This design comes from an exercise in tuning for small area, a short achievable clock period and few clock cycles on the open sky130 flow, not from production work. RTL that was checked went through simulation tests only; none was proved equivalent to the original. Not every run is shown, and edits may drop behaviour that the tests do not exercise. Only the layout flow was run in runs 1, 20 and 21; the RTL was not checked for function there.

[design/flow/design.v]
module mac (
    input  logic [31:0] a,
    input  logic [15:0] one,
    input  logic [15:0] two,
    input  logic [15:0] neg,
    output logic [89:0] cs
);
    wire m1 = ((one[0] & a[0]) | (two[0] & 1'b0)) ^ neg[0];
    wire m2 = ((one[0] & a[1]) | (two[0] & a[0])) ^ neg[0];
    wire m3 = ((one[0] & a[2]) | (two[0] & a[1])) ^ neg[0];
    wire m4 = ((one[0] & a[3]) | (two[0] & a[2])) ^ neg[0];
    wire m5 = ((one[0] & a[4]) | (two[0] & a[3])) ^ neg[0];
    wire m6 = ((one[0] & a[5]) | (two[0] & a[4])) ^ neg[0];
    wire m7 = ((one[0] & a[6]) | (two[0] & a[5])) ^ neg[0];
    wire m8 = ((one[0] & a[7]) | (two[0] & a[6])) ^ neg[0];
    wire m9 = ((one[0] & a[8]) | (two[0] & a[7])) ^ neg[0];
    wire m10 = ((one[0] & a[9]) | (two[0] & a[8])) ^ neg[0];
    wire m11 = ((one[0] & a[10]) | (two[0] & a[9])) ^ neg[0];
    wire m12 = ((one[0] & a[11]) | (two[0] & a[10])) ^ neg[0];
    wire m13 = ((one[0] & a[12]) | (two[0] & a[11])) ^ neg[0];
    wire m14 = ((one[0] & a[13]) | (two[0] & a[12])) ^ neg[0];
    wire m15 = ((one[0] & a[14]) | (two[0] & a[13])) ^ neg[0];
    wire m16 = ((one[0] & a[15]) | (two[0] & a[14])) ^ neg[0];
    wire m17 = ((one[0] & a[16]) | (two[0] & a[15])) ^ neg[0];
    wire m18 = ((one[0] & a[17]) | (two[0] & a[16])) ^ neg[0];
    wire m19 = ((one[0] & a[18]) | (two[0] & a[17])) ^ neg[0];
    wire m20 = ((one[0] & a[19]) | (two[0] & a[18])) ^ neg[0];
    wire m21 = ((one[0] & a[20]) | (two[0] & a[19])) ^ neg[0];
    wire m22 = ((one[0] & a[21]) | (two[0] & a[20])) ^ neg[0];
    wire m23 = ((one[0] & a[22]) | (two[0] & a[21])) ^ neg[0];
    wire m24 = ((one[0] & a[23]) | (two[0] & a[22])) ^ neg[0];
    wire m25 = ((one[0] & a[24]) | (two[0] & a[23])) ^ neg[0];
    wire m26 = ((one[0] & a[25]) | (two[0] & a[24])) ^ neg[0];
    wire m27 = ((one[0] & a[26]) | (two[0] & a[25])) ^ neg[0];
    wire m28 = ((one[0] & a[27]) | (two[0] & a[26])) ^ neg[0];
    wire m29 = ((one[0] & a[28]) | (two[0] & a[27])) ^ neg[0];
    wire m30 = ((one[0] & a[29]) | (two[0] & a[28])) ^ neg[0];
    wire m31 = ((one[0] & a[30]) | (two[0] & a[29])) ^ neg[0];
    wire m32 = ((one[0] & a[31]) | (two[0] & a[30])) ^ neg[0];
    wire m33 = ((one[1] & a[0]) | (two[1] & 1'b0)) ^ neg[1];
    wire m34 = ((one[1] & a[1]) | (two[1] & a[0])) ^ neg[1];
    wire m35 = ((one[1] & a[2]) | (two[1] & a[1])) ^ neg[1];
    wire m36 = ((one[1] & a[3]) | (two[1] & a[2])) ^ neg[1];
    wire m37 = ((one[1] & a[4]) | (two[1] & a[3])) ^ neg[1];
    wire m38 = ((one[1] & a[5]) | (two[1] & a[4])) ^ neg[1];
    wire m39 = ((one[1] & a[6]) | (two[1] & a[5])) ^ neg[1];
    wire m40 = ((one[1] & a[7]) | (two[1] & a[6])) ^ neg[1];
    wire m41 = ((one[1] & a[8]) | (two[1] & a[7])) ^ neg[1];
    wire m42 = ((one[1] & a[9]) | (two[1] & a[8])) ^ neg[1];
    wire m43 = ((one[1] & a[10]) | (two[1] & a[9])) ^ neg[1];
    wire m44 = ((one[1] & a[11]) | (two[1] & a[10])) ^ neg[1];
    wire m45 = ((one[1] & a[12]) | (two[1] & a[11])) ^ neg[1];
    wire m46 = ((one[1] & a[13]) | (two[1] & a[12])) ^ neg[1];
    wire m47 = ((one[1] & a[14]) | (two[1] & a[13])) ^ neg[1];
    wire m48 = ((one[1] & a[15]) | (two[1] & a[14])) ^ neg[1];
    wire m49 = ((one[1] & a[16]) | (two[1] & a[15])) ^ neg[1];
    wire m50 = ((one[1] & a[17]) | (two[1] & a[16])) ^ neg[1];
    wire m51 = ((one[1] & a[18]) | (two[1] & a[17])) ^ neg[1];
    wire m52 = ((one[1] & a[19]) | (two[1] & a[18])) ^ neg[1];
    wire m53 = ((one[1] & a[20]) | (two[1] & a[19])) ^ neg[1];
    wire m54 = ((one[1] & a[21]) | (two[1] & a[20])) ^ neg[1];
    wire m55 = ((one[1] & a[22]) | (two[1] & a[21])) ^ neg[1];
    wire m56 = ((one[1] & a[23]) | (two[1] & a[22])) ^ neg[1];
    wire m57 = ((one[1] & a[24]) | (two[1] & a[23])) ^ neg[1];
    wire m58 = ((one[1] & a[25]) | (two[1] & a[24])) ^ neg[1];
    wire m59 = ((one[1] & a[26]) | (two[1] & a[25])) ^ neg[1];
    wire m60 = ((one[1] & a[27]) | (two[1] & a[26])) ^ neg[1];
    wire m61 = ((one[1] & a[28]) | (two[1] & a[27])) ^ neg[1];
    wire m62 = ((one[1] & a[29]) | (two[1] & a[28])) ^ neg[1];
    wire m63 = ((one[2] & a[0]) | (two[2] & 1'b0)) ^ neg[2];
    wire m64 = ((one[2] & a[1]) | (two[2] & a[0])) ^ neg[2];
    wire m65 = ((one[2] & a[2]) | (two[2] & a[1])) ^ neg[2];
    wire m66 = ((one[2] & a[3]) | (two[2] & a[2])) ^ neg[2];
    wire m67 = ((one[2] & a[4]) | (two[2] & a[3])) ^ neg[2];
    wire m68 = ((one[2] & a[5]) | (two[2] & a[4])) ^ neg[2];
    wire m69 = ((one[2] & a[6]) | (two[2] & a[5])) ^ neg[2];
    wire m70 = ((one[2] & a[7]) | (two[2] & a[6])) ^ neg[2];
    wire m71 = ((one[2] & a[8]) | (two[2] & a[7])) ^ neg[2];
    wire m72 = ((one[2] & a[9]) | (two[2] & a[8])) ^ neg[2];
    wire m73 = ((one[2] & a[10]) | (two[2] & a[9])) ^ neg[2];
    wire m74 = ((one[2] & a[11]) | (two[2] & a[10])) ^ neg[2];
    wire m75 = ((one[2] & a[12]) | (two[2] & a[11])) ^ neg[2];
    wire m76 = ((one[2] & a[13]) | (two[2] & a[12])) ^ neg[2];
    wire m77 = ((one[2] & a[14]) | (two[2] & a[13])) ^ neg[2];
    wire m78 = ((one[2] & a[15]) | (two[2] & a[14])) ^ neg[2];
    wire m79 = ((one[2] & a[16]) | (two[2] & a[15])) ^ neg[2];
    wire m80 = ((one[2] & a[17]) | (two[2] & a[16])) ^ neg[2];
    wire m81 = ((one[2] & a[18]) | (two[2] & a[17])) ^ neg[2];
    wire m82 = ((one[2] & a[19]) | (two[2] & a[18])) ^ neg[2];
    wire m83 = ((one[2] & a[20]) | (two[2] & a[19])) ^ neg[2];
    wire m84 = ((one[2] & a[21]) | (two[2] & a[20])) ^ neg[2];
    wire m85 = ((one[2] & a[22]) | (two[2] & a[21])) ^ neg[2];
    wire m86 = ((one[2] & a[23]) | (two[2] & a[22])) ^ neg[2];
    wire m87 = ((one[2] & a[24]) | (two[2] & a[23])) ^ neg[2];
    wire m88 = ((one[2] & a[25]) | (two[2] & a[24])) ^ neg[2];
    wire m89 = ((one[2] & a[26]) | (two[2] & a[25])) ^ neg[2];
    wire m90 = ((one[2] & a[27]) | (two[2] & a[26])) ^ neg[2];
    wire m91 = ((one[3] & a[0]) | (two[3] & 1'b0)) ^ neg[3];
    wire m92 = ((one[3] & a[1]) | (two[3] & a[0])) ^ neg[3];
    wire m93 = ((one[3] & a[2]) | (two[3] & a[1])) ^ neg[3];
    wire m94 = ((one[3] & a[3]) | (two[3] & a[2])) ^ neg[3];
    wire m95 = ((one[3] & a[4]) | (two[3] & a[3])) ^ neg[3];
    wire m96 = ((one[3] & a[5]) | (two[3] & a[4])) ^ neg[3];
    wire m97 = ((one[3] & a[6]) | (two[3] & a[5])) ^ neg[3];
    wire m98 = ((one[3] & a[7]) | (two[3] & a[6])) ^ neg[3];
    wire m99 = ((one[3] & a[8]) | (two[3] & a[7])) ^ neg[3];
    wire m100 = ((one[3] & a[9]) | (two[3] & a[8])) ^ neg[3];
    wire m101 = ((one[3] & a[10]) | (two[3] & a[9])) ^ neg[3];
    wire m102 = ((one[3] & a[11]) | (two[3] & a[10])) ^ neg[3];
    wire m103 = ((one[3] & a[12]) | (two[3] & a[11])) ^ neg[3];
    wire m104 = ((one[3] & a[13]) | (two[3] & a[12])) ^ neg[3];
    wire m105 = ((one[3] & a[14]) | (two[3] & a[13])) ^ neg[3];
    wire m106 = ((one[3] & a[15]) | (two[3] & a[14])) ^ neg[3];
    wire m107 = ((one[3] & a[16]) | (two[3] & a[15])) ^ neg[3];
    wire m108 = ((one[3] & a[17]) | (two[3] & a[16])) ^ neg[3];
    wire m109 = ((one[3] & a[18]) | (two[3] & a[17])) ^ neg[3];
    wire m110 = ((one[3] & a[19]) | (two[3] & a[18])) ^ neg[3];
    wire m111 = ((one[3] & a[20]) | (two[3] & a[19])) ^ neg[3];
    wire m112 = ((one[3] & a[21]) | (two[3] & a[20])) ^ neg[3];
    wire m113 = ((one[3] & a[22]) | (two[3] & a[21])) ^ neg[3];
    wire m114 = ((one[3] & a[23]) | (two[3] & a[22])) ^ neg[3];
    wire m115 = ((one[3] & a[24]) | (two[3] & a[23])) ^ neg[3];
    wire m116 = ((one[3] & a[25]) | (two[3] & a[24])) ^ neg[3];
    wire m117 = ((one[4] & a[0]) | (two[4] & 1'b0)) ^ neg[4];
    wire m118 = ((one[4] & a[1]) | (two[4] & a[0])) ^ neg[4];
    wire m119 = ((one[4] & a[2]) | (two[4] & a[1])) ^ neg[4];
    wire m120 = ((one[4] & a[3]) | (two[4] & a[2])) ^ neg[4];
    wire m121 = ((one[4] & a[4]) | (two[4] & a[3])) ^ neg[4];
    wire m122 = ((one[4] & a[5]) | (two[4] & a[4])) ^ neg[4];
    wire m123 = ((one[4] & a[6]) | (two[4] & a[5])) ^ neg[4];
    wire m124 = ((one[4] & a[7]) | (two[4] & a[6])) ^ neg[4];
    wire m125 = ((one[4] & a[8]) | (two[4] & a[7])) ^ neg[4];
    wire m126 = ((one[4] & a[9]) | (two[4] & a[8])) ^ neg[4];
    wire m127 = ((one[4] & a[10]) | (two[4] & a[9])) ^ neg[4];
    wire m128 = ((one[4] & a[11]) | (two[4] & a[10])) ^ neg[4];
    wire m129 = ((one[4] & a[12]) | (two[4] & a[11])) ^ neg[4];
    wire m130 = ((one[4] & a[13]) | (two[4] & a[12])) ^ neg[4];
    wire m131 = ((one[4] & a[14]) | (two[4] & a[13])) ^ neg[4];
    wire m132 = ((one[4] & a[15]) | (two[4] & a[14])) ^ neg[4];
    wire m133 = ((one[4] & a[16]) | (two[4] & a[15])) ^ neg[4];
    wire m134 = ((one[4] & a[17]) | (two[4] & a[16])) ^ neg[4];
    wire m135 = ((one[4] & a[18]) | (two[4] & a[17])) ^ neg[4];
    wire m136 = ((one[4] & a[19]) | (two[4] & a[18])) ^ neg[4];
    wire m137 = ((one[4] & a[20]) | (two[4] & a[19])) ^ neg[4];
    wire m138 = ((one[4] & a[21]) | (two[4] & a[20])) ^ neg[4];
    wire m139 = ((one[4] & a[22]) | (two[4] & a[21])) ^ neg[4];
    wire m140 = ((one[4] & a[23]) | (two[4] & a[22])) ^ neg[4];
    wire m141 = ((one[5] & a[0]) | (two[5] & 1'b0)) ^ neg[5];
    wire m142 = ((one[5] & a[1]) | (two[5] & a[0])) ^ neg[5];
    wire m143 = ((one[5] & a[2]) | (two[5] & a[1])) ^ neg[5];
    wire m144 = ((one[5] & a[3]) | (two[5] & a[2])) ^ neg[5];
    wire m145 = ((one[5] & a[4]) | (two[5] & a[3])) ^ neg[5];
    wire m146 = ((one[5] & a[5]) | (two[5] & a[4])) ^ neg[5];
    wire m147 = ((one[5] & a[6]) | (two[5] & a[5])) ^ neg[5];
    wire m148 = ((one[5] & a[7]) | (two[5] & a[6])) ^ neg[5];
    wire m149 = ((one[5] & a[8]) | (two[5] & a[7])) ^ neg[5];
    wire m150 = ((one[5] & a[9]) | (two[5] & a[8])) ^ neg[5];
    wire m151 = ((one[5] & a[10]) | (two[5] & a[9])) ^ neg[5];
    wire m152 = ((one[5] & a[11]) | (two[5] & a[10])) ^ neg[5];
    wire m153 = ((one[5] & a[12]) | (two[5] & a[11])) ^ neg[5];
    wire m154 = ((one[5] & a[13]) | (two[5] & a[12])) ^ neg[5];
    wire m155 = ((one[5] & a[14]) | (two[5] & a[13])) ^ neg[5];
    wire m156 = ((one[5] & a[15]) | (two[5] & a[14])) ^ neg[5];
    wire m157 = ((one[5] & a[16]) | (two[5] & a[15])) ^ neg[5];
    wire m158 = ((one[5] & a[17]) | (two[5] & a[16])) ^ neg[5];
    wire m159 = ((one[5] & a[18]) | (two[5] & a[17])) ^ neg[5];
    wire m160 = ((one[5] & a[19]) | (two[5] & a[18])) ^ neg[5];
    wire m161 = ((one[5] & a[20]) | (two[5] & a[19])) ^ neg[5];
    wire m162 = ((one[5] & a[21]) | (two[5] & a[20])) ^ neg[5];
    wire m163 = ((one[6] & a[0]) | (two[6] & 1'b0)) ^ neg[6];
    wire m164 = ((one[6] & a[1]) | (two[6] & a[0])) ^ neg[6];
    wire m165 = ((one[6] & a[2]) | (two[6] & a[1])) ^ neg[6];
    wire m166 = ((one[6] & a[3]) | (two[6] & a[2])) ^ neg[6];
    wire m167 = ((one[6] & a[4]) | (two[6] & a[3])) ^ neg[6];
    wire m168 = ((one[6] & a[5]) | (two[6] & a[4])) ^ neg[6];
    wire m169 = ((one[6] & a[6]) | (two[6] & a[5])) ^ neg[6];
    wire m170 = ((one[6] & a[7]) | (two[6] & a[6])) ^ neg[6];
    wire m171 = ((one[6] & a[8]) | (two[6] & a[7])) ^ neg[6];
    wire m172 = ((one[6] & a[9]) | (two[6] & a[8])) ^ neg[6];
    wire m173 = ((one[6] & a[10]) | (two[6] & a[9])) ^ neg[6];
    wire m174 = ((one[6] & a[11]) | (two[6] & a[10])) ^ neg[6];
    wire m175 = ((one[6] & a[12]) | (two[6] & a[11])) ^ neg[6];
    wire m176 = ((one[6] & a[13]) | (two[6] & a[12])) ^ neg[6];
    wire m177 = ((one[6] & a[14]) | (two[6] & a[13])) ^ neg[6];
    wire m178 = ((one[6] & a[15]) | (two[6] & a[14])) ^ neg[6];
    wire m179 = ((one[6] & a[16]) | (two[6] & a[15])) ^ neg[6];
    wire m180 = ((one[6] & a[17]) | (two[6] & a[16])) ^ neg[6];
    wire m181 = ((one[6] & a[18]) | (two[6] & a[17])) ^ neg[6];
    wire m182 = ((one[6] & a[19]) | (two[6] & a[18])) ^ neg[6];
    wire m183 = ((one[7] & a[0]) | (two[7] & 1'b0)) ^ neg[7];
    wire m184 = ((one[7] & a[1]) | (two[7] & a[0])) ^ neg[7];
    wire m185 = ((one[7] & a[2]) | (two[7] & a[1])) ^ neg[7];
    wire m186 = ((one[7] & a[3]) | (two[7] & a[2])) ^ neg[7];
    wire m187 = ((one[7] & a[4]) | (two[7] & a[3])) ^ neg[7];
    wire m188 = ((one[7] & a[5]) | (two[7] & a[4])) ^ neg[7];
    wire m189 = ((one[7] & a[6]) | (two[7] & a[5])) ^ neg[7];
    wire m190 = ((one[7] & a[7]) | (two[7] & a[6])) ^ neg[7];
    wire m191 = ((one[7] & a[8]) | (two[7] & a[7])) ^ neg[7];
    wire m192 = ((one[7] & a[9]) | (two[7] & a[8])) ^ neg[7];
    wire m193 = ((one[7] & a[10]) | (two[7] & a[9])) ^ neg[7];
    wire m194 = ((one[7] & a[11]) | (two[7] & a[10])) ^ neg[7];
    wire m195 = ((one[7] & a[12]) | (two[7] & a[11])) ^ neg[7];
    wire m196 = ((one[7] & a[13]) | (two[7] & a[12])) ^ neg[7];
    wire m197 = ((one[7] & a[14]) | (two[7] & a[13])) ^ neg[7];
    wire m198 = ((one[7] & a[15]) | (two[7] & a[14])) ^ neg[7];
    wire m199 = ((one[7] & a[16]) | (two[7] & a[15])) ^ neg[7];
    wire m200 = ((one[7] & a[17]) | (two[7] & a[16])) ^ neg[7];
    wire m201 = ((one[8] & a[0]) | (two[8] & 1'b0)) ^ neg[8];
    wire m202 = ((one[8] & a[1]) | (two[8] & a[0])) ^ neg[8];
    wire m203 = ((one[8] & a[2]) | (two[8] & a[1])) ^ neg[8];
    wire m204 = ((one[8] & a[3]) | (two[8] & a[2])) ^ neg[8];
    wire m205 = ((one[8] & a[4]) | (two[8] & a[3])) ^ neg[8];
    wire m206 = ((one[8] & a[5]) | (two[8] & a[4])) ^ neg[8];
    wire m207 = ((one[8] & a[6]) | (two[8] & a[5])) ^ neg[8];
    wire m208 = ((one[8] & a[7]) | (two[8] & a[6])) ^ neg[8];
    wire m209 = ((one[8] & a[8]) | (two[8] & a[7])) ^ neg[8];
    wire m210 = ((one[8] & a[9]) | (two[8] & a[8])) ^ neg[8];
    wire m211 = ((one[8] & a[10]) | (two[8] & a[9])) ^ neg[8];
    wire m212 = ((one[8] & a[11]) | (two[8] & a[10])) ^ neg[8];
    wire m213 = ((one[8] & a[12]) | (two[8] & a[11])) ^ neg[8];
    wire m214 = ((one[8] & a[13]) | (two[8] & a[12])) ^ neg[8];
    wire m215 = ((one[8] & a[14]) | (two[8] & a[13])) ^ neg[8];
    wire m216 = ((one[8] & a[15]) | (two[8] & a[14])) ^ neg[8];
    wire m217 = ((one[9] & a[0]) | (two[9] & 1'b0)) ^ neg[9];
    wire m218 = ((one[9] & a[1]) | (two[9] & a[0])) ^ neg[9];
    wire m219 = ((one[9] & a[2]) | (two[9] & a[1])) ^ neg[9];
    wire m220 = ((one[9] & a[3]) | (two[9] & a[2])) ^ neg[9];
    wire m221 = ((one[9] & a[4]) | (two[9] & a[3])) ^ neg[9];
    wire m222 = ((one[9] & a[5]) | (two[9] & a[4])) ^ neg[9];
    wire m223 = ((one[9] & a[6]) | (two[9] & a[5])) ^ neg[9];
    wire m224 = ((one[9] & a[7]) | (two[9] & a[6])) ^ neg[9];
    wire m225 = ((one[9] & a[8]) | (two[9] & a[7])) ^ neg[9];
    wire m226 = ((one[9] & a[9]) | (two[9] & a[8])) ^ neg[9];
    wire m227 = ((one[9] & a[10]) | (two[9] & a[9])) ^ neg[9];
    wire m228 = ((one[9] & a[11]) | (two[9] & a[10])) ^ neg[9];
    wire m229 = ((one[9] & a[12]) | (two[9] & a[11])) ^ neg[9];
    wire m230 = ((one[9] & a[13]) | (two[9] & a[12])) ^ neg[9];
    wire m231 = ((one[10] & a[0]) | (two[10] & 1'b0)) ^ neg[10];
    wire m232 = ((one[10] & a[1]) | (two[10] & a[0])) ^ neg[10];
    wire m233 = ((one[10] & a[2]) | (two[10] & a[1])) ^ neg[10];
    wire m234 = ((one[10] & a[3]) | (two[10] & a[2])) ^ neg[10];
    wire m235 = ((one[10] & a[4]) | (two[10] & a[3])) ^ neg[10];
    wire m236 = ((one[10] & a[5]) | (two[10] & a[4])) ^ neg[10];
    wire m237 = ((one[10] & a[6]) | (two[10] & a[5])) ^ neg[10];
    wire m238 = ((one[10] & a[7]) | (two[10] & a[6])) ^ neg[10];
    wire m239 = ((one[10] & a[8]) | (two[10] & a[7])) ^ neg[10];
    wire m240 = ((one[10] & a[9]) | (two[10] & a[8])) ^ neg[10];
    wire m241 = ((one[10] & a[10]) | (two[10] & a[9])) ^ neg[10];
    wire m242 = ((one[10] & a[11]) | (two[10] & a[10])) ^ neg[10];
    wire m243 = ((one[11] & a[0]) | (two[11] & 1'b0)) ^ neg[11];
    wire m244 = ((one[11] & a[1]) | (two[11] & a[0])) ^ neg[11];
    wire m245 = ((one[11] & a[2]) | (two[11] & a[1])) ^ neg[11];
    wire m246 = ((one[11] & a[3]) | (two[11] & a[2])) ^ neg[11];
    wire m247 = ((one[11] & a[4]) | (two[11] & a[3])) ^ neg[11];
    wire m248 = ((one[11] & a[5]) | (two[11] & a[4])) ^ neg[11];
    wire m249 = ((one[11] & a[6]) | (two[11] & a[5])) ^ neg[11];
    wire m250 = ((one[11] & a[7]) | (two[11] & a[6])) ^ neg[11];
    wire m251 = ((one[11] & a[8]) | (two[11] & a[7])) ^ neg[11];
    wire m252 = ((one[11] & a[9]) | (two[11] & a[8])) ^ neg[11];
    wire m253 = ((one[12] & a[0]) | (two[12] & 1'b0)) ^ neg[12];
    wire m254 = ((one[12] & a[1]) | (two[12] & a[0])) ^ neg[12];
    wire m255 = ((one[12] & a[2]) | (two[12] & a[1])) ^ neg[12];
    wire m256 = ((one[12] & a[3]) | (two[12] & a[2])) ^ neg[12];
    wire m257 = ((one[12] & a[4]) | (two[12] & a[3])) ^ neg[12];
    wire m258 = ((one[12] & a[5]) | (two[12] & a[4])) ^ neg[12];
    wire m259 = ((one[12] & a[6]) | (two[12] & a[5])) ^ neg[12];
    wire m260 = ((one[12] & a[7]) | (two[12] & a[6])) ^ neg[12];
    wire m261 = ((one[13] & a[0]) | (two[13] & 1'b0)) ^ neg[13];
    wire m262 = ((one[13] & a[1]) | (two[13] & a[0])) ^ neg[13];
    wire m263 = ((one[13] & a[2]) | (two[13] & a[1])) ^ neg[13];
    wire m264 = ((one[13] & a[3]) | (two[13] & a[2])) ^ neg[13];
    wire m265 = ((one[13] & a[4]) | (two[13] & a[3])) ^ neg[13];
    wire m266 = ((one[13] & a[5]) | (two[13] & a[4])) ^ neg[13];
    wire m267 = ((one[14] & a[0]) | (two[14] & 1'b0)) ^ neg[14];
    wire m268 = ((one[14] & a[1]) | (two[14] & a[0])) ^ neg[14];
    wire m269 = ((one[14] & a[2]) | (two[14] & a[1])) ^ neg[14];
    wire m270 = ((one[14] & a[3]) | (two[14] & a[2])) ^ neg[14];
    wire m271 = ((one[15] & a[0]) | (two[15] & 1'b0)) ^ neg[15];
    wire m272 = ((one[15] & a[1]) | (two[15] & a[0])) ^ neg[15];
    wire m273 = m32 ^ m62 ^ m90 ^ m116 ^ m140 ^ m162 ^ m182 ^ m200 ^ m216 ^ m230 ^ m242 ^ m252 ^ m260 ^ m266 ^ m270 ^ m272;
    wire m274 = m25 ^ m55;
    wire m275 = m25 & m55;
    wire m276 = m26 ^ m56;
    wire m277 = m26 & m56;
    wire m278 = m27 ^ m57 ^ m85;
    wire m279 = (m27 & m57) | (m27 & m85) | (m57 & m85);
    wire m280 = m111 ^ m135;
    wire m281 = m111 & m135;
    wire m282 = m28 ^ m58 ^ m86;
    wire m283 = (m28 & m58) | (m28 & m86) | (m58 & m86);
    wire m284 = m112 ^ m136;
    wire m285 = m112 & m136;
    wire m286 = m29 ^ m59 ^ m87;
    wire m287 = (m29 & m59) | (m29 & m87) | (m59 & m87);
    wire m288 = m113 ^ m137 ^ m159;
    wire m289 = (m113 & m137) | (m113 & m159) | (m137 & m159);
    wire m290 = m179 ^ m197;
    wire m291 = m179 & m197;
    wire m292 = m30 ^ m60 ^ m88;
    wire m293 = (m30 & m60) | (m30 & m88) | (m60 & m88);
    wire m294 = m114 ^ m138 ^ m160;
    wire m295 = (m114 & m138) | (m114 & m160) | (m138 & m160);
    wire m296 = m180 ^ m198;
    wire m297 = m180 & m198;
    wire m298 = m31 ^ m61 ^ m89;
    wire m299 = (m31 & m61) | (m31 & m89) | (m61 & m89);
    wire m300 = m115 ^ m139 ^ m161;
    wire m301 = (m115 & m139) | (m115 & m161) | (m139 & m161);
    wire m302 = m181 ^ m199 ^ m215;
    wire m303 = (m181 & m199) | (m181 & m215) | (m199 & m215);
    wire m304 = m229 ^ m241;
    wire m305 = m229 & m241;
    wire m306 = m17 ^ m47;
    wire m307 = m17 & m47;
    wire m308 = m18 ^ m48;
    wire m309 = m18 & m48;
    wire m310 = m19 ^ m49 ^ m77;
    wire m311 = (m19 & m49) | (m19 & m77) | (m49 & m77);
    wire m312 = m103 ^ m127;
    wire m313 = m103 & m127;
    wire m314 = m20 ^ m50 ^ m78;
    wire m315 = (m20 & m50) | (m20 & m78) | (m50 & m78);
    wire m316 = m104 ^ m128;
    wire m317 = m104 & m128;
    wire m318 = m21 ^ m51 ^ m79;
    wire m319 = (m21 & m51) | (m21 & m79) | (m51 & m79);
    wire m320 = m105 ^ m129 ^ m151;
    wire m321 = (m105 & m129) | (m105 & m151) | (m129 & m151);
    wire m322 = m171 ^ m189;
    wire m323 = m171 & m189;
    wire m324 = m22 ^ m52 ^ m80;
    wire m325 = (m22 & m52) | (m22 & m80) | (m52 & m80);
    wire m326 = m106 ^ m130 ^ m152;
    wire m327 = (m106 & m130) | (m106 & m152) | (m130 & m152);
    wire m328 = m172 ^ m190;
    wire m329 = m172 & m190;
    wire m330 = m23 ^ m53 ^ m81;
    wire m331 = (m23 & m53) | (m23 & m81) | (m53 & m81);
    wire m332 = m107 ^ m131 ^ m153;
    wire m333 = (m107 & m131) | (m107 & m153) | (m131 & m153);
    wire m334 = m173 ^ m191 ^ m207;
    wire m335 = (m173 & m191) | (m173 & m207) | (m191 & m207);
    wire m336 = m221 ^ m233;
    wire m337 = m221 & m233;
    wire m338 = m24 ^ m54 ^ m82;
    wire m339 = (m24 & m54) | (m24 & m82) | (m54 & m82);
    wire m340 = m108 ^ m132 ^ m154;
    wire m341 = (m108 & m132) | (m108 & m154) | (m132 & m154);
    wire m342 = m174 ^ m192 ^ m208;
    wire m343 = (m174 & m192) | (m174 & m208) | (m192 & m208);
    wire m344 = m222 ^ m234;
    wire m345 = m222 & m234;
    wire m346 = m274 ^ m83 ^ m109;
    wire m347 = (m274 & m83) | (m274 & m109) | (m83 & m109);
    wire m348 = m133 ^ m155 ^ m175;
    wire m349 = (m133 & m155) | (m133 & m175) | (m155 & m175);
    wire m350 = m193 ^ m209 ^ m223;
    wire m351 = (m193 & m209) | (m193 & m223) | (m209 & m223);
    wire m352 = m235 ^ m245 ^ m253;
    wire m353 = (m235 & m245) | (m235 & m253) | (m245 & m253);
    wire m354 = m275 ^ m276 ^ m84;
    wire m355 = (m275 & m276) | (m275 & m84) | (m276 & m84);
    wire m356 = m110 ^ m134 ^ m156;
    wire m357 = (m110 & m134) | (m110 & m156) | (m134 & m156);
    wire m358 = m176 ^ m194 ^ m210;
    wire m359 = (m176 & m194) | (m176 & m210) | (m194 & m210);
    wire m360 = m224 ^ m236 ^ m246;
    wire m361 = (m224 & m236) | (m224 & m246) | (m236 & m246);
    wire m362 = m277 ^ m278 ^ m280;
    wire m363 = (m277 & m278) | (m277 & m280) | (m278 & m280);
    wire m364 = m157 ^ m177 ^ m195;
    wire m365 = (m157 & m177) | (m157 & m195) | (m177 & m195);
    wire m366 = m211 ^ m225 ^ m237;
    wire m367 = (m211 & m225) | (m211 & m237) | (m225 & m237);
    wire m368 = m247 ^ m255 ^ m261;
    wire m369 = (m247 & m255) | (m247 & m261) | (m255 & m261);
    wire m370 = m279 ^ m281 ^ m282;
    wire m371 = (m279 & m281) | (m279 & m282) | (m281 & m282);
    wire m372 = m284 ^ m158 ^ m178;
    wire m373 = (m284 & m158) | (m284 & m178) | (m158 & m178);
    wire m374 = m196 ^ m212 ^ m226;
    wire m375 = (m196 & m212) | (m196 & m226) | (m212 & m226);
    wire m376 = m238 ^ m248 ^ m256;
    wire m377 = (m238 & m248) | (m238 & m256) | (m248 & m256);
    wire m378 = m283 ^ m285 ^ m286;
    wire m379 = (m283 & m285) | (m283 & m286) | (m285 & m286);
    wire m380 = m288 ^ m290 ^ m213;
    wire m381 = (m288 & m290) | (m288 & m213) | (m290 & m213);
    wire m382 = m227 ^ m239 ^ m249;
    wire m383 = (m227 & m239) | (m227 & m249) | (m239 & m249);
    wire m384 = m257 ^ m263 ^ m267;
    wire m385 = (m257 & m263) | (m257 & m267) | (m263 & m267);
    wire m386 = m287 ^ m289 ^ m291;
    wire m387 = (m287 & m289) | (m287 & m291) | (m289 & m291);
    wire m388 = m292 ^ m294 ^ m296;
    wire m389 = (m292 & m294) | (m292 & m296) | (m294 & m296);
    wire m390 = m214 ^ m228 ^ m240;
    wire m391 = (m214 & m228) | (m214 & m240) | (m228 & m240);
    wire m392 = m250 ^ m258 ^ m264;
    wire m393 = (m250 & m258) | (m250 & m264) | (m258 & m264);
    wire m394 = m293 ^ m295 ^ m297;
    wire m395 = (m293 & m295) | (m293 & m297) | (m295 & m297);
    wire m396 = m298 ^ m300 ^ m302;
    wire m397 = (m298 & m300) | (m298 & m302) | (m300 & m302);
    wire m398 = m304 ^ m251 ^ m259;
    wire m399 = (m304 & m251) | (m304 & m259) | (m251 & m259);
    wire m400 = m265 ^ m269 ^ m271;
    wire m401 = (m265 & m269) | (m265 & m271) | (m269 & m271);
    wire m402 = m11 ^ m41;
    wire m403 = m11 & m41;
    wire m404 = m12 ^ m42;
    wire m405 = m12 & m42;
    wire m406 = m13 ^ m43 ^ m71;
    wire m407 = (m13 & m43) | (m13 & m71) | (m43 & m71);
    wire m408 = m97 ^ m121;
    wire m409 = m97 & m121;
    wire m410 = m14 ^ m44 ^ m72;
    wire m411 = (m14 & m44) | (m14 & m72) | (m44 & m72);
    wire m412 = m98 ^ m122;
    wire m413 = m98 & m122;
    wire m414 = m15 ^ m45 ^ m73;
    wire m415 = (m15 & m45) | (m15 & m73) | (m45 & m73);
    wire m416 = m99 ^ m123 ^ m145;
    wire m417 = (m99 & m123) | (m99 & m145) | (m123 & m145);
    wire m418 = m165 ^ m183;
    wire m419 = m165 & m183;
    wire m420 = m16 ^ m46 ^ m74;
    wire m421 = (m16 & m46) | (m16 & m74) | (m46 & m74);
    wire m422 = m100 ^ m124 ^ m146;
    wire m423 = (m100 & m124) | (m100 & m146) | (m124 & m146);
    wire m424 = m166 ^ m184;
    wire m425 = m166 & m184;
    wire m426 = m306 ^ m75 ^ m101;
    wire m427 = (m306 & m75) | (m306 & m101) | (m75 & m101);
    wire m428 = m125 ^ m147 ^ m167;
    wire m429 = (m125 & m147) | (m125 & m167) | (m147 & m167);
    wire m430 = m185 ^ m201 ^ neg[8];
    wire m431 = (m185 & m201) | (m185 & neg[8]) | (m201 & neg[8]);
    wire m432 = m307 ^ m308 ^ m76;
    wire m433 = (m307 & m308) | (m307 & m76) | (m308 & m76);
    wire m434 = m102 ^ m126 ^ m148;
    wire m435 = (m102 & m126) | (m102 & m148) | (m126 & m148);
    wire m436 = m168 ^ m186 ^ m202;
    wire m437 = (m168 & m186) | (m168 & m202) | (m186 & m202);
    wire m438 = m309 ^ m310 ^ m312;
    wire m439 = (m309 & m310) | (m309 & m312) | (m310 & m312);
    wire m440 = m149 ^ m169 ^ m187;
    wire m441 = (m149 & m169) | (m149 & m187) | (m169 & m187);
    wire m442 = m203 ^ m217 ^ neg[9];
    wire m443 = (m203 & m217) | (m203 & neg[9]) | (m217 & neg[9]);
    wire m444 = m311 ^ m313 ^ m314;
    wire m445 = (m311 & m313) | (m311 & m314) | (m313 & m314);
    wire m446 = m316 ^ m150 ^ m170;
    wire m447 = (m316 & m150) | (m316 & m170) | (m150 & m170);
    wire m448 = m188 ^ m204 ^ m218;
    wire m449 = (m188 & m204) | (m188 & m218) | (m204 & m218);
    wire m450 = m315 ^ m317 ^ m318;
    wire m451 = (m315 & m317) | (m315 & m318) | (m317 & m318);
    wire m452 = m320 ^ m322 ^ m205;
    wire m453 = (m320 & m322) | (m320 & m205) | (m322 & m205);
    wire m454 = m219 ^ m231 ^ neg[10];
    wire m455 = (m219 & m231) | (m219 & neg[10]) | (m231 & neg[10]);
    wire m456 = m319 ^ m321 ^ m323;
    wire m457 = (m319 & m321) | (m319 & m323) | (m321 & m323);
    wire m458 = m324 ^ m326 ^ m328;
    wire m459 = (m324 & m326) | (m324 & m328) | (m326 & m328);
    wire m460 = m206 ^ m220 ^ m232;
    wire m461 = (m206 & m220) | (m206 & m232) | (m220 & m232);
    wire m462 = m325 ^ m327 ^ m329;
    wire m463 = (m325 & m327) | (m325 & m329) | (m327 & m329);
    wire m464 = m330 ^ m332 ^ m334;
    wire m465 = (m330 & m332) | (m330 & m334) | (m332 & m334);
    wire m466 = m336 ^ m243 ^ neg[11];
    wire m467 = (m336 & m243) | (m336 & neg[11]) | (m243 & neg[11]);
    wire m468 = m331 ^ m333 ^ m335;
    wire m469 = (m331 & m333) | (m331 & m335) | (m333 & m335);
    wire m470 = m337 ^ m338 ^ m340;
    wire m471 = (m337 & m338) | (m337 & m340) | (m338 & m340);
    wire m472 = m342 ^ m344 ^ m244;
    wire m473 = (m342 & m344) | (m342 & m244) | (m344 & m244);
    wire m474 = m339 ^ m341 ^ m343;
    wire m475 = (m339 & m341) | (m339 & m343) | (m341 & m343);
    wire m476 = m345 ^ m346 ^ m348;
    wire m477 = (m345 & m346) | (m345 & m348) | (m346 & m348);
    wire m478 = m350 ^ m352 ^ neg[12];
    wire m479 = (m350 & m352) | (m350 & neg[12]) | (m352 & neg[12]);
    wire m480 = m347 ^ m349 ^ m351;
    wire m481 = (m347 & m349) | (m347 & m351) | (m349 & m351);
    wire m482 = m353 ^ m354 ^ m356;
    wire m483 = (m353 & m354) | (m353 & m356) | (m354 & m356);
    wire m484 = m358 ^ m360 ^ m254;
    wire m485 = (m358 & m360) | (m358 & m254) | (m360 & m254);
    wire m486 = m355 ^ m357 ^ m359;
    wire m487 = (m355 & m357) | (m355 & m359) | (m357 & m359);
    wire m488 = m361 ^ m362 ^ m364;
    wire m489 = (m361 & m362) | (m361 & m364) | (m362 & m364);
    wire m490 = m366 ^ m368 ^ neg[13];
    wire m491 = (m366 & m368) | (m366 & neg[13]) | (m368 & neg[13]);
    wire m492 = m363 ^ m365 ^ m367;
    wire m493 = (m363 & m365) | (m363 & m367) | (m365 & m367);
    wire m494 = m369 ^ m370 ^ m372;
    wire m495 = (m369 & m370) | (m369 & m372) | (m370 & m372);
    wire m496 = m374 ^ m376 ^ m262;
    wire m497 = (m374 & m376) | (m374 & m262) | (m376 & m262);
    wire m498 = m371 ^ m373 ^ m375;
    wire m499 = (m371 & m373) | (m371 & m375) | (m373 & m375);
    wire m500 = m377 ^ m378 ^ m380;
    wire m501 = (m377 & m378) | (m377 & m380) | (m378 & m380);
    wire m502 = m382 ^ m384 ^ neg[14];
    wire m503 = (m382 & m384) | (m382 & neg[14]) | (m384 & neg[14]);
    wire m504 = m379 ^ m381 ^ m383;
    wire m505 = (m379 & m381) | (m379 & m383) | (m381 & m383);
    wire m506 = m385 ^ m386 ^ m388;
    wire m507 = (m385 & m386) | (m385 & m388) | (m386 & m388);
    wire m508 = m390 ^ m392 ^ m268;
    wire m509 = (m390 & m392) | (m390 & m268) | (m392 & m268);
    wire m510 = m387 ^ m389 ^ m391;
    wire m511 = (m387 & m389) | (m387 & m391) | (m389 & m391);
    wire m512 = m393 ^ m394 ^ m396;
    wire m513 = (m393 & m394) | (m393 & m396) | (m394 & m396);
    wire m514 = m398 ^ m400 ^ neg[15];
    wire m515 = (m398 & m400) | (m398 & neg[15]) | (m400 & neg[15]);
    wire m516 = m7 ^ m37;
    wire m517 = m7 & m37;
    wire m518 = m8 ^ m38;
    wire m519 = m8 & m38;
    wire m520 = m9 ^ m39 ^ m67;
    wire m521 = (m9 & m39) | (m9 & m67) | (m39 & m67);
    wire m522 = m93 ^ m117;
    wire m523 = m93 & m117;
    wire m524 = m10 ^ m40 ^ m68;
    wire m525 = (m10 & m40) | (m10 & m68) | (m40 & m68);
    wire m526 = m94 ^ m118;
    wire m527 = m94 & m118;
    wire m528 = m402 ^ m69 ^ m95;
    wire m529 = (m402 & m69) | (m402 & m95) | (m69 & m95);
    wire m530 = m119 ^ m141 ^ neg[5];
    wire m531 = (m119 & m141) | (m119 & neg[5]) | (m141 & neg[5]);
    wire m532 = m403 ^ m404 ^ m70;
    wire m533 = (m403 & m404) | (m403 & m70) | (m404 & m70);
    wire m534 = m96 ^ m120 ^ m142;
    wire m535 = (m96 & m120) | (m96 & m142) | (m120 & m142);
    wire m536 = m405 ^ m406 ^ m408;
    wire m537 = (m405 & m406) | (m405 & m408) | (m406 & m408);
    wire m538 = m143 ^ m163 ^ neg[6];
    wire m539 = (m143 & m163) | (m143 & neg[6]) | (m163 & neg[6]);
    wire m540 = m407 ^ m409 ^ m410;
    wire m541 = (m407 & m409) | (m407 & m410) | (m409 & m410);
    wire m542 = m412 ^ m144 ^ m164;
    wire m543 = (m412 & m144) | (m412 & m164) | (m144 & m164);
    wire m544 = m411 ^ m413 ^ m414;
    wire m545 = (m411 & m413) | (m411 & m414) | (m413 & m414);
    wire m546 = m416 ^ m418 ^ neg[7];
    wire m547 = (m416 & m418) | (m416 & neg[7]) | (m418 & neg[7]);
    wire m548 = m415 ^ m417 ^ m419;
    wire m549 = (m415 & m417) | (m415 & m419) | (m417 & m419);
    wire m550 = m420 ^ m422 ^ m424;
    wire m551 = (m420 & m422) | (m420 & m424) | (m422 & m424);
    wire m552 = m421 ^ m423 ^ m425;
    wire m553 = (m421 & m423) | (m421 & m425) | (m423 & m425);
    wire m554 = m426 ^ m428 ^ m430;
    wire m555 = (m426 & m428) | (m426 & m430) | (m428 & m430);
    wire m556 = m427 ^ m429 ^ m431;
    wire m557 = (m427 & m429) | (m427 & m431) | (m429 & m431);
    wire m558 = m432 ^ m434 ^ m436;
    wire m559 = (m432 & m434) | (m432 & m436) | (m434 & m436);
    wire m560 = m433 ^ m435 ^ m437;
    wire m561 = (m433 & m435) | (m433 & m437) | (m435 & m437);
    wire m562 = m438 ^ m440 ^ m442;
    wire m563 = (m438 & m440) | (m438 & m442) | (m440 & m442);
    wire m564 = m439 ^ m441 ^ m443;
    wire m565 = (m439 & m441) | (m439 & m443) | (m441 & m443);
    wire m566 = m444 ^ m446 ^ m448;
    wire m567 = (m444 & m446) | (m444 & m448) | (m446 & m448);
    wire m568 = m445 ^ m447 ^ m449;
    wire m569 = (m445 & m447) | (m445 & m449) | (m447 & m449);
    wire m570 = m450 ^ m452 ^ m454;
    wire m571 = (m450 & m452) | (m450 & m454) | (m452 & m454);
    wire m572 = m451 ^ m453 ^ m455;
    wire m573 = (m451 & m453) | (m451 & m455) | (m453 & m455);
    wire m574 = m456 ^ m458 ^ m460;
    wire m575 = (m456 & m458) | (m456 & m460) | (m458 & m460);
    wire m576 = m457 ^ m459 ^ m461;
    wire m577 = (m457 & m459) | (m457 & m461) | (m459 & m461);
    wire m578 = m462 ^ m464 ^ m466;
    wire m579 = (m462 & m464) | (m462 & m466) | (m464 & m466);
    wire m580 = m463 ^ m465 ^ m467;
    wire m581 = (m463 & m465) | (m463 & m467) | (m465 & m467);
    wire m582 = m468 ^ m470 ^ m472;
    wire m583 = (m468 & m470) | (m468 & m472) | (m470 & m472);
    wire m584 = m469 ^ m471 ^ m473;
    wire m585 = (m469 & m471) | (m469 & m473) | (m471 & m473);
    wire m586 = m474 ^ m476 ^ m478;
    wire m587 = (m474 & m476) | (m474 & m478) | (m476 & m478);
    wire m588 = m475 ^ m477 ^ m479;
    wire m589 = (m475 & m477) | (m475 & m479) | (m477 & m479);
    wire m590 = m480 ^ m482 ^ m484;
    wire m591 = (m480 & m482) | (m480 & m484) | (m482 & m484);
    wire m592 = m481 ^ m483 ^ m485;
    wire m593 = (m481 & m483) | (m481 & m485) | (m483 & m485);
    wire m594 = m486 ^ m488 ^ m490;
    wire m595 = (m486 & m488) | (m486 & m490) | (m488 & m490);
    wire m596 = m487 ^ m489 ^ m491;
    wire m597 = (m487 & m489) | (m487 & m491) | (m489 & m491);
    wire m598 = m492 ^ m494 ^ m496;
    wire m599 = (m492 & m494) | (m492 & m496) | (m494 & m496);
    wire m600 = m493 ^ m495 ^ m497;
    wire m601 = (m493 & m495) | (m493 & m497) | (m495 & m497);
    wire m602 = m498 ^ m500 ^ m502;
    wire m603 = (m498 & m500) | (m498 & m502) | (m500 & m502);
    wire m604 = m499 ^ m501 ^ m503;
    wire m605 = (m499 & m501) | (m499 & m503) | (m501 & m503);
    wire m606 = m504 ^ m506 ^ m508;
    wire m607 = (m504 & m506) | (m504 & m508) | (m506 & m508);
    wire m608 = m505 ^ m507 ^ m509;
    wire m609 = (m505 & m507) | (m505 & m509) | (m507 & m509);
    wire m610 = m510 ^ m512 ^ m514;
    wire m611 = (m510 & m512) | (m510 & m514) | (m512 & m514);
    wire m612 = m5 ^ m35;
    wire m613 = m5 & m35;
    wire m614 = m6 ^ m36;
    wire m615 = m6 & m36;
    wire m616 = m516 ^ m65 ^ m91;
    wire m617 = (m516 & m65) | (m516 & m91) | (m65 & m91);
    wire m618 = m517 ^ m518 ^ m66;
    wire m619 = (m517 & m518) | (m517 & m66) | (m518 & m66);
    wire m620 = m519 ^ m520 ^ m522;
    wire m621 = (m519 & m520) | (m519 & m522) | (m520 & m522);
    wire m622 = m521 ^ m523 ^ m524;
    wire m623 = (m521 & m523) | (m521 & m524) | (m523 & m524);
    wire m624 = m525 ^ m527 ^ m528;
    wire m625 = (m525 & m527) | (m525 & m528) | (m527 & m528);
    wire m626 = m529 ^ m531 ^ m532;
    wire m627 = (m529 & m531) | (m529 & m532) | (m531 & m532);
    wire m628 = m533 ^ m535 ^ m536;
    wire m629 = (m533 & m535) | (m533 & m536) | (m535 & m536);
    wire m630 = m537 ^ m539 ^ m540;
    wire m631 = (m537 & m539) | (m537 & m540) | (m539 & m540);
    wire m632 = m541 ^ m543 ^ m544;
    wire m633 = (m541 & m543) | (m541 & m544) | (m543 & m544);
    wire m634 = m545 ^ m547 ^ m548;
    wire m635 = (m545 & m547) | (m545 & m548) | (m547 & m548);
    wire m636 = m549 ^ m551 ^ m552;
    wire m637 = (m549 & m551) | (m549 & m552) | (m551 & m552);
    wire m638 = m553 ^ m555 ^ m556;
    wire m639 = (m553 & m555) | (m553 & m556) | (m555 & m556);
    wire m640 = m557 ^ m559 ^ m560;
    wire m641 = (m557 & m559) | (m557 & m560) | (m559 & m560);
    wire m642 = m561 ^ m563 ^ m564;
    wire m643 = (m561 & m563) | (m561 & m564) | (m563 & m564);
    wire m644 = m565 ^ m567 ^ m568;
    wire m645 = (m565 & m567) | (m565 & m568) | (m567 & m568);
    wire m646 = m569 ^ m571 ^ m572;
    wire m647 = (m569 & m571) | (m569 & m572) | (m571 & m572);
    wire m648 = m573 ^ m575 ^ m576;
    wire m649 = (m573 & m575) | (m573 & m576) | (m575 & m576);
    wire m650 = m577 ^ m579 ^ m580;
    wire m651 = (m577 & m579) | (m577 & m580) | (m579 & m580);
    wire m652 = m581 ^ m583 ^ m584;
    wire m653 = (m581 & m583) | (m581 & m584) | (m583 & m584);
    wire m654 = m585 ^ m587 ^ m588;
    wire m655 = (m585 & m587) | (m585 & m588) | (m587 & m588);
    wire m656 = m589 ^ m591 ^ m592;
    wire m657 = (m589 & m591) | (m589 & m592) | (m591 & m592);
    wire m658 = m593 ^ m595 ^ m596;
    wire m659 = (m593 & m595) | (m593 & m596) | (m595 & m596);
    wire m660 = m597 ^ m599 ^ m600;
    wire m661 = (m597 & m599) | (m597 & m600) | (m599 & m600);
    wire m662 = m601 ^ m603 ^ m604;
    wire m663 = (m601 & m603) | (m601 & m604) | (m603 & m604);
    wire m664 = m605 ^ m607 ^ m608;
    wire m665 = (m605 & m607) | (m605 & m608) | (m607 & m608);
    wire m666 = m299 ^ m301;
    wire m667 = m303 ^ m305;
    wire m668 = m666 ^ m667;
    wire m669 = m273 ^ m395;
    wire m670 = m397 ^ m399;
    wire m671 = m401 ^ m668;
    wire m672 = m669 ^ m670;
    wire m673 = m671 ^ m511;
    wire m674 = m513 ^ m515;
    wire m675 = m672 ^ m673;
    wire m676 = m674 ^ m609;
    wire m677 = m611 ^ m675;
    wire m678 = m676 ^ m677;
    wire m679 = m665 ^ m678;
    assign cs = {m679, m610, m664, m663, m606, m662, m661, m602, m660, m659, m598, m658, m657, m594, m656, m655, m590, m654, m653, m586, m652, m651, m582, m650, m649, m578, m648, m647, m574, m646, m645, m570, m644, m643, m566, m642, m641, m562, m640, m639, m558, m638, m637, m554, m636, m635, m550, m634, m633, m546, m632, m631, m542, m630, m629, m538, m628, m627, m534, m626, m625, m530, m624, m623, m526, m622, m621, neg[4], m620, m619, m92, m618, m617, neg[3], m616, m615, m64, m614, m613, neg[2], m63, m612, m34, m4, neg[1], m33, m3, m2, neg[0], m1};
endmodule
module mac_sum (
    input  logic [31:0] base,
    input  logic [89:0] cs,
    output logic [31:0] sum
);
    wire t1 = base[2] ^ cs[3];
    wire t2 = base[2] & cs[3];
    wire t3 = base[3] ^ cs[6];
    wire t4 = base[3] & cs[6];
    wire t5 = base[4] ^ cs[8] ^ cs[9];
    wire t6 = (base[4] & cs[8]) | (base[4] & cs[9]) | (cs[8] & cs[9]);
    wire t7 = base[5] ^ cs[11] ^ cs[12];
    wire t8 = (base[5] & cs[11]) | (base[5] & cs[12]) | (cs[11] & cs[12]);
    wire t9 = base[6] ^ cs[14] ^ cs[15];
    wire t10 = (base[6] & cs[14]) | (base[6] & cs[15]) | (cs[14] & cs[15]);
    wire t11 = base[7] ^ cs[17] ^ cs[18];
    wire t12 = (base[7] & cs[17]) | (base[7] & cs[18]) | (cs[17] & cs[18]);
    wire t13 = base[8] ^ cs[20] ^ cs[21];
    wire t14 = (base[8] & cs[20]) | (base[8] & cs[21]) | (cs[20] & cs[21]);
    wire t15 = base[9] ^ cs[23] ^ cs[24];
    wire t16 = (base[9] & cs[23]) | (base[9] & cs[24]) | (cs[23] & cs[24]);
    wire t17 = base[10] ^ cs[26] ^ cs[27];
    wire t18 = (base[10] & cs[26]) | (base[10] & cs[27]) | (cs[26] & cs[27]);
    wire t19 = base[11] ^ cs[29] ^ cs[30];
    wire t20 = (base[11] & cs[29]) | (base[11] & cs[30]) | (cs[29] & cs[30]);
    wire t21 = base[12] ^ cs[32] ^ cs[33];
    wire t22 = (base[12] & cs[32]) | (base[12] & cs[33]) | (cs[32] & cs[33]);
    wire t23 = base[13] ^ cs[35] ^ cs[36];
    wire t24 = (base[13] & cs[35]) | (base[13] & cs[36]) | (cs[35] & cs[36]);
    wire t25 = base[14] ^ cs[38] ^ cs[39];
    wire t26 = (base[14] & cs[38]) | (base[14] & cs[39]) | (cs[38] & cs[39]);
    wire t27 = base[15] ^ cs[41] ^ cs[42];
    wire t28 = (base[15] & cs[41]) | (base[15] & cs[42]) | (cs[41] & cs[42]);
    wire t29 = base[16] ^ cs[44] ^ cs[45];
    wire t30 = (base[16] & cs[44]) | (base[16] & cs[45]) | (cs[44] & cs[45]);
    wire t31 = base[17] ^ cs[47] ^ cs[48];
    wire t32 = (base[17] & cs[47]) | (base[17] & cs[48]) | (cs[47] & cs[48]);
    wire t33 = base[18] ^ cs[50] ^ cs[51];
    wire t34 = (base[18] & cs[50]) | (base[18] & cs[51]) | (cs[50] & cs[51]);
    wire t35 = base[19] ^ cs[53] ^ cs[54];
    wire t36 = (base[19] & cs[53]) | (base[19] & cs[54]) | (cs[53] & cs[54]);
    wire t37 = base[20] ^ cs[56] ^ cs[57];
    wire t38 = (base[20] & cs[56]) | (base[20] & cs[57]) | (cs[56] & cs[57]);
    wire t39 = base[21] ^ cs[59] ^ cs[60];
    wire t40 = (base[21] & cs[59]) | (base[21] & cs[60]) | (cs[59] & cs[60]);
    wire t41 = base[22] ^ cs[62] ^ cs[63];
    wire t42 = (base[22] & cs[62]) | (base[22] & cs[63]) | (cs[62] & cs[63]);
    wire t43 = base[23] ^ cs[65] ^ cs[66];
    wire t44 = (base[23] & cs[65]) | (base[23] & cs[66]) | (cs[65] & cs[66]);
    wire t45 = base[24] ^ cs[68] ^ cs[69];
    wire t46 = (base[24] & cs[68]) | (base[24] & cs[69]) | (cs[68] & cs[69]);
    wire t47 = base[25] ^ cs[71] ^ cs[72];
    wire t48 = (base[25] & cs[71]) | (base[25] & cs[72]) | (cs[71] & cs[72]);
    wire t49 = base[26] ^ cs[74] ^ cs[75];
    wire t50 = (base[26] & cs[74]) | (base[26] & cs[75]) | (cs[74] & cs[75]);
    wire t51 = base[27] ^ cs[77] ^ cs[78];
    wire t52 = (base[27] & cs[77]) | (base[27] & cs[78]) | (cs[77] & cs[78]);
    wire t53 = base[28] ^ cs[80] ^ cs[81];
    wire t54 = (base[28] & cs[80]) | (base[28] & cs[81]) | (cs[80] & cs[81]);
    wire t55 = base[29] ^ cs[83] ^ cs[84];
    wire t56 = (base[29] & cs[83]) | (base[29] & cs[84]) | (cs[83] & cs[84]);
    wire t57 = base[30] ^ cs[86] ^ cs[87];
    wire t58 = (base[30] & cs[86]) | (base[30] & cs[87]) | (cs[86] & cs[87]);
    wire t59 = base[0] ^ cs[0];
    wire t60 = base[0] & cs[0];
    wire t61 = base[1] ^ cs[2];
    wire t62 = base[1] & cs[2];
    wire t63 = t1 ^ cs[4] ^ cs[5];
    wire t64 = (t1 & cs[4]) | (t1 & cs[5]) | (cs[4] & cs[5]);
    wire t65 = t2 ^ t3 ^ cs[7];
    wire t66 = (t2 & t3) | (t2 & cs[7]) | (t3 & cs[7]);
    wire t67 = t4 ^ t5 ^ cs[10];
    wire t68 = (t4 & t5) | (t4 & cs[10]) | (t5 & cs[10]);
    wire t69 = t6 ^ t7 ^ cs[13];
    wire t70 = (t6 & t7) | (t6 & cs[13]) | (t7 & cs[13]);
    wire t71 = t8 ^ t9 ^ cs[16];
    wire t72 = (t8 & t9) | (t8 & cs[16]) | (t9 & cs[16]);
    wire t73 = t10 ^ t11 ^ cs[19];
    wire t74 = (t10 & t11) | (t10 & cs[19]) | (t11 & cs[19]);
    wire t75 = t12 ^ t13 ^ cs[22];
    wire t76 = (t12 & t13) | (t12 & cs[22]) | (t13 & cs[22]);
    wire t77 = t14 ^ t15 ^ cs[25];
    wire t78 = (t14 & t15) | (t14 & cs[25]) | (t15 & cs[25]);
    wire t79 = t16 ^ t17 ^ cs[28];
    wire t80 = (t16 & t17) | (t16 & cs[28]) | (t17 & cs[28]);
    wire t81 = t18 ^ t19 ^ cs[31];
    wire t82 = (t18 & t19) | (t18 & cs[31]) | (t19 & cs[31]);
    wire t83 = t20 ^ t21 ^ cs[34];
    wire t84 = (t20 & t21) | (t20 & cs[34]) | (t21 & cs[34]);
    wire t85 = t22 ^ t23 ^ cs[37];
    wire t86 = (t22 & t23) | (t22 & cs[37]) | (t23 & cs[37]);
    wire t87 = t24 ^ t25 ^ cs[40];
    wire t88 = (t24 & t25) | (t24 & cs[40]) | (t25 & cs[40]);
    wire t89 = t26 ^ t27 ^ cs[43];
    wire t90 = (t26 & t27) | (t26 & cs[43]) | (t27 & cs[43]);
    wire t91 = t28 ^ t29 ^ cs[46];
    wire t92 = (t28 & t29) | (t28 & cs[46]) | (t29 & cs[46]);
    wire t93 = t30 ^ t31 ^ cs[49];
    wire t94 = (t30 & t31) | (t30 & cs[49]) | (t31 & cs[49]);
    wire t95 = t32 ^ t33 ^ cs[52];
    wire t96 = (t32 & t33) | (t32 & cs[52]) | (t33 & cs[52]);
    wire t97 = t34 ^ t35 ^ cs[55];
    wire t98 = (t34 & t35) | (t34 & cs[55]) | (t35 & cs[55]);
    wire t99 = t36 ^ t37 ^ cs[58];
    wire t100 = (t36 & t37) | (t36 & cs[58]) | (t37 & cs[58]);
    wire t101 = t38 ^ t39 ^ cs[61];
    wire t102 = (t38 & t39) | (t38 & cs[61]) | (t39 & cs[61]);
    wire t103 = t40 ^ t41 ^ cs[64];
    wire t104 = (t40 & t41) | (t40 & cs[64]) | (t41 & cs[64]);
    wire t105 = t42 ^ t43 ^ cs[67];
    wire t106 = (t42 & t43) | (t42 & cs[67]) | (t43 & cs[67]);
    wire t107 = t44 ^ t45 ^ cs[70];
    wire t108 = (t44 & t45) | (t44 & cs[70]) | (t45 & cs[70]);
    wire t109 = t46 ^ t47 ^ cs[73];
    wire t110 = (t46 & t47) | (t46 & cs[73]) | (t47 & cs[73]);
    wire t111 = t48 ^ t49 ^ cs[76];
    wire t112 = (t48 & t49) | (t48 & cs[76]) | (t49 & cs[76]);
    wire t113 = t50 ^ t51 ^ cs[79];
    wire t114 = (t50 & t51) | (t50 & cs[79]) | (t51 & cs[79]);
    wire t115 = t52 ^ t53 ^ cs[82];
    wire t116 = (t52 & t53) | (t52 & cs[82]) | (t53 & cs[82]);
    wire t117 = t54 ^ t55 ^ cs[85];
    wire t118 = (t54 & t55) | (t54 & cs[85]) | (t55 & cs[85]);
    wire t119 = t56 ^ t57 ^ cs[88];
    wire t120 = (t56 & t57) | (t56 & cs[88]) | (t57 & cs[88]);
    wire t121 = t59 & cs[1];
    wire t122 = t59 ^ cs[1];
    wire t123 = t60 & t61;
    wire t124 = t60 ^ t61;
    wire t125 = t62 & t63;
    wire t126 = t62 ^ t63;
    wire t127 = t64 & t65;
    wire t128 = t64 ^ t65;
    wire t129 = t66 & t67;
    wire t130 = t66 ^ t67;
    wire t131 = t68 & t69;
    wire t132 = t68 ^ t69;
    wire t133 = t70 & t71;
    wire t134 = t70 ^ t71;
    wire t135 = t72 & t73;
    wire t136 = t72 ^ t73;
    wire t137 = t74 & t75;
    wire t138 = t74 ^ t75;
    wire t139 = t76 & t77;
    wire t140 = t76 ^ t77;
    wire t141 = t78 & t79;
    wire t142 = t78 ^ t79;
    wire t143 = t80 & t81;
    wire t144 = t80 ^ t81;
    wire t145 = t82 & t83;
    wire t146 = t82 ^ t83;
    wire t147 = t84 & t85;
    wire t148 = t84 ^ t85;
    wire t149 = t86 & t87;
    wire t150 = t86 ^ t87;
    wire t151 = t88 & t89;
    wire t152 = t88 ^ t89;
    wire t153 = t90 & t91;
    wire t154 = t90 ^ t91;
    wire t155 = t92 & t93;
    wire t156 = t92 ^ t93;
    wire t157 = t94 & t95;
    wire t158 = t94 ^ t95;
    wire t159 = t96 & t97;
    wire t160 = t96 ^ t97;
    wire t161 = t98 & t99;
    wire t162 = t98 ^ t99;
    wire t163 = t100 & t101;
    wire t164 = t100 ^ t101;
    wire t165 = t102 & t103;
    wire t166 = t102 ^ t103;
    wire t167 = t104 & t105;
    wire t168 = t104 ^ t105;
    wire t169 = t106 & t107;
    wire t170 = t106 ^ t107;
    wire t171 = t108 & t109;
    wire t172 = t108 ^ t109;
    wire t173 = t110 & t111;
    wire t174 = t110 ^ t111;
    wire t175 = t112 & t113;
    wire t176 = t112 ^ t113;
    wire t177 = t114 & t115;
    wire t178 = t114 ^ t115;
    wire t179 = t116 & t117;
    wire t180 = t116 ^ t117;
    wire t181 = t118 & t119;
    wire t182 = t118 ^ t119;
    wire t183 = t123 | (t124 & t121);
    wire t184 = t125 | (t126 & t123);
    wire t185 = t126 & t124;
    wire t186 = t127 | (t128 & t125);
    wire t187 = t128 & t126;
    wire t188 = t129 | (t130 & t127);
    wire t189 = t130 & t128;
    wire t190 = t131 | (t132 & t129);
    wire t191 = t132 & t130;
    wire t192 = t133 | (t134 & t131);
    wire t193 = t134 & t132;
    wire t194 = t135 | (t136 & t133);
    wire t195 = t136 & t134;
    wire t196 = t137 | (t138 & t135);
    wire t197 = t138 & t136;
    wire t198 = t139 | (t140 & t137);
    wire t199 = t140 & t138;
    wire t200 = t141 | (t142 & t139);
    wire t201 = t142 & t140;
    wire t202 = t143 | (t144 & t141);
    wire t203 = t144 & t142;
    wire t204 = t145 | (t146 & t143);
    wire t205 = t146 & t144;
    wire t206 = t147 | (t148 & t145);
    wire t207 = t148 & t146;
    wire t208 = t149 | (t150 & t147);
    wire t209 = t150 & t148;
    wire t210 = t151 | (t152 & t149);
    wire t211 = t152 & t150;
    wire t212 = t153 | (t154 & t151);
    wire t213 = t154 & t152;
    wire t214 = t155 | (t156 & t153);
    wire t215 = t156 & t154;
    wire t216 = t157 | (t158 & t155);
    wire t217 = t158 & t156;
    wire t218 = t159 | (t160 & t157);
    wire t219 = t160 & t158;
    wire t220 = t161 | (t162 & t159);
    wire t221 = t162 & t160;
    wire t222 = t163 | (t164 & t161);
    wire t223 = t164 & t162;
    wire t224 = t165 | (t166 & t163);
    wire t225 = t166 & t164;
    wire t226 = t167 | (t168 & t165);
    wire t227 = t168 & t166;
    wire t228 = t169 | (t170 & t167);
    wire t229 = t170 & t168;
    wire t230 = t171 | (t172 & t169);
    wire t231 = t172 & t170;
    wire t232 = t173 | (t174 & t171);
    wire t233 = t174 & t172;
    wire t234 = t175 | (t176 & t173);
    wire t235 = t176 & t174;
    wire t236 = t177 | (t178 & t175);
    wire t237 = t178 & t176;
    wire t238 = t179 | (t180 & t177);
    wire t239 = t180 & t178;
    wire t240 = t181 | (t182 & t179);
    wire t241 = t182 & t180;
    wire t242 = t184 | (t185 & t121);
    wire t243 = t186 | (t187 & t183);
    wire t244 = t188 | (t189 & t184);
    wire t245 = t189 & t185;
    wire t246 = t190 | (t191 & t186);
    wire t247 = t191 & t187;
    wire t248 = t192 | (t193 & t188);
    wire t249 = t193 & t189;
    wire t250 = t194 | (t195 & t190);
    wire t251 = t195 & t191;
    wire t252 = t196 | (t197 & t192);
    wire t253 = t197 & t193;
    wire t254 = t198 | (t199 & t194);
    wire t255 = t199 & t195;
    wire t256 = t200 | (t201 & t196);
    wire t257 = t201 & t197;
    wire t258 = t202 | (t203 & t198);
    wire t259 = t203 & t199;
    wire t260 = t204 | (t205 & t200);
    wire t261 = t205 & t201;
    wire t262 = t206 | (t207 & t202);
    wire t263 = t207 & t203;
    wire t264 = t208 | (t209 & t204);
    wire t265 = t209 & t205;
    wire t266 = t210 | (t211 & t206);
    wire t267 = t211 & t207;
    wire t268 = t212 | (t213 & t208);
    wire t269 = t213 & t209;
    wire t270 = t214 | (t215 & t210);
    wire t271 = t215 & t211;
    wire t272 = t216 | (t217 & t212);
    wire t273 = t217 & t213;
    wire t274 = t218 | (t219 & t214);
    wire t275 = t219 & t215;
    wire t276 = t220 | (t221 & t216);
    wire t277 = t221 & t217;
    wire t278 = t222 | (t223 & t218);
    wire t279 = t223 & t219;
    wire t280 = t224 | (t225 & t220);
    wire t281 = t225 & t221;
    wire t282 = t226 | (t227 & t222);
    wire t283 = t227 & t223;
    wire t284 = t228 | (t229 & t224);
    wire t285 = t229 & t225;
    wire t286 = t230 | (t231 & t226);
    wire t287 = t231 & t227;
    wire t288 = t232 | (t233 & t228);
    wire t289 = t233 & t229;
    wire t290 = t234 | (t235 & t230);
    wire t291 = t235 & t231;
    wire t292 = t236 | (t237 & t232);
    wire t293 = t237 & t233;
    wire t294 = t238 | (t239 & t234);
    wire t295 = t239 & t235;
    wire t296 = t240 | (t241 & t236);
    wire t297 = t241 & t237;
    wire t298 = t244 | (t245 & t121);
    wire t299 = t246 | (t247 & t183);
    wire t300 = t248 | (t249 & t242);
    wire t301 = t250 | (t251 & t243);
    wire t302 = t252 | (t253 & t244);
    wire t303 = t253 & t245;
    wire t304 = t254 | (t255 & t246);
    wire t305 = t255 & t247;
    wire t306 = t256 | (t257 & t248);
    wire t307 = t257 & t249;
    wire t308 = t258 | (t259 & t250);
    wire t309 = t259 & t251;
    wire t310 = t260 | (t261 & t252);
    wire t311 = t261 & t253;
    wire t312 = t262 | (t263 & t254);
    wire t313 = t263 & t255;
    wire t314 = t264 | (t265 & t256);
    wire t315 = t265 & t257;
    wire t316 = t266 | (t267 & t258);
    wire t317 = t267 & t259;
    wire t318 = t268 | (t269 & t260);
    wire t319 = t269 & t261;
    wire t320 = t270 | (t271 & t262);
    wire t321 = t271 & t263;
    wire t322 = t272 | (t273 & t264);
    wire t323 = t273 & t265;
    wire t324 = t274 | (t275 & t266);
    wire t325 = t275 & t267;
    wire t326 = t276 | (t277 & t268);
    wire t327 = t277 & t269;
    wire t328 = t278 | (t279 & t270);
    wire t329 = t279 & t271;
    wire t330 = t280 | (t281 & t272);
    wire t331 = t281 & t273;
    wire t332 = t282 | (t283 & t274);
    wire t333 = t283 & t275;
    wire t334 = t284 | (t285 & t276);
    wire t335 = t285 & t277;
    wire t336 = t286 | (t287 & t278);
    wire t337 = t287 & t279;
    wire t338 = t288 | (t289 & t280);
    wire t339 = t289 & t281;
    wire t340 = t290 | (t291 & t282);
    wire t341 = t291 & t283;
    wire t342 = t292 | (t293 & t284);
    wire t343 = t293 & t285;
    wire t344 = t294 | (t295 & t286);
    wire t345 = t295 & t287;
    wire t346 = t296 | (t297 & t288);
    wire t347 = t297 & t289;
    wire t348 = t302 | (t303 & t121);
    wire t349 = t304 | (t305 & t183);
    wire t350 = t306 | (t307 & t242);
    wire t351 = t308 | (t309 & t243);
    wire t352 = t310 | (t311 & t298);
    wire t353 = t312 | (t313 & t299);
    wire t354 = t314 | (t315 & t300);
    wire t355 = t316 | (t317 & t301);
    wire t356 = t318 | (t319 & t302);
    wire t357 = t319 & t303;
    wire t358 = t320 | (t321 & t304);
    wire t359 = t321 & t305;
    wire t360 = t322 | (t323 & t306);
    wire t361 = t323 & t307;
    wire t362 = t324 | (t325 & t308);
    wire t363 = t325 & t309;
    wire t364 = t326 | (t327 & t310);
    wire t365 = t327 & t311;
    wire t366 = t328 | (t329 & t312);
    wire t367 = t329 & t313;
    wire t368 = t330 | (t331 & t314);
    wire t369 = t331 & t315;
    wire t370 = t332 | (t333 & t316);
    wire t371 = t333 & t317;
    wire t372 = t334 | (t335 & t318);
    wire t373 = t335 & t319;
    wire t374 = t336 | (t337 & t320);
    wire t375 = t337 & t321;
    wire t376 = t338 | (t339 & t322);
    wire t377 = t339 & t323;
    wire t378 = t340 | (t341 & t324);
    wire t379 = t341 & t325;
    wire t380 = t342 | (t343 & t326);
    wire t381 = t343 & t327;
    wire t382 = t344 | (t345 & t328);
    wire t383 = t345 & t329;
    wire t384 = t346 | (t347 & t330);
    wire t385 = t347 & t331;
    wire t386 = t356 | (t357 & t121);
    wire t387 = t358 | (t359 & t183);
    wire t388 = t360 | (t361 & t242);
    wire t389 = t362 | (t363 & t243);
    wire t390 = t364 | (t365 & t298);
    wire t391 = t366 | (t367 & t299);
    wire t392 = t368 | (t369 & t300);
    wire t393 = t370 | (t371 & t301);
    wire t394 = t372 | (t373 & t348);
    wire t395 = t374 | (t375 & t349);
    wire t396 = t376 | (t377 & t350);
    wire t397 = t378 | (t379 & t351);
    wire t398 = t380 | (t381 & t352);
    wire t399 = t382 | (t383 & t353);
    wire t400 = t384 | (t385 & t354);
    wire t401 = t124 ^ t121;
    wire t402 = t126 ^ t183;
    wire t403 = t128 ^ t242;
    wire t404 = t130 ^ t243;
    wire t405 = t132 ^ t298;
    wire t406 = t134 ^ t299;
    wire t407 = t136 ^ t300;
    wire t408 = t138 ^ t301;
    wire t409 = t140 ^ t348;
    wire t410 = t142 ^ t349;
    wire t411 = t144 ^ t350;
    wire t412 = t146 ^ t351;
    wire t413 = t148 ^ t352;
    wire t414 = t150 ^ t353;
    wire t415 = t152 ^ t354;
    wire t416 = t154 ^ t355;
    wire t417 = t156 ^ t386;
    wire t418 = t158 ^ t387;
    wire t419 = t160 ^ t388;
    wire t420 = t162 ^ t389;
    wire t421 = t164 ^ t390;
    wire t422 = t166 ^ t391;
    wire t423 = t168 ^ t392;
    wire t424 = t170 ^ t393;
    wire t425 = t172 ^ t394;
    wire t426 = t174 ^ t395;
    wire t427 = t176 ^ t396;
    wire t428 = t178 ^ t397;
    wire t429 = t180 ^ t398;
    wire t430 = t182 ^ t399;
    wire t431 = base[31] ^ cs[89] ^ t58 ^ t120 ^ t400;
    assign sum = {t431, t430, t429, t428, t427, t426, t425, t424, t423, t422, t421, t420, t419, t418, t417, t416, t415, t414, t413, t412, t411, t410, t409, t408, t407, t406, t405, t404, t403, t402, t401, t122};
endmodule
module mac_array_mxn (
    input  logic        clk,
    input  logic        we,
    input  logic        n2,
    input  logic [31:0] d,
    output logic [31:0] cur
);
    logic [31:0] oth;
    always_ff @(posedge clk) begin
        if (we) begin
            cur <= n2 ? oth : d;
            oth <= d;
        end
    end
endmodule
module matmul_datapath (
    input  logic        clk,
    input  logic        adv,
    input  logic        v2,       
    input  logic        n2,       
    input  logic        f2,       
    input  logic [31:0] a,
    input  logic [15:0] one,
    input  logic [15:0] two,
    input  logic [15:0] neg,
    output logic [31:0] res       
);
    localparam int NB = 90;    
    logic [NB-1:0] cs, cs_q;
    logic [31:0] acc_cur;
    mac u_mul (
        .a    (a),
        .one  (one),
        .two  (two),
        .neg  (neg),
        .cs   (cs)
    );
    always_ff @(posedge clk)
        if (adv) cs_q <= cs;
    wire [31:0] base = f2 ? 32'd0 : acc_cur;
    mac_sum u_sum (
        .base (base),
        .cs   (cs_q),
        .sum  (res)
    );
    mac_array_mxn u_acc (
        .clk (clk),
        .we  (adv & v2),
        .n2  (n2),
        .d   (res),
        .cur (acc_cur)
    );
endmodule
module compute_wrapper (
    input  logic        clk,
    input  logic        rst_n,
    input  logic [31:0] s_axis_a_tdata,
    input  logic        s_axis_a_tvalid,
    output logic        s_axis_a_tready,
    input  logic        s_axis_a_tlast,
    input  logic [31:0] s_axis_b_tdata,
    input  logic        s_axis_b_tvalid,
    output logic        s_axis_b_tready,
    input  logic        s_axis_b_tlast,
    output logic [31:0] m_axis_c_tdata,
    output logic        m_axis_c_tvalid,
    input  logic        m_axis_c_tready,
    output logic        m_axis_c_tlast,
    input  logic [31:0] cfg_m,
    input  logic [31:0] cfg_k,
    input  logic [31:0] cfg_n,
    output logic        job_end
);
    wire       m2    = cfg_m[1];
    wire       n2    = cfg_n[1];
    wire [1:0] klast = cfg_k[1:0] - 2'd1;
    wire [3:0] kn    = n2 ? {cfg_k[2:0], 1'b0} : {1'b0, cfg_k[2:0]};
    logic       i_q, j_q, idone_q, a_have_q, a_rdy_q, b_rdy_q;
    logic [1:0] k_q;
    logic [3:0] b_cnt_q;
    logic       v1_q, f1_q, l1_q, t1_q;
    logic       v2_q, f2_q, l2_q, t2_q;
    logic       ov_q, ol_q, sv_q, sl_q;
    logic [31:0] bstore [8];
    logic [31:0] op_a;
    logic [15:0] one_q, two_q, neg_q;
    logic [31:0] out_q, skid_q;
    wire adv = ~sv_q;
    wire a_hs  = s_axis_a_tvalid & a_rdy_q;
    wire b_hs  = s_axis_b_tvalid & b_rdy_q;
    wire [2:0] idx     = n2 ? {k_q, j_q} : {1'b0, k_q};
    wire       b_port  = (b_cnt_q == {1'b0, idx});
    wire       b_ok    = (b_cnt_q > {1'b0, idx}) | (b_port & b_hs);
    wire       a_ok    = a_have_q | a_hs;
    wire       issue   = adv & ~idone_q & a_ok & b_ok;
    wire       j_end   = ~n2 | j_q;
    wire       k_end   = (k_q == klast);
    wire       i_end   = ~m2 | i_q;
    wire pop  = ov_q & m_axis_c_tready;
    assign job_end = pop & ol_q;
    logic       i_d, j_d, idone_d, a_have_d, b_rdy_d, sv_d;
    logic [1:0] k_d;
    logic [3:0] b_cnt_d;
    always_comb begin
        i_d = i_q; j_d = j_q; k_d = k_q; idone_d = idone_q;
        a_have_d = a_have_q; b_cnt_d = b_cnt_q;
        if (issue) begin
            if (!j_end)
                j_d = 1'b1;
            else begin
                j_d = 1'b0;
                if (!k_end)
                    k_d = k_q + 2'd1;
                else begin
                    k_d = 2'd0;
                    if (!i_end) i_d = 1'b1;
                    else        idone_d = 1'b1;
                end
            end
        end
        if (issue & j_end)
            a_have_d = 1'b0;
        else if (a_hs)
            a_have_d = 1'b1;
        if (b_hs)
            b_cnt_d = b_cnt_q + 4'd1;
        b_rdy_d = b_cnt_d < kn;
        if (job_end) begin
            i_d = 1'b0; j_d = 1'b0; k_d = 2'd0; idone_d = 1'b0;
            a_have_d = 1'b0; b_cnt_d = 4'd0; b_rdy_d = 1'b1;
        end
    end
    always_ff @(posedge clk or negedge rst_n) begin
        if (!rst_n) begin
            i_q <= 1'b0; j_q <= 1'b0; k_q <= 2'd0; idone_q <= 1'b0;
            a_have_q <= 1'b0; b_cnt_q <= 4'd0; b_rdy_q <= 1'b0;
            a_rdy_q <= 1'b1;
        end else begin
            i_q <= i_d; j_q <= j_d; k_q <= k_d; idone_q <= idone_d;
            a_have_q <= a_have_d; b_cnt_q <= b_cnt_d; b_rdy_q <= b_rdy_d;
            a_rdy_q <= ~idone_d & ~a_have_d & ~sv_d;
        end
    end
    always_ff @(posedge clk) begin
        if (b_hs)
            bstore[b_cnt_q[2:0]] <= s_axis_b_tdata;
        if (a_hs)
            op_a <= s_axis_a_tdata;
    end
    wire [31:0] b_op = b_port ? s_axis_b_tdata : bstore[idx];
    logic [15:0] one_d, two_d, neg_d;
    always_comb begin
        for (int r = 0; r < 16; r++) begin
            logic x2, x1, x0;
            x2 = b_op[2*r+1];
            x1 = b_op[2*r];
            x0 = (r == 0) ? 1'b0 : b_op[2*r-1];
            one_d[r] = x1 ^ x0;
            two_d[r] = (x2 & ~x1 & ~x0) | (~x2 & x1 & x0);
            neg_d[r] = x2 & ~(x1 & x0);
        end
    end
    always_ff @(posedge clk) begin
        if (adv) begin
            one_q <= one_d;
            two_q <= two_d;
            neg_q <= neg_d;
        end
    end
    always_ff @(posedge clk or negedge rst_n) begin
        if (!rst_n) begin
            v1_q <= 1'b0; f1_q <= 1'b0; l1_q <= 1'b0; t1_q <= 1'b0;
            v2_q <= 1'b0; f2_q <= 1'b0; l2_q <= 1'b0; t2_q <= 1'b0;
        end else if (adv) begin
            v1_q <= issue;
            f1_q <= (k_q == 2'd0);
            l1_q <= k_end;
            t1_q <= k_end & j_end & i_end;
            v2_q <= v1_q;
            f2_q <= f1_q;
            l2_q <= l1_q;
            t2_q <= t1_q;
        end
    end
    logic [31:0] res;
    matmul_datapath u_dp (
        .clk   (clk),
        .adv   (adv),
        .v2    (v2_q),
        .n2    (n2),
        .f2    (f2_q),
        .a     (op_a),
        .one   (one_q),
        .two   (two_q),
        .neg   (neg_q),
        .res   (res)
    );
    wire push = adv & v2_q & l2_q;
    assign sv_d = sv_q ? ~pop : (push & ov_q & ~pop);
    always_ff @(posedge clk or negedge rst_n) begin
        if (!rst_n) begin
            ov_q <= 1'b0; ol_q <= 1'b0; sv_q <= 1'b0; sl_q <= 1'b0;
        end else begin
            sv_q <= sv_d;
            if (sv_q) begin
                if (pop) ol_q <= sl_q;
            end else if (push) begin
                if (!ov_q || pop) begin
                    ov_q <= 1'b1;
                    ol_q <= t2_q;
                end else
                    sl_q <= t2_q;
            end else if (pop)
                ov_q <= 1'b0;
        end
    end
    always_ff @(posedge clk) begin
        if (sv_q) begin
            if (pop) out_q <= skid_q;
        end else if (push) begin
            if (!ov_q || pop) out_q <= res;
            else              skid_q <= res;
        end
    end
    assign s_axis_a_tready = a_rdy_q;
    assign s_axis_b_tready = b_rdy_q;
    assign m_axis_c_tvalid = ov_q;
    assign m_axis_c_tdata  = out_q;
    assign m_axis_c_tlast  = ol_q;
endmodule
module axi_lite_ctrl_wrapper (
    input  logic        clk,
    input  logic        rst_n,
    input  logic [31:0] s_axi_awaddr,
    input  logic        s_axi_awvalid,
    output logic        s_axi_awready,
    input  logic [31:0] s_axi_wdata,
    input  logic        s_axi_wvalid,
    output logic        s_axi_wready,
    output logic        s_axi_bvalid,
    output logic [1:0]  s_axi_bresp,
    input  logic        s_axi_bready,
    input  logic [31:0] s_axi_araddr,
    input  logic        s_axi_arvalid,
    output logic        s_axi_arready,
    output logic [31:0] s_axi_rdata,
    output logic [1:0]  s_axi_rresp,
    output logic        s_axi_rvalid,
    input  logic        s_axi_rready,
    output logic [31:0] cfg_m,
    output logic [31:0] cfg_k,
    output logic [31:0] cfg_n,
    input  logic        job_end       
);
    logic [31:1] ctrl_q;
    logic [31:0] cfg_m_q, cfg_k_q, cfg_n_q;
    logic        done_q;
    logic        bvalid_q, bresp_q, awready_q, arready_q;
    logic        rpend_q, rvalid_q, rresp_q, rdone_q;
    logic [4:0]  rsel_q;      
    logic [31:0] rdata_q;
    wire wr = s_axi_awvalid & s_axi_wvalid & awready_q;
    wire [7:0] wa = s_axi_awaddr[7:0];
    wire full_ok = (s_axi_awaddr[31:5] == 27'd0) &&
                   (s_axi_awaddr[4:0] == 5'h00 || s_axi_awaddr[4:0] == 5'h08 ||
                    s_axi_awaddr[4:0] == 5'h0C || s_axi_awaddr[4:0] == 5'h10);
    wire start = wr && wa == 8'h00 && s_axi_wdata[0];
    always_ff @(posedge clk or negedge rst_n) begin
        if (!rst_n) begin
            ctrl_q  <= '0;
            cfg_m_q <= '0;
            cfg_k_q <= '0;
            cfg_n_q <= '0;
        end else if (wr) begin
            case (wa)
                8'h00: ctrl_q  <= s_axi_wdata[31:1];
                8'h08: cfg_m_q <= s_axi_wdata;
                8'h0C: cfg_k_q <= s_axi_wdata;
                8'h10: cfg_n_q <= s_axi_wdata;
                default: ;
            endcase
        end
    end
    always_ff @(posedge clk or negedge rst_n) begin
        if (!rst_n) begin
            bvalid_q  <= 1'b0;
            awready_q <= 1'b1;
            bresp_q   <= 1'b0;
            done_q    <= 1'b0;
        end else begin
            if (wr) begin
                bvalid_q  <= 1'b1;
                awready_q <= 1'b0;
                bresp_q   <= ~full_ok;
            end else if (s_axi_bready) begin
                bvalid_q  <= 1'b0;
                awready_q <= 1'b1;
            end
            if (start)
                done_q <= 1'b0;
            else if (job_end)
                done_q <= 1'b1;
        end
    end
    wire ar = s_axi_arvalid & arready_q;
    wire rvalid_d = rpend_q | (rvalid_q & ~s_axi_rready);
    wire [7:0] ra = s_axi_araddr[7:0];
    always_ff @(posedge clk or negedge rst_n) begin
        if (!rst_n) begin
            rpend_q   <= 1'b0;
            rvalid_q  <= 1'b0;
            arready_q <= 1'b1;
        end else begin
            rpend_q   <= ar;
            rvalid_q  <= rvalid_d;
            arready_q <= ~ar & ~rvalid_d;
        end
    end
    always_ff @(posedge clk) begin
        if (ar) begin
            rsel_q  <= {ra == 8'h10, ra == 8'h0C, ra == 8'h08, ra == 8'h04, ra == 8'h00};
            rdone_q <= done_q;
        end
        if (rpend_q) begin
            rdata_q <= ({32{rsel_q[0]}} & {ctrl_q, 1'b0}) |
                       ({32{rsel_q[1]}} & {31'd0, rdone_q}) |
                       ({32{rsel_q[2]}} & cfg_m_q) |
                       ({32{rsel_q[3]}} & cfg_k_q) |
                       ({32{rsel_q[4]}} & cfg_n_q);
            rresp_q <= ~|rsel_q;
        end
    end
    assign s_axi_awready = awready_q;
    assign s_axi_wready  = awready_q;
    assign s_axi_bvalid  = bvalid_q;
    assign s_axi_bresp   = {bresp_q, 1'b0};
    assign s_axi_arready = arready_q;
    assign s_axi_rvalid  = rvalid_q;
    assign s_axi_rdata   = rdata_q;
    assign s_axi_rresp   = {rresp_q, 1'b0};
    assign cfg_m = cfg_m_q;
    assign cfg_k = cfg_k_q;
    assign cfg_n = cfg_n_q;
endmodule
module axi_matrix_accelerator #(
    parameter ADDR_W = 32,
    parameter DATA_W = 32
) (
    input  logic clk,
    input  logic rst_n,
    input  logic [ADDR_W-1:0] s_axi_awaddr,
    input  logic        s_axi_awvalid,
    output logic        s_axi_awready,
    input  logic [DATA_W-1:0] s_axi_wdata,
    input  logic        s_axi_wvalid,
    output logic        s_axi_wready,
    output logic        s_axi_bvalid,
    output logic [1:0]  s_axi_bresp,
    input  logic        s_axi_bready,
    input  logic [ADDR_W-1:0] s_axi_araddr,
    input  logic        s_axi_arvalid,
    output logic        s_axi_arready,
    output logic [DATA_W-1:0] s_axi_rdata,
    output logic [1:0]  s_axi_rresp,
    output logic        s_axi_rvalid,
    input  logic        s_axi_rready,
    input  logic [DATA_W-1:0] s_axis_a_tdata,
    input  logic        s_axis_a_tvalid,
    output logic        s_axis_a_tready,
    input  logic        s_axis_a_tlast,
    input  logic [DATA_W-1:0] s_axis_b_tdata,
    input  logic        s_axis_b_tvalid,
    output logic        s_axis_b_tready,
    input  logic        s_axis_b_tlast,
    output logic [DATA_W-1:0] m_axis_c_tdata,
    output logic        m_axis_c_tvalid,
    input  logic        m_axis_c_tready,
    output logic        m_axis_c_tlast
);
    logic [DATA_W-1:0] cfg_m;
    logic [DATA_W-1:0] cfg_k;
    logic [DATA_W-1:0] cfg_n;
    logic              job_end;
    axi_lite_ctrl_wrapper u_ctrl (
        .clk            (clk),
        .rst_n          (rst_n),
        .s_axi_awaddr   (s_axi_awaddr),
        .s_axi_awvalid  (s_axi_awvalid),
        .s_axi_awready  (s_axi_awready),
        .s_axi_wdata    (s_axi_wdata),
        .s_axi_wvalid   (s_axi_wvalid),
        .s_axi_wready   (s_axi_wready),
        .s_axi_bvalid   (s_axi_bvalid),
        .s_axi_bresp    (s_axi_bresp),
        .s_axi_bready   (s_axi_bready),
        .s_axi_araddr   (s_axi_araddr),
        .s_axi_arvalid  (s_axi_arvalid),
        .s_axi_arready  (s_axi_arready),
        .s_axi_rdata    (s_axi_rdata),
        .s_axi_rresp    (s_axi_rresp),
        .s_axi_rvalid   (s_axi_rvalid),
        .s_axi_rready   (s_axi_rready),
        .cfg_m          (cfg_m),
        .cfg_k          (cfg_k),
        .cfg_n          (cfg_n),
        .job_end        (job_end)
    );
    compute_wrapper u_compute (
        .clk                (clk),
        .rst_n              (rst_n),
        .s_axis_a_tdata     (s_axis_a_tdata),
        .s_axis_a_tvalid    (s_axis_a_tvalid),
        .s_axis_a_tready    (s_axis_a_tready),
        .s_axis_a_tlast     (s_axis_a_tlast),
        .s_axis_b_tdata     (s_axis_b_tdata),
        .s_axis_b_tvalid    (s_axis_b_tvalid),
        .s_axis_b_tready    (s_axis_b_tready),
        .s_axis_b_tlast     (s_axis_b_tlast),
        .m_axis_c_tdata     (m_axis_c_tdata),
        .m_axis_c_tvalid    (m_axis_c_tvalid),
        .m_axis_c_tready    (m_axis_c_tready),
        .m_axis_c_tlast     (m_axis_c_tlast),
        .cfg_m              (cfg_m),
        .cfg_k              (cfg_k),
        .cfg_n              (cfg_n),
        .job_end            (job_end)
    );
endmodule
[design/flow/flow/run.sh]
#!/bin/bash
set -euo pipefail
MARGIN=$(cat flow/margin.txt)
bash standard.sh SETUP_SLACK_MARGIN=$MARGIN finish > make_finish.log 2>&1
[design/flow/flow/margin.txt]
7.5
[design/flow/standard.sh]
#!/bin/bash
# synth_recipe.tcl (not shown) runs the flow's synth.tcl, then flattens the netlist and writes it again
# the make line also repeats each setting of config.mk as NAME=value (left out here)
make -C /OpenROAD-flow-scripts/flow DESIGN_CONFIG=/design/flow/config.mk WORK_HOME=/design/flow/orfs CLKGATE_MAP_FILE= SYNTH_SCRIPT=/design/flow/synth_recipe.tcl "${@:-finish}"
[design/flow/config.mk]
export PLATFORM = sky130hd
export DESIGN_NAME = axi_matrix_accelerator
export DESIGN_NICKNAME = axi_matrix_accelerator
export VERILOG_FILES = /design/flow/design.v
export SDC_FILE = /design/flow/constraint.sdc
export NUM_CORES = 4
export LEC_CHECK = 0
export ABC_CLOCK_PERIOD_IN_PS = 3500
export CAP_MARGIN = 20
export CORE_MARGIN = 2
export CORE_UTILIZATION = 45
export SLEW_MARGIN = 20
[design/flow/constraint.sdc]
create_clock -name core_clock -period 11.0 [get_ports {clk}]
set_input_delay 2.2000 -clock core_clock [delete_from_list [all_inputs] [get_ports {clk}]]
set_output_delay 2.2000 -clock core_clock [all_outputs]
set_load 0.01 [all_outputs]
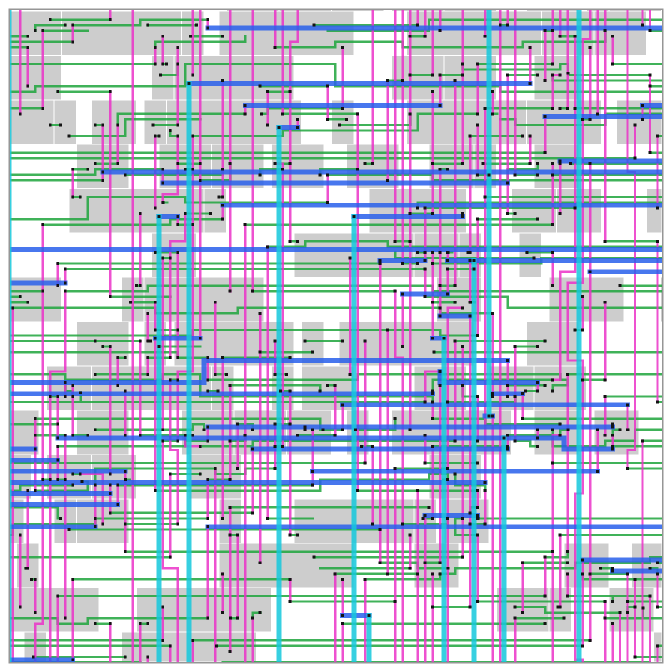
Figure 1: run 1, layout detail.
Window x 133 to 173, y 194 to 234 microns. Cells in grey, sequential cells in the stronger grey; small squares are vias.
- magenta: met2
- blue: met3
- green: met1
- cyan: met4
- most frequent: inv_1 (19), a22oi_1 (15), xnor2_1 (14)
- cells with their middle in the window: 88
- sequential cells in the window: 0

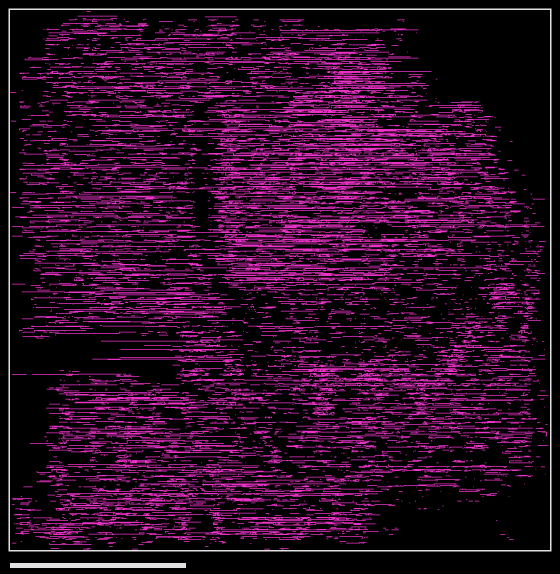
Figure 2: run 1, metal 1.
The bar under the picture is 100 microns long.
- nets with wire on the layer: 3563
- share of all routed wire: 39%
- longest straight run: 67.2 microns

==> flow_metrics.py, run 1 <==
metrics = {
    "cells_and_area": {
        "biggestCellCategory": "sequential cells",
        "nMultiInputCombCells": 1818,
        "fin_nets": 3838,
        "finish.utilization_pct": 56.94,
        "sh_seq_area_pct": 42.35,
        "clock_area_share_pct": 5.298,
    },
    "placed_design": {
        "placed_area_sq_um": 45050,
        "place_ws_ps": 5706,
    },
    "global_routing": {
        "grt_antenna_before_repair": 6,
        "busiest_layer": "met2",
        "grt_use_met1_pct": 31.74,
        "met2_usage_pct": 42.42,
    },
    "timing": {
        "setup_slack_ps": 6534,
    },
    "min_path": {
        "worstHoldEndpoint": "u_ctrl.rdone_q",
        "hold_class": "reg2reg",
    },
    "floorplan": {
        "initial_utilization_pct": 45.54,
        "die_y_microns": 306.3,
    },
    "synthesis": {
        "synth_ff_type": "edfxtp_1",
        "synth-edff-count": 593,
        "synth_xor_area_share_pct": 7.136,
        "netlist_area_sq_um": 41110,
        "syn_avg_cell_area_sq_um": 13.66,
        "synthCells": 3010,
        "synth_seq_area_share_pct": 52.94,
        "synth.mux.area_fraction_pct": 8.533,
        "synth-compound-area-share_pct": 9.626,
    },
    "setup_path": {
        "start_kind": "flop",
        "reg2reg_depth": 14,
        "worstPathArrival_ps": 4860,
    },
    "clock_network": {
        "cts_resized": 620,
        "cts_tree": "built",
        "path_clk_slew_ps": 70,
    },
    "status": {
        "status": "complete, no violations",
    },
}
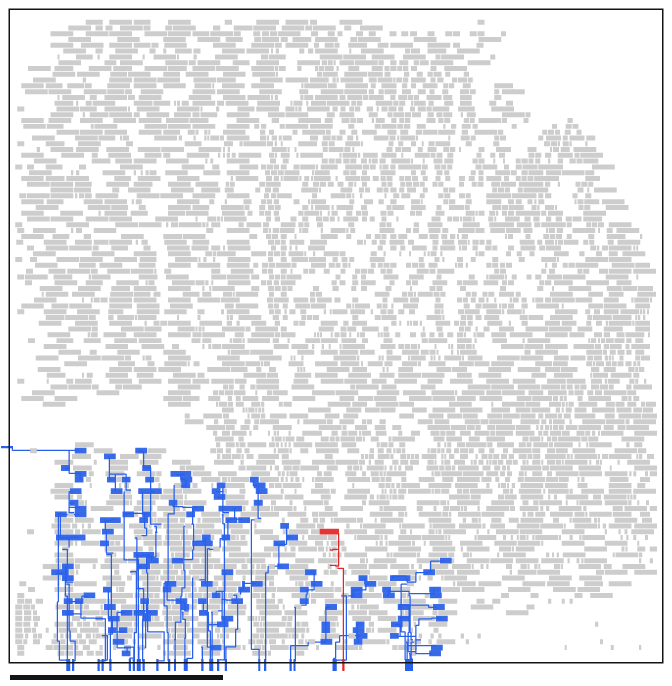
Figure 3: run 1, nets reached from selected ports.
The bar under the picture is 100 microns long.
- red: m_axis_c_tlast (direction output; edge bottom; end cells 1; wire 70.4 microns)
- blue: s_axi_wdata (direction input; edge 31 bottom, 1 left; end cells 127; wire 2280 microns)

-- run 1: cell usage in the layout (no fill, tap or decap), drive strengths merged, types with 10 or more instances in the layout --
| master | count |
|---|---|
| a22oi | 321 |
| clkinv | 38 |
| nor3 | 26 |
| edfxtp | 593 |
| clkdlybuf4s15 | 13 |
| xnor2 | 212 |
| nor4 | 11 |
| nor2b | 42 |
| dfrtp | 155 |
| nand2 | 143 |
| inv | 231 |
| clkbuf | 98 |
| ha | 85 |
| o31ai | 14 |
| xor2 | 123 |
| mux4 | 64 |
| nor2 | 89 |
| nand3 | 26 |
| buf | 316 |
| o21ai | 73 |
| clkdlybuf4s50 | 137 |
| bufinv | 10 |
| a21oi | 53 |
| mux2i | 40 |
| mux2 | 148 |
| a21o | 35 |
| fa | 220 |
-- run 1: critical path, stage by stage, from the launching register on --
cell,delay [ps]
edfxtp_1,500
buf_6,170
a22oi_2,200
xnor2_2,120
fa_1,530
fa_2,420
fa_1,520
fa_2,400
fa_2,340
xor2_1,170
xnor2_1,150
xnor2_1,150
xnor2_1,100
xnor2_1,250
xnor2_2,160
==> run 1 -> run 2 <==
--- a/design/flow/design.v
+++ b/design/flow/design.v
@@ -4,5 +4,5 @@
     input  logic [15:0] two,
     input  logic [15:0] neg,
-    output logic [89:0] cs
+    output logic [95:0] cs
 );
     wire m1 = ((one[0] & a[0]) | (two[0] & 1'b0)) ^ neg[0];
@@ -671,23 +671,10 @@
     wire m664 = m605 ^ m607 ^ m608;
     wire m665 = (m605 & m607) | (m605 & m608) | (m607 & m608);
-    wire m666 = m299 ^ m301;
-    wire m667 = m303 ^ m305;
-    wire m668 = m666 ^ m667;
-    wire m669 = m273 ^ m395;
-    wire m670 = m397 ^ m399;
-    wire m671 = m401 ^ m668;
-    wire m672 = m669 ^ m670;
-    wire m673 = m671 ^ m511;
-    wire m674 = m513 ^ m515;
-    wire m675 = m672 ^ m673;
-    wire m676 = m674 ^ m609;
-    wire m677 = m611 ^ m675;
-    wire m678 = m676 ^ m677;
-    wire m679 = m665 ^ m678;
-    assign cs = {m679, m610, m664, m663, m606, m662, m661, m602, m660, m659, m598, m658, m657, m594, m656, m655, m590, m654, m653, m586, m652, m651, m582, m650, m649, m578, m648, m647, m574, m646, m645, m570, m644, m643, m566, m642, m641, m562, m640, m639, m558, m638, m637, m554, m636, m635, m550, m634, m633, m546, m632, m631, m542, m630, m629, m538, m628, m627, m534, m626, m625, m530, m624, m623, m526, m622, m621, neg[4], m620, m619, m92, m618, m617, neg[3], m616, m615, m64, m614, m613, neg[2], m63, m612, m34, m4, neg[1], m33, m3, m2, neg[0], m1};
+    wire m666 = m273 ^ m299 ^ m301 ^ m303 ^ m305 ^ m395 ^ m397 ^ m399 ^ m401;
+    assign cs = {m665, m611, m609, m515, m513, m511, m666, m610, m664, m663, m606, m662, m661, m602, m660, m659, m598, m658, m657, m594, m656, m655, m590, m654, m653, m586, m652, m651, m582, m650, m649, m578, m648, m647, m574, m646, m645, m570, m644, m643, m566, m642, m641, m562, m640, m639, m558, m638, m637, m554, m636, m635, m550, m634, m633, m546, m632, m631, m542, m630, m629, m538, m628, m627, m534, m626, m625, m530, m624, m623, m526, m622, m621, neg[4], m620, m619, m92, m618, m617, neg[3], m616, m615, m64, m614, m613, neg[2], m63, m612, m34, m4, neg[1], m33, m3, m2, neg[0], m1};
 endmodule
 module mac_sum (
     input  logic [31:0] base,
-    input  logic [89:0] cs,
+    input  logic [95:0] cs,
     output logic [31:0] sum
 );
@@ -1122,19 +1109,25 @@
     wire t429 = t180 ^ t398;
     wire t430 = t182 ^ t399;
-    wire t431 = base[31] ^ cs[89] ^ t58 ^ t120 ^ t400;
+    wire t431 = base[31] ^ cs[89] ^ cs[90] ^ cs[91] ^ cs[92] ^ cs[93] ^ cs[94] ^ cs[95] ^ t58 ^ t120 ^ t400;
     assign sum = {t431, t430, t429, t428, t427, t426, t425, t424, t423, t422, t421, t420, t419, t418, t417, t416, t415, t414, t413, t412, t411, t410, t409, t408, t407, t406, t405, t404, t403, t402, t401, t122};
 endmodule
 module mac_array_mxn (
     input  logic        clk,
+    input  logic        rst_n,
     input  logic        we,
     input  logic        n2,
+    input  logic        clr,
     input  logic [31:0] d,
     output logic [31:0] cur
 );
     logic [31:0] oth;
-    always_ff @(posedge clk) begin
-        if (we) begin
-            cur <= n2 ? oth : d;
-            oth <= d;
+    wire  [31:0] dz = clr ? 32'd0 : d;
+    always_ff @(posedge clk or negedge rst_n) begin
+        if (!rst_n) begin
+            cur <= '0;
+            oth <= '0;
+        end else if (we) begin
+            cur <= n2 ? oth : dz;
+            oth <= dz;
         end
     end
@@ -1142,8 +1135,9 @@
 module matmul_datapath (
     input  logic        clk,
+    input  logic        rst_n,
     input  logic        adv,
     input  logic        v2,       
     input  logic        n2,       
-    input  logic        f2,       
+    input  logic        l2,       
     input  logic [31:0] a,
     input  logic [15:0] one,
@@ -1152,5 +1146,5 @@
     output logic [31:0] res       
 );
-    localparam int NB = 90;    
+    localparam int NB = 96;    
     logic [NB-1:0] cs, cs_q;
     logic [31:0] acc_cur;
@@ -1164,7 +1158,6 @@
     always_ff @(posedge clk)
         if (adv) cs_q <= cs;
-    wire [31:0] base = f2 ? 32'd0 : acc_cur;
     mac_sum u_sum (
-        .base (base),
+        .base (acc_cur),
         .cs   (cs_q),
         .sum  (res)
@@ -1172,6 +1165,8 @@
     mac_array_mxn u_acc (
         .clk (clk),
+        .rst_n (rst_n),
         .we  (adv & v2),
         .n2  (n2),
+        .clr (l2),
         .d   (res),
         .cur (acc_cur)
@@ -1205,6 +1200,6 @@
     logic [1:0] k_q;
     logic [3:0] b_cnt_q;
-    logic       v1_q, f1_q, l1_q, t1_q;
-    logic       v2_q, f2_q, l2_q, t2_q;
+    logic       v1_q, l1_q, t1_q;
+    logic       v2_q, l2_q, t2_q;
     logic       ov_q, ol_q, sv_q, sl_q;
     logic [31:0] bstore [8];
@@ -1296,13 +1291,11 @@
     always_ff @(posedge clk or negedge rst_n) begin
         if (!rst_n) begin
-            v1_q <= 1'b0; f1_q <= 1'b0; l1_q <= 1'b0; t1_q <= 1'b0;
-            v2_q <= 1'b0; f2_q <= 1'b0; l2_q <= 1'b0; t2_q <= 1'b0;
+            v1_q <= 1'b0; l1_q <= 1'b0; t1_q <= 1'b0;
+            v2_q <= 1'b0; l2_q <= 1'b0; t2_q <= 1'b0;
         end else if (adv) begin
             v1_q <= issue;
-            f1_q <= (k_q == 2'd0);
             l1_q <= k_end;
             t1_q <= k_end & j_end & i_end;
             v2_q <= v1_q;
-            f2_q <= f1_q;
             l2_q <= l1_q;
             t2_q <= t1_q;
@@ -1312,8 +1305,9 @@
     matmul_datapath u_dp (
         .clk   (clk),
+        .rst_n (rst_n),
         .adv   (adv),
         .v2    (v2_q),
         .n2    (n2),
-        .f2    (f2_q),
+        .l2    (l2_q),
         .a     (op_a),
         .one   (one_q),
@@ -1391,5 +1385,15 @@
                    (s_axi_awaddr[4:0] == 5'h00 || s_axi_awaddr[4:0] == 5'h08 ||
                     s_axi_awaddr[4:0] == 5'h0C || s_axi_awaddr[4:0] == 5'h10);
-    wire start = wr && wa == 8'h00 && s_axi_wdata[0];
+    logic [3:0]  wsel_q;      
+    logic [31:0] wd_q;
+    wire start = wsel_q[0] & wd_q[0];
+    always_ff @(posedge clk or negedge rst_n) begin
+        if (!rst_n)
+            wsel_q <= '0;
+        else
+            wsel_q <= {wr && wa == 8'h10, wr && wa == 8'h0C, wr && wa == 8'h08, wr && wa == 8'h00};
+    end
+    always_ff @(posedge clk)
+        wd_q <= s_axi_wdata;
     always_ff @(posedge clk or negedge rst_n) begin
         if (!rst_n) begin
@@ -1398,12 +1402,9 @@
             cfg_k_q <= '0;
             cfg_n_q <= '0;
-        end else if (wr) begin
-            case (wa)
-                8'h00: ctrl_q  <= s_axi_wdata[31:1];
-                8'h08: cfg_m_q <= s_axi_wdata;
-                8'h0C: cfg_k_q <= s_axi_wdata;
-                8'h10: cfg_n_q <= s_axi_wdata;
-                default: ;
-            endcase
+        end else begin
+            if (wsel_q[0]) ctrl_q  <= wd_q[31:1];
+            if (wsel_q[1]) cfg_m_q <= wd_q;
+            if (wsel_q[2]) cfg_k_q <= wd_q;
+            if (wsel_q[3]) cfg_n_q <= wd_q;
         end
     end
==> flow_metrics.py, run 2 <==
metrics = {
    "status": {
        "status": "complete, no violations",
    },
    "synthesis": {
        "synth_seq_area_share_pct": 53.19,
        "synth.mux.area_fraction_pct": 8.481,
        "netlist_area_sq_um": 41960,
        "synthCells": 3115,
        "synth-compound-area-share_pct": 9.803,
        "synth-edff-count": 535,
        "synth_ff_type": "edfxtp_1",
    },
    "global_routing": {
        "met2_usage_pct": 37.29,
        "grt_antenna_before_repair": 5,
        "busiest_layer": "met2",
    },
    "cells_and_area": {
        "final_cell_mix": "edfxtp_1 (535), a22oi_1 (283), dfrtp_1 (213)",
        "nMultiInputCombCells": 1891,
        "final_common_cell": "edfxtp_1",
        "clock_area_share_pct": 5.683,
        "sh_seq_area_pct": 43.84,
        "biggestCellCategory": "sequential cells",
        "fin_nets": 3891,
    },
    "setup_path": {
        "path_cells": "fa_2 -> fa_1 -> ha_4 -> a2111oi_4 -> nand2_1 -> o211ai_4 -> nand4_1 -> buf_6 -> a31oi_4 -> mux2i_1 -> nor2_2 -> buf_4 -> inv_2",
        "max_stage_delay_ps": 590,
        "start_kind": "flop",
        "reg2reg_depth": 13,
        "worstPathArrival_ps": 4180,
        "cp_top_family": "adder cells",
        "crit_buf_inv": 3,
        "cp_slowest_cell": "fa_1",
    },
    "floorplan": {
        "die_y_microns": 309.3,
        "initial_utilization_pct": 45.56,
    },
    "timing": {
        "slew_headroom_pct": 27.57,
        "setup_tns_ps": 0,
        "setup_slack_ps": 7233,
        "fmax_ghz": 0.2654,
    },
    "min_path": {
        "worstHoldEndpoint": "u_ctrl.rdone_q",
        "hold_class": "reg2reg",
    },
    "clock_network": {
        "path_clk_slew_ps": 60,
        "cts_tree": "built",
    },
    "detailed_routing": {
        "drt_pre_antenna_iters": 7,
        "detail-route-antenna-nets": 0,
    },
    "placed_design": {
        "dp_cells": 4399,
        "place_ws_ps": 6487,
    },
}
Testbench counts for the RTL of run 2, summed over its fixed seeds: cycles 9,492.
run 2: cell types whose count changed after synthesis, moves of 25 or more:
| cell | previous run | this run |
|---|---|---|
| dfrtp_1 | 155 | 221 |
| nor2b_1 | 42 | 14 |
| edfxtp_1 | 593 | 535 |
| nand2_1 | 140 | 165 |
| dfxtp_1 | 0 | 32 |
run 2: timing repair:
action,in CTS,in global routing
endpoints found under the setup margin,421,332
gates cloned,6,3
hold buffers,0,0
setup buffers,103,60
resized for setup,380,170
pin swaps,86,113
run 2: worst max path at each step:
stage / startpoint / endpoint / slack [ps] / cells past startpoint
floorplan: s_axis_b_tvalid / u_compute.bstore[0][0] / 6380 / 2
global placement: s_axis_b_tvalid / u_compute.b_rdy_q / 6530 / 8
detailed placement: rst_n / u_compute.u_dp.u_acc.cur[31] / 6490 / 3
CTS: u_compute.u_dp.cs_q[21] / u_compute.out_q[30] / 7250 / 11
global route: u_compute.u_dp.cs_q[23] / u_compute.out_q[25] / 7090 / 12
finish: u_compute.u_dp.cs_q[23] / u_compute.skid_q[29] / 7230 / 13
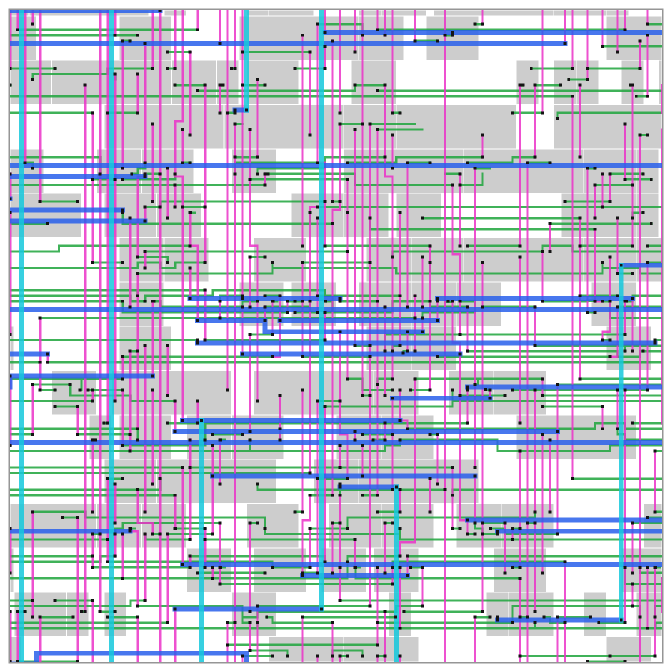
Figure 4: run 2, layout detail.
Window x 135 to 175, y 197 to 237 microns. Cells in grey, sequential cells in the stronger grey; small squares are vias.
- green: met1
- blue: met3
- cyan: met4
- magenta: met2
- most frequent: a22oi_1 (25), xor2_1 (18), fa_1 (14)
- sequential cells in the window: 0
- cells with their middle in the window: 96

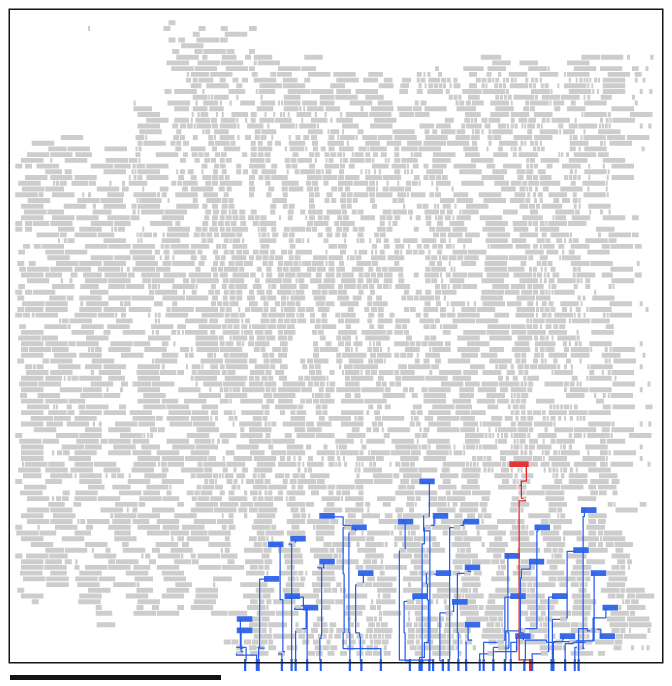
Figure 5: run 2, nets reached from selected ports.
The bar under the picture is 100 microns long.
- blue: s_axi_wdata (direction input; edge bottom; end cells 32; wire 1630 microns)
- red: m_axis_c_tlast (direction output; edge bottom; end cells 1; wire 105 microns)

==> run 2 -> run 3 <==
--- a/design/flow/design.v
+++ b/design/flow/design.v
@@ -1114,19 +1114,16 @@
 module mac_array_mxn (
     input  logic        clk,
-    input  logic        rst_n,
     input  logic        we,
     input  logic        n2,
     input  logic        clr,
+    input  logic        clr_all,
     input  logic [31:0] d,
     output logic [31:0] cur
 );
     logic [31:0] oth;
-    wire  [31:0] dz = clr ? 32'd0 : d;
-    always_ff @(posedge clk or negedge rst_n) begin
-        if (!rst_n) begin
-            cur <= '0;
-            oth <= '0;
-        end else if (we) begin
-            cur <= n2 ? oth : dz;
+    wire  [31:0] dz = (clr | clr_all) ? 32'd0 : d;
+    always_ff @(posedge clk) begin
+        if (we | clr_all) begin
+            cur <= (n2 & ~clr_all) ? oth : dz;
             oth <= dz;
         end
@@ -1149,4 +1146,9 @@
     logic [NB-1:0] cs, cs_q;
     logic [31:0] acc_cur;
+    logic        fresh_q;    
+    always_ff @(posedge clk or negedge rst_n) begin
+        if (!rst_n) fresh_q <= 1'b1;
+        else        fresh_q <= 1'b0;
+    end
     mac u_mul (
         .a    (a),
@@ -1165,8 +1167,8 @@
     mac_array_mxn u_acc (
         .clk (clk),
-        .rst_n (rst_n),
         .we  (adv & v2),
         .n2  (n2),
         .clr (l2),
+        .clr_all (fresh_q),
         .d   (res),
         .cur (acc_cur)
@@ -1375,4 +1377,5 @@
     logic [31:1] ctrl_q;
     logic [31:0] cfg_m_q, cfg_k_q, cfg_n_q;
+    logic [3:0]  wrote_q;     
     logic        done_q;
     logic        bvalid_q, bresp_q, awready_q, arready_q;
@@ -1397,16 +1400,19 @@
         wd_q <= s_axi_wdata;
     always_ff @(posedge clk or negedge rst_n) begin
-        if (!rst_n) begin
-            ctrl_q  <= '0;
-            cfg_m_q <= '0;
-            cfg_k_q <= '0;
-            cfg_n_q <= '0;
-        end else begin
-            if (wsel_q[0]) ctrl_q  <= wd_q[31:1];
-            if (wsel_q[1]) cfg_m_q <= wd_q;
-            if (wsel_q[2]) cfg_k_q <= wd_q;
-            if (wsel_q[3]) cfg_n_q <= wd_q;
-        end
+        if (!rst_n)
+            wrote_q <= '0;
+        else
+            wrote_q <= wrote_q | wsel_q;
     end
+    always_ff @(posedge clk) begin
+        if (wsel_q[0]) ctrl_q  <= wd_q[31:1];
+        if (wsel_q[1]) cfg_m_q <= wd_q;
+        if (wsel_q[2]) cfg_k_q <= wd_q;
+        if (wsel_q[3]) cfg_n_q <= wd_q;
+    end
+    wire [31:1] ctrl_v  = wrote_q[0] ? ctrl_q  : '0;
+    wire [31:0] cfg_m_v = wrote_q[1] ? cfg_m_q : '0;
+    wire [31:0] cfg_k_v = wrote_q[2] ? cfg_k_q : '0;
+    wire [31:0] cfg_n_v = wrote_q[3] ? cfg_n_q : '0;
     always_ff @(posedge clk or negedge rst_n) begin
         if (!rst_n) begin
@@ -1450,9 +1456,9 @@
         end
         if (rpend_q) begin
-            rdata_q <= ({32{rsel_q[0]}} & {ctrl_q, 1'b0}) |
+            rdata_q <= ({32{rsel_q[0]}} & {ctrl_v, 1'b0}) |
                        ({32{rsel_q[1]}} & {31'd0, rdone_q}) |
-                       ({32{rsel_q[2]}} & cfg_m_q) |
-                       ({32{rsel_q[3]}} & cfg_k_q) |
-                       ({32{rsel_q[4]}} & cfg_n_q);
+                       ({32{rsel_q[2]}} & cfg_m_v) |
+                       ({32{rsel_q[3]}} & cfg_k_v) |
+                       ({32{rsel_q[4]}} & cfg_n_v);
             rresp_q <= ~|rsel_q;
         end
@@ -1466,7 +1472,7 @@
     assign s_axi_rdata   = rdata_q;
     assign s_axi_rresp   = {rresp_q, 1'b0};
-    assign cfg_m = cfg_m_q;
-    assign cfg_k = cfg_k_q;
-    assign cfg_n = cfg_n_q;
+    assign cfg_m = cfg_m_v;
+    assign cfg_k = cfg_k_v;
+    assign cfg_n = cfg_n_v;
 endmodule
 module axi_matrix_accelerator #(
==> design/flow/flow/run.sh (replaced) <==
#!/bin/bash
# The standard layout (standard.sh, unchanged synthesis), with
#  - the port buffers made of sky130_fd_sc_hd__buf_2 (ORFS otherwise picks a
#    delay cell); every port still gets its buffer.
# make's output goes to make_finish.log; each step's full log stays in orfs/logs/.
set -euo pipefail
MARGIN=$(cat flow/margin.txt)
bash standard.sh SETUP_SLACK_MARGIN=$MARGIN \
    "BUFFER_PORTS_ARGS=-buffer_cell sky130_fd_sc_hd__buf_2" finish > make_finish.log 2>&1
==> flow_metrics.py, run 3 <==
metrics = {
    "cells_and_area": {
        "final_common_cell": "edfxtp_1",
        "final_cell_mix": "edfxtp_1 (726), a22oi_1 (281), buf_2 (216)",
    },
    "clock_network": {
        "hold_buffers": 0,
        "cts_tree": "built",
        "post_cts_buffers": 135,
    },
    "timing": {
        "fmax_ghz": 0.2497,
        "setup_tns_ps": 0,
    },
    "synthesis": {
        "synth-edff-count": 726,
        "synth_ff_type": "edfxtp_1",
        "synth_xor_area_share_pct": 7.248,
        "netlist_area_sq_um": 40930,
        "synth_seq_area_share_pct": 57.17,
        "syn_avg_cell_area_sq_um": 14.23,
        "synth.mux.area_fraction_pct": 5.056,
    },
    "setup_path": {
        "max_stage_delay_ps": 570,
        "crit_cells": 13,
        "reg2reg_depth": 13,
        "crit_buf_inv": 1,
        "cp_top_family": "compound AO/OA/AOI/OAI gates",
        "critPathLaunch": "u_compute.u_dp.u_acc.cur[15]",
        "start_kind": "flop",
        "cp_slowest_cell": "fa_1",
        "worstPathArrival_ps": 4410,
        "path_cells": "fa_1 -> fa_1 -> ha_4 -> a21o_1 -> a21o_1 -> a2111oi_4 -> o211ai_2 -> o21a_2 -> a41o_1 -> a21oi_4 -> xor2_4 -> buf_12 -> o21ai_2",
    },
    "min_path": {
        "hold_class": "reg2reg",
        "worstHoldEndpoint": "u_ctrl.done_q",
    },
    "detailed_routing": {
        "drt_pre_antenna_iters": 5,
        "detail-route-antenna-nets": 0,
        "drc": 0,
    },
    "floorplan": {
        "initial_utilization_pct": 45.47,
        "die_y_microns": 305.6,
    },
    "global_routing": {
        "grt_antenna_before_repair": 13,
    },
    "placed_design": {
        "placed_area_sq_um": 43400,
    },
    "status": {
        "status": "complete, no violations",
    },
}
Testbench counts for the RTL of run 3, summed over its fixed seeds: cycles 9,492.
## run 3: final cells by class
cell class / count / area (sq um)
inverters: 220 / 842.1
flip-flops and latches: 796 / 23410
fillers: 7332 / 40380
clock buffers: 98 / 2270
diodes: 3 / 7.507
clock inverters: 62 / 641.9
well taps: 1176 / 1471
repair buffers: 451 / 3575
multi-input cells: 1662 / 17420
## run 3: stage by stage
stage | hold slack, ps | worst slack, ps | util (%) | instances
final | 463.1 | 6995 | 55.14 | 4468
after floorplan | 424.4 | 7179 | - | 2878
after global placement | 436.1 | 6355 | 48.21 | 4120
after CTS | 467.7 | 7008 | 54.14 | 4422
after detailed placement | 442.8 | 6349 | 48.21 | 4120
after global routing | 492.6 | 6864 | 55.14 | 4467
## run 3: metal layers
metal  GRT usage, %  up-vias
met5              0        -
met4          10.20        4
met3          3.640      277
met2          37.83      920
met1          28.63    12780
li1               -    11110
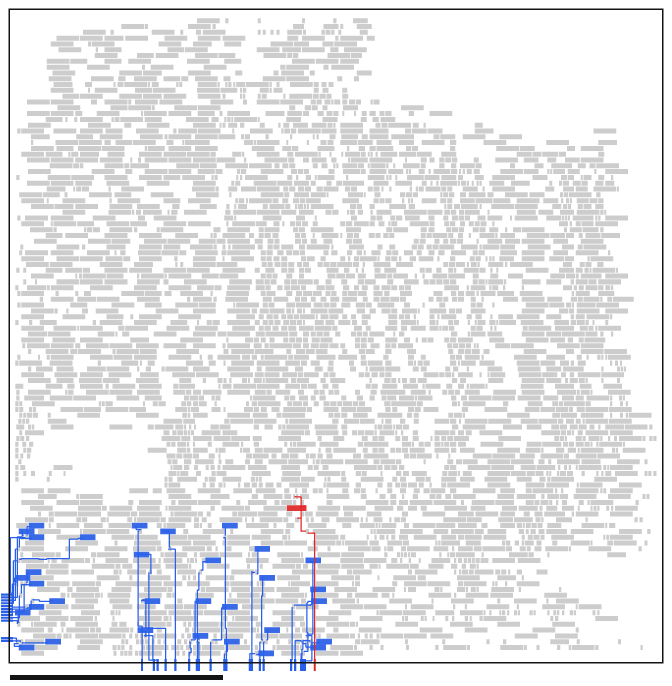
Figure 6: run 3, nets reached from selected ports.
The bar under the picture is 100 microns long.
- red: m_axis_c_tlast (direction output; edge bottom; end cells 1; wire 88.6 microns)
- blue: s_axi_wdata (direction input; edge 20 bottom, 12 left; end cells 32; wire 1060 microns)

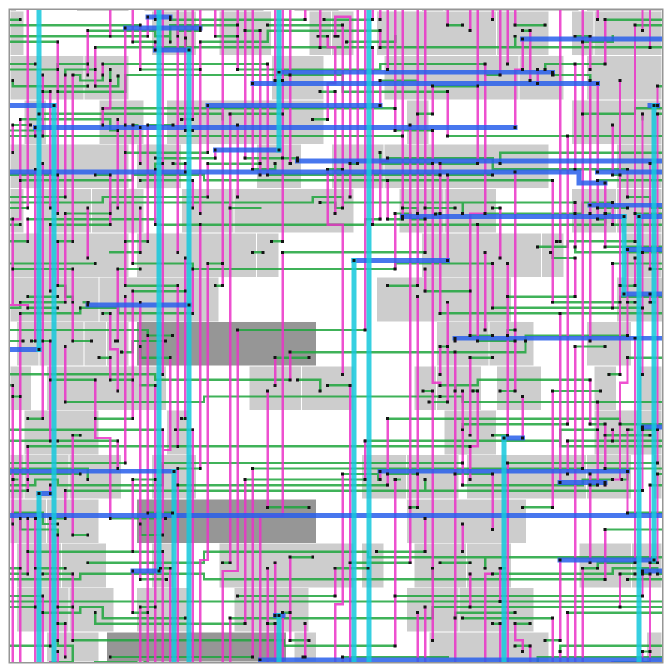
Figure 7: run 3, layout detail.
Window x 133 to 173, y 194 to 234 microns. Cells in grey, sequential cells in the stronger grey; small squares are vias.
- magenta: met2
- blue: met3
- green: met1
- cyan: met4
- cells with their middle in the window: 94
- netlist names of flops here include: u_compute.u_dp.cs_q (3)
- most frequent: a22oi_1 (19), inv_1 (15), xnor2_1 (14)
- sequential cells in the window: 3

==> run 3 -> run 4 <==
==> design/flow/flow/margin.txt (replaced) <==
7.0
==> flow_metrics.py, run 4 <==
metrics = {
    "cells_and_area": {
        "num-clock-buffers": 105,
        "final_cells": 4327,
        "fin_nets": 3552,
        "regArea_sq_um": 23400,
        "fillerInstances": 7522,
        "buffers": 311,
        "clock_area_share_pct": 6.440,
        "final_cell_mix": "edfxtp_1 (726), a22oi_1 (317), fa_1 (220), buf_2 (220), inv_1 (215)",
        "n_all_inverters": 220,
        "seq_cell_count": 796,
        "final_common_cell": "edfxtp_1",
        "biggestCellCategory": "sequential cells",
        "buf_share_pct": 4.015,
    },
    "setup_path": {
        "crit_buf_inv": 0,
        "crit_cells": 12,
        "worstPathArrival_ps": 4470,
        "critPathLaunch": "u_compute.u_dp.cs_q[27]",
        "max_stage_delay_ps": 570,
        "start_kind": "flop",
        "path_cells": "fa_1 -> fa_1 -> ha_4 -> a21oi_2 -> o211ai_1 -> a21oi_2 -> nand4_1 -> a211oi_2 -> o21ai_2 -> a31oi_4 -> xnor2_4 -> mux2_2",
        "crit_end": "u_compute.out_q[31]",
        "cp_top_family": "adder cells",
        "cp_slowest_cell": "fa_1",
    },
    "floorplan": {
        "die_y_microns": 305.6,
        "initial_utilization_pct": 45.47,
        "tap_cells": 1176,
    },
    "synthesis": {
        "synth_seq_area_share_pct": 57.17,
        "synthCells": 2876,
        "synth_ff_type": "edfxtp_1",
        "synth_xor_area_share_pct": 7.248,
        "synth-edff-count": 726,
        "syn_avg_cell_area_sq_um": 14.23,
    },
    "min_path": {
        "hold_class": "reg2reg",
    },
    "global_routing": {
        "grt_use_met1_pct": 27.77,
        "met2_usage_pct": 37.12,
        "met3_usage_pct": 3.328,
        "busiest_layer": "met2",
        "grt_antenna_before_repair": 14,
    },
    "clock_network": {
        "cts_resized": 57,
        "post_cts_buffers": 25,
        "path_clk_slew_ps": 60,
    },
    "detailed_routing": {
        "detail-route-antenna-nets": 0,
        "drt_pre_antenna_iters": 6,
    },
    "timing": {
        "fmax_ghz": 0.2464,
    },
    "placed_design": {
        "dp_cells": 4115,
    },
    "status": {
        "status": "complete, no violations",
    },
}
==> run 4: worst reg2reg max path: stages (launching register included) <==
cell and delay [ps]:
edfxtp_1 400, fa_1 570, fa_1 460, ha_4 280, a21oi_2 170, o211ai_1 140, a21oi_2 220, nand4_1 310
a211oi_2 380, o21ai_2 120, a31oi_4 290, xnor2_4 170, mux2_2 310
==> run 4: metal layers <==
| metal | part of all wire [%] | vias to the layer above | routed length, microns |
|---|---|---|---|
| li1 | - | 10810 | - |
| met1 | 41 | 12390 | 40980 |
| met2 | 51 | 803 | 50560 |
| met3 | 5.5 | 203 | 5482 |
| met4 | 3.0 | 8 | 2992 |
| met5 | 0.057 | - | 57 |
==> run 4: cells by family after synthesis <==
family,after synthesis
xor gates and xnor gates,337
AOI/OAI and AO/OA,534
buffers and inverters,421
and+or+nand+nor,359
other,1
adders and majority gates,304
DFF,796
muxes,124
==> run 4: metrics by stage <==
stage	utilization (%)	worst slack, ps	instance area (sq um)
4_1_cts	51.96	6876	46770
2_1_floorplan	-	6782	40990
3_5_place_dp	47.96	6175	43170
5_1_grt	52.45	6815	47210
6_report	52.45	6942	47210
3_3_place_gp	47.96	6188	43170
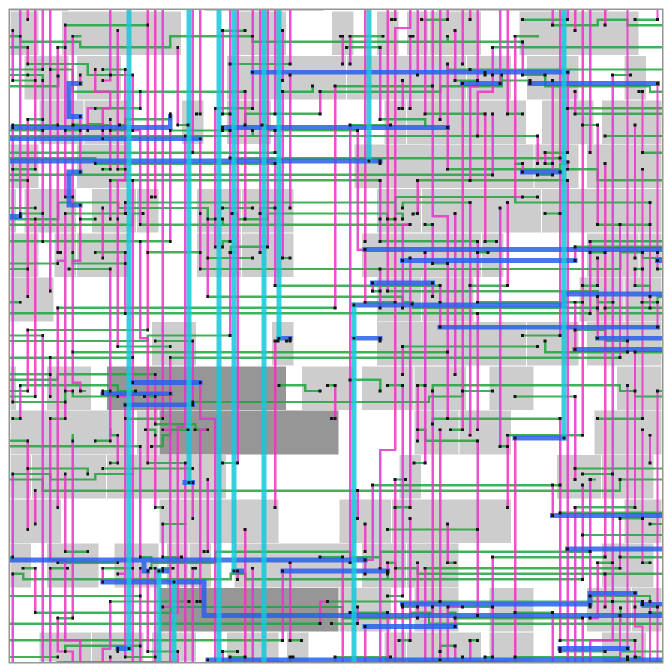
Figure 8: run 4, layout detail.
Window x 133 to 173, y 194 to 234 microns. Cells in grey, sequential cells in the stronger grey; small squares are vias.
- cyan: met4
- magenta: met2
- blue: met3
- green: met1
- netlist names of flops here include: u_compute.u_dp.cs_q (3)
- cells with their middle in the window: 99
- sequential cells in the window: 3
- most frequent: a22oi_1 (23), xor2_1 (16), inv_1 (16)

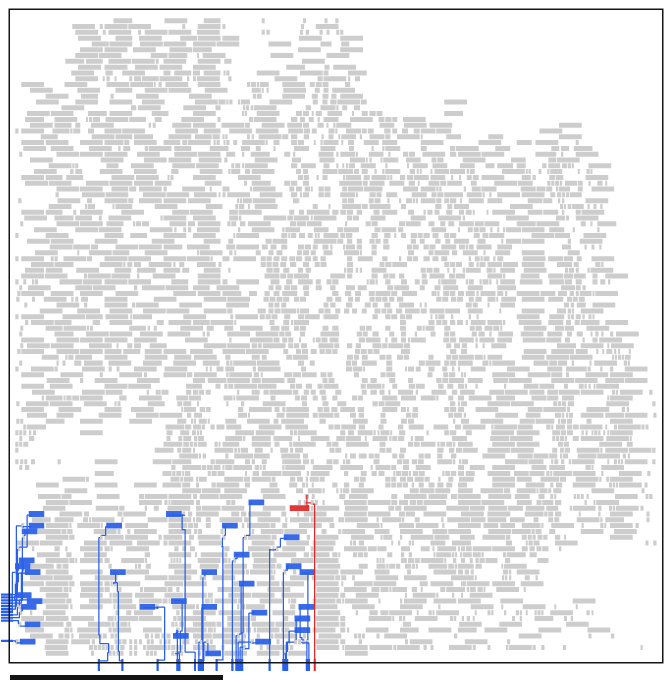
Figure 9: run 4, nets reached from selected ports.
The bar under the picture is 100 microns long.
- blue: s_axi_wdata (direction input; edge 21 bottom, 11 left; end cells 32; wire 1130 microns)
- red: m_axis_c_tlast (direction output; edge bottom; end cells 1; wire 82.9 microns)

==> run 4 -> run 5 <==
==> design/flow/flow/margin.txt (replaced) <==
7.5
--- a/design/flow/config.mk
+++ b/design/flow/config.mk
@@ -6,5 +6,5 @@
 export NUM_CORES = 4
 export LEC_CHECK = 0
-export ABC_CLOCK_PERIOD_IN_PS = 3500
+export ABC_CLOCK_PERIOD_IN_PS = 1200
 export CAP_MARGIN = 20
 export CORE_MARGIN = 2
==> flow_metrics.py, run 5 <==
metrics = {
    "status": {
        "status": "complete, no violations",
    },
    "cells_and_area": {
        "final_common_cell": "edfxtp_1",
        "fin_area_sq_um": 49640,
    },
    "setup_path": {
        "cp_slowest_cell": "fa_1",
        "path_cells": "fa_1 -> fa_1 -> ha_4 -> a21o_1 -> a21o_1 -> a2111oi_4 -> o211ai_2 -> o21a_2 -> a41o_1 -> a21oi_4 -> xor2_4 -> buf_12 -> o21ai_2",
        "reg2reg_depth": 13,
        "worstPathArrival_ps": 4410,
        "max_stage_delay_ps": 570,
        "start_kind": "flop",
        "critPathLaunch": "u_compute.u_dp.u_acc.cur[15]",
    },
    "floorplan": {
        "die_y_microns": 305.6,
    },
    "timing": {
        "fmax_ghz": 0.2497,
        "hold_ws_ps": 463.1,
        "slew_headroom_pct": 22.28,
    },
    "synthesis": {
        "synth.mux.area_fraction_pct": 5.056,
        "synth-edff-count": 726,
        "synth_ff_type": "edfxtp_1",
        "synthCells": 2876,
    },
    "min_path": {
        "worstHoldEndpoint": "u_ctrl.done_q",
    },
    "detailed_routing": {
        "wl_met3_mm": 6.158,
        "route.top_layer_used": "met5",
        "wl_met2_mm": 52.37,
        "detail-route-antenna-nets": 0,
    },
    "global_routing": {
        "met3_usage_pct": 3.640,
    },
    "clock_network": {
        "hold_buffers": 0,
    },
}
## run 5: cell counts after synthesis
No cell type changed its count.
## run 5: area by class of cell
type / instances / area [sq um]
fillers: 7332 / 40380
flip-flops and latches: 796 / 23410
multi-input cells: 1662 / 17420
repair buffers: 451 / 3575
clock buffers: 98 / 2270
well taps: 1176 / 1471
inverters: 220 / 842.1
clock inverters: 62 / 641.9
diodes: 3 / 7.507
## run 5: critical path, delay by kind of cell (launching register included)
kind                       cells  cell delay [ps]
adders and majority gates      3             1300
DFF                            1              430
xor gates and xnor gates       1              210
buffers and inverters          1              160
AOI/OAI and AO/OA              8             1650
## run 5: how the worst max path moves through the flow
stage | endpoint | slack (ps) | cells past startpoint
after floorplan | u_compute.b_rdy_q | 7180 | 6
after global placement | u_compute.out_q[31] | 6350 | 12
after detailed placement | u_compute.out_q[31] | 6350 | 12
after CTS | u_compute.out_q[30] | 7010 | 13
after global routing | u_compute.u_dp.u_acc.cur[24] | 6860 | 13
final | u_compute.out_q[30] | 7000 | 13
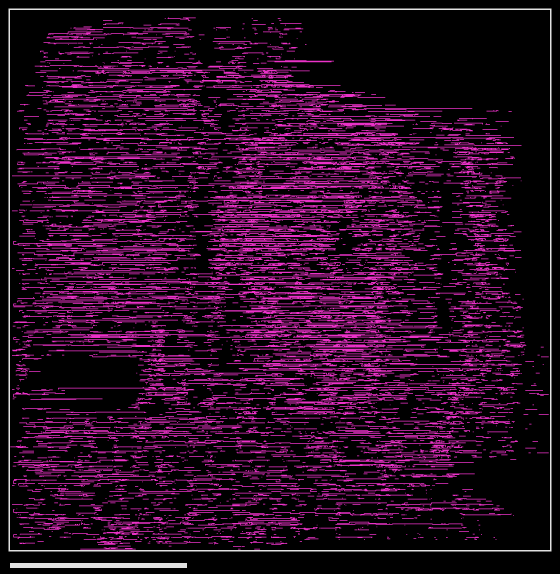
Figure 10: run 5, metal 1.
The bar under the picture is 100 microns long.
- nets with wire on the layer: 3449
- share of all routed wire: 40%
- longest straight run: 69.0 microns

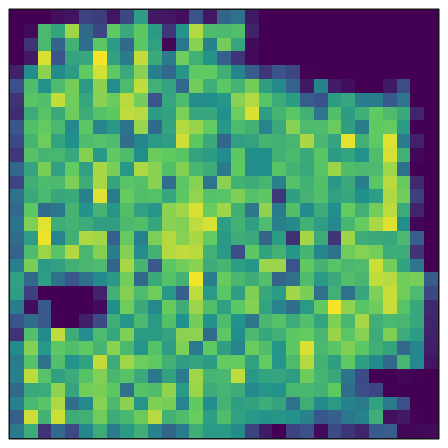
Figure 11: run 5, placement density heat map.
31 x 31 tiles, from dark purple (low) to yellow (high), 0 to 100% covered.
- tiles over 75% full: 20%
- fullest tile: 99%
- densest ninth of the die: centre
- nearly empty tiles: 12%

==> run 5 -> run 6 <==
--- a/design/flow/config.mk
+++ b/design/flow/config.mk
@@ -6,5 +6,5 @@
 export NUM_CORES = 4
 export LEC_CHECK = 0
-export ABC_CLOCK_PERIOD_IN_PS = 1200
+export ABC_CLOCK_PERIOD_IN_PS = 2000
 export CAP_MARGIN = 20
 export CORE_MARGIN = 2
==> flow_metrics.py, run 6 <==
metrics = {
    "status": {
        "status": "complete, no violations",
    },
    "timing": {
        "setup_tns_ps": 0,
        "hold_ws_ps": 463.1,
        "fmax_ghz": 0.2497,
        "slew_headroom_pct": 22.28,
    },
    "cells_and_area": {
        "biggestCellCategory": "sequential cells",
        "num-clock-buffers": 98,
        "final_common_cell": "edfxtp_1",
        "n_all_inverters": 220,
        "nMultiInputCombCells": 1662,
        "clock_area_share_pct": 5.866,
        "buffers": 451,
        "diodes": 3,
        "finish.utilization_pct": 55.14,
        "seq_cell_count": 796,
        "fillerInstances": 7332,
        "multi_input_area_share_pct": 35.10,
        "fin_area_sq_um": 49640,
        "final_cells": 4468,
        "regArea_sq_um": 23410,
        "fin_nets": 3694,
    },
    "synthesis": {
        "netlist_area_sq_um": 40930,
        "synth-edff-count": 726,
        "synth_ff_type": "edfxtp_1",
        "synthCells": 2876,
        "synth_xor_area_share_pct": 7.248,
        "synth.mux.area_fraction_pct": 5.056,
        "synth-compound-area-share_pct": 9.244,
    },
    "detailed_routing": {
        "drc": 0,
        "wl_met2_mm": 52.37,
        "wl_met1_mm": 42.15,
        "route.top_layer_used": "met5",
    },
    "min_path": {
        "hold_class": "reg2reg",
    },
    "setup_path": {
        "start_kind": "flop",
        "worstPathArrival_ps": 4410,
        "critPathLaunch": "u_compute.u_dp.u_acc.cur[15]",
    },
    "floorplan": {
        "tap_cells": 1176,
        "initial_utilization_pct": 45.47,
    },
    "clock_network": {
        "post_cts_buffers": 135,
        "hold_buffers": 0,
        "cts_resized": 211,
    },
    "global_routing": {
        "met3_usage_pct": 3.640,
        "grt_use_met1_pct": 28.63,
        "met2_usage_pct": 37.83,
    },
    "placed_design": {
        "place_ws_ps": 6349,
        "dp_cells": 4120,
        "placed_area_sq_um": 43400,
    },
}
run 6: cell counts after synthesis:
No cell type changed its count.
run 6: worst max-delay path, stage by stage (launching register included):
cell       delay, ps
edfxtp_1         430
fa_1             570
fa_1             460
ha_4             270
a21o_1           160
a21o_1           200
a2111oi_4        400
o211ai_2         110
o21a_2           280
a41o_1           270
a21oi_4          180
xor2_4           210
buf_12           160
o21ai_2           50
run 6: final timing paths:
| kind | to | slack (ps) | cells past startpoint |
|---|---|---|---|
| max | u_compute.out_q[30] | 7000 | 13 |
| min reg2reg | u_ctrl.done_q | 460 | 1 |
| max in group asynchronous | u_compute.ov_q | 8660 | 1 |
| min in group asynchronous | u_ctrl.rvalid_q | 1660 | 1 |
| max reg2reg | u_compute.out_q[30] | 7000 | 13 |
| min | u_ctrl.done_q | 460 | 1 |
==> run 6 -> run 7 <==
--- a/design/flow/config.mk
+++ b/design/flow/config.mk
@@ -6,7 +6,8 @@
 export NUM_CORES = 4
 export LEC_CHECK = 0
-export ABC_CLOCK_PERIOD_IN_PS = 2000
 export CAP_MARGIN = 20
 export CORE_MARGIN = 2
 export CORE_UTILIZATION = 45
+export CTS_BUF_LIST = sky130_fd_sc_hd__clkbuf_8
+export CTS_CLUSTER_SIZE = 24
 export SLEW_MARGIN = 20
==> flow_metrics.py, run 7 <==
metrics = {
    "synthesis": {
        "synth.mux.area_fraction_pct": 5.056,
        "netlist_area_sq_um": 40930,
        "synth_seq_area_share_pct": 57.17,
        "synth_xor_area_share_pct": 7.248,
        "synthCells": 2876,
        "synth-edff-count": 726,
        "ys_ff_latch": 796,
        "syn_avg_cell_area_sq_um": 14.23,
    },
    "cells_and_area": {
        "fin_nets": 3751,
        "finish.utilization_pct": 55.10,
        "fin_area_sq_um": 49600,
        "final_cell_mix": "edfxtp_1 (726), a22oi_1 (278), inv_1 (231)",
        "final_cells": 4571,
    },
    "setup_path": {
        "reg2reg_slack_ps": 7010,
        "start_kind": "flop",
        "r2r-end": "u_compute.out_q[31]",
        "reg2reg_from": "u_compute.u_dp.cs_q[24]",
        "critPathLaunch": "u_compute.u_dp.cs_q[24]",
        "path_max_fanout": 8,
        "cp_top_family": "adder cells",
        "crit_end": "u_compute.out_q[31]",
        "cp_slowest_cell": "fa_1",
        "reg2reg_depth": 13,
        "path_cells": "fa_1 -> fa_1 -> ha_4 -> a21oi_2 -> o211ai_1 -> a21oi_2 -> nand4_1 -> buf_6 -> a211oi_4 -> o21ai_2 -> a31oi_4 -> xnor2_4 -> mux2_4",
        "crit_buf_inv": 1,
        "max_stage_delay_ps": 600,
        "criticalPathCategory": "reg2reg",
        "worstPathArrival_ps": 4560,
    },
    "detailed_routing": {
        "detail-route-antenna-nets": 0,
        "drc": 0,
        "via_per_inst": 5.553,
        "wl_met3_mm": 6.710,
        "wl_met2_mm": 52.52,
        "wl_met1_mm": 42.03,
        "drt_pre_antenna_iters": 5,
    },
    "global_routing": {
        "met2_usage_pct": 37.63,
        "grt_pass1_wl_mm": 160.2,
        "grt_use_met1_pct": 28.49,
        "met3_usage_pct": 4.437,
        "grt_antenna_before_repair": 14,
    },
    "timing": {
        "fmax_ghz": 0.2504,
        "setup_slack_ps": 7006,
        "setup_tns_ps": 0,
        "hold_ws_ps": 467.8,
    },
    "clock_network": {
        "post_cts_buffers": 149,
        "cts_resized": 214,
        "cts_tree": "built",
        "insertion_delay_ps": 840,
        "hold_buffers": 0,
    },
    "floorplan": {
        "die_y_microns": 305.6,
        "initial_utilization_pct": 45.47,
    },
    "min_path": {
        "hold_depth": 0,
        "worstHoldEndpoint": "u_ctrl.rdone_q",
        "hold_class": "reg2reg",
    },
    "placed_design": {
        "dp_cells": 4120,
        "placed_area_sq_um": 43400,
    },
    "status": {
        "status": "complete, no violations",
    },
}
-- run 7: changes by cell type in the layout (fill, tap and decap cells not counted), sizes merged --
cell	change
bufbuf	+1
clkinvlp	-5
diode	+6
clkinv	+8
and2	-1
inv	+45
buf	+9
bufinv	-3
clkbuf	+43
-- run 7: worst register-to-register path, stage by stage (launching register included) --
cell      delay (ps)
edfxtp_1         400
fa_1             460
fa_1             600
ha_4             260
a21oi_2          160
o211ai_1         160
a21oi_2          210
nand4_1          130
buf_6            160
a211oi_4         290
o21ai_2          110
a31oi_4          340
xnor2_4          170
mux2_4           290
-- run 7: area by class of cell --
type	instances	area, sq um
Clock inverter	107	654.4
Tap cell	1176	1471
Timing Repair Buffer	460	3722
Inverter	220	849.6
Multi-Input combinational cell	1661	17520
Sequential cell	796	23410
Fill cell	7348	40410
Antenna cell	9	22.52
Clock buffer	142	1954
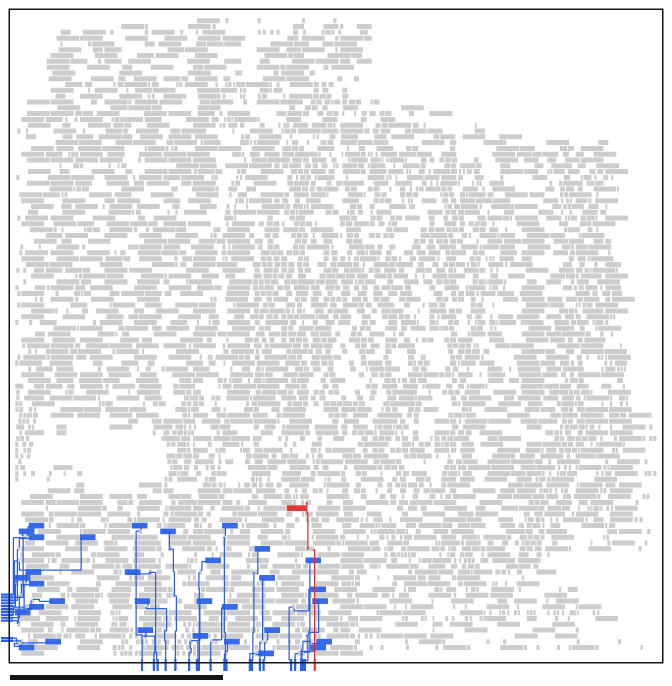
Figure 12: run 7, nets reached from selected ports.
The bar under the picture is 100 microns long.
- red: m_axis_c_tlast (direction output; edge bottom; end cells 1; wire 76.7 microns)
- blue: s_axi_wdata (direction input; edge 20 bottom, 12 left; end cells 32; wire 1060 microns)

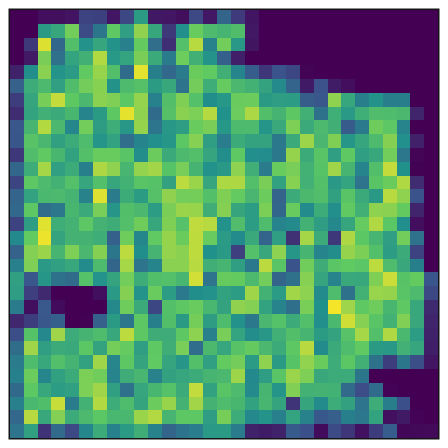
Figure 13: run 7, placement density heat map.
31 x 31 tiles, from dark purple (low) to yellow (high), 0 to 100% covered.
- emptiest ninth of the die: upper right
- tiles over 75% full: 21%
- mean over tiles: 52%
- nearly empty tiles: 12%

==> run 7 -> run 8 <==
==> design/flow/flow/margin.txt (replaced) <==
6.5
--- a/design/flow/config.mk
+++ b/design/flow/config.mk
@@ -6,8 +6,7 @@
 export NUM_CORES = 4
 export LEC_CHECK = 0
+export ABC_CLOCK_PERIOD_IN_PS = 3500
 export CAP_MARGIN = 20
 export CORE_MARGIN = 2
 export CORE_UTILIZATION = 45
-export CTS_BUF_LIST = sky130_fd_sc_hd__clkbuf_8
-export CTS_CLUSTER_SIZE = 24
 export SLEW_MARGIN = 20
==> flow_metrics.py, run 8 <==
metrics = {
    "timing": {
        "setup_slack_ps": 6677,
        "fmax_ghz": 0.2313,
    },
    "placed_design": {
        "placed_area_sq_um": 43200,
        "dp_cells": 4119,
    },
    "status": {
        "status": "complete, no violations",
    },
    "cells_and_area": {
        "final_cell_mix": "edfxtp_1 (726), a22oi_1 (320), fa_1 (220), buf_2 (220), inv_1 (219)",
        "finish.utilization_pct": 51.34,
    },
    "synthesis": {
        "synth.mux.area_fraction_pct": 5.056,
        "synth-compound-area-share_pct": 9.244,
        "synth_ff_type": "edfxtp_1",
        "synth-edff-count": 726,
        "synth_xor_area_share_pct": 7.248,
        "syn_avg_cell_area_sq_um": 14.23,
        "synth_seq_area_share_pct": 57.17,
        "ys_ff_latch": 796,
    },
    "setup_path": {
        "cp_top_family": "compound AO/OA/AOI/OAI gates",
        "reg2reg_from": "u_compute.u_dp.cs_q[26]",
        "reg2reg_slack_ps": 6680,
        "path_max_fanout": 8,
        "cp_slowest_cell": "fa_1",
        "crit_buf_inv": 0,
        "r2r-end": "u_compute.u_dp.u_acc.cur[30]",
    },
    "floorplan": {
        "die_y_microns": 305.6,
        "initial_utilization_pct": 45.47,
    },
    "detailed_routing": {
        "wl_met2_mm": 48.69,
        "wl_met1_mm": 40.75,
        "via_per_inst": 5.601,
        "route.top_layer_used": "met5",
        "detail-route-antenna-nets": 0,
        "drt_pre_antenna_iters": 6,
        "wl_met3_mm": 5.948,
    },
    "clock_network": {
        "hold_buffers": 0,
        "cts_tree": "built",
        "post_cts_buffers": 1,
    },
    "min_path": {
        "hold_class": "reg2reg",
        "hold_depth": 0,
    },
    "global_routing": {
        "met2_usage_pct": 35.35,
        "grt_use_met1_pct": 27.60,
    },
}
==> run 8: cell types whose count changed in the layout (fill, tap and decap cells not counted), moves of 32 or more <==
cell       previous run  this run
inv_2                32         0
buf_6                57         4
fa_1                172       220
a22oi_1             278       320
fa_2                 48         0
a22oi_2              43         1
clkbuf_8            142         3
buf_4               149        43
clkbuf_16             1        87
==> run 8: how the worst max path moves through the flow <==
stage / start / end / slack [ps]
finish: u_compute.u_dp.cs_q[26] / u_compute.u_dp.u_acc.cur[30] / 6680
global placement: u_compute.u_dp.cs_q[8] / u_compute.out_q[31] / 6280
CTS: u_compute.u_dp.cs_q[3] / u_compute.out_q[31] / 6500
global route: u_compute.u_dp.cs_q[26] / u_compute.out_q[31] / 6500
detailed placement: u_compute.u_dp.cs_q[3] / u_compute.out_q[31] / 6270
floorplan: s_axis_b_tvalid / u_compute.bstore[1][0] / 5910
==> run 8: final cells by class <==
class,count,area (sq um),area share (%)
Antenna cell,4,10.01,0.02166
Clock buffer,95,2237,4.841
Clock inverter,66,643.1,1.392
Inverter,220,830.8,1.798
Multi-Input combinational cell,1661,16090,34.81
Sequential cell,796,23400,50.65
Tap cell,1176,1471,3.184
Timing Repair Buffer,271,1529,3.309
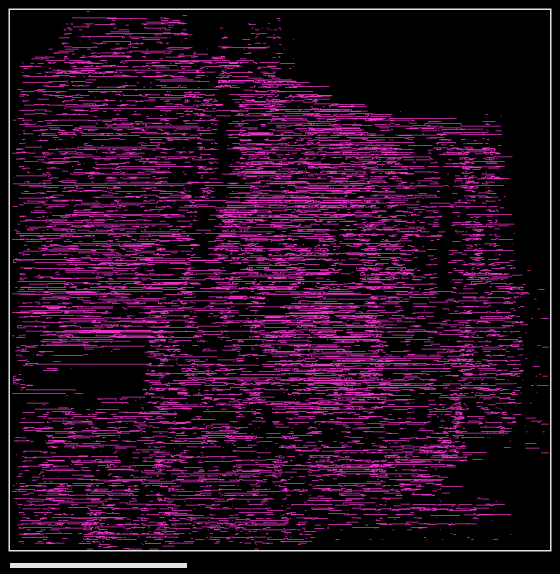
Figure 14: run 8, metal 1.
The bar under the picture is 100 microns long.
- nets with wire on the layer: 3278
- main direction: horizontal
- longest straight run: 93.4 microns
- share of all routed wire: 41%
- wire length on this layer: 40.7 mm

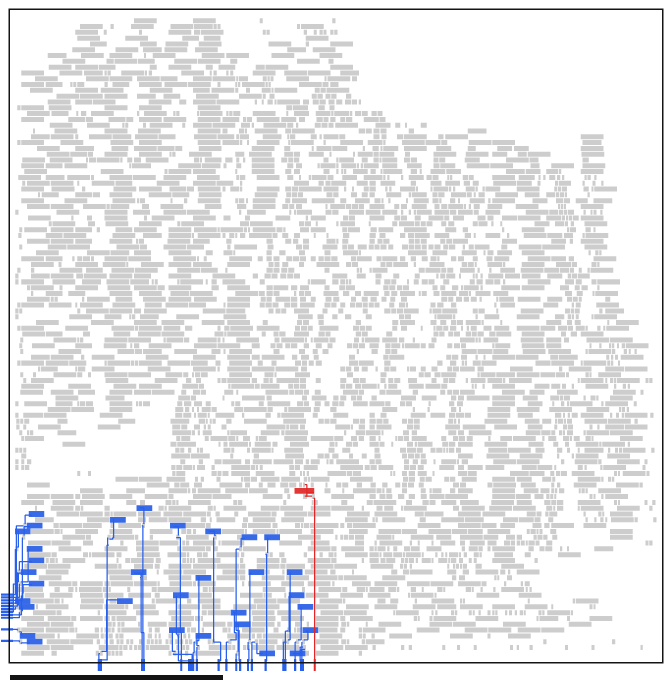
Figure 15: run 8, nets reached from selected ports.
The bar under the picture is 100 microns long.
- red: m_axis_c_tlast (direction output; edge bottom; end cells 1; wire 89.5 microns)
- blue: s_axi_wdata (direction input; edge 21 bottom, 11 left; end cells 32; wire 1090 microns)

==> run 8 -> run 9 <==
==> design/flow/flow/margin.txt (replaced) <==
6.0
==> flow_metrics.py, run 9 <==
metrics = {
    "cells_and_area": {
        "seq_cell_count": 796,
        "multi_input_area_sq_um": 16030,
        "clock_area_share_pct": 5.941,
        "final_common_cell": "edfxtp_1",
        "multi_input_area_share_pct": 34.83,
        "buffers": 270,
        "final_cell_mix": "edfxtp_1 (726), a22oi_1 (320), fa_1 (220), buf_2 (220), inv_1 (219)",
        "num-clock-buffers": 101,
        "nMultiInputCombCells": 1661,
        "finish.utilization_pct": 51.13,
        "buf_share_pct": 3.333,
        "sh_seq_area_pct": 50.86,
        "fin_area_sq_um": 46020,
        "regArea_sq_um": 23400,
    },
    "timing": {
        "slew_headroom_pct": 21.77,
        "fmax_ghz": 0.2081,
    },
    "clock_network": {
        "cts_tree": "built",
        "insertion_delay_ps": 660,
        "path_clk_slew_ps": 60,
        "hold_buffers": 0,
        "post_cts_buffers": 0,
    },
    "setup_path": {
        "start_kind": "flop",
        "worstPathArrival_ps": 5210,
        "path_max_fanout": 5,
        "max_stage_delay_ps": 540,
        "cp_slowest_cell": "fa_1",
    },
    "detailed_routing": {
        "wl_met3_mm": 5.752,
        "wl_met2_mm": 47.97,
        "detail-route-antenna-nets": 0,
        "route.top_layer_used": "met5",
        "drt_pre_antenna_iters": 6,
        "drc": 0,
    },
    "synthesis": {
        "synth-edff-count": 726,
        "ys_ff_latch": 796,
        "synth_ff_type": "edfxtp_1",
    },
    "floorplan": {
        "tap_cells": 1176,
        "initial_utilization_pct": 45.47,
    },
    "global_routing": {
        "met3_usage_pct": 3.522,
        "grt_pass1_wl_mm": 149.8,
        "met2_usage_pct": 34.65,
    },
    "min_path": {
        "hold_class": "reg2reg",
    },
    "status": {
        "status": "complete, no violations",
    },
    "placed_design": {
        "placed_area_sq_um": 43220,
    },
}
-- run 9: final timing paths --
path | start | end | slack (ps) | depth (start not counted)
min in group asynchronous | rst_n | u_ctrl.rvalid_q | 1680 | 1
max in group asynchronous | rst_n | u_compute.sv_q | 8680 | 1
hold / removal | u_ctrl.wd_q[30] | u_ctrl.ctrl_q[30] | 460 | 0
setup reg to reg | u_compute.u_dp.cs_q[8] | u_compute.out_q[31] | 6200 | 14
hold reg to reg | u_ctrl.wd_q[30] | u_ctrl.ctrl_q[30] | 460 | 0
setup / recovery | u_compute.u_dp.cs_q[8] | u_compute.out_q[31] | 6200 | 14
-- run 9: metrics by stage --
stage               hold WS (ps)  std cells
floorplan                  424.4       2878
global placement           435.5       4117
detailed placement         454.5       4120
CTS                        462.6       4274
global route               488.4       4283
finish                     463.5       4284
-- run 9: logic make-up (layout without fill, tap and decap cells) --
logic type                 count (synthesis)  after routing  share of synthesized area, %
DFF                                      796            796                         57.17
AOI/OAI and AO/OA                        534            534                         9.244
buffers and inverters                    421            644                         3.977
and+or+nand+nor                          359            359                         3.971
xor gates and xnor gates                 337            337                         7.248
adders and majority gates                304            304                         13.33
muxes                                    124            124                         5.056
other                                      1             10                      0.009162
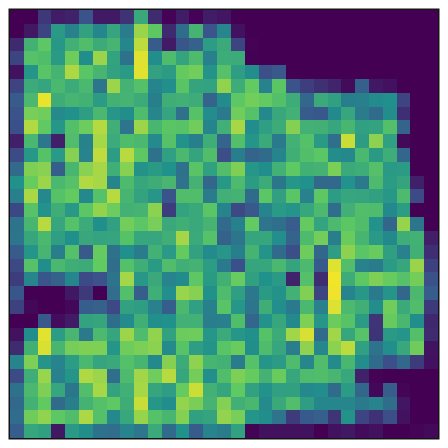
Figure 16: run 9, placement density heat map.
31 x 31 tiles, from dark purple (low) to yellow (high), 0 to 100% covered.
- fullest tile: 98%
- nearly empty tiles: 12%
- mean over tiles: 48%
- emptiest ninth of the die: upper right

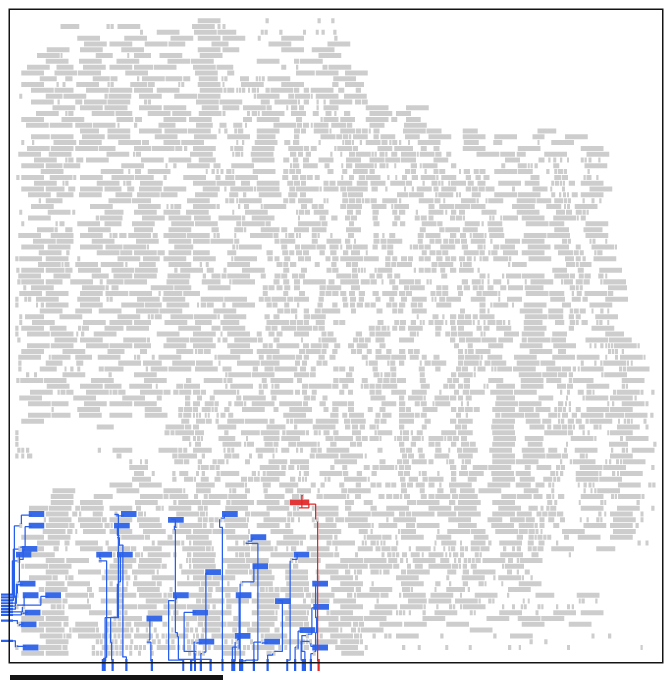
Figure 17: run 9, nets reached from selected ports.
The bar under the picture is 100 microns long.
- blue: s_axi_wdata (direction input; edge 22 bottom, 10 left; end cells 32; wire 1150 microns)
- red: m_axis_c_tlast (direction output; edge bottom; end cells 1; wire 88.4 microns)

==> run 9 -> run 10 <==
==> design/flow/flow/margin.txt (replaced) <==
7.2
==> flow_metrics.py, run 10 <==
metrics = {
    "status": {
        "status": "complete, no violations",
    },
    "placed_design": {
        "placed_area_sq_um": 43260,
        "dp_cells": 4120,
    },
    "setup_path": {
        "r2r-end": "u_compute.out_q[31]",
        "reg2reg_from": "u_compute.u_dp.cs_q[27]",
        "reg2reg_depth": 12,
        "path_max_fanout": 6,
        "cp_top_family": "adder cells",
        "crit_cells": 12,
        "cp_slowest_cell": "fa_1",
        "critPathLaunch": "u_compute.u_dp.cs_q[27]",
    },
    "cells_and_area": {
        "multi_input_area_share_pct": 34.89,
        "num-clock-buffers": 110,
        "final_cells": 4392,
        "finish.utilization_pct": 53.40,
        "diodes": 2,
        "buf_share_pct": 5.734,
        "fillerInstances": 7416,
        "n_all_inverters": 220,
        "final_cell_mix": "edfxtp_1 (726), a22oi_1 (306), buf_2 (220)",
    },
    "clock_network": {
        "post_cts_buffers": 64,
        "insertion_delay_ps": 700,
        "path_clk_slew_ps": 60,
        "cts_resized": 100,
    },
    "global_routing": {
        "busiest_layer": "met2",
        "met2_usage_pct": 36.96,
        "grt_pass1_wl_mm": 156.4,
    },
    "floorplan": {
        "die_y_microns": 305.6,
        "tap_cells": 1176,
    },
    "synthesis": {
        "synth_seq_area_share_pct": 57.17,
        "synthCells": 2876,
        "syn_avg_cell_area_sq_um": 14.23,
    },
    "detailed_routing": {
        "route.top_layer_used": "met5",
        "detail-route-antenna-nets": 0,
        "wl_met2_mm": 50.97,
    },
}
==> run 10: worst min-delay path by stage <==
stage,from,to,depth (start not counted)
2_1_floorplan,u_compute.neg_q[3],u_compute.u_dp.cs_q[16],0
6_report,u_ctrl.done_q,u_ctrl.rdone_q,0
4_1_cts,u_ctrl.done_q,u_ctrl.rdone_q,0
5_1_grt,u_ctrl.done_q,u_ctrl.rdone_q,0
3_5_place_dp,u_ctrl.done_q,u_ctrl.rdone_q,0
3_3_place_gp,u_ctrl.done_q,u_ctrl.rdone_q,0
==> run 10: kinds of logic (layout without fill, tap and decap cells) <==
group,Yosys count,after routing,synth area share (%)
flip-flops,796,796,57.17
adder cells (fa/ha/maj),304,304,13.33
AO/OA/AOI/OAI,534,534,9.244
other,1,5,0.009162
XOR/XNOR,337,337,7.248
multiplexers,124,124,5.056
buffers and inverters,421,757,3.977
AND/OR/NAND/NOR,359,359,3.971
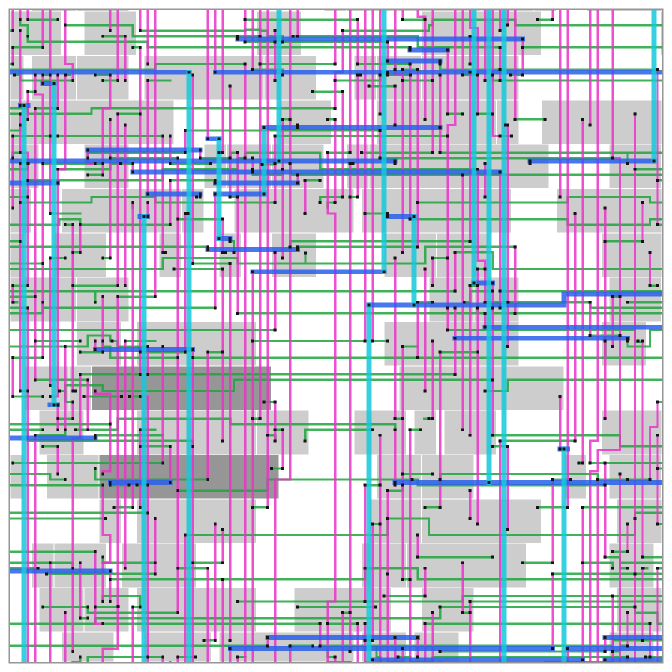
Figure 18: run 10, layout detail.
Window x 133 to 173, y 194 to 234 microns. Cells in grey, sequential cells in the stronger grey; small squares are vias.
- cyan: met4
- magenta: met2
- blue: met3
- green: met1
- sequential cells in the window: 2
- most frequent: a22oi_1 (19), xor2_1 (16)
- cells with their middle in the window: 90
- netlist names of flops here include: u_compute.u_dp.cs_q (2)

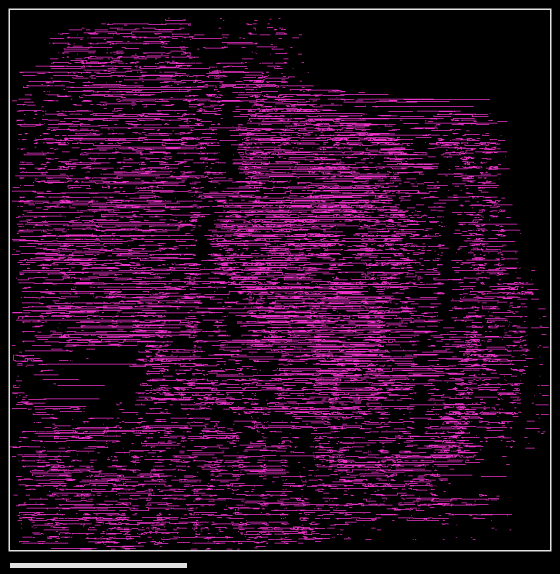
Figure 19: run 10, metal 1.
The bar under the picture is 100 microns long.
- wire length on this layer: 42.2 mm
- main direction: horizontal
- share of all routed wire: 41%
- longest straight run: 57.5 microns

==> run 10 -> run 11 <==
==> design/flow/flow/margin.txt (replaced) <==
7.0
--- a/design/flow/config.mk
+++ b/design/flow/config.mk
@@ -6,7 +6,9 @@
 export NUM_CORES = 4
 export LEC_CHECK = 0
-export ABC_CLOCK_PERIOD_IN_PS = 3500
 export CAP_MARGIN = 20
 export CORE_MARGIN = 2
 export CORE_UTILIZATION = 45
+export CTS_BUF_LIST = sky130_fd_sc_hd__clkbuf_16
+export CTS_CLUSTER_DIAMETER = 150
+export CTS_CLUSTER_SIZE = 30
 export SLEW_MARGIN = 20
==> flow_metrics.py, run 11 <==
metrics = {
    "synthesis": {
        "syn_avg_cell_area_sq_um": 14.23,
        "synth.mux.area_fraction_pct": 5.056,
        "synth_xor_area_share_pct": 7.248,
        "synthSimpleGateAreaFrac_pct": 3.971,
        "netlist_area_sq_um": 40930,
        "ys_ff_latch": 796,
        "synth_fa_ha_area_share_pct": 13.33,
        "synth_top_family_by_area": "adder cells",
        "synthCells": 2876,
        "synth_seq_area_share_pct": 57.17,
        "synth_ff_type": "edfxtp_1",
        "synth-compound-area-share_pct": 9.244,
    },
    "setup_path": {
        "cp_slowest_cell": "fa_2",
        "critPathLaunch": "u_compute.u_dp.cs_q[23]",
        "path_cells": "fa_2 -> fa_1 -> ha_4 -> and2_1 -> and3_1 -> o21ai_2 -> nand4_1 -> a211oi_2 -> o21ai_2 -> a31oi_4 -> xnor2_4 -> mux2_2",
        "cpMostUsedCell": "o21ai_2",
        "worstPathArrival_ps": 4500,
        "max_stage_delay_ps": 600,
        "cp_top_family": "adder cells",
        "reg2reg_from": "u_compute.u_dp.cs_q[23]",
    },
    "min_path": {
        "holdCritStartpoint": "u_ctrl.wd_q[0]",
        "hold_class": "reg2reg",
    },
    "floorplan": {
        "initial_utilization_pct": 45.47,
        "die_y_microns": 305.6,
    },
    "global_routing": {
        "grt_pass1_wl_mm": 149.9,
    },
    "detailed_routing": {
        "via_per_inst": 5.626,
        "drt_pre_antenna_iters": 5,
        "detail-route-antenna-nets": 0,
        "drc": 0,
    },
    "timing": {
        "slew_headroom_pct": 22.25,
        "hold_ws_ps": 459.3,
        "setup_slack_ps": 6952,
        "setup_tns_ps": 0,
    },
    "placed_design": {
        "placed_area_sq_um": 43170,
        "dp_cells": 4115,
        "place_ws_ps": 6175,
    },
    "cells_and_area": {
        "final_common_cell": "edfxtp_1",
        "fin_nets": 3498,
        "multi_input_area_sq_um": 16540,
        "regArea_sq_um": 23400,
        "final_cell_mix": "edfxtp_1 (726), a22oi_1 (318), inv_1 (227)",
        "fillerInstances": 7698,
        "final_cells": 4215,
        "finish.utilization_pct": 50.02,
    },
    "clock_network": {
        "cts_tree": "built",
        "cts_resized": 58,
        "post_cts_buffers": 27,
        "path_clk_slew_ps": 120,
        "insertion_delay_ps": 680,
    },
    "status": {
        "status": "complete, no violations",
    },
}
-- run 11: worst paths after layout --
kind / endpoint / slack [ps] / depth (start not counted)
setup / recovery: u_compute.out_q[31] / 6950 / 12
setup reg to reg: u_compute.out_q[31] / 6950 / 12
max in group asynchronous: u_compute.sv_q / 8710 / 1
min in group asynchronous: u_ctrl.done_q / 1650 / 1
hold / removal: u_ctrl.done_q / 460 / 1
hold reg to reg: u_ctrl.done_q / 460 / 1
-- run 11: per-layer routing --
metal	part of all wire (%)	vias to the layer above	wire, microns	track usage (%)
li1	-	10620	-	-
met1	42	12240	41120	27.44
met2	51	683	50100	36.88
met3	4.6	158	4495	2.260
met4	2.3	10	2257	4.708
met5	0.068	-	67	0
-- run 11: area by class of cell --
type	count	area share, %
diodes	2	0.01112
clock buffers	30	1.667
clock inverters	17	0.2223
inverters	220	1.854
multi-input cells	1661	36.74
flip-flops and latches	796	51.98
well taps	1176	3.268
repair buffers	313	4.252
-- run 11: kinds of logic (layout without fill, tap and decap cells) --
family          count (synthesis)  in the layout
flops                         796            796
compound gates                534            534
buf+inv                       421            580
fa+ha+maj                     304            304
simple gates                  359            359
xor+xnor                      337            337
other cells                     1              5
mux                           124            124
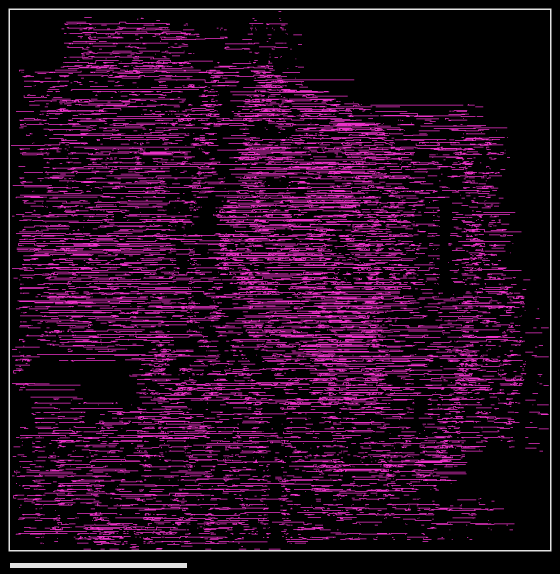
Figure 20: run 11, metal 1.
The bar under the picture is 100 microns long.
- main direction: horizontal
- longest straight run: 75.9 microns
- nets with wire on the layer: 3238

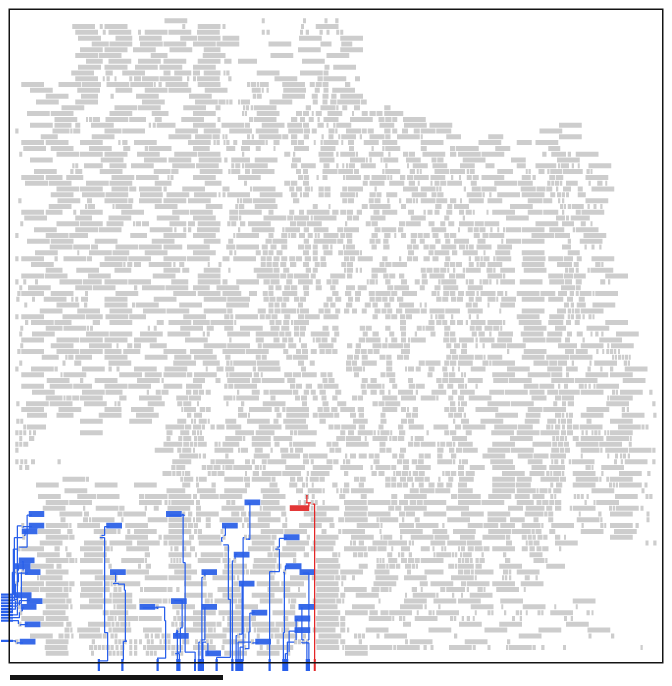
Figure 21: run 11, nets reached from selected ports.
The bar under the picture is 100 microns long.
- blue: s_axi_wdata (direction input; edge 21 bottom, 11 left; end cells 32; wire 1140 microns)
- red: m_axis_c_tlast (direction output; edge bottom; end cells 1; wire 82.0 microns)

==> run 11 -> run 12 <==
--- a/design/flow/config.mk
+++ b/design/flow/config.mk
@@ -8,7 +8,7 @@
 export CAP_MARGIN = 20
 export CORE_MARGIN = 2
-export CORE_UTILIZATION = 45
+export CORE_UTILIZATION = 60
 export CTS_BUF_LIST = sky130_fd_sc_hd__clkbuf_16
-export CTS_CLUSTER_DIAMETER = 150
-export CTS_CLUSTER_SIZE = 30
+export CTS_CLUSTER_DIAMETER = 120
+export CTS_CLUSTER_SIZE = 22
 export SLEW_MARGIN = 20
==> flow_metrics.py, run 12 <==
metrics = {
    "timing": {
        "setup_tns_ps": 0,
        "slew_headroom_pct": 23.69,
        "fmax_ghz": 0.2439,
    },
    "global_routing": {
        "grt_antenna_before_repair": 10,
        "grt_use_met1_pct": 35.97,
        "met2_usage_pct": 47.14,
        "grt_pass1_wl_mm": 146.1,
        "busiest_layer": "met2",
    },
    "min_path": {
        "worstHoldEndpoint": "u_ctrl.rdone_q",
        "hold_class": "reg2reg",
        "hold_depth": 0,
    },
    "cells_and_area": {
        "final_cell_mix": "edfxtp_1 (726), a22oi_1 (320), inv_1 (236)",
        "regArea_sq_um": 23400,
        "clock_area_share_pct": 2.698,
        "num-clock-buffers": 42,
        "fin_nets": 3525,
        "multi_input_area_sq_um": 16590,
        "sh_seq_area_pct": 51.80,
        "finish.utilization_pct": 67.03,
        "final_common_cell": "edfxtp_1",
        "seq_cell_count": 796,
        "diodes": 3,
        "multi_input_area_share_pct": 36.74,
        "fillerInstances": 4799,
        "final_cells": 3945,
        "biggestCellCategory": "sequential cells",
    },
    "detailed_routing": {
        "drc": 0,
        "drt_pre_antenna_iters": 6,
        "detail-route-antenna-nets": 0,
        "wl_met1_mm": 38.65,
    },
    "setup_path": {
        "criticalPathCategory": "reg2reg",
        "reg2reg_slack_ps": 6900,
        "crit_end": "u_compute.u_dp.u_acc.cur[30]",
        "critPathLaunch": "u_compute.u_dp.cs_q[42]",
        "r2r-end": "u_compute.u_dp.u_acc.cur[30]",
        "start_kind": "flop",
    },
    "floorplan": {
        "die_y_microns": 265.2,
        "initial_utilization_pct": 60.73,
    },
    "synthesis": {
        "synthCells": 2876,
        "ys_ff_latch": 796,
    },
    "clock_network": {
        "path_clk_slew_ps": 90,
    },
    "status": {
        "status": "complete, no violations",
    },
}
run 12: per-stage QoR:
stage | worst slack, ps | hold WS, ps | instance area (sq um)
final | 6899 | 452.6 | 45170
after global routing | 6820 | 461.9 | 45170
after CTS | 6926 | 456.7 | 44880
after detailed placement | 6006 | 434.9 | 42800
after global placement | 6018 | 431.0 | 42790
after floorplan | 6782 | 424.4 | 40990
run 12: logic make-up after synthesis:
logic type,Yosys count,synth area share (%)
other cells,1,0.009162
buf+inv,421,3.977
flops,796,57.17
compound gates,534,9.244
mux,124,5.056
fa+ha+maj,304,13.33
simple gates,359,3.971
xor+xnor,337,7.248
run 12: worst max-delay path, cell delays in order (launching register included):
cell	delay (ps)
edfxtp_1	410
fa_1	530
fa_1	600
ha_4	230
a21o_1	160
a21o_1	190
a2111oi_4	490
o211ai_2	120
o21a_4	260
a41o_1	260
a21oi_4	180
xor2_4	190
buf_4	140
o21ai_1	60
run 12: repair_timing:
item	CTS	global route
hold buffers	0	0
gates cloned	0	0
gates resized for setup	68	31
buffers inserted	45	20
hold endpoints to repair	0	0
setup endpoints to repair	121	45
pin swaps	26	15
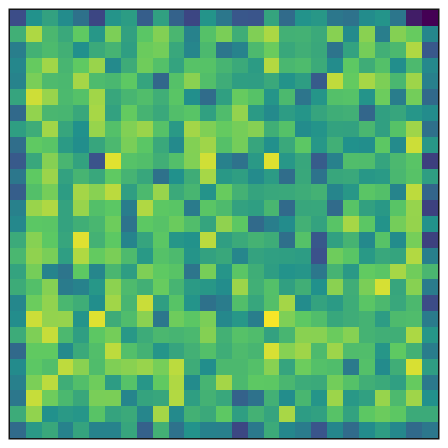
Figure 22: run 12, placement density heat map.
27 x 27 tiles, from dark purple (low) to yellow (high), 0 to 100% covered.
- mean over tiles: 63%
- tiles over 75% full: 23%
- nearly empty tiles: 0.10%
- fullest tile: 99%

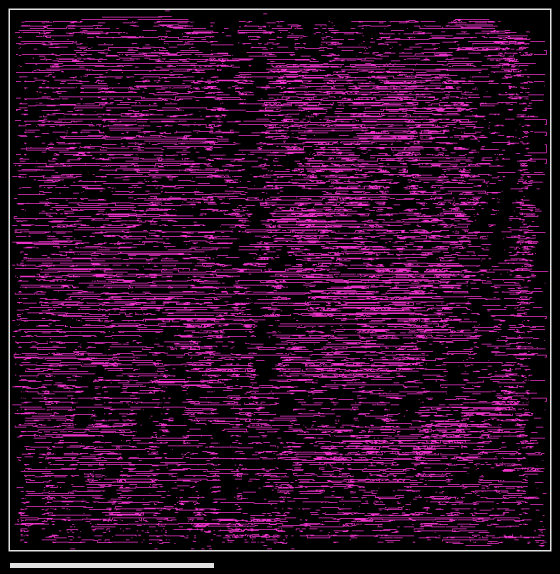
Figure 23: run 12, metal 1.
The bar under the picture is 100 microns long.
- wire length on this layer: 38.7 mm
- longest straight run: 71.8 microns
- share of all routed wire: 40%

==> run 12 -> run 13 <==
--- a/design/flow/config.mk
+++ b/design/flow/config.mk
@@ -6,7 +6,8 @@
 export NUM_CORES = 4
 export LEC_CHECK = 0
+export ABC_AREA = 1
 export CAP_MARGIN = 20
 export CORE_MARGIN = 2
-export CORE_UTILIZATION = 60
+export CORE_UTILIZATION = 45
 export CTS_BUF_LIST = sky130_fd_sc_hd__clkbuf_16
 export CTS_CLUSTER_DIAMETER = 120
==> flow_metrics.py, run 13 <==
metrics = {
    "setup_path": {
        "reg2reg_from": "u_compute.op_a[17]",
        "crit_buf_inv": 2,
        "criticalPathCategory": "reg2reg",
        "start_kind": "flop",
        "cp_top_family": "adder cells",
        "path_cells": "clkinvlp_4 -> o22ai_1 -> xor2_1 -> fa_1 -> inv_1 -> fa_1 -> fa_1 -> fa_1 -> fa_1",
        "crit_end": "u_compute.u_dp.cs_q[84]",
        "cp_slowest_cell": "fa_1",
        "cpMostUsedCell": "fa_1",
        "worstPathArrival_ps": 4240,
        "r2r-end": "u_compute.u_dp.cs_q[84]",
    },
    "synthesis": {
        "synth-compound-area-share_pct": 6.636,
        "syn_avg_cell_area_sq_um": 10.86,
        "netlist_area_sq_um": 42840,
        "synthCells": 3944,
        "synthSimpleGateAreaFrac_pct": 13.08,
        "synth.mux.area_fraction_pct": 0.1314,
    },
    "min_path": {
        "hold_depth": 1,
        "hold_class": "reg2reg",
        "worstHoldEndpoint": "u_ctrl.wrote_q[0]",
        "holdCritStartpoint": "u_ctrl.wrote_q[0]",
    },
    "cells_and_area": {
        "multi_input_area_sq_um": 16580,
        "regArea_sq_um": 23400,
        "fin_nets": 4604,
        "final_common_cell": "nand2_1",
    },
    "detailed_routing": {
        "wl_met3_mm": 6.369,
        "drt_pre_antenna_iters": 7,
        "wl_met1_mm": 46.69,
        "drc": 0,
    },
    "global_routing": {
        "met3_usage_pct": 2.933,
        "grt_use_met1_pct": 30.36,
        "met2_usage_pct": 35.91,
        "busiest_layer": "met2",
        "grt_pass1_wl_mm": 164.2,
    },
    "clock_network": {
        "path_clk_slew_ps": 90,
        "hold_buffers": 0,
    },
    "status": {
        "status": "complete, no violations",
    },
    "timing": {
        "fmax_ghz": 0.2558,
    },
}
-- run 13: changes by cell type after synthesis, moves of 141 or more --
cell     delta
inv_1     +274
nand3_1   +191
xnor2_1   -191
o22ai_1   +238
nand2_1   +777
a22oi_1   -321
xor2_1    +141
-- run 13: per-stage QoR --
| step | worst slack, ps | util, % |
|---|---|---|
| global placement | 6481 | 47.48 |
| CTS | 6965 | 49.07 |
| detailed placement | 6443 | 47.48 |
| finish | 7091 | 49.57 |
| floorplan | 6678 | - |
| global route | 6968 | 49.57 |
-- run 13: repair_timing --
| action | CTS | global route |
|---|---|---|
| gates resized for setup | 27 | 43 |
| buffers inserted | 18 | 30 |
| endpoints found under the setup margin | 46 | 20 |
| gates cloned | 6 | 5 |
| pin swaps | 0 | 2 |
-- run 13: area by class of cell --
class / count / area share, %
Timing Repair inverter: 10 / 0.1066
Antenna cell: 7 / 0.03730
Clock buffer: 44 / 2.345
Clock inverter: 24 / 0.3437
Inverter: 542 / 4.591
Tap cell: 1265 / 3.371
Timing Repair Buffer: 311 / 4.063
Sequential cell: 796 / 49.83
Multi-Input combinational cell: 2424 / 35.32
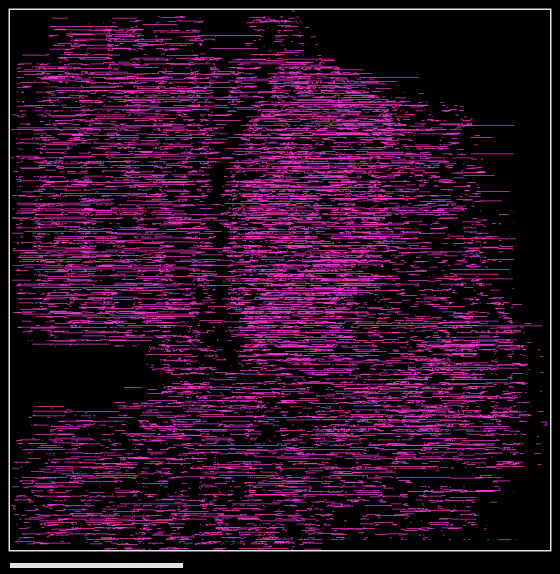
Figure 24: run 13, metal 1.
The bar under the picture is 100 microns long.
- longest straight run: 70.4 microns
- nets with wire on the layer: 4309
- share of all routed wire: 44%
- wire length on this layer: 46.7 mm

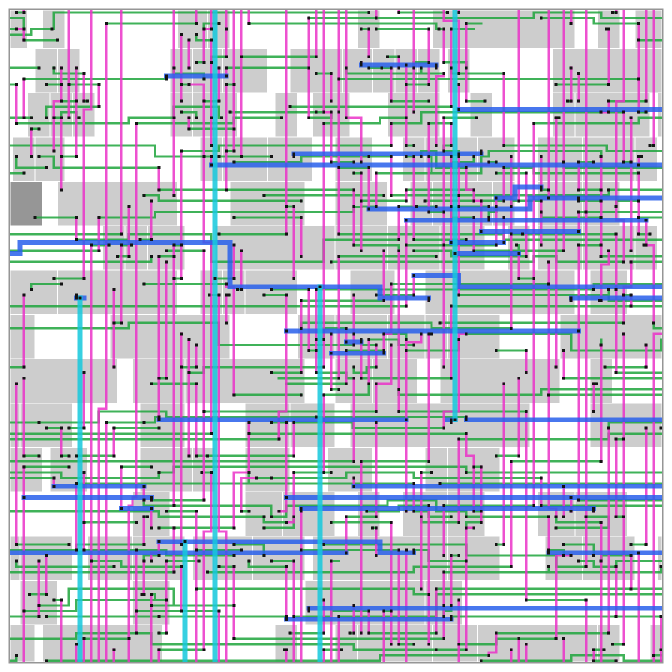
Figure 25: run 13, layout detail.
Window x 136 to 176, y 199 to 239 microns. Cells in grey, sequential cells in the stronger grey; small squares are vias.
- green: met1
- cyan: met4
- magenta: met2
- blue: met3
- cells with their middle in the window: 132
- sequential cells in the window: 0
- most frequent: inv_1 (26), xor2_1 (22), o22ai_1 (20)

==> run 13 -> run 14 <==
==> design/flow/flow/margin.txt (replaced) <==
6.7
==> flow_metrics.py, run 14 <==
metrics = {
    "timing": {
        "fmax_ghz": 0.2382,
        "hold_ws_ps": 483.2,
    },
    "synthesis": {
        "synth_xor_area_share_pct": 5.827,
        "synth-compound-area-share_pct": 6.636,
        "synthSimpleGateAreaFrac_pct": 13.08,
        "synth-edff-count": 726,
        "netlist_area_sq_um": 42840,
        "synth_ff_type": "edfxtp_1",
        "synth_seq_area_share_pct": 54.62,
    },
    "clock_network": {
        "path_clk_slew_ps": 90,
        "insertion_delay_ps": 620,
        "post_cts_buffers": 1,
    },
    "global_routing": {
        "grt_antenna_before_repair": 9,
    },
    "cells_and_area": {
        "multi_input_area_sq_um": 16550,
        "fillerInstances": 8647,
        "final_cell_mix": "nand2_1 (914), edfxtp_1 (726), inv_1 (500)",
        "regArea_sq_um": 23400,
    },
    "min_path": {
        "hold_depth": 1,
    },
    "setup_path": {
        "path_cells": "clkinvlp_4 -> o22ai_1 -> xor2_1 -> fa_1 -> inv_1 -> fa_1 -> fa_1 -> fa_1 -> fa_1",
        "cp_top_family": "adder cells",
        "cp_slowest_cell": "edfxtp_1",
        "start_kind": "flop",
    },
    "status": {
        "status": "complete, no violations",
    },
    "detailed_routing": {
        "detail-route-antenna-nets": 0,
        "via_per_inst": 5.218,
    },
}
[run 14: changes by cell type in the layout (fill, tap and decap cells not counted), sizes merged]
cell,change
clkinvlp,-20
inv,+12
clkinv,-1
clkbuf,-1
diode,-4
buf,-44
[run 14: worst paths after layout]
kind	startpoint	to	slack, ps
max	u_compute.one_q[4]	u_compute.u_dp.cs_q[87]	6800
min	u_ctrl.wrote_q[0]	u_ctrl.wrote_q[0]	480
max reg2reg	u_compute.one_q[4]	u_compute.u_dp.cs_q[87]	6800
min reg2reg	u_ctrl.wrote_q[0]	u_ctrl.wrote_q[0]	480
max in group asynchronous	rst_n	u_compute.ol_q	8700
min in group asynchronous	rst_n	u_ctrl.rvalid_q	1710
[run 14: layer usage]
layer	up-vias	part of all wire [%]	GRT usage (%)
met4	6	2.5	5.687
met3	133	5.8	2.707
met1	13640	43	30.29
met5	-	0.036	0
li1	13420	-	-
met2	796	48	36.09
[run 14: area by class of cell]
class | instances | share of cell area, %
tap | 1265 | 3.416
sequential | 796 | 50.49
multi-input combinational | 2424 | 35.72
timing repair buffer | 266 | 3.181
clock inverter | 23 | 0.3051
timing repair inverter | 2 | 0.02160
antenna | 3 | 0.01620
inverter | 542 | 4.469
clock buffer | 44 | 2.376
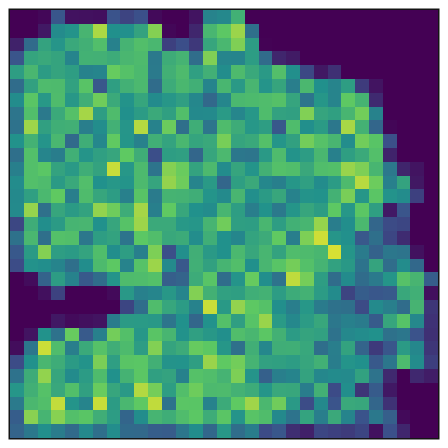
Figure 26: run 14, placement density heat map.
31 x 31 tiles, from dark purple (low) to yellow (high), 0 to 100% covered.
- tiles over 75% full: 7.6%
- mean over tiles: 46%
- fullest tile: 94%
- nearly empty tiles: 13%
- emptiest ninth of the die: upper right

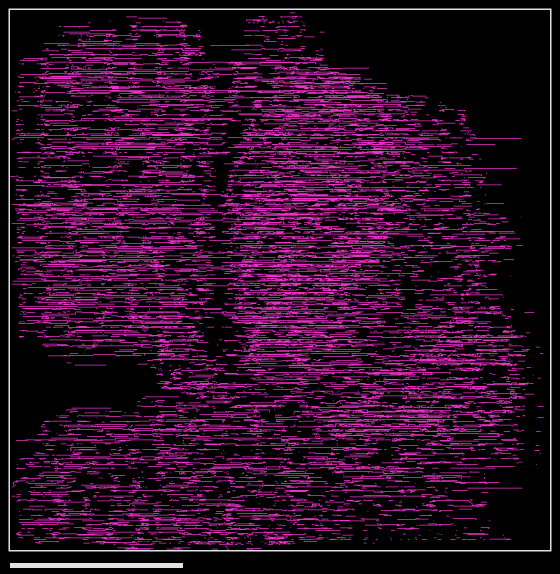
Figure 27: run 14, metal 1.
The bar under the picture is 100 microns long.
- wire length on this layer: 46.2 mm
- share of all routed wire: 43%
- nets with wire on the layer: 4245
- main direction: horizontal

==> run 14 -> run 15 <==
==> design/flow/flow/margin.txt (replaced) <==
7.3
==> flow_metrics.py, run 15 <==
metrics = {
    "synthesis": {
        "synthSimpleGateAreaFrac_pct": 13.08,
        "ys_ff_latch": 796,
        "synth_seq_area_share_pct": 54.62,
        "netlist_area_sq_um": 42840,
        "synth_fa_ha_area_share_pct": 12.73,
        "synth.mux.area_fraction_pct": 0.1314,
        "synthCells": 3944,
    },
    "setup_path": {
        "criticalPathCategory": "reg2reg",
        "r2r-end": "u_compute.u_dp.cs_q[51]",
        "crit_buf_inv": 9,
        "reg2reg_slack_ps": 7160,
        "path_max_fanout": 7,
        "path_cells": "clkinvlp_4 -> buf_6 -> buf_6 -> buf_6 -> buf_6 -> buf_6 -> buf_6 -> buf_6 -> buf_6 -> o22ai_4 -> xor2_1 -> ha_2 -> fa_2 -> fa_2 -> fa_2",
        "max_stage_delay_ps": 570,
        "reg2reg_depth": 15,
        "cp_top_family": "adder cells",
    },
    "detailed_routing": {
        "wl_met1_mm": 47.48,
        "route.top_layer_used": "met5",
        "wl_met2_mm": 54.52,
        "drt_pre_antenna_iters": 5,
        "detail-route-antenna-nets": 0,
    },
    "cells_and_area": {
        "finish.utilization_pct": 50.45,
        "final_common_cell": "nand2_1",
        "fillerInstances": 8560,
        "nMultiInputCombCells": 2427,
        "fin_nets": 4653,
        "clock_area_share_pct": 2.527,
        "fin_area_sq_um": 47790,
        "n_all_inverters": 557,
        "seq_cell_count": 796,
        "biggestCellCategory": "sequential cells",
        "diodes": 4,
        "num-clock-buffers": 42,
    },
    "clock_network": {
        "cts_tree": "built",
        "path_clk_slew_ps": 100,
        "cts_resized": 120,
    },
    "status": {
        "status": "complete, no violations",
    },
    "timing": {
        "setup_tns_ps": 0,
        "fmax_ghz": 0.2602,
    },
    "floorplan": {
        "tap_cells": 1265,
    },
    "min_path": {
        "holdCritStartpoint": "u_ctrl.wrote_q[0]",
    },
    "global_routing": {
        "met2_usage_pct": 37.44,
    },
}
==> run 15: cell counts after synthesis <==
No cell type changed its count.
==> run 15: per-stage QoR <==
step	worst slack (ps)
after floorplan	6804
after global placement	6212
after detailed placement	6152
after CTS	7221
after global routing	7095
final	7156
==> run 15: worst max-delay path by stage <==
stage,to,slack (ps),cells past startpoint,from
2_1_floorplan,u_compute.bstore[0][0],6800,4,s_axis_b_tvalid
3_3_place_gp,u_compute.one_q[1],6210,14,u_ctrl.cfg_n_q[1]
3_5_place_dp,u_compute.one_q[1],6150,14,u_ctrl.wrote_q[3]
4_1_cts,u_compute.u_dp.cs_q[84],7220,11,u_compute.one_q[0]
5_1_grt,u_compute.u_dp.cs_q[87],7100,11,u_compute.two_q[0]
6_report,u_compute.u_dp.cs_q[51],7160,15,u_compute.one_q[0]
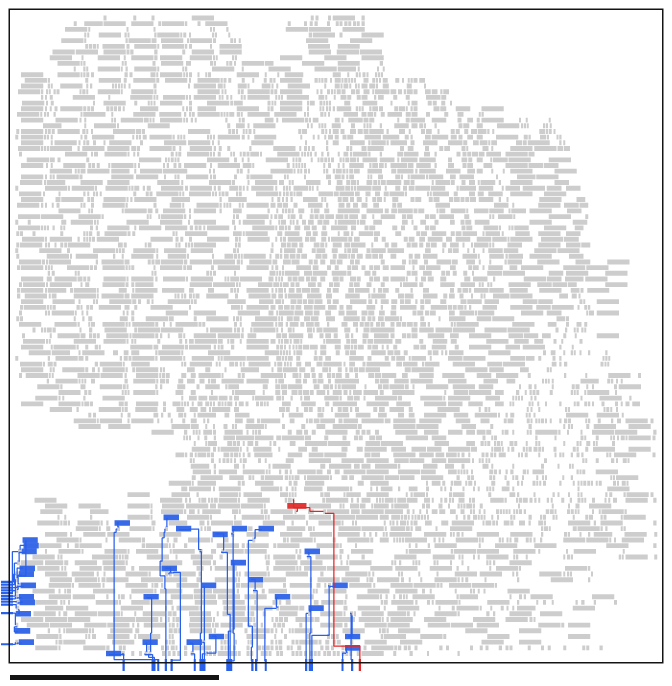
Figure 28: run 15, nets reached from selected ports.
The bar under the picture is 100 microns long.
- red: m_axis_c_tlast (direction output; edge bottom; end cells 1; wire 109 microns)
- blue: s_axi_wdata (direction input; edge 21 bottom, 11 left; end cells 32; wire 1070 microns)

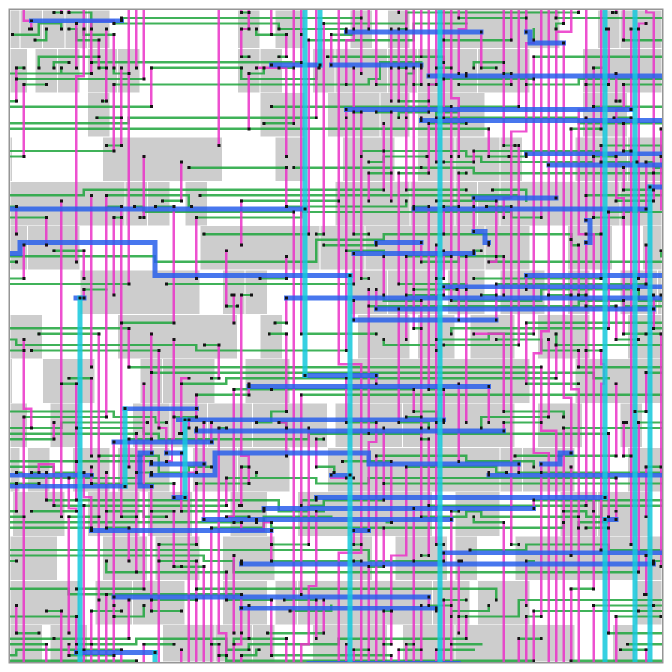
Figure 29: run 15, layout detail.
Window x 136 to 176, y 199 to 239 microns. Cells in grey, sequential cells in the stronger grey; small squares are vias.
- magenta: met2
- cyan: met4
- green: met1
- blue: met3
- sequential cells in the window: 0
- cells with their middle in the window: 134
- most frequent: xor2_1 (26), inv_1 (20), o22ai_1 (19)

==> run 15 -> run 16 <==
--- a/design/flow/config.mk
+++ b/design/flow/config.mk
@@ -13,3 +13,4 @@
 export CTS_CLUSTER_DIAMETER = 120
 export CTS_CLUSTER_SIZE = 22
+export PLACE_DENSITY = 0.7
 export SLEW_MARGIN = 20
==> flow_metrics.py, run 16 <==
metrics = {
    "status": {
        "status": "complete, no violations",
    },
    "timing": {
        "setup_tns_ps": 0,
    },
    "setup_path": {
        "worstPathArrival_ps": 4200,
        "cp_top_family": "adder cells",
        "crit_cells": 9,
        "reg2reg_depth": 9,
    },
    "cells_and_area": {
        "finish.utilization_pct": 50.77,
        "buf_share_pct": 5.547,
        "diodes": 8,
        "multi_input_area_share_pct": 35.28,
        "clock_area_share_pct": 2.495,
        "multi_input_area_sq_um": 16970,
        "n_all_inverters": 553,
        "sh_seq_area_pct": 48.67,
    },
    "synthesis": {
        "syn_avg_cell_area_sq_um": 10.86,
        "synth_ff_type": "edfxtp_1",
    },
    "placed_design": {
        "placed_area_sq_um": 45100,
        "place_ws_ps": 6485,
        "dp_cells": 5291,
    },
    "detailed_routing": {
        "drc": 0,
        "via_per_inst": 5.394,
        "wl_met1_mm": 44.05,
        "route.top_layer_used": "met5",
        "detail-route-antenna-nets": 0,
        "drt_pre_antenna_iters": 8,
        "wl_met2_mm": 52.16,
    },
    "clock_network": {
        "cts_tree": "built",
        "path_clk_slew_ps": 90,
    },
    "global_routing": {
        "grt_use_met1_pct": 29.35,
    },
    "floorplan": {
        "initial_utilization_pct": 45.22,
        "tap_cells": 1265,
    },
    "min_path": {
        "hold_depth": 0,
    },
}
[run 16: worst register-to-register path, cell delays in order, from the launching register on]
cell and delay [ps]:
edfxtp_1 420, clkinv_4 130, o22ai_2 250, xor2_2 130
fa_1 680, inv_1 90, fa_2 580, fa_2 440
fa_2 370, fa_1 480
[run 16: repair_timing]
action | in CTS | in global routing
pin swaps | 25 | 38
resized for setup | 116 | 85
hold endpoints to repair | 0 | 0
cloned | 20 | 1
buffers inserted | 77 | 22
setup endpoints to repair | 47 | 50
[run 16: kinds of logic after synthesis]
kind of cell / synth area share [%]
AND/OR/NAND/NOR: 13.08
buffers and inverters: 6.960
adder cells (fa/ha/maj): 12.73
multiplexers: 0.1314
other: 0.008754
AO/OA/AOI/OAI: 6.636
XOR/XNOR: 5.827
flip-flops: 54.62
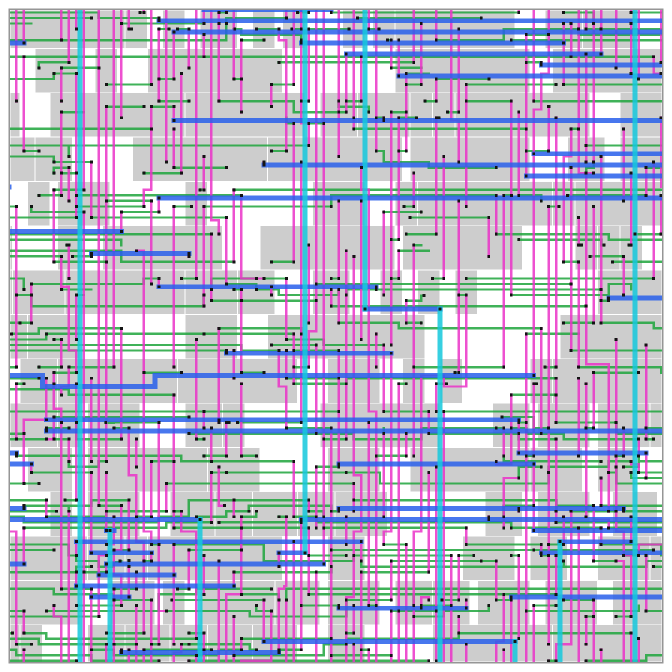
Figure 30: run 16, layout detail.
Window x 136 to 176, y 199 to 239 microns. Cells in grey, sequential cells in the stronger grey; small squares are vias.
- blue: met3
- green: met1
- magenta: met2
- cyan: met4
- cells with their middle in the window: 118
- sequential cells in the window: 0
- most frequent: o22ai_1 (23), xor2_1 (23)

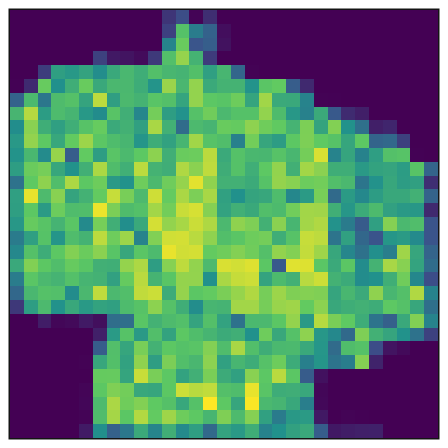
Figure 31: run 16, placement density heat map.
31 x 31 tiles, from dark purple (low) to yellow (high), 0 to 100% covered.
- fullest tile: 100%
- nearly empty tiles: 25%
- emptiest ninth of the die: upper right
- tiles over 75% full: 22%

==> run 16 -> run 17 <==
--- a/design/flow/config.mk
+++ b/design/flow/config.mk
@@ -13,4 +13,4 @@
 export CTS_CLUSTER_DIAMETER = 120
 export CTS_CLUSTER_SIZE = 22
-export PLACE_DENSITY = 0.7
+export PLACE_DENSITY = 0.8
 export SLEW_MARGIN = 20
==> flow_metrics.py, run 17 <==
metrics = {
    "status": {
        "status": "complete, no violations",
    },
    "cells_and_area": {
        "areaGrowthSynthToFinish_pct": 10.85,
        "final_common_cell": "nand2_1",
        "fin_area_sq_um": 47490,
        "finish.utilization_pct": 50.13,
        "fin_nets": 4624,
        "final_cell_mix": "nand2_1 (906), edfxtp_1 (726), inv_1 (466)",
    },
    "setup_path": {
        "cp_slowest_cell": "fa_2",
        "criticalPathCategory": "reg2reg",
        "crit_end": "u_compute.u_dp.cs_q[84]",
        "reg2reg_from": "u_compute.one_q[0]",
        "cpMostUsedCell": "fa_2",
        "crit_buf_inv": 4,
        "path_cells": "clkinvlp_4 -> o22ai_4 -> xor2_2 -> fa_1 -> fa_2 -> inv_2 -> fa_2 -> inv_2 -> fa_1 -> inv_1 -> fa_2",
        "reg2reg_depth": 11,
        "worstPathArrival_ps": 4200,
        "reg2reg_slack_ps": 7170,
        "start_kind": "flop",
        "crit_cells": 11,
        "max_stage_delay_ps": 580,
        "path_max_fanout": 6,
        "critPathLaunch": "u_compute.one_q[0]",
    },
    "min_path": {
        "holdCritStartpoint": "u_ctrl.done_q",
        "worstHoldEndpoint": "u_ctrl.rdone_q",
        "hold_depth": 0,
        "hold_class": "reg2reg",
    },
    "timing": {
        "drv_slew": 0,
        "slew_headroom_pct": 33.15,
        "hold_ws_ps": 475.6,
        "fmax_ghz": 0.2611,
        "setup_tns_ps": 0,
        "setup_viol": 0,
    },
    "detailed_routing": {
        "drt_pre_antenna_iters": 8,
        "via_per_inst": 5.510,
    },
    "clock_network": {
        "insertion_delay_ps": 650,
        "path_clk_slew_ps": 90,
        "cts_tree": "built",
    },
    "synthesis": {
        "ys_ff_latch": 796,
        "syn_avg_cell_area_sq_um": 10.86,
        "synth_seq_area_share_pct": 54.62,
        "synth-edff-count": 726,
        "synth_ff_type": "edfxtp_1",
    },
    "global_routing": {
        "grt_antenna_before_repair": 21,
    },
    "floorplan": {
        "design.core.area_sq_um": 94730,
    },
    "placed_design": {
        "placed_area_sq_um": 45010,
    },
}
==> run 17: cell counts after synthesis <==
Identical to the previous run, type by type.
==> run 17: area by class of cell <==
class                   count  area (sq um)
repair inverters           16         90.09
diodes                     10         25.02
clock inverters            19         140.1
flip-flops and latches    796         23400
clock buffers              43          1076
fillers                  8095         47240
inverters                 542          2177
well taps                1265          1583
repair buffers            326          2085
multi-input cells        2424         16910
==> run 17: metrics by stage <==
stage               instances  worst slack [ps]
floorplan                3946              6804
global placement         5280              6443
detailed placement       5282              6400
CTS                      5394              7193
global route             5437              7065
finish                   5441              7169
==> run 17: repair_timing <==
item / 4_1_cts / 5_1_grt
gates cloned: 14 / 4
setup buffers: 36 / 33
setup endpoints to repair: 94 / 104
pin swaps: 28 / 35
gates resized for setup: 99 / 73
==> run 17: kinds of logic after synthesis <==
logic type,synth area share (%)
flops,54.62
simple gates,13.08
xor+xnor,5.827
buf+inv,6.960
other cells,0.008754
compound gates,6.636
mux,0.1314
fa+ha+maj,12.73
==> run 17: per-layer routing <==
layer,wire length (microns),GRT usage (%)
met1,41820,28.95
met2,51260,35.40
met3,10460,3.756
met4,4934,8.558
met5,55,0
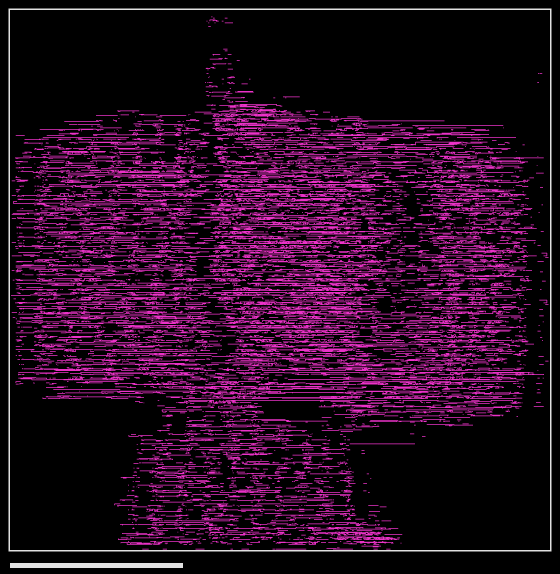
Figure 32: run 17, metal 1.
The bar under the picture is 100 microns long.
- wire length on this layer: 41.8 mm
- longest straight run: 93.4 microns
- nets with wire on the layer: 4326
- share of all routed wire: 39%
- main direction: horizontal

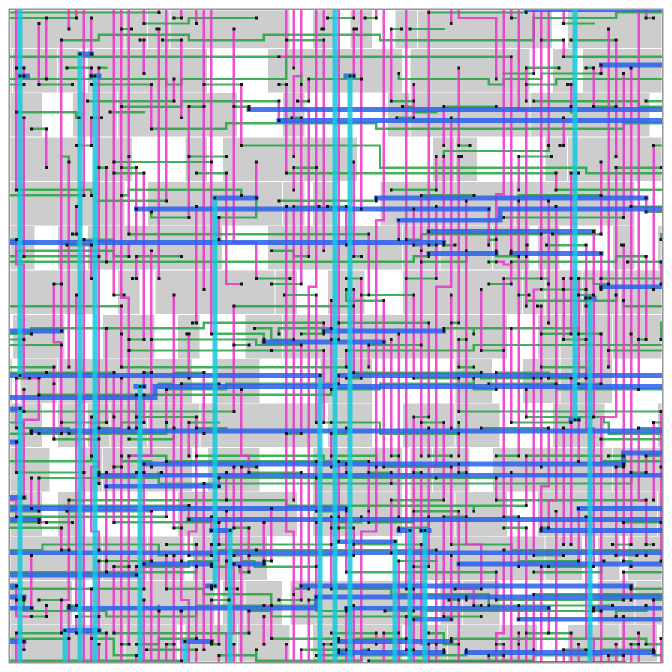
Figure 33: run 17, layout detail.
Window x 136 to 176, y 199 to 239 microns. Cells in grey, sequential cells in the stronger grey; small squares are vias.
- green: met1
- magenta: met2
- cyan: met4
- blue: met3
- cells with their middle in the window: 131
- most frequent: xor2_1 (28), o22ai_1 (27), inv_1 (25)
- sequential cells in the window: 0

==> run 17 -> run 18 <==
==> design/flow/flow/margin.txt (replaced) <==
7.0
--- a/design/flow/config.mk
+++ b/design/flow/config.mk
@@ -6,5 +6,4 @@
 export NUM_CORES = 4
 export LEC_CHECK = 0
-export ABC_AREA = 1
 export CAP_MARGIN = 20
 export CORE_MARGIN = 2
@@ -13,4 +12,3 @@
 export CTS_CLUSTER_DIAMETER = 120
 export CTS_CLUSTER_SIZE = 22
-export PLACE_DENSITY = 0.8
 export SLEW_MARGIN = 20
==> flow_metrics.py, run 18 <==
metrics = {
    "min_path": {
        "hold_depth": 1,
        "worstHoldEndpoint": "u_ctrl.done_q",
    },
    "synthesis": {
        "synth_ff_type": "edfxtp_1",
        "synth.mux.area_fraction_pct": 5.056,
        "synth_xor_area_share_pct": 7.248,
        "syn_avg_cell_area_sq_um": 14.23,
        "synth-edff-count": 726,
        "synthCells": 2876,
        "ys_ff_latch": 796,
    },
    "setup_path": {
        "max_stage_delay_ps": 570,
        "worstPathArrival_ps": 4450,
        "crit_cells": 12,
        "criticalPathCategory": "reg2reg",
        "cp_slowest_cell": "fa_1",
        "critPathLaunch": "u_compute.u_dp.u_acc.cur[7]",
        "r2r-end": "u_compute.out_q[31]",
        "reg2reg_from": "u_compute.u_dp.u_acc.cur[7]",
        "crit_buf_inv": 0,
        "cp_top_family": "compound AO/OA/AOI/OAI gates",
        "crit_end": "u_compute.out_q[31]",
    },
    "clock_network": {
        "cts_tree": "built",
        "path_clk_slew_ps": 90,
        "insertion_delay_ps": 640,
    },
    "global_routing": {
        "grt_use_met1_pct": 27.45,
        "grt_pass1_wl_mm": 150.6,
        "grt_antenna_before_repair": 15,
        "met3_usage_pct": 2.503,
    },
    "cells_and_area": {
        "fillerInstances": 7700,
    },
    "floorplan": {
        "design.core.area_sq_um": 90010,
        "die_y_microns": 305.6,
    },
    "detailed_routing": {
        "detail-route-antenna-nets": 0,
        "drc": 0,
        "drt_pre_antenna_iters": 5,
        "via_per_inst": 5.615,
    },
    "status": {
        "status": "complete, no violations",
    },
    "timing": {
        "fmax_ghz": 0.2457,
        "drv_slew": 0,
        "slew_headroom_pct": 21.57,
    },
}
[run 18: cell types whose count changed after synthesis, sizes merged, moves of 139 or more]
cell and change:
a22oi +321, inv -302, nand2 -794, nand3 -191, o22ai -238, xnor2 +191
xor2 -139
[run 18: area by class of cell]
class                           count  area [sq um]  share of cell area (%)
Clock buffer                       43          1076                   2.372
Tap cell                         1176          1471                   3.244
Inverter                          220         834.6                   1.840
Sequential cell                   796         23400                   51.59
Clock inverter                     27         181.4                  0.3999
Multi-Input combinational cell   1661         16510                   36.40
Timing Repair Buffer              310          1872                   4.126
Antenna cell                        4         10.01                 0.02207
[run 18: metrics by stage]
step | worst slack, ps | utilization, % | std cells | hold WS (ps)
after floorplan | 6782 | - | 2878 | 424.4
after global placement | 6188 | 47.96 | 4115 | 435.2
after detailed placement | 6175 | 47.96 | 4115 | 454.7
after CTS | 6828 | 49.93 | 4207 | 455.6
after global routing | 6819 | 50.39 | 4235 | 489.9
final | 6929 | 50.40 | 4237 | 456.7
[run 18: repair_timing]
item,CTS,global route
hold buffers,0,0
resized for setup,51,47
endpoints found under the setup margin,110,73
setup buffers,22,24
pin swaps,30,23
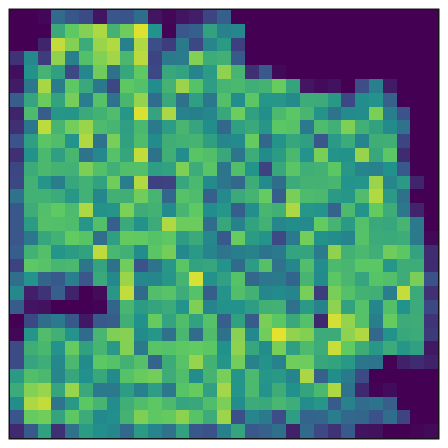
Figure 34: run 18, placement density heat map.
31 x 31 tiles, from dark purple (low) to yellow (high), 0 to 100% covered.
- tiles over 75% full: 12%
- nearly empty tiles: 13%
- fullest tile: 96%
- mean over tiles: 47%

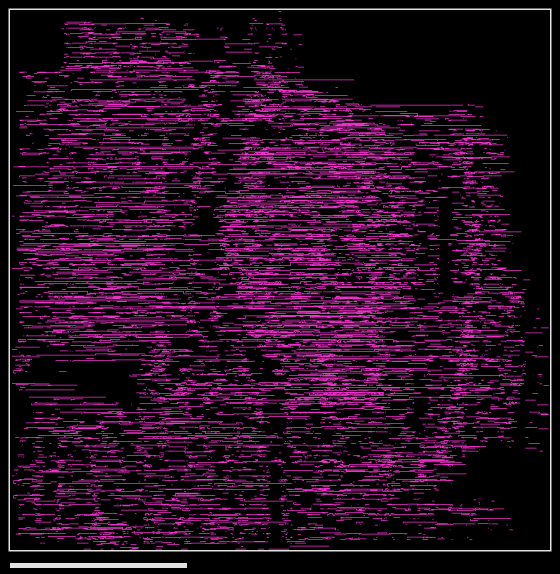
Figure 35: run 18, metal 1.
The bar under the picture is 100 microns long.
- longest straight run: 72.2 microns
- wire length on this layer: 40.7 mm

==> run 18 -> run 19 <==
--- a/design/flow/config.mk
+++ b/design/flow/config.mk
@@ -10,5 +10,5 @@
 export CORE_UTILIZATION = 45
 export CTS_BUF_LIST = sky130_fd_sc_hd__clkbuf_16
-export CTS_CLUSTER_DIAMETER = 120
-export CTS_CLUSTER_SIZE = 22
+export CTS_CLUSTER_DIAMETER = 135
+export CTS_CLUSTER_SIZE = 26
 export SLEW_MARGIN = 20
==> flow_metrics.py, run 19 <==
metrics = {
    "cells_and_area": {
        "final_common_cell": "edfxtp_1",
        "areaGrowthSynthToFinish_pct": 10.57,
        "finish.utilization_pct": 50.28,
        "final_cells": 4222,
    },
    "min_path": {
        "worstHoldEndpoint": "u_ctrl.done_q",
        "hold_class": "reg2reg",
    },
    "status": {
        "status": "complete, no violations",
    },
    "timing": {
        "fmax_ghz": 0.2450,
        "setup_slack_ps": 6918,
        "hold_ws_ps": 466.3,
        "slew_headroom_pct": 23.94,
        "drv_slew": 0,
    },
    "placed_design": {
        "place_ws_ps": 6175,
        "placed_area_sq_um": 43170,
        "dp_cells": 4115,
    },
    "detailed_routing": {
        "wl_met1_mm": 40.88,
        "route.top_layer_used": "met5",
        "wl_met2_mm": 49.95,
        "detail-route-antenna-nets": 0,
    },
    "synthesis": {
        "netlist_area_sq_um": 40930,
        "synth_seq_area_share_pct": 57.17,
        "synth_ff_type": "edfxtp_1",
        "synthSimpleGateAreaFrac_pct": 3.971,
        "syn_avg_cell_area_sq_um": 14.23,
    },
    "floorplan": {
        "die_y_microns": 305.6,
        "initial_utilization_pct": 45.47,
    },
    "setup_path": {
        "cp_top_family": "adder cells",
        "worstPathArrival_ps": 4450,
        "r2r-end": "u_compute.out_q[31]",
        "reg2reg_from": "u_compute.u_dp.cs_q[42]",
        "crit_buf_inv": 1,
        "start_kind": "flop",
        "crit_end": "u_compute.out_q[31]",
        "cpMostUsedCell": "fa_1",
        "path_max_fanout": 5,
        "criticalPathCategory": "reg2reg",
        "crit_cells": 13,
        "path_cells": "fa_1 -> fa_1 -> ha_4 -> buf_4 -> nor3_1 -> o31ai_2 -> nand2_2 -> nor3b_4 -> a211oi_2 -> o21ai_2 -> a31oi_4 -> xnor2_4 -> mux2_4",
    },
    "global_routing": {
        "grt_antenna_before_repair": 14,
    },
    "clock_network": {
        "insertion_delay_ps": 620,
    },
}
run 19: cell counts after synthesis:
Identical to the previous run, type by type.
run 19: cell families after synthesis:
| group | count (synthesis) |
|---|---|
| flip-flops | 796 |
| AO/OA/AOI/OAI | 534 |
| buffers and inverters | 421 |
| AND/OR/NAND/NOR | 359 |
| XOR/XNOR | 337 |
| adder cells (fa/ha/maj) | 304 |
| multiplexers | 124 |
| other | 1 |
run 19: area by class of cell:
cell class / instances / area, sq um / share of cell area (%)
multi-input combinational: 1661 / 16590 / 36.66
tap: 1176 / 1471 / 3.251
clock buffer: 37 / 925.9 / 2.046
sequential: 796 / 23400 / 51.72
antenna: 3 / 7.507 / 0.01659
inverter: 220 / 834.6 / 1.844
timing repair buffer: 312 / 1912 / 4.225
clock inverter: 17 / 110.1 / 0.2433
run 19: routing by layer:
metal	vias up	global-route usage [%]
li1	10640	-
met1	12150	27.64
met2	741	36.67
met3	175	2.468
met4	10	5.476
met5	-	0
run 19: repair_timing:
item,in CTS,in global routing
buffers inserted,22,26
hold buffers,0,0
setup endpoints to repair,110,64
pin swaps,35,20
gates resized for setup,60,49
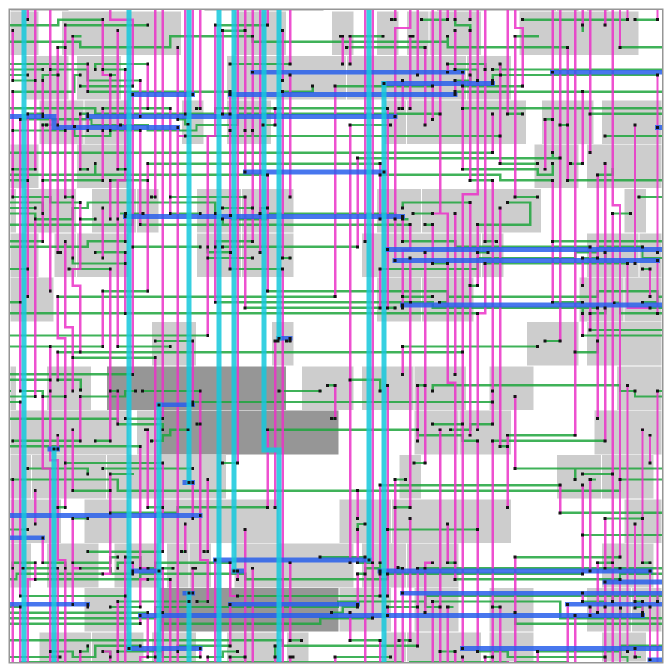
Figure 36: run 19, layout detail.
Window x 133 to 173, y 194 to 234 microns. Cells in grey, sequential cells in the stronger grey; small squares are vias.
- green: met1
- magenta: met2
- blue: met3
- cyan: met4
- most frequent: a22oi_1 (23), xor2_1 (16), inv_1 (16)
- sequential cells in the window: 3
- cells with their middle in the window: 97
- netlist names of flops here include: u_compute.u_dp.cs_q (3)

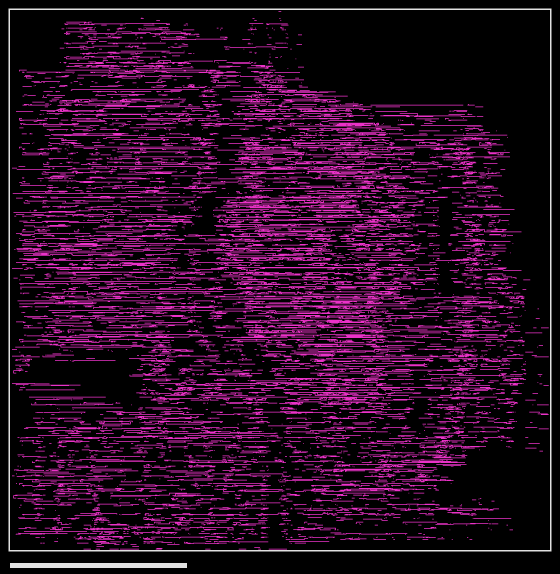
Figure 37: run 19, metal 1.
The bar under the picture is 100 microns long.
- nets with wire on the layer: 3247
- share of all routed wire: 41%
- wire length on this layer: 40.9 mm

==> run 19 -> run 20 <==
--- a/design/flow/design.v
+++ b/design/flow/design.v
@@ -1212,7 +1212,7 @@
     wire a_hs  = s_axis_a_tvalid & a_rdy_q;
     wire b_hs  = s_axis_b_tvalid & b_rdy_q;
-    wire [2:0] idx     = n2 ? {k_q, j_q} : {1'b0, k_q};
-    wire       b_port  = (b_cnt_q == {1'b0, idx});
-    wire       b_ok    = (b_cnt_q > {1'b0, idx}) | (b_port & b_hs);
+    logic [2:0] idx_q;
+    logic       bp_q, bs_q;
+    wire       b_ok    = bs_q | (bp_q & b_hs);
     wire       a_ok    = a_have_q | a_hs;
     wire       issue   = adv & ~idone_q & a_ok & b_ok;
@@ -1225,4 +1225,5 @@
     logic [1:0] k_d;
     logic [3:0] b_cnt_d;
+    wire  [2:0] idx_d = n2 ? {k_d, j_d} : {1'b0, k_d};
     always_comb begin
         i_d = i_q; j_d = j_q; k_d = k_q; idone_d = idone_q;
@@ -1259,8 +1260,12 @@
             a_have_q <= 1'b0; b_cnt_q <= 4'd0; b_rdy_q <= 1'b0;
             a_rdy_q <= 1'b1;
+            idx_q <= 3'd0; bp_q <= 1'b1; bs_q <= 1'b0;
         end else begin
             i_q <= i_d; j_q <= j_d; k_q <= k_d; idone_q <= idone_d;
             a_have_q <= a_have_d; b_cnt_q <= b_cnt_d; b_rdy_q <= b_rdy_d;
             a_rdy_q <= ~idone_d & ~a_have_d & ~sv_d;
+            idx_q <= idx_d;
+            bp_q  <= (b_cnt_d == {1'b0, idx_d});
+            bs_q  <= (b_cnt_d > {1'b0, idx_d});
         end
     end
@@ -1271,5 +1276,5 @@
             op_a <= s_axis_a_tdata;
     end
-    wire [31:0] b_op = b_port ? s_axis_b_tdata : bstore[idx];
+    wire [31:0] b_op = bp_q ? s_axis_b_tdata : bstore[idx_q];
     logic [15:0] one_d, two_d, neg_d;
     always_comb begin
--- a/design/flow/config.mk
+++ b/design/flow/config.mk
@@ -10,5 +10,5 @@
 export CORE_UTILIZATION = 45
 export CTS_BUF_LIST = sky130_fd_sc_hd__clkbuf_16
-export CTS_CLUSTER_DIAMETER = 135
-export CTS_CLUSTER_SIZE = 26
+export CTS_CLUSTER_DIAMETER = 120
+export CTS_CLUSTER_SIZE = 22
 export SLEW_MARGIN = 20
==> flow_metrics.py, run 20 <==
metrics = {
    "status": {
        "status": "complete, no violations",
    },
    "timing": {
        "setup_slack_ps": 6956,
        "slew_headroom_pct": 29.44,
        "hold_ws_ps": 464.2,
    },
    "min_path": {
        "hold_depth": 1,
        "holdCritStartpoint": "u_ctrl.wrote_q[0]",
    },
    "placed_design": {
        "place_ws_ps": 5737,
        "dp_cells": 4157,
    },
    "setup_path": {
        "worstPathArrival_ps": 4570,
        "reg2reg_slack_ps": 6970,
        "reg2reg_from": "u_compute.u_dp.cs_q[9]",
        "max_stage_delay_ps": 620,
        "r2r-end": "u_compute.u_dp.u_acc.cur[28]",
        "reg2reg_depth": 14,
        "criticalPathCategory": "in2reg",
        "path_max_fanout": 4,
        "path_cells": "buf_4 -> a31oi_4 -> or4_4 -> nor2_4 -> nand2_1 -> or3_4 -> a21oi_4 -> a21oi_2 -> ha_1 -> nor2b_1 -> o21a_1 -> o21ai_1 -> nand2b_1",
        "cp_top_family": "simple AND/OR/NAND/NOR gates",
    },
    "cells_and_area": {
        "diodes": 2,
        "multi_input_area_share_pct": 36.09,
        "areaGrowthSynthToFinish_pct": 10.70,
        "biggestCellCategory": "sequential cells",
        "fin_area_sq_um": 45570,
        "n_all_inverters": 223,
        "final_common_cell": "edfxtp_1",
        "final_cell_mix": "edfxtp_1 (726), a22oi_1 (317), inv_1 (234)",
        "final_cells": 4290,
        "buffers": 328,
        "multi_input_area_sq_um": 16450,
        "fillerInstances": 7716,
        "sh_seq_area_pct": 51.65,
        "finish.utilization_pct": 50.47,
        "clock_area_share_pct": 2.677,
        "fin_nets": 3569,
        "nMultiInputCombCells": 1697,
    },
    "synthesis": {
        "syn_avg_cell_area_sq_um": 14.09,
        "netlist_area_sq_um": 41170,
        "ys_ff_latch": 801,
        "synthCells": 2921,
        "synth_ff_type": "edfxtp_1",
    },
    "detailed_routing": {
        "via_per_inst": 5.621,
        "drc": 0,
        "wl_met1_mm": 41.88,
        "wl_met3_mm": 5.000,
    },
    "global_routing": {
        "grt_pass1_wl_mm": 151.5,
        "grt_antenna_before_repair": 7,
        "busiest_layer": "met2",
    },
    "clock_network": {
        "insertion_delay_ps": 630,
        "post_cts_buffers": 32,
        "cts_resized": 20,
        "hold_buffers": 0,
    },
    "floorplan": {
        "design.core.area_sq_um": 90290,
        "tap_cells": 1176,
        "die_y_microns": 306.5,
    },
}
==> run 20: worst max-delay path by stage <==
stage / cells past startpoint / to / slack (ps) / start
3_3_place_gp: 14 / u_compute.bs_q / 5800 / s_axis_a_tvalid
3_5_place_dp: 14 / u_compute.bs_q / 5740 / s_axis_a_tvalid
4_1_cts: 14 / u_compute.bs_q / 6940 / s_axis_a_tvalid
5_1_grt: 14 / u_compute.out_q[30] / 6790 / u_compute.u_dp.cs_q[9]
6_report: 13 / u_compute.bs_q / 6960 / s_axis_b_tvalid
2_1_floorplan: 14 / u_compute.bs_q / 6250 / s_axis_a_tvalid
==> run 20: cells by family after synthesis <==
kind of cell	count (synthesis)	share of synthesized area, %
AOI/OAI and AO/OA	544	9.340
muxes	119	4.900
and+or+nand+nor	393	4.313
other	1	0.009110
adders and majority gates	304	13.25
xor gates and xnor gates	333	7.085
DFF	801	57.14
buffers and inverters	426	3.957
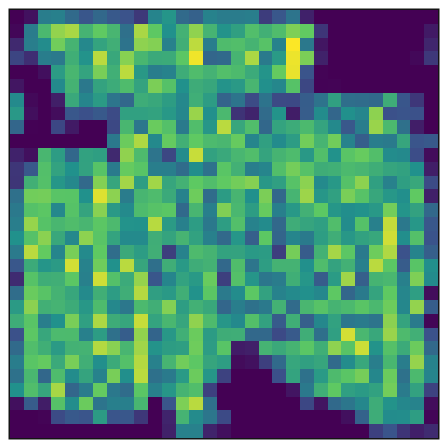
Figure 38: run 20, placement density heat map.
31 x 31 tiles, from dark purple (low) to yellow (high), 0 to 100% covered.
- emptiest ninth of the die: upper right
- fullest tile: 100%
- nearly empty tiles: 12%
- tiles over 75% full: 13%
- mean over tiles: 47%

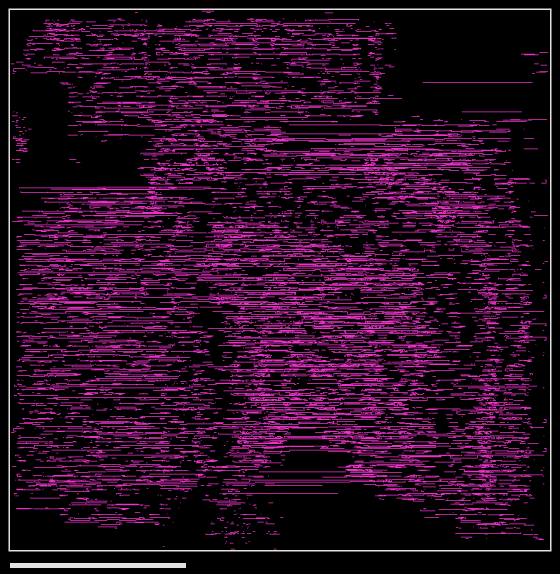
Figure 39: run 20, metal 1.
The bar under the picture is 100 microns long.
- main direction: horizontal
- longest straight run: 82.3 microns
- nets with wire on the layer: 3290

==> run 20 -> run 21 <==
--- a/design/flow/design.v
+++ b/design/flow/design.v
@@ -1138,7 +1138,5 @@
     input  logic        l2,       
     input  logic [31:0] a,
-    input  logic [15:0] one,
-    input  logic [15:0] two,
-    input  logic [15:0] neg,
+    input  logic [31:0] b,
     output logic [31:0] res       
 );
@@ -1151,4 +1149,16 @@
         else        fresh_q <= 1'b0;
     end
+    logic [15:0] one, two, neg;
+    always_comb begin
+        for (int r = 0; r < 16; r++) begin
+            logic x2, x1, x0;
+            x2 = b[2*r+1];
+            x1 = b[2*r];
+            x0 = (r == 0) ? 1'b0 : b[2*r-1];
+            one[r] = x1 ^ x0;
+            two[r] = (x2 & ~x1 & ~x0) | (~x2 & x1 & x0);
+            neg[r] = x2 & ~(x1 & x0);
+        end
+    end
     mac u_mul (
         .a    (a),
@@ -1207,5 +1217,5 @@
     logic [31:0] bstore [8];
     logic [31:0] op_a;
-    logic [15:0] one_q, two_q, neg_q;
+    logic [31:0] op_b;
     logic [31:0] out_q, skid_q;
     wire adv = ~sv_q;
@@ -1277,22 +1287,7 @@
     end
     wire [31:0] b_op = bp_q ? s_axis_b_tdata : bstore[idx_q];
-    logic [15:0] one_d, two_d, neg_d;
-    always_comb begin
-        for (int r = 0; r < 16; r++) begin
-            logic x2, x1, x0;
-            x2 = b_op[2*r+1];
-            x1 = b_op[2*r];
-            x0 = (r == 0) ? 1'b0 : b_op[2*r-1];
-            one_d[r] = x1 ^ x0;
-            two_d[r] = (x2 & ~x1 & ~x0) | (~x2 & x1 & x0);
-            neg_d[r] = x2 & ~(x1 & x0);
-        end
-    end
     always_ff @(posedge clk) begin
-        if (adv) begin
-            one_q <= one_d;
-            two_q <= two_d;
-            neg_q <= neg_d;
-        end
+        if (adv)
+            op_b <= b_op;
     end
     always_ff @(posedge clk or negedge rst_n) begin
@@ -1318,7 +1313,5 @@
         .l2    (l2_q),
         .a     (op_a),
-        .one   (one_q),
-        .two   (two_q),
-        .neg   (neg_q),
+        .b     (op_b),
         .res   (res)
     );
==> flow_metrics.py, run 21 <==
metrics = {
    "detailed_routing": {
        "drt_pre_antenna_iters": 6,
        "via_per_inst": 5.630,
        "detail-route-antenna-nets": 0,
        "wl_met3_mm": 5.695,
        "wl_met1_mm": 41.37,
    },
    "floorplan": {
        "design.core.area_sq_um": 89870,
        "tap_cells": 1176,
    },
    "synthesis": {
        "synthCells": 2947,
        "synth_seq_area_share_pct": 56.53,
    },
    "setup_path": {
        "path_max_fanout": 5,
        "cp_slowest_cell": "fa_2",
        "worstPathArrival_ps": 4510,
    },
    "timing": {
        "drv_slew": 0,
        "fmax_ghz": 0.2422,
        "setup_slack_ps": 6871,
    },
    "clock_network": {
        "path_clk_slew_ps": 90,
        "insertion_delay_ps": 630,
    },
    "cells_and_area": {
        "diodes": 5,
        "multi_input_area_share_pct": 36.64,
        "finish.utilization_pct": 51.83,
        "sh_seq_area_pct": 49.49,
        "buf_share_pct": 6.046,
        "multi_input_area_sq_um": 17070,
        "n_all_inverters": 230,
        "biggestCellCategory": "sequential cells",
        "regArea_sq_um": 23060,
        "final_common_cell": "edfxtp_1",
    },
    "status": {
        "status": "complete, no violations",
    },
    "global_routing": {
        "grt_use_met1_pct": 27.92,
        "grt_antenna_before_repair": 16,
        "met2_usage_pct": 36.37,
        "grt_pass1_wl_mm": 151.9,
    },
    "placed_design": {
        "dp_cells": 4200,
    },
}
## run 21: cell count changes after synthesis, sizes merged, moves of 16 or more
cell	change
edfxtp	-16
nand2	+21
a22oi	-30
a21oi	+41
o21ai	+33
## run 21: timing repair
action | 4_1_cts | 5_1_grt
setup endpoints to repair | 106 | 69
gates resized for setup | 118 | 104
pin swaps | 41 | 80
hold buffers | 0 | 0
cloned | 12 | 3
endpoints found under the hold margin | 0 | 0
buffers inserted | 50 | 43
## run 21: cell families after synthesis
family | after synthesis | synth area share [%]
compound gates | 558 | 9.310
buf+inv | 432 | 4.046
flops | 785 | 56.53
mux | 114 | 4.816
other cells | 1 | 0.009200
fa+ha+maj | 304 | 13.38
simple gates | 420 | 4.746
xor+xnor | 333 | 7.155
## run 21: worst paths after layout
check,start,end,slack (ps),cells after the start
max in group asynchronous,rst_n,u_compute.idx_q[0],8960,1
worst max-delay path,u_compute.u_dp.cs_q[39],u_compute.out_q[29],6870,13
min in group asynchronous,rst_n,u_ctrl.wsel_q[1],1550,1
worst min register to register,u_ctrl.done_q,u_ctrl.rdone_q,460,0
worst min-delay path,u_ctrl.done_q,u_ctrl.rdone_q,460,0
worst max register to register,u_compute.u_dp.cs_q[39],u_compute.out_q[29],6870,13
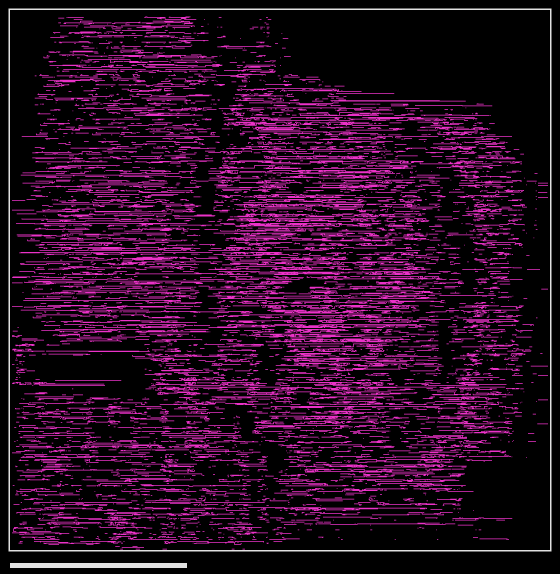
Figure 40: run 21, metal 1.
The bar under the picture is 100 microns long.
- nets with wire on the layer: 3383
- longest straight run: 88.8 microns
- wire length on this layer: 41.4 mm

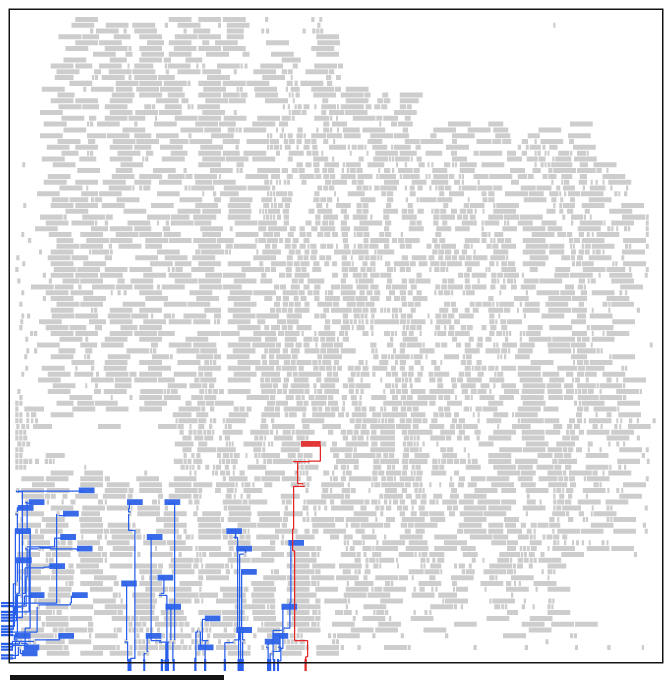
Figure 41: run 21, nets reached from selected ports.
The bar under the picture is 100 microns long.
- red: m_axis_c_tlast (direction output; edge bottom; end cells 1; wire 129 microns)
- blue: s_axi_wdata (direction input; edge 17 bottom, 15 left; end cells 32; wire 1380 microns)

==> run 21 -> run 22 <==
--- a/design/flow/design.v
+++ b/design/flow/design.v
@@ -1138,5 +1138,7 @@
     input  logic        l2,       
     input  logic [31:0] a,
-    input  logic [31:0] b,
+    input  logic [15:0] one,
+    input  logic [15:0] two,
+    input  logic [15:0] neg,
     output logic [31:0] res       
 );
@@ -1149,16 +1151,4 @@
         else        fresh_q <= 1'b0;
     end
-    logic [15:0] one, two, neg;
-    always_comb begin
-        for (int r = 0; r < 16; r++) begin
-            logic x2, x1, x0;
-            x2 = b[2*r+1];
-            x1 = b[2*r];
-            x0 = (r == 0) ? 1'b0 : b[2*r-1];
-            one[r] = x1 ^ x0;
-            two[r] = (x2 & ~x1 & ~x0) | (~x2 & x1 & x0);
-            neg[r] = x2 & ~(x1 & x0);
-        end
-    end
     mac u_mul (
         .a    (a),
@@ -1217,12 +1207,12 @@
     logic [31:0] bstore [8];
     logic [31:0] op_a;
-    logic [31:0] op_b;
+    logic [15:0] one_q, two_q, neg_q;
     logic [31:0] out_q, skid_q;
     wire adv = ~sv_q;
     wire a_hs  = s_axis_a_tvalid & a_rdy_q;
     wire b_hs  = s_axis_b_tvalid & b_rdy_q;
-    logic [2:0] idx_q;
-    logic       bp_q, bs_q;
-    wire       b_ok    = bs_q | (bp_q & b_hs);
+    wire [2:0] idx     = n2 ? {k_q, j_q} : {1'b0, k_q};
+    wire       b_port  = (b_cnt_q == {1'b0, idx});
+    wire       b_ok    = (b_cnt_q > {1'b0, idx}) | (b_port & b_hs);
     wire       a_ok    = a_have_q | a_hs;
     wire       issue   = adv & ~idone_q & a_ok & b_ok;
@@ -1235,5 +1225,4 @@
     logic [1:0] k_d;
     logic [3:0] b_cnt_d;
-    wire  [2:0] idx_d = n2 ? {k_d, j_d} : {1'b0, k_d};
     always_comb begin
         i_d = i_q; j_d = j_q; k_d = k_q; idone_d = idone_q;
@@ -1270,12 +1259,8 @@
             a_have_q <= 1'b0; b_cnt_q <= 4'd0; b_rdy_q <= 1'b0;
             a_rdy_q <= 1'b1;
-            idx_q <= 3'd0; bp_q <= 1'b1; bs_q <= 1'b0;
         end else begin
             i_q <= i_d; j_q <= j_d; k_q <= k_d; idone_q <= idone_d;
             a_have_q <= a_have_d; b_cnt_q <= b_cnt_d; b_rdy_q <= b_rdy_d;
             a_rdy_q <= ~idone_d & ~a_have_d & ~sv_d;
-            idx_q <= idx_d;
-            bp_q  <= (b_cnt_d == {1'b0, idx_d});
-            bs_q  <= (b_cnt_d > {1'b0, idx_d});
         end
     end
@@ -1286,8 +1271,23 @@
             op_a <= s_axis_a_tdata;
     end
-    wire [31:0] b_op = bp_q ? s_axis_b_tdata : bstore[idx_q];
+    wire [31:0] b_op = b_port ? s_axis_b_tdata : bstore[idx];
+    logic [15:0] one_d, two_d, neg_d;
+    always_comb begin
+        for (int r = 0; r < 16; r++) begin
+            logic x2, x1, x0;
+            x2 = b_op[2*r+1];
+            x1 = b_op[2*r];
+            x0 = (r == 0) ? 1'b0 : b_op[2*r-1];
+            one_d[r] = x1 ^ x0;
+            two_d[r] = (x2 & ~x1 & ~x0) | (~x2 & x1 & x0);
+            neg_d[r] = x2 & ~(x1 & x0);
+        end
+    end
     always_ff @(posedge clk) begin
-        if (adv)
-            op_b <= b_op;
+        if (adv) begin
+            one_q <= one_d;
+            two_q <= two_d;
+            neg_q <= neg_d;
+        end
     end
     always_ff @(posedge clk or negedge rst_n) begin
@@ -1313,5 +1313,7 @@
         .l2    (l2_q),
         .a     (op_a),
-        .b     (op_b),
+        .one   (one_q),
+        .two   (two_q),
+        .neg   (neg_q),
         .res   (res)
     );
==> design/flow/flow/run.sh (replaced) <==
#!/bin/bash
# The standard layout (standard.sh), with three changes to how it is made:
#  - after the standard synthesis, flow/fapol.py removes inverters between full
#    adders by choosing for each full adder whether it computes its outputs or
#    their complements (a full adder with all inputs inverted gives both outputs
#    inverted); registers and all other logic are unchanged;
#  - the timing repair steps are asked to leave MARGIN ns of setup slack at
#    the design's clock period (flow/margin.txt);
#  - the port buffers are sky130_fd_sc_hd__buf_2 (ORFS otherwise picks a delay
#    cell); every port still gets its buffer.
# Logs: make_synth.log, fapol.log, make_finish.log here; each step's full log in orfs/logs/.
set -euo pipefail
MARGIN=$(cat flow/margin.txt)
KNOBS=(SETUP_SLACK_MARGIN=$MARGIN "BUFFER_PORTS_ARGS=-buffer_cell sky130_fd_sc_hd__buf_2")
bash standard.sh "${KNOBS[@]}" synth > make_synth.log 2>&1
R=orfs/results/${FLOW_PLATFORM}/axi_matrix_accelerator/base
cp $R/1_2_yosys.v std_1_2_yosys.v
python3 flow/fapol.py std_1_2_yosys.v $R/1_2_yosys.v > fapol.log 2>&1
rm -f $R/1_synth.odb $R/1_synth.sdc
bash standard.sh "${KNOBS[@]}" finish > make_finish.log 2>&1
==> design/flow/flow/fapol.py (new file) <==
#!/usr/bin/env python3
"""Remove inverters between full adders of a Yosys netlist by choosing, for
each full adder, whether it computes its outputs or their complements
(fa(~a,~b,~c) = ~fa(a,b,c) for both outputs). Registers and all other cells
are kept; only inverters next to full adders are removed or added.

usage: fapol.py IN.v OUT.v
"""
import re, sys, random

src = open(sys.argv[1]).read()
m = re.search(r'^module\s+(\S+)\s*\(', src, re.M)
body_start = src.index(';', m.end()) + 1
end = src.rindex('endmodule')
header = src[:body_start]
body = src[body_start:end]

# split the body into statements
stmts = []
for s in re.finditer(r'(.*?;)', body, re.S):
    stmts.append(s.group(1))
tail = body[sum(len(s) for s in stmts):]

cell_re = re.compile(r'^\s*(sky130_fd_sc_hd__\w+)\s+(\S+)\s*\((.*)\)\s*;\s*$', re.S)
pin_re = re.compile(r'\.(\w+)\(\s*((?:\\\S+\s)|[^()\s]+)\s*\)')
OUTPINS = {'X', 'Y', 'Q', 'Q_N', 'COUT', 'SUM', 'HI', 'LO'}

cells = []       # (index, type, name, {pin: net})
decls = []       # statement indices of declarations / others
ports_out = set(); ports_in = set()
for i, st in enumerate(stmts):
    c = cell_re.match(st)
    if c:
        pins = {p: n.strip() for p, n in pin_re.findall(c.group(3))}
        cells.append([i, c.group(1), c.group(2), pins])
    else:
        t = st.strip()
        mm = re.match(r'(input|output)\s+(?:\[[^\]]*\]\s*)?(.+);', t, re.S)
        if mm:
            for nm in mm.group(2).split(','):
                (ports_in if mm.group(1) == 'input' else ports_out).add(nm.strip())

def esc(n):
    return n + ' ' if n.startswith('\\') else n

def base_name(n):
    # bus bit "x[3]" -> "x" for port lookups
    return re.sub(r'\[\d+\]$', '', n.strip())

driver = {}
loads = {}
for ci, (i, typ, name, pins) in enumerate(cells):
    for p, n in pins.items():
        if p in OUTPINS:
            driver[n] = (ci, p)
        else:
            loads.setdefault(n, []).append((ci, p))

def is_fa(ci): return re.match(r'sky130_fd_sc_hd__fa_\d+$', cells[ci][1]) is not None
def is_inv(ci): return re.match(r'sky130_fd_sc_hd__inv_\d+$', cells[ci][1]) is not None
def is_port(n): return base_name(n) in ports_out or base_name(n) in ports_in

# managed inverters: next to a full adder, output not a port
managed = set()
for ci, (i, typ, name, pins) in enumerate(cells):
    if not is_inv(ci): continue
    a, y = pins['A'], pins['Y']
    if is_port(y): continue
    d = driver.get(a)
    nearfa = (d is not None and (is_fa(d[0]) or is_inv(d[0]))) or any(is_fa(l[0]) for l in loads.get(y, []))
    if nearfa:
        managed.add(ci)
# close over chains: an inverter feeding a managed inverter, or fed by one
changed = True
while changed:
    changed = False
    for ci in list(managed):
        a, y = cells[ci][3]['A'], cells[ci][3]['Y']
        d = driver.get(a)
        if d and is_inv(d[0]) and d[0] not in managed and not is_port(cells[d[0]][3]['Y']):
            managed.add(d[0]); changed = True

def resolve(n):
    inv = 0
    while n in driver and driver[n][0] in managed:
        inv ^= 1
        n = cells[driver[n][0]][3]['A']
    return n, inv

# every load pin reached through a managed inverter, or on a full adder input
# or on a full adder output net: (src, inv, load cell, pin)
edges = []
for n, ls in loads.items():
    for (ci, p) in ls:
        if ci in managed: continue
        src, inv = resolve(n)
        d = driver.get(src)
        src_fa = d is not None and is_fa(d[0])
        if inv or is_fa(ci) or src_fa:
            edges.append([src, inv, ci, p])

fas = [ci for ci in range(len(cells)) if is_fa(ci)]
flip = {ci: 0 for ci in fas}
def src_flip(src):
    d = driver.get(src)
    return flip[d[0]] if d is not None and d[0] in flip else 0
def need(e):
    src, inv, ci, p = e
    return inv ^ src_flip(src) ^ (flip[ci] if ci in flip else 0)
def weight(e):
    d = driver.get(e[0])
    return 3 if (d is not None and is_fa(d[0]) and is_fa(e[2])) else 1
W = [weight(e) for e in edges]
def cost():
    return sum(W[k] * need(e) for k, e in enumerate(edges))

# incident edges per full adder
inc = {ci: [] for ci in fas}
for k, e in enumerate(edges):
    if e[2] in inc: inc[e[2]].append(k)
    d = driver.get(e[0])
    if d is not None and d[0] in inc: inc[d[0]].append(k)

before = cost()
rng = random.Random(1)
order = list(fas)
def descend():
    for it in range(100):
        improved = False
        rng.shuffle(order)
        for ci in order:
            ks = set(inc[ci])
            c0 = sum(W[k] * need(edges[k]) for k in ks)
            flip[ci] ^= 1
            c1 = sum(W[k] * need(edges[k]) for k in ks)
            if c1 < c0:
                improved = True
            else:
                flip[ci] ^= 1
        if not improved:
            break
best = None
for restart in range(40):
    for ci in fas:
        flip[ci] = rng.randint(0, 1) if restart else 0
    descend()
    # a few perturbations from the local minimum
    for kick in range(20):
        saved = dict(flip); c_saved = cost()
        for ci in rng.sample(fas, 5):
            flip[ci] ^= 1
        descend()
        if cost() > c_saved:
            flip.update(saved)
    c = cost()
    if best is None or c < best[0]:
        best = (c, dict(flip))
flip.update(best[1])
after = cost()

# a source net driven by an XOR/XNOR gate whose loads all want its complement:
# swap the gate for its complement instead of adding an inverter
SWAP = {'xor2': 'xnor2', 'xnor2': 'xor2'}
swapped = 0
swapped_cells = []
bysrc = {}
for k2, e in enumerate(edges):
    bysrc.setdefault(e[0], []).append(k2)
for src, ks in bysrc.items():
    d = driver.get(src)
    if d is None: continue
    mt = re.match(r'sky130_fd_sc_hd__(xor2|xnor2)_(\d+)$', cells[d[0]][1])
    if not mt or is_port(src): continue
    other = [l for l in loads.get(src, []) if l[0] not in managed and
             not any(edges[k2][2] == l[0] and edges[k2][3] == l[1] for k2 in ks)]
    if other: continue
    if all(need(edges[k2]) for k2 in ks):
        cells[d[0]][1] = f'sky130_fd_sc_hd__{SWAP[mt.group(1)]}_{mt.group(2)}'
        # xor2 drives X, xnor2 drives Y
        pins = cells[d[0]][3]
        if mt.group(1) == 'xor2':
            pins['Y'] = pins.pop('X')
        else:
            pins['X'] = pins.pop('Y')
        for k2 in ks:
            edges[k2][1] ^= 1
        swapped += 1
        swapped_cells.append(d[0])

# rewrite: drop managed inverters, reconnect loads, one new inverter per
# source net whose loads need the complement
newinv = {}
def inv_net(src):
    if src not in newinv:
        newinv[src] = f'_fapol_n{len(newinv) + 1}_'
    return newinv[src]
for e in edges:
    src, inv, ci, p = e
    net = inv_net(src) if need(e) else src
    cells[ci][3][p] = net

# nets that now carry the complement of their old value get new names
rename = {}
def newname(n):
    return (n + '_fapol') if not n.startswith('\\') else (n + '_fapol')
for ci in fas:
    if flip[ci]:
        for p in ('COUT', 'SUM'):
            n = cells[ci][3].get(p)
            if n is not None:
                rename[n] = newname(n)
for ci in swapped_cells:
    for p in ('X', 'Y'):
        n = cells[ci][3].get(p)
        if n is not None:
            rename[n] = newname(n)
for ci in range(len(cells)):
    pins = cells[ci][3]
    for p in pins:
        if pins[p] in rename:
            pins[p] = rename[pins[p]]
# and so do the cells that drive them
for ci in set(swapped_cells) | {c for c in fas if flip[c]}:
    cells[ci][2] = newname(cells[ci][2])
decl_re = re.compile(r'^(\s*wire\s+)(\S+)(\s*;\s*)$', re.S)
for i, st in enumerate(stmts):
    md = decl_re.match(st)
    if md and md.group(2) in rename:
        stmts[i] = md.group(1) + rename[md.group(2)] + (' ' if rename[md.group(2)].startswith('\\') else '') + ';'
extra = []
for k2, (src, nn) in enumerate(newinv.items()):
    a = rename.get(src, src)
    extra.append(f'  wire {nn};')
    extra.append(f'  sky130_fd_sc_hd__inv_1 _fapol_i{k2 + 1}_ (\n    .A({esc(a)}),\n    .Y({nn})\n  );')
idx_of = {cells[ci][0]: ci for ci in range(len(cells))}
res = []
for i, st in enumerate(stmts):
    if i in idx_of:
        ci = idx_of[i]
        if ci in managed:
            continue
        typ, name, pins = cells[ci][1], cells[ci][2], cells[ci][3]
        pl = ",\n".join(f"    .{p}({esc(n)})" for p, n in pins.items())
        res.append(f"\n  {typ} {esc(name)} (\n{pl}\n  );")
    else:
        res.append(st)
text = header + "".join(res) + "\n" + "\n".join(extra) + "\n" + tail + "endmodule\n"
open(sys.argv[2], 'w').write(text)
print(f"full adders {len(fas)}, flipped {sum(flip.values())}, managed inverters {len(managed)}, "
      f"weighted inverted connections {before} -> {after}, xor/xnor swapped {swapped}, new inverters {len(newinv)}")
==> design/flow/flow/margin.txt (replaced) <==
7.3
--- a/design/flow/config.mk
+++ b/design/flow/config.mk
@@ -6,4 +6,5 @@
 export NUM_CORES = 4
 export LEC_CHECK = 0
+export ABC_AREA = 1
 export CAP_MARGIN = 20
 export CORE_MARGIN = 2
==> flow_metrics.py, run 22 <==
metrics = {
    "timing": {
        "fmax_ghz": 0.2603,
        "setup_tns_ps": 0,
        "setup_slack_ps": 7158,
        "drv_slew": 0,
    },
    "cells_and_area": {
        "regArea_sq_um": 23400,
        "areaGrowthSynthToFinish_pct": 10.71,
        "multi_input_area_share_pct": 35.85,
        "final_common_cell": "nand2_1",
        "num-clock-buffers": 42,
        "sh_seq_area_pct": 49.93,
        "fin_nets": 4493,
        "fin_area_sq_um": 46860,
        "multi_input_area_sq_um": 16800,
        "nMultiInputCombCells": 2426,
        "final_cell_mix": "nand2_1 (908), edfxtp_1 (726), inv_1 (337)",
    },
    "synthesis": {
        "syn_avg_cell_area_sq_um": 11.12,
        "synthCells": 3808,
        "netlist_area_sq_um": 42330,
    },
    "setup_path": {
        "crit_cells": 10,
        "reg2reg_slack_ps": 7160,
        "crit_buf_inv": 3,
        "path_cells": "clkinv_4 -> o22ai_1 -> xor2_1 -> ha_1 -> inv_1 -> fa_1 -> fa_2 -> fa_2 -> fa_1 -> inv_1",
        "reg2reg_depth": 10,
        "critPathLaunch": "u_compute.one_q[6]",
        "crit_end": "u_compute.u_dp.cs_q[87]",
        "r2r-end": "u_compute.u_dp.cs_q[87]",
    },
    "placed_design": {
        "placed_area_sq_um": 44510,
        "place_ws_ps": 6177,
    },
    "min_path": {
        "hold_depth": 0,
    },
    "floorplan": {
        "tap_cells": 1254,
        "initial_utilization_pct": 45.35,
        "die_y_microns": 310.7,
        "design.core.area_sq_um": 93330,
    },
    "status": {
        "status": "complete, no violations",
    },
    "global_routing": {
        "grt_pass1_wl_mm": 166.9,
    },
    "clock_network": {
        "path_clk_slew_ps": 90,
        "cts_tree": "built",
    },
    "detailed_routing": {
        "via_per_inst": 5.340,
    },
}
Testbench counts for the RTL of run 22, summed over its fixed seeds: cycles 9,492.
-- run 22: repair_timing --
item / in CTS / in global routing
buffers inserted: 46 / 20
resized for setup: 114 / 34
endpoints found under the setup margin: 92 / 70
cloned: 14 / 3
pin swaps: 32 / 13
-- run 22: layer usage --
metal	routed length, microns	track usage (%)	vias to the layer above
li1	-	-	13320
met1	46450	30.71	13830
met2	53160	36.80	940
met3	6659	3.079	194
met4	3549	7.455	6
met5	31	0	-
-- run 22: how the worst min path moves through the flow --
stage | start | endpoint | slack, ps
3_3_place_gp | u_ctrl.done_q | u_ctrl.rdone_q | 440
5_1_grt | u_ctrl.done_q | u_ctrl.rdone_q | 480
3_5_place_dp | u_ctrl.done_q | u_ctrl.rdone_q | 440
6_report | u_ctrl.done_q | u_ctrl.rdone_q | 460
4_1_cts | u_ctrl.done_q | u_ctrl.rdone_q | 470
2_1_floorplan | u_compute.neg_q[2] | u_compute.u_dp.cs_q[10] | 420
-- run 22: worst reg2reg max path, stage by stage (launching register included) --
cell and delay, ps:
edfxtp_1 520, clkinv_4 240, o22ai_1 290, xor2_1 120, ha_1 300, inv_1 60
fa_1 600, fa_2 470, fa_2 360, fa_1 580, inv_1 50
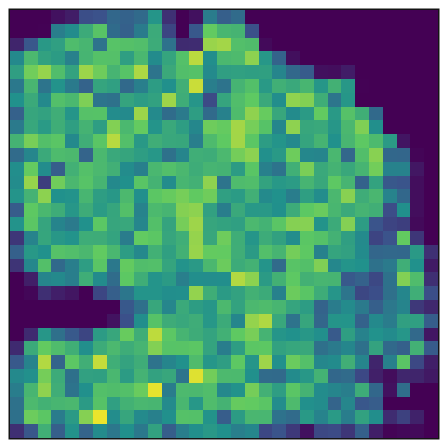
Figure 42: run 22, placement density heat map.
31 x 31 tiles, from dark purple (low) to yellow (high), 0 to 100% covered.
- mean over tiles: 47%
- emptiest ninth of the die: upper right
- nearly empty tiles: 13%
- fullest tile: 97%
- tiles over 75% full: 9.9%

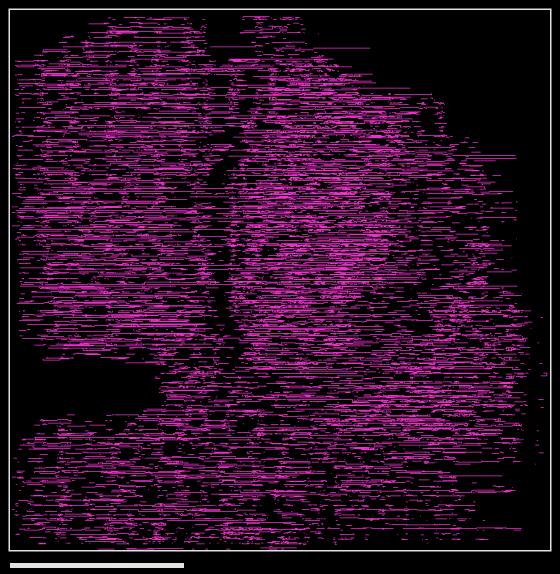
Figure 43: run 22, metal 1.
The bar under the picture is 100 microns long.
- nets with wire on the layer: 4185
- share of all routed wire: 42%
- wire length on this layer: 46.4 mm
- main direction: horizontal

==> run 22 -> run 23 <==
--- a/design/flow/design.v
+++ b/design/flow/design.v
@@ -1388,26 +1388,17 @@
                    (s_axi_awaddr[4:0] == 5'h00 || s_axi_awaddr[4:0] == 5'h08 ||
                     s_axi_awaddr[4:0] == 5'h0C || s_axi_awaddr[4:0] == 5'h10);
-    logic [3:0]  wsel_q;      
-    logic [31:0] wd_q;
-    wire start = wsel_q[0] & wd_q[0];
-    always_ff @(posedge clk or negedge rst_n) begin
-        if (!rst_n)
-            wsel_q <= '0;
-        else
-            wsel_q <= {wr && wa == 8'h10, wr && wa == 8'h0C, wr && wa == 8'h08, wr && wa == 8'h00};
-    end
-    always_ff @(posedge clk)
-        wd_q <= s_axi_wdata;
+    wire [3:0] wsel = {wr && wa == 8'h10, wr && wa == 8'h0C, wr && wa == 8'h08, wr && wa == 8'h00};
+    wire start = wsel[0] & s_axi_wdata[0];
     always_ff @(posedge clk or negedge rst_n) begin
         if (!rst_n)
             wrote_q <= '0;
         else
-            wrote_q <= wrote_q | wsel_q;
+            wrote_q <= wrote_q | wsel;
     end
     always_ff @(posedge clk) begin
-        if (wsel_q[0]) ctrl_q  <= wd_q[31:1];
-        if (wsel_q[1]) cfg_m_q <= wd_q;
-        if (wsel_q[2]) cfg_k_q <= wd_q;
-        if (wsel_q[3]) cfg_n_q <= wd_q;
+        if (wsel[0]) ctrl_q  <= s_axi_wdata[31:1];
+        if (wsel[1]) cfg_m_q <= s_axi_wdata;
+        if (wsel[2]) cfg_k_q <= s_axi_wdata;
+        if (wsel[3]) cfg_n_q <= s_axi_wdata;
     end
     wire [31:1] ctrl_v  = wrote_q[0] ? ctrl_q  : '0;
==> flow_metrics.py, run 23 <==
metrics = {
    "cells_and_area": {
        "multi_input_area_sq_um": 16650,
        "seq_cell_count": 760,
        "clock_area_share_pct": 2.616,
        "num-clock-buffers": 43,
        "nMultiInputCombCells": 2280,
        "regArea_sq_um": 22660,
        "buf_share_pct": 4.939,
        "final_cells": 5051,
        "biggestCellCategory": "sequential cells",
        "diodes": 1,
        "final_cell_mix": "edfxtp_1 (726), nand2_1 (682), inv_1 (374)",
        "areaGrowthSynthToFinish_pct": 12.02,
    },
    "min_path": {
        "hold_class": "reg2reg",
    },
    "floorplan": {
        "die_y_microns": 306.3,
        "design.core.area_sq_um": 90290,
        "tap_cells": 1176,
    },
    "global_routing": {
        "busiest_layer": "met2",
        "grt_pass1_wl_mm": 162.6,
        "grt_antenna_before_repair": 6,
        "met3_usage_pct": 2.723,
        "met2_usage_pct": 37.34,
    },
    "detailed_routing": {
        "drc": 0,
        "via_per_inst": 5.448,
        "wl_met2_mm": 51.38,
        "wl_met1_mm": 46.46,
        "wl_met3_mm": 6.134,
        "route.top_layer_used": "met5",
        "detail-route-antenna-nets": 0,
    },
    "timing": {
        "drv_slew": 0,
        "fmax_ghz": 0.2604,
        "setup_viol": 0,
        "slew_headroom_pct": 31.73,
        "setup_tns_ps": 0,
        "hold_ws_ps": 472.6,
    },
    "setup_path": {
        "cp_slowest_cell": "fa_2",
        "worstPathArrival_ps": 4160,
        "crit_buf_inv": 2,
        "start_kind": "flop",
        "path_max_fanout": 6,
        "cp_top_family": "adder cells",
        "max_stage_delay_ps": 580,
        "criticalPathCategory": "reg2reg",
    },
    "placed_design": {
        "dp_cells": 4904,
    },
    "synthesis": {
        "netlist_area_sq_um": 41110,
        "syn_avg_cell_area_sq_um": 11.28,
    },
    "clock_network": {
        "insertion_delay_ps": 610,
        "cts_tree": "built",
    },
    "status": {
        "status": "complete, no violations",
    },
}
Testbench counts for the RTL of run 23, summed over its fixed seeds: cycles 9,492.
-- run 23: worst paths after layout --
kind                                     from                      end  cells after the start
hold / removal                  u_ctrl.done_q           u_ctrl.rdone_q                      0
hold reg to reg                 u_ctrl.done_q           u_ctrl.rdone_q                      0
max in group asynchronous               rst_n           u_compute.sv_q                      1
min in group asynchronous               rst_n          u_ctrl.rvalid_q                      1
setup / recovery           u_compute.one_q[0]  u_compute.u_dp.cs_q[84]                      9
setup reg to reg           u_compute.one_q[0]  u_compute.u_dp.cs_q[84]                      9
-- run 23: through the flow --
stage / setup WS (ps) / cell area [sq um]
final: 7159 / 46060
after global routing: 7100 / 46060
after CTS: 7224 / 45550
after detailed placement: 6287 / 43440
after global placement: 6375 / 43420
after floorplan: 6788 / 41310
-- run 23: repair_timing --
item,in CTS,in global routing
pin swaps,25,53
resized for setup,103,79
buffers inserted,49,21
hold endpoints to repair,0,0
setup endpoints to repair,94,75
cloned,14,4
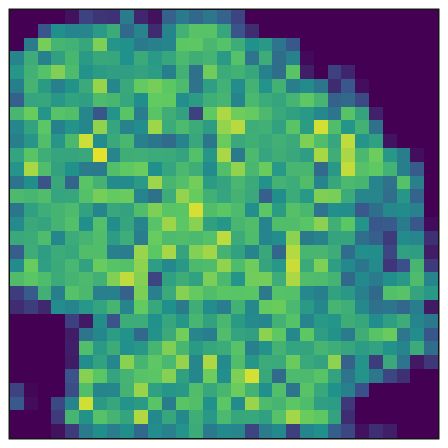
Figure 44: run 23, placement density heat map.
31 x 31 tiles, from dark purple (low) to yellow (high), 0 to 100% covered.
- emptiest ninth of the die: upper right
- tiles over 75% full: 10%
- fullest tile: 96%
- mean over tiles: 48%
- nearly empty tiles: 14%

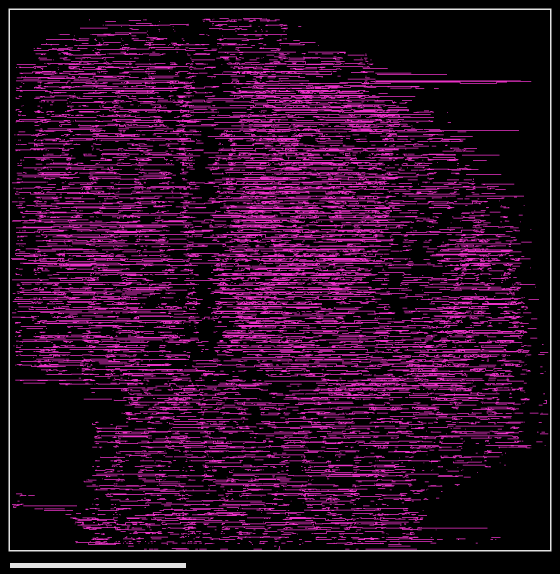
Figure 45: run 23, metal 1.
The bar under the picture is 100 microns long.
- nets with wire on the layer: 4029
- longest straight run: 87.9 microns

==> run 23 -> run 24 <==
--- a/design/flow/flow/fapol.py
+++ b/design/flow/flow/fapol.py
@@ -110,5 +110,5 @@
 def weight(e):
     d = driver.get(e[0])
-    return 3 if (d is not None and is_fa(d[0]) and is_fa(e[2])) else 1
+    return 10 if (d is not None and is_fa(d[0]) and is_fa(e[2])) else 1
 W = [weight(e) for e in edges]
 def cost():
--- a/design/flow/config.mk
+++ b/design/flow/config.mk
@@ -6,5 +6,4 @@
 export NUM_CORES = 4
 export LEC_CHECK = 0
-export ABC_AREA = 1
 export CAP_MARGIN = 20
 export CORE_MARGIN = 2
==> flow_metrics.py, run 24 <==
metrics = {
    "cells_and_area": {
        "seq_cell_count": 760,
        "fin_area_sq_um": 45530,
        "diodes": 7,
        "multi_input_area_sq_um": 17230,
        "buf_share_pct": 5.876,
    },
    "detailed_routing": {
        "detail-route-antenna-nets": 0,
        "drc": 0,
    },
    "global_routing": {
        "busiest_layer": "met2",
        "grt_antenna_before_repair": 11,
    },
    "status": {
        "status": "complete, no violations",
    },
    "setup_path": {
        "critPathLaunch": "u_compute.u_dp.u_acc.cur[5]",
        "path_cells": "fa_1 -> fa_1 -> ha_4 -> o21a_1 -> o2111ai_2 -> o22a_2 -> a211o_4 -> a2111oi_4 -> buf_4 -> o21ai_4 -> a31oi_4",
        "cp_slowest_cell": "fa_1",
        "cpMostUsedCell": "fa_1",
    },
    "synthesis": {
        "netlist_area_sq_um": 40130,
        "syn_avg_cell_area_sq_um": 14.02,
    },
    "placed_design": {
        "placed_area_sq_um": 42430,
        "dp_cells": 4088,
    },
    "clock_network": {
        "cts_resized": 102,
        "post_cts_buffers": 74,
    },
    "timing": {
        "setup_viol": 0,
        "slew_headroom_pct": 33.21,
        "setup_tns_ps": 0,
    },
    "floorplan": {
        "initial_utilization_pct": 45.41,
    },
    "min_path": {
        "hold_depth": 0,
        "holdCritStartpoint": "u_ctrl.done_q",
        "worstHoldEndpoint": "u_ctrl.rdone_q",
    },
}
==> run 24: changes by cell type in the layout (fill, tap and decap cells not counted), sizes merged, moves of 52 or more <==
| cell | previous run | this run |
|---|---|---|
| nand2 | 696 | 156 |
| a22oi | 2 | 322 |
| inv | 404 | 88 |
| o22ai | 239 | 4 |
| xnor2 | 97 | 298 |
| xor2 | 196 | 33 |
| nand3 | 195 | 33 |
| and3 | 0 | 68 |
| a211oi | 0 | 64 |
| o21ai | 137 | 76 |
| o211ai | 63 | 5 |
| a21oi | 113 | 61 |
==> run 24: layer usage <==
| metal | part of all wire (%) | vias up |
|---|---|---|
| met3 | 6.9 | 216 |
| met1 | 41 | 12830 |
| met4 | 3.8 | 8 |
| met5 | 0.050 | - |
| li1 | - | 11050 |
| met2 | 48 | 1038 |
==> run 24: critical path: cells and delay by family (launching register included) <==
kind	cells	cell delay (ps)
compound gates	7	1740
fa+ha+maj	3	1360
buf+inv	1	200
flops	1	410
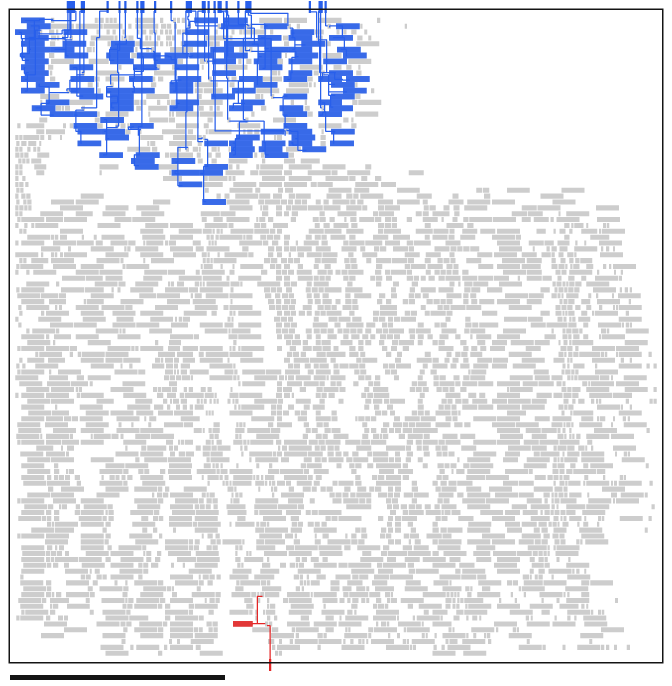
Figure 46: run 24, nets reached from selected ports.
The bar under the picture is 100 microns long.
- blue: s_axi_wdata (direction input; edge top; end cells 128; wire 2130 microns)
- red: m_axis_c_tlast (direction output; edge bottom; end cells 1; wire 39.2 microns)

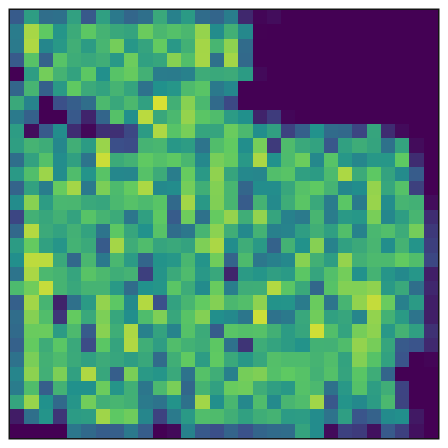
Figure 47: run 24, placement density heat map.
30 x 30 tiles, from dark purple (low) to yellow (high), 0 to 100% covered.
- tiles over 75% full: 14%
- emptiest ninth of the die: upper right
- nearly empty tiles: 14%
- fullest tile: 94%

==> run 24 -> run 25 <==
--- a/design/flow/config.mk
+++ b/design/flow/config.mk
@@ -6,4 +6,5 @@
 export NUM_CORES = 4
 export LEC_CHECK = 0
+export ABC_AREA = 1
 export CAP_MARGIN = 20
 export CORE_MARGIN = 2
==> flow_metrics.py, run 25 <==
metrics = {
    "status": {
        "status": "complete, no violations",
    },
    "setup_path": {
        "criticalPathCategory": "reg2reg",
        "max_stage_delay_ps": 570,
        "worstPathArrival_ps": 4080,
        "path_cells": "inv_2 -> buf_4 -> o22ai_2 -> xnor2_2 -> fa_1 -> fa_1 -> fa_2 -> fa_1 -> fa_1",
        "cpMostUsedCell": "fa_1",
        "start_kind": "flop",
        "cp_slowest_cell": "fa_1",
        "cp_top_family": "adder cells",
    },
    "detailed_routing": {
        "wl_met1_mm": 45.80,
        "drc": 0,
        "wl_met3_mm": 6.983,
        "wl_met2_mm": 50.92,
        "via_per_inst": 5.451,
        "route.top_layer_used": "met5",
    },
    "clock_network": {
        "insertion_delay_ps": 640,
        "cts_resized": 122,
        "post_cts_buffers": 63,
    },
    "placed_design": {
        "dp_cells": 4895,
        "placed_area_sq_um": 43390,
    },
    "cells_and_area": {
        "fillerInstances": 7963,
        "final_common_cell": "edfxtp_1",
        "final_cell_mix": "edfxtp_1 (726), nand2_1 (683), inv_1 (371)",
        "fin_nets": 4330,
        "finish.utilization_pct": 51.05,
        "fin_area_sq_um": 46090,
    },
    "timing": {
        "drv_slew": 0,
        "fmax_ghz": 0.2665,
        "setup_tns_ps": 0,
    },
    "global_routing": {
        "met2_usage_pct": 37.09,
        "grt_pass1_wl_mm": 163.4,
    },
    "min_path": {
        "hold_class": "reg2reg",
    },
    "synthesis": {
        "syn_avg_cell_area_sq_um": 11.30,
        "synthCells": 3634,
        "netlist_area_sq_um": 41080,
    },
    "floorplan": {
        "design.core.area_sq_um": 90290,
        "initial_utilization_pct": 45.49,
    },
}
run 25: area by class of cell:
type | instances | area [sq um] | share of cell area (%)
inverter | 417 | 1725 | 3.743
tap | 1176 | 1471 | 3.192
antenna | 2 | 5.005 | 0.01086
multi-input combinational | 2280 | 16600 | 36.03
clock buffer | 43 | 1076 | 2.335
timing repair inverter | 10 | 50.05 | 0.1086
timing repair buffer | 342 | 2298 | 4.987
sequential | 760 | 22660 | 49.16
clock inverter | 26 | 202.7 | 0.4398
run 25: final timing paths:
| check | start | slack, ps | cells past startpoint | to |
|---|---|---|---|---|
| worst max-delay path | u_compute.op_a[24] | 7250 | 9 | u_compute.u_dp.cs_q[87] |
| worst min-delay path | u_ctrl.done_q | 480 | 0 | u_ctrl.rdone_q |
| worst max register to register | u_compute.op_a[24] | 7250 | 9 | u_compute.u_dp.cs_q[87] |
| worst min register to register | u_ctrl.done_q | 480 | 0 | u_ctrl.rdone_q |
| max in group asynchronous | rst_n | 8730 | 1 | u_compute.sv_q |
| min in group asynchronous | rst_n | 1680 | 1 | u_ctrl.bresp_q |
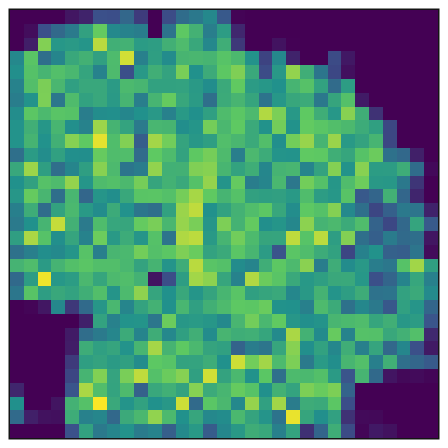
Figure 48: run 25, placement density heat map.
31 x 31 tiles, from dark purple (low) to yellow (high), 0 to 100% covered.
- tiles over 75% full: 11%
- emptiest ninth of the die: upper right
- mean over tiles: 48%
- fullest tile: 100%
- nearly empty tiles: 15%

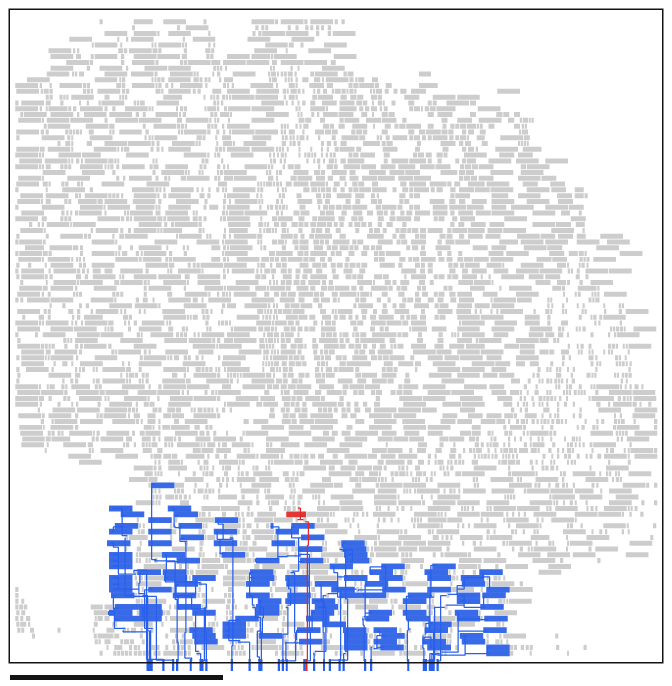
Figure 49: run 25, nets reached from selected ports.
The bar under the picture is 100 microns long.
- red: m_axis_c_tlast (direction output; edge bottom; end cells 1; wire 79.3 microns)
- blue: s_axi_wdata (direction input; edge bottom; end cells 128; wire 1990 microns)


==> gallery <==
Layout detail.
image #1
Window x 133 to 173, y 194 to 234 microns. Cells in grey, sequential cells in the stronger grey; small squares are vias.
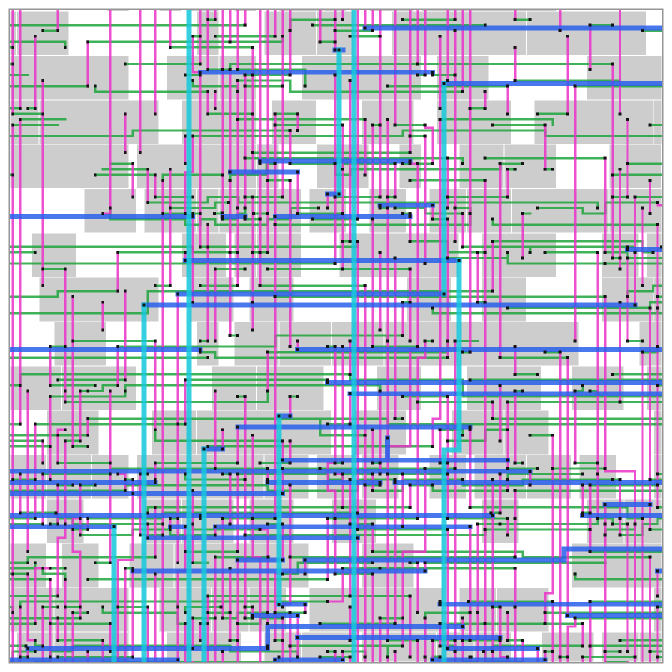
image #2
Window x 133 to 173, y 194 to 234 microns. Cells in grey, sequential cells in the stronger grey; small squares are vias.
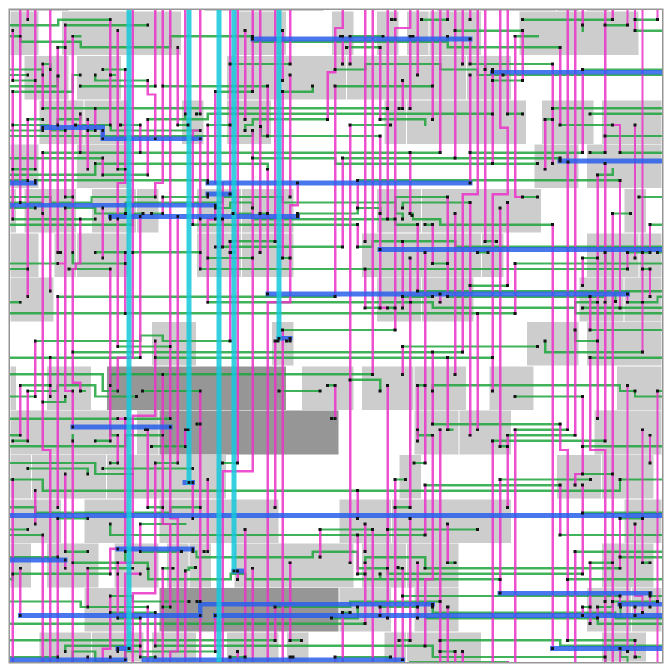
image #3
Window x 133 to 173, y 195 to 235 microns. Cells in grey, sequential cells in the stronger grey; small squares are vias.
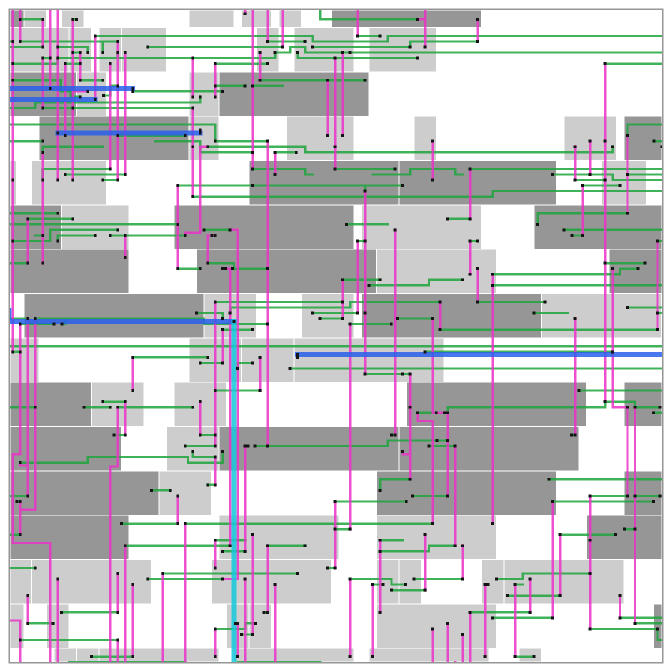
image #4
Window x 135 to 175, y 197 to 237 microns. Cells in grey, sequential cells in the stronger grey; small squares are vias.
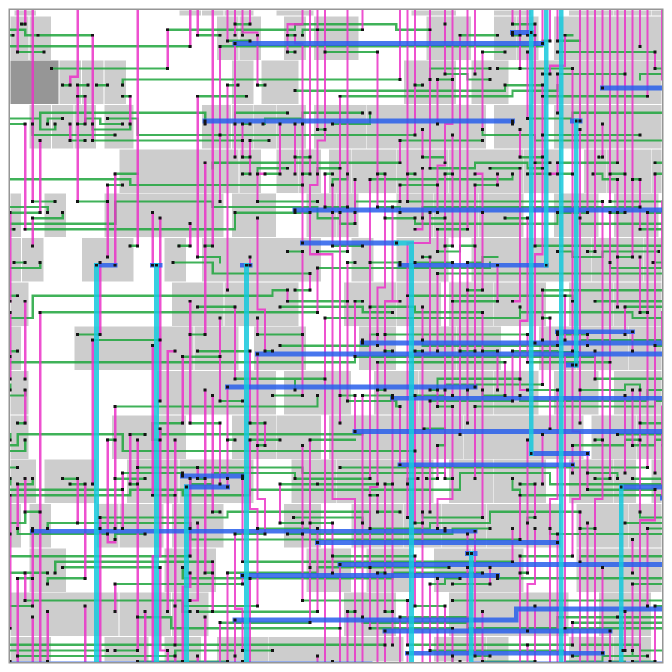
image #5
Window x 133 to 173, y 194 to 234 microns. Cells in grey, sequential cells in the stronger grey; small squares are vias.
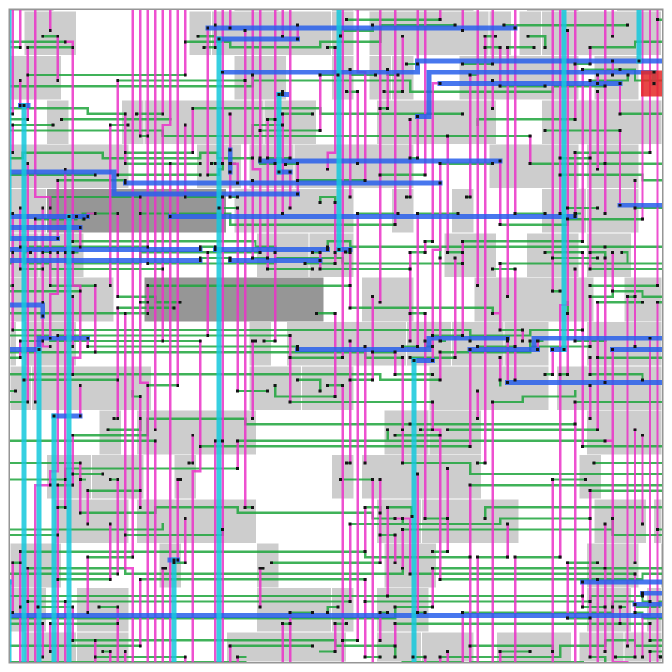
image #6
Window x 132 to 172, y 193 to 233 microns. Cells in grey, sequential cells in the stronger grey; small squares are vias.
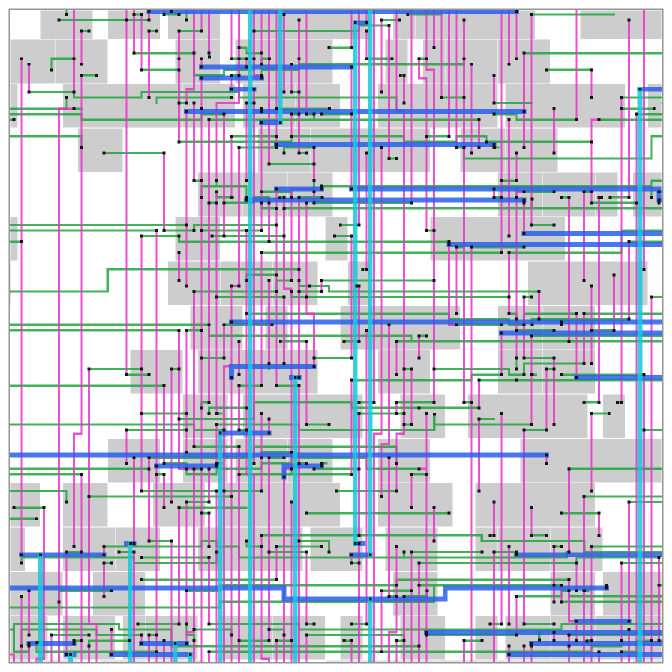
image #1: run 25
image #2: run 11
image #5: run 8
image #6: run 21
image #4: run 22
image #3: run 20

Key to image #5:
- magenta: met2
- red: met5
- blue: met3
- cyan: met4
- green: met1
- most frequent: fa_1 (21), inv_1 (20), a22oi_1 (18)
- netlist names of flops here include: u_compute.u_dp.cs_q (2)
- sequential cells in the window: 2
- cells with their middle in the window: 94


==> notes/layouts.md <==
Pictures saved along the way, in no particular order.

Nets reached from selected ports.
The bar under the picture is 100 microns long.
picture 1
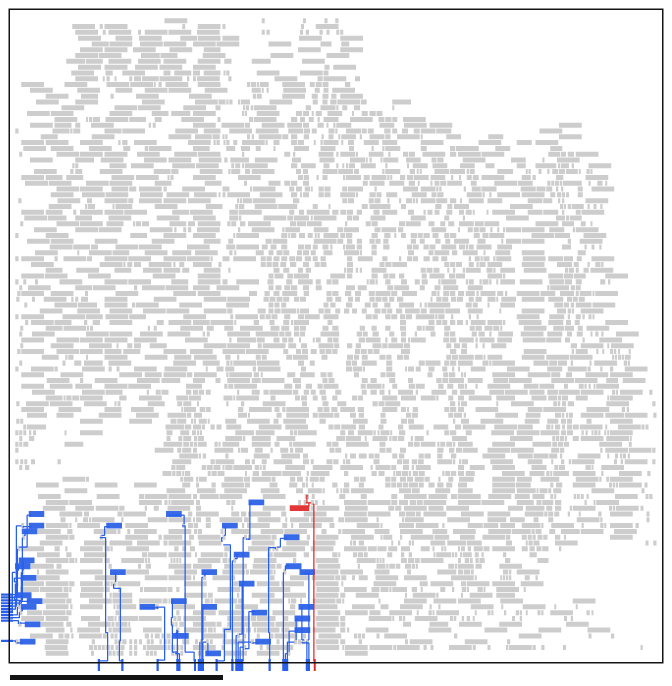
picture 2
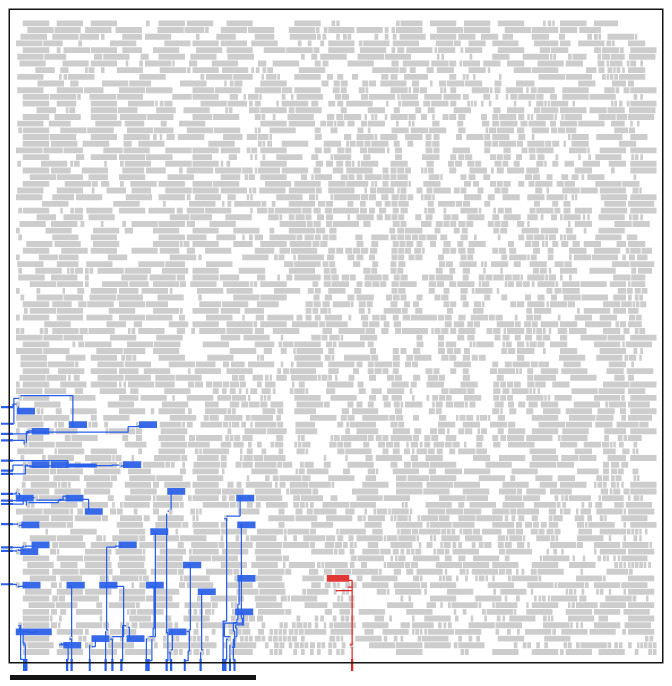
The one with the largest die is picture 1.
picture 1: run 18
picture 2: run 12

Key to picture 1:
- blue: s_axi_wdata (direction input; edge 21 bottom, 11 left; end cells 32; wire 1120 microns)
- red: m_axis_c_tlast (direction output; edge bottom; end cells 1; wire 82.0 microns)

separate check: timing with driven ports:
Ports are ideal in the flow. The routed layouts listed here were re-timed in OpenROAD.
Step 1 sets driving cells, clkbuf_16 on the clock port and buf_2 on the other inputs (assumed; they add their load-dependent delay and slew).
Step 2 times the ports against the registers' clock, not the clock port: input delays grow and output delays shrink by t, the midpoint of the rising clock arrivals with the driver on.
Slacks: ideal / step 1 / step 2; pairs: ideal / step 1.
| run | t, ns | setup WS [ns] | clock arrival spread, ns | slew at the worst register clock pin (ns) | cell pins on the clock port's net |
|---|---|---|---|---|---|
| run 1 | 0.726 | 6.534 / 6.534 / 6.534 | 0.036 / 0.037 | 0.07 / 0.07 | 1 |
| run 2 | 0.716 | 7.233 / 7.233 / 6.856 | 0.018 / 0.017 | 0.07 / 0.07 | 1 |
| run 3 | 0.740 | 6.995 / 6.995 / 6.826 | 0.032 / 0.031 | 0.07 / 0.07 | 1 |
| run 4 | 0.724 | 6.942 / 6.942 / 6.427 | 0.035 / 0.035 | 0.06 / 0.06 | 1 |
| run 5 | 0.740 | 6.995 / 6.995 / 6.826 | 0.032 / 0.031 | 0.07 / 0.07 | 1 |
| run 6 | 0.740 | 6.995 / 6.995 / 6.826 | 0.032 / 0.031 | 0.07 / 0.07 | 1 |
| run 7 | 0.887 | 7.006 / 7.006 / 6.680 | 0.043 / 0.043 | 0.07 / 0.07 | 1 |
| run 8 | 0.725 | 6.677 / 6.677 / 6.237 | 0.031 / 0.030 | 0.07 / 0.07 | 1 |
| run 9 | 0.712 | 6.196 / 6.196 / 6.196 | 0.035 / 0.036 | 0.07 / 0.07 | 1 |
| run 10 | 0.738 | 6.954 / 6.954 / 6.735 | 0.051 / 0.051 | 0.07 / 0.07 | 1 |
| run 11 | 0.730 | 6.952 / 6.952 / 6.457 | 0.041 / 0.041 | 0.12 / 0.12 | 1 |
| run 12 | 0.673 | 6.899 / 6.899 / 6.453 | 0.023 / 0.024 | 0.10 / 0.10 | 1 |
| run 13 | 0.679 | 7.091 / 7.091 / 6.767 | 0.046 / 0.046 | 0.10 / 0.10 | 1 |
| run 14 | 0.675 | 6.801 / 6.801 / 6.778 | 0.022 / 0.022 | 0.10 / 0.10 | 1 |
| run 15 | 0.699 | 7.156 / 7.156 / 7.038 | 0.035 / 0.035 | 0.10 / 0.10 | 1 |
| run 16 | 0.679 | 7.144 / 7.144 / 6.901 | 0.057 / 0.057 | 0.09 / 0.09 | 1 |
| run 17 | 0.691 | 7.169 / 7.169 / 6.729 | 0.046 / 0.047 | 0.10 / 0.10 | 1 |
| run 18 | 0.686 | 6.929 / 6.929 / 6.495 | 0.049 / 0.049 | 0.10 / 0.10 | 1 |
| run 19 | 0.673 | 6.918 / 6.918 / 6.527 | 0.026 / 0.027 | 0.11 / 0.11 | 1 |
| run 20 | 0.676 | 6.956 / 6.930 / 6.254 | 0.036 / 0.036 | 0.10 / 0.10 | 1 |
| run 21 | 0.681 | 6.871 / 6.871 / 6.271 | 0.043 / 0.043 | 0.10 / 0.10 | 1 |
| run 22 | 0.694 | 7.158 / 7.158 / 6.873 | 0.034 / 0.034 | 0.10 / 0.10 | 1 |
| run 23 | 0.665 | 7.159 / 7.159 / 6.899 | 0.038 / 0.038 | 0.10 / 0.10 | 1 |
| run 24 | 0.668 | 7.131 / 7.131 / 6.775 | 0.047 / 0.046 | 0.09 / 0.09 | 1 |
| run 25 | 0.688 | 7.248 / 7.248 / 6.922 | 0.044 / 0.044 | 0.09 / 0.09 | 1 |
After both steps every run listed still meets setup and hold. For run 20, which loses most, drivers alone change the setup slack by -0.026 ns; drivers and shift together by -0.702 ns.
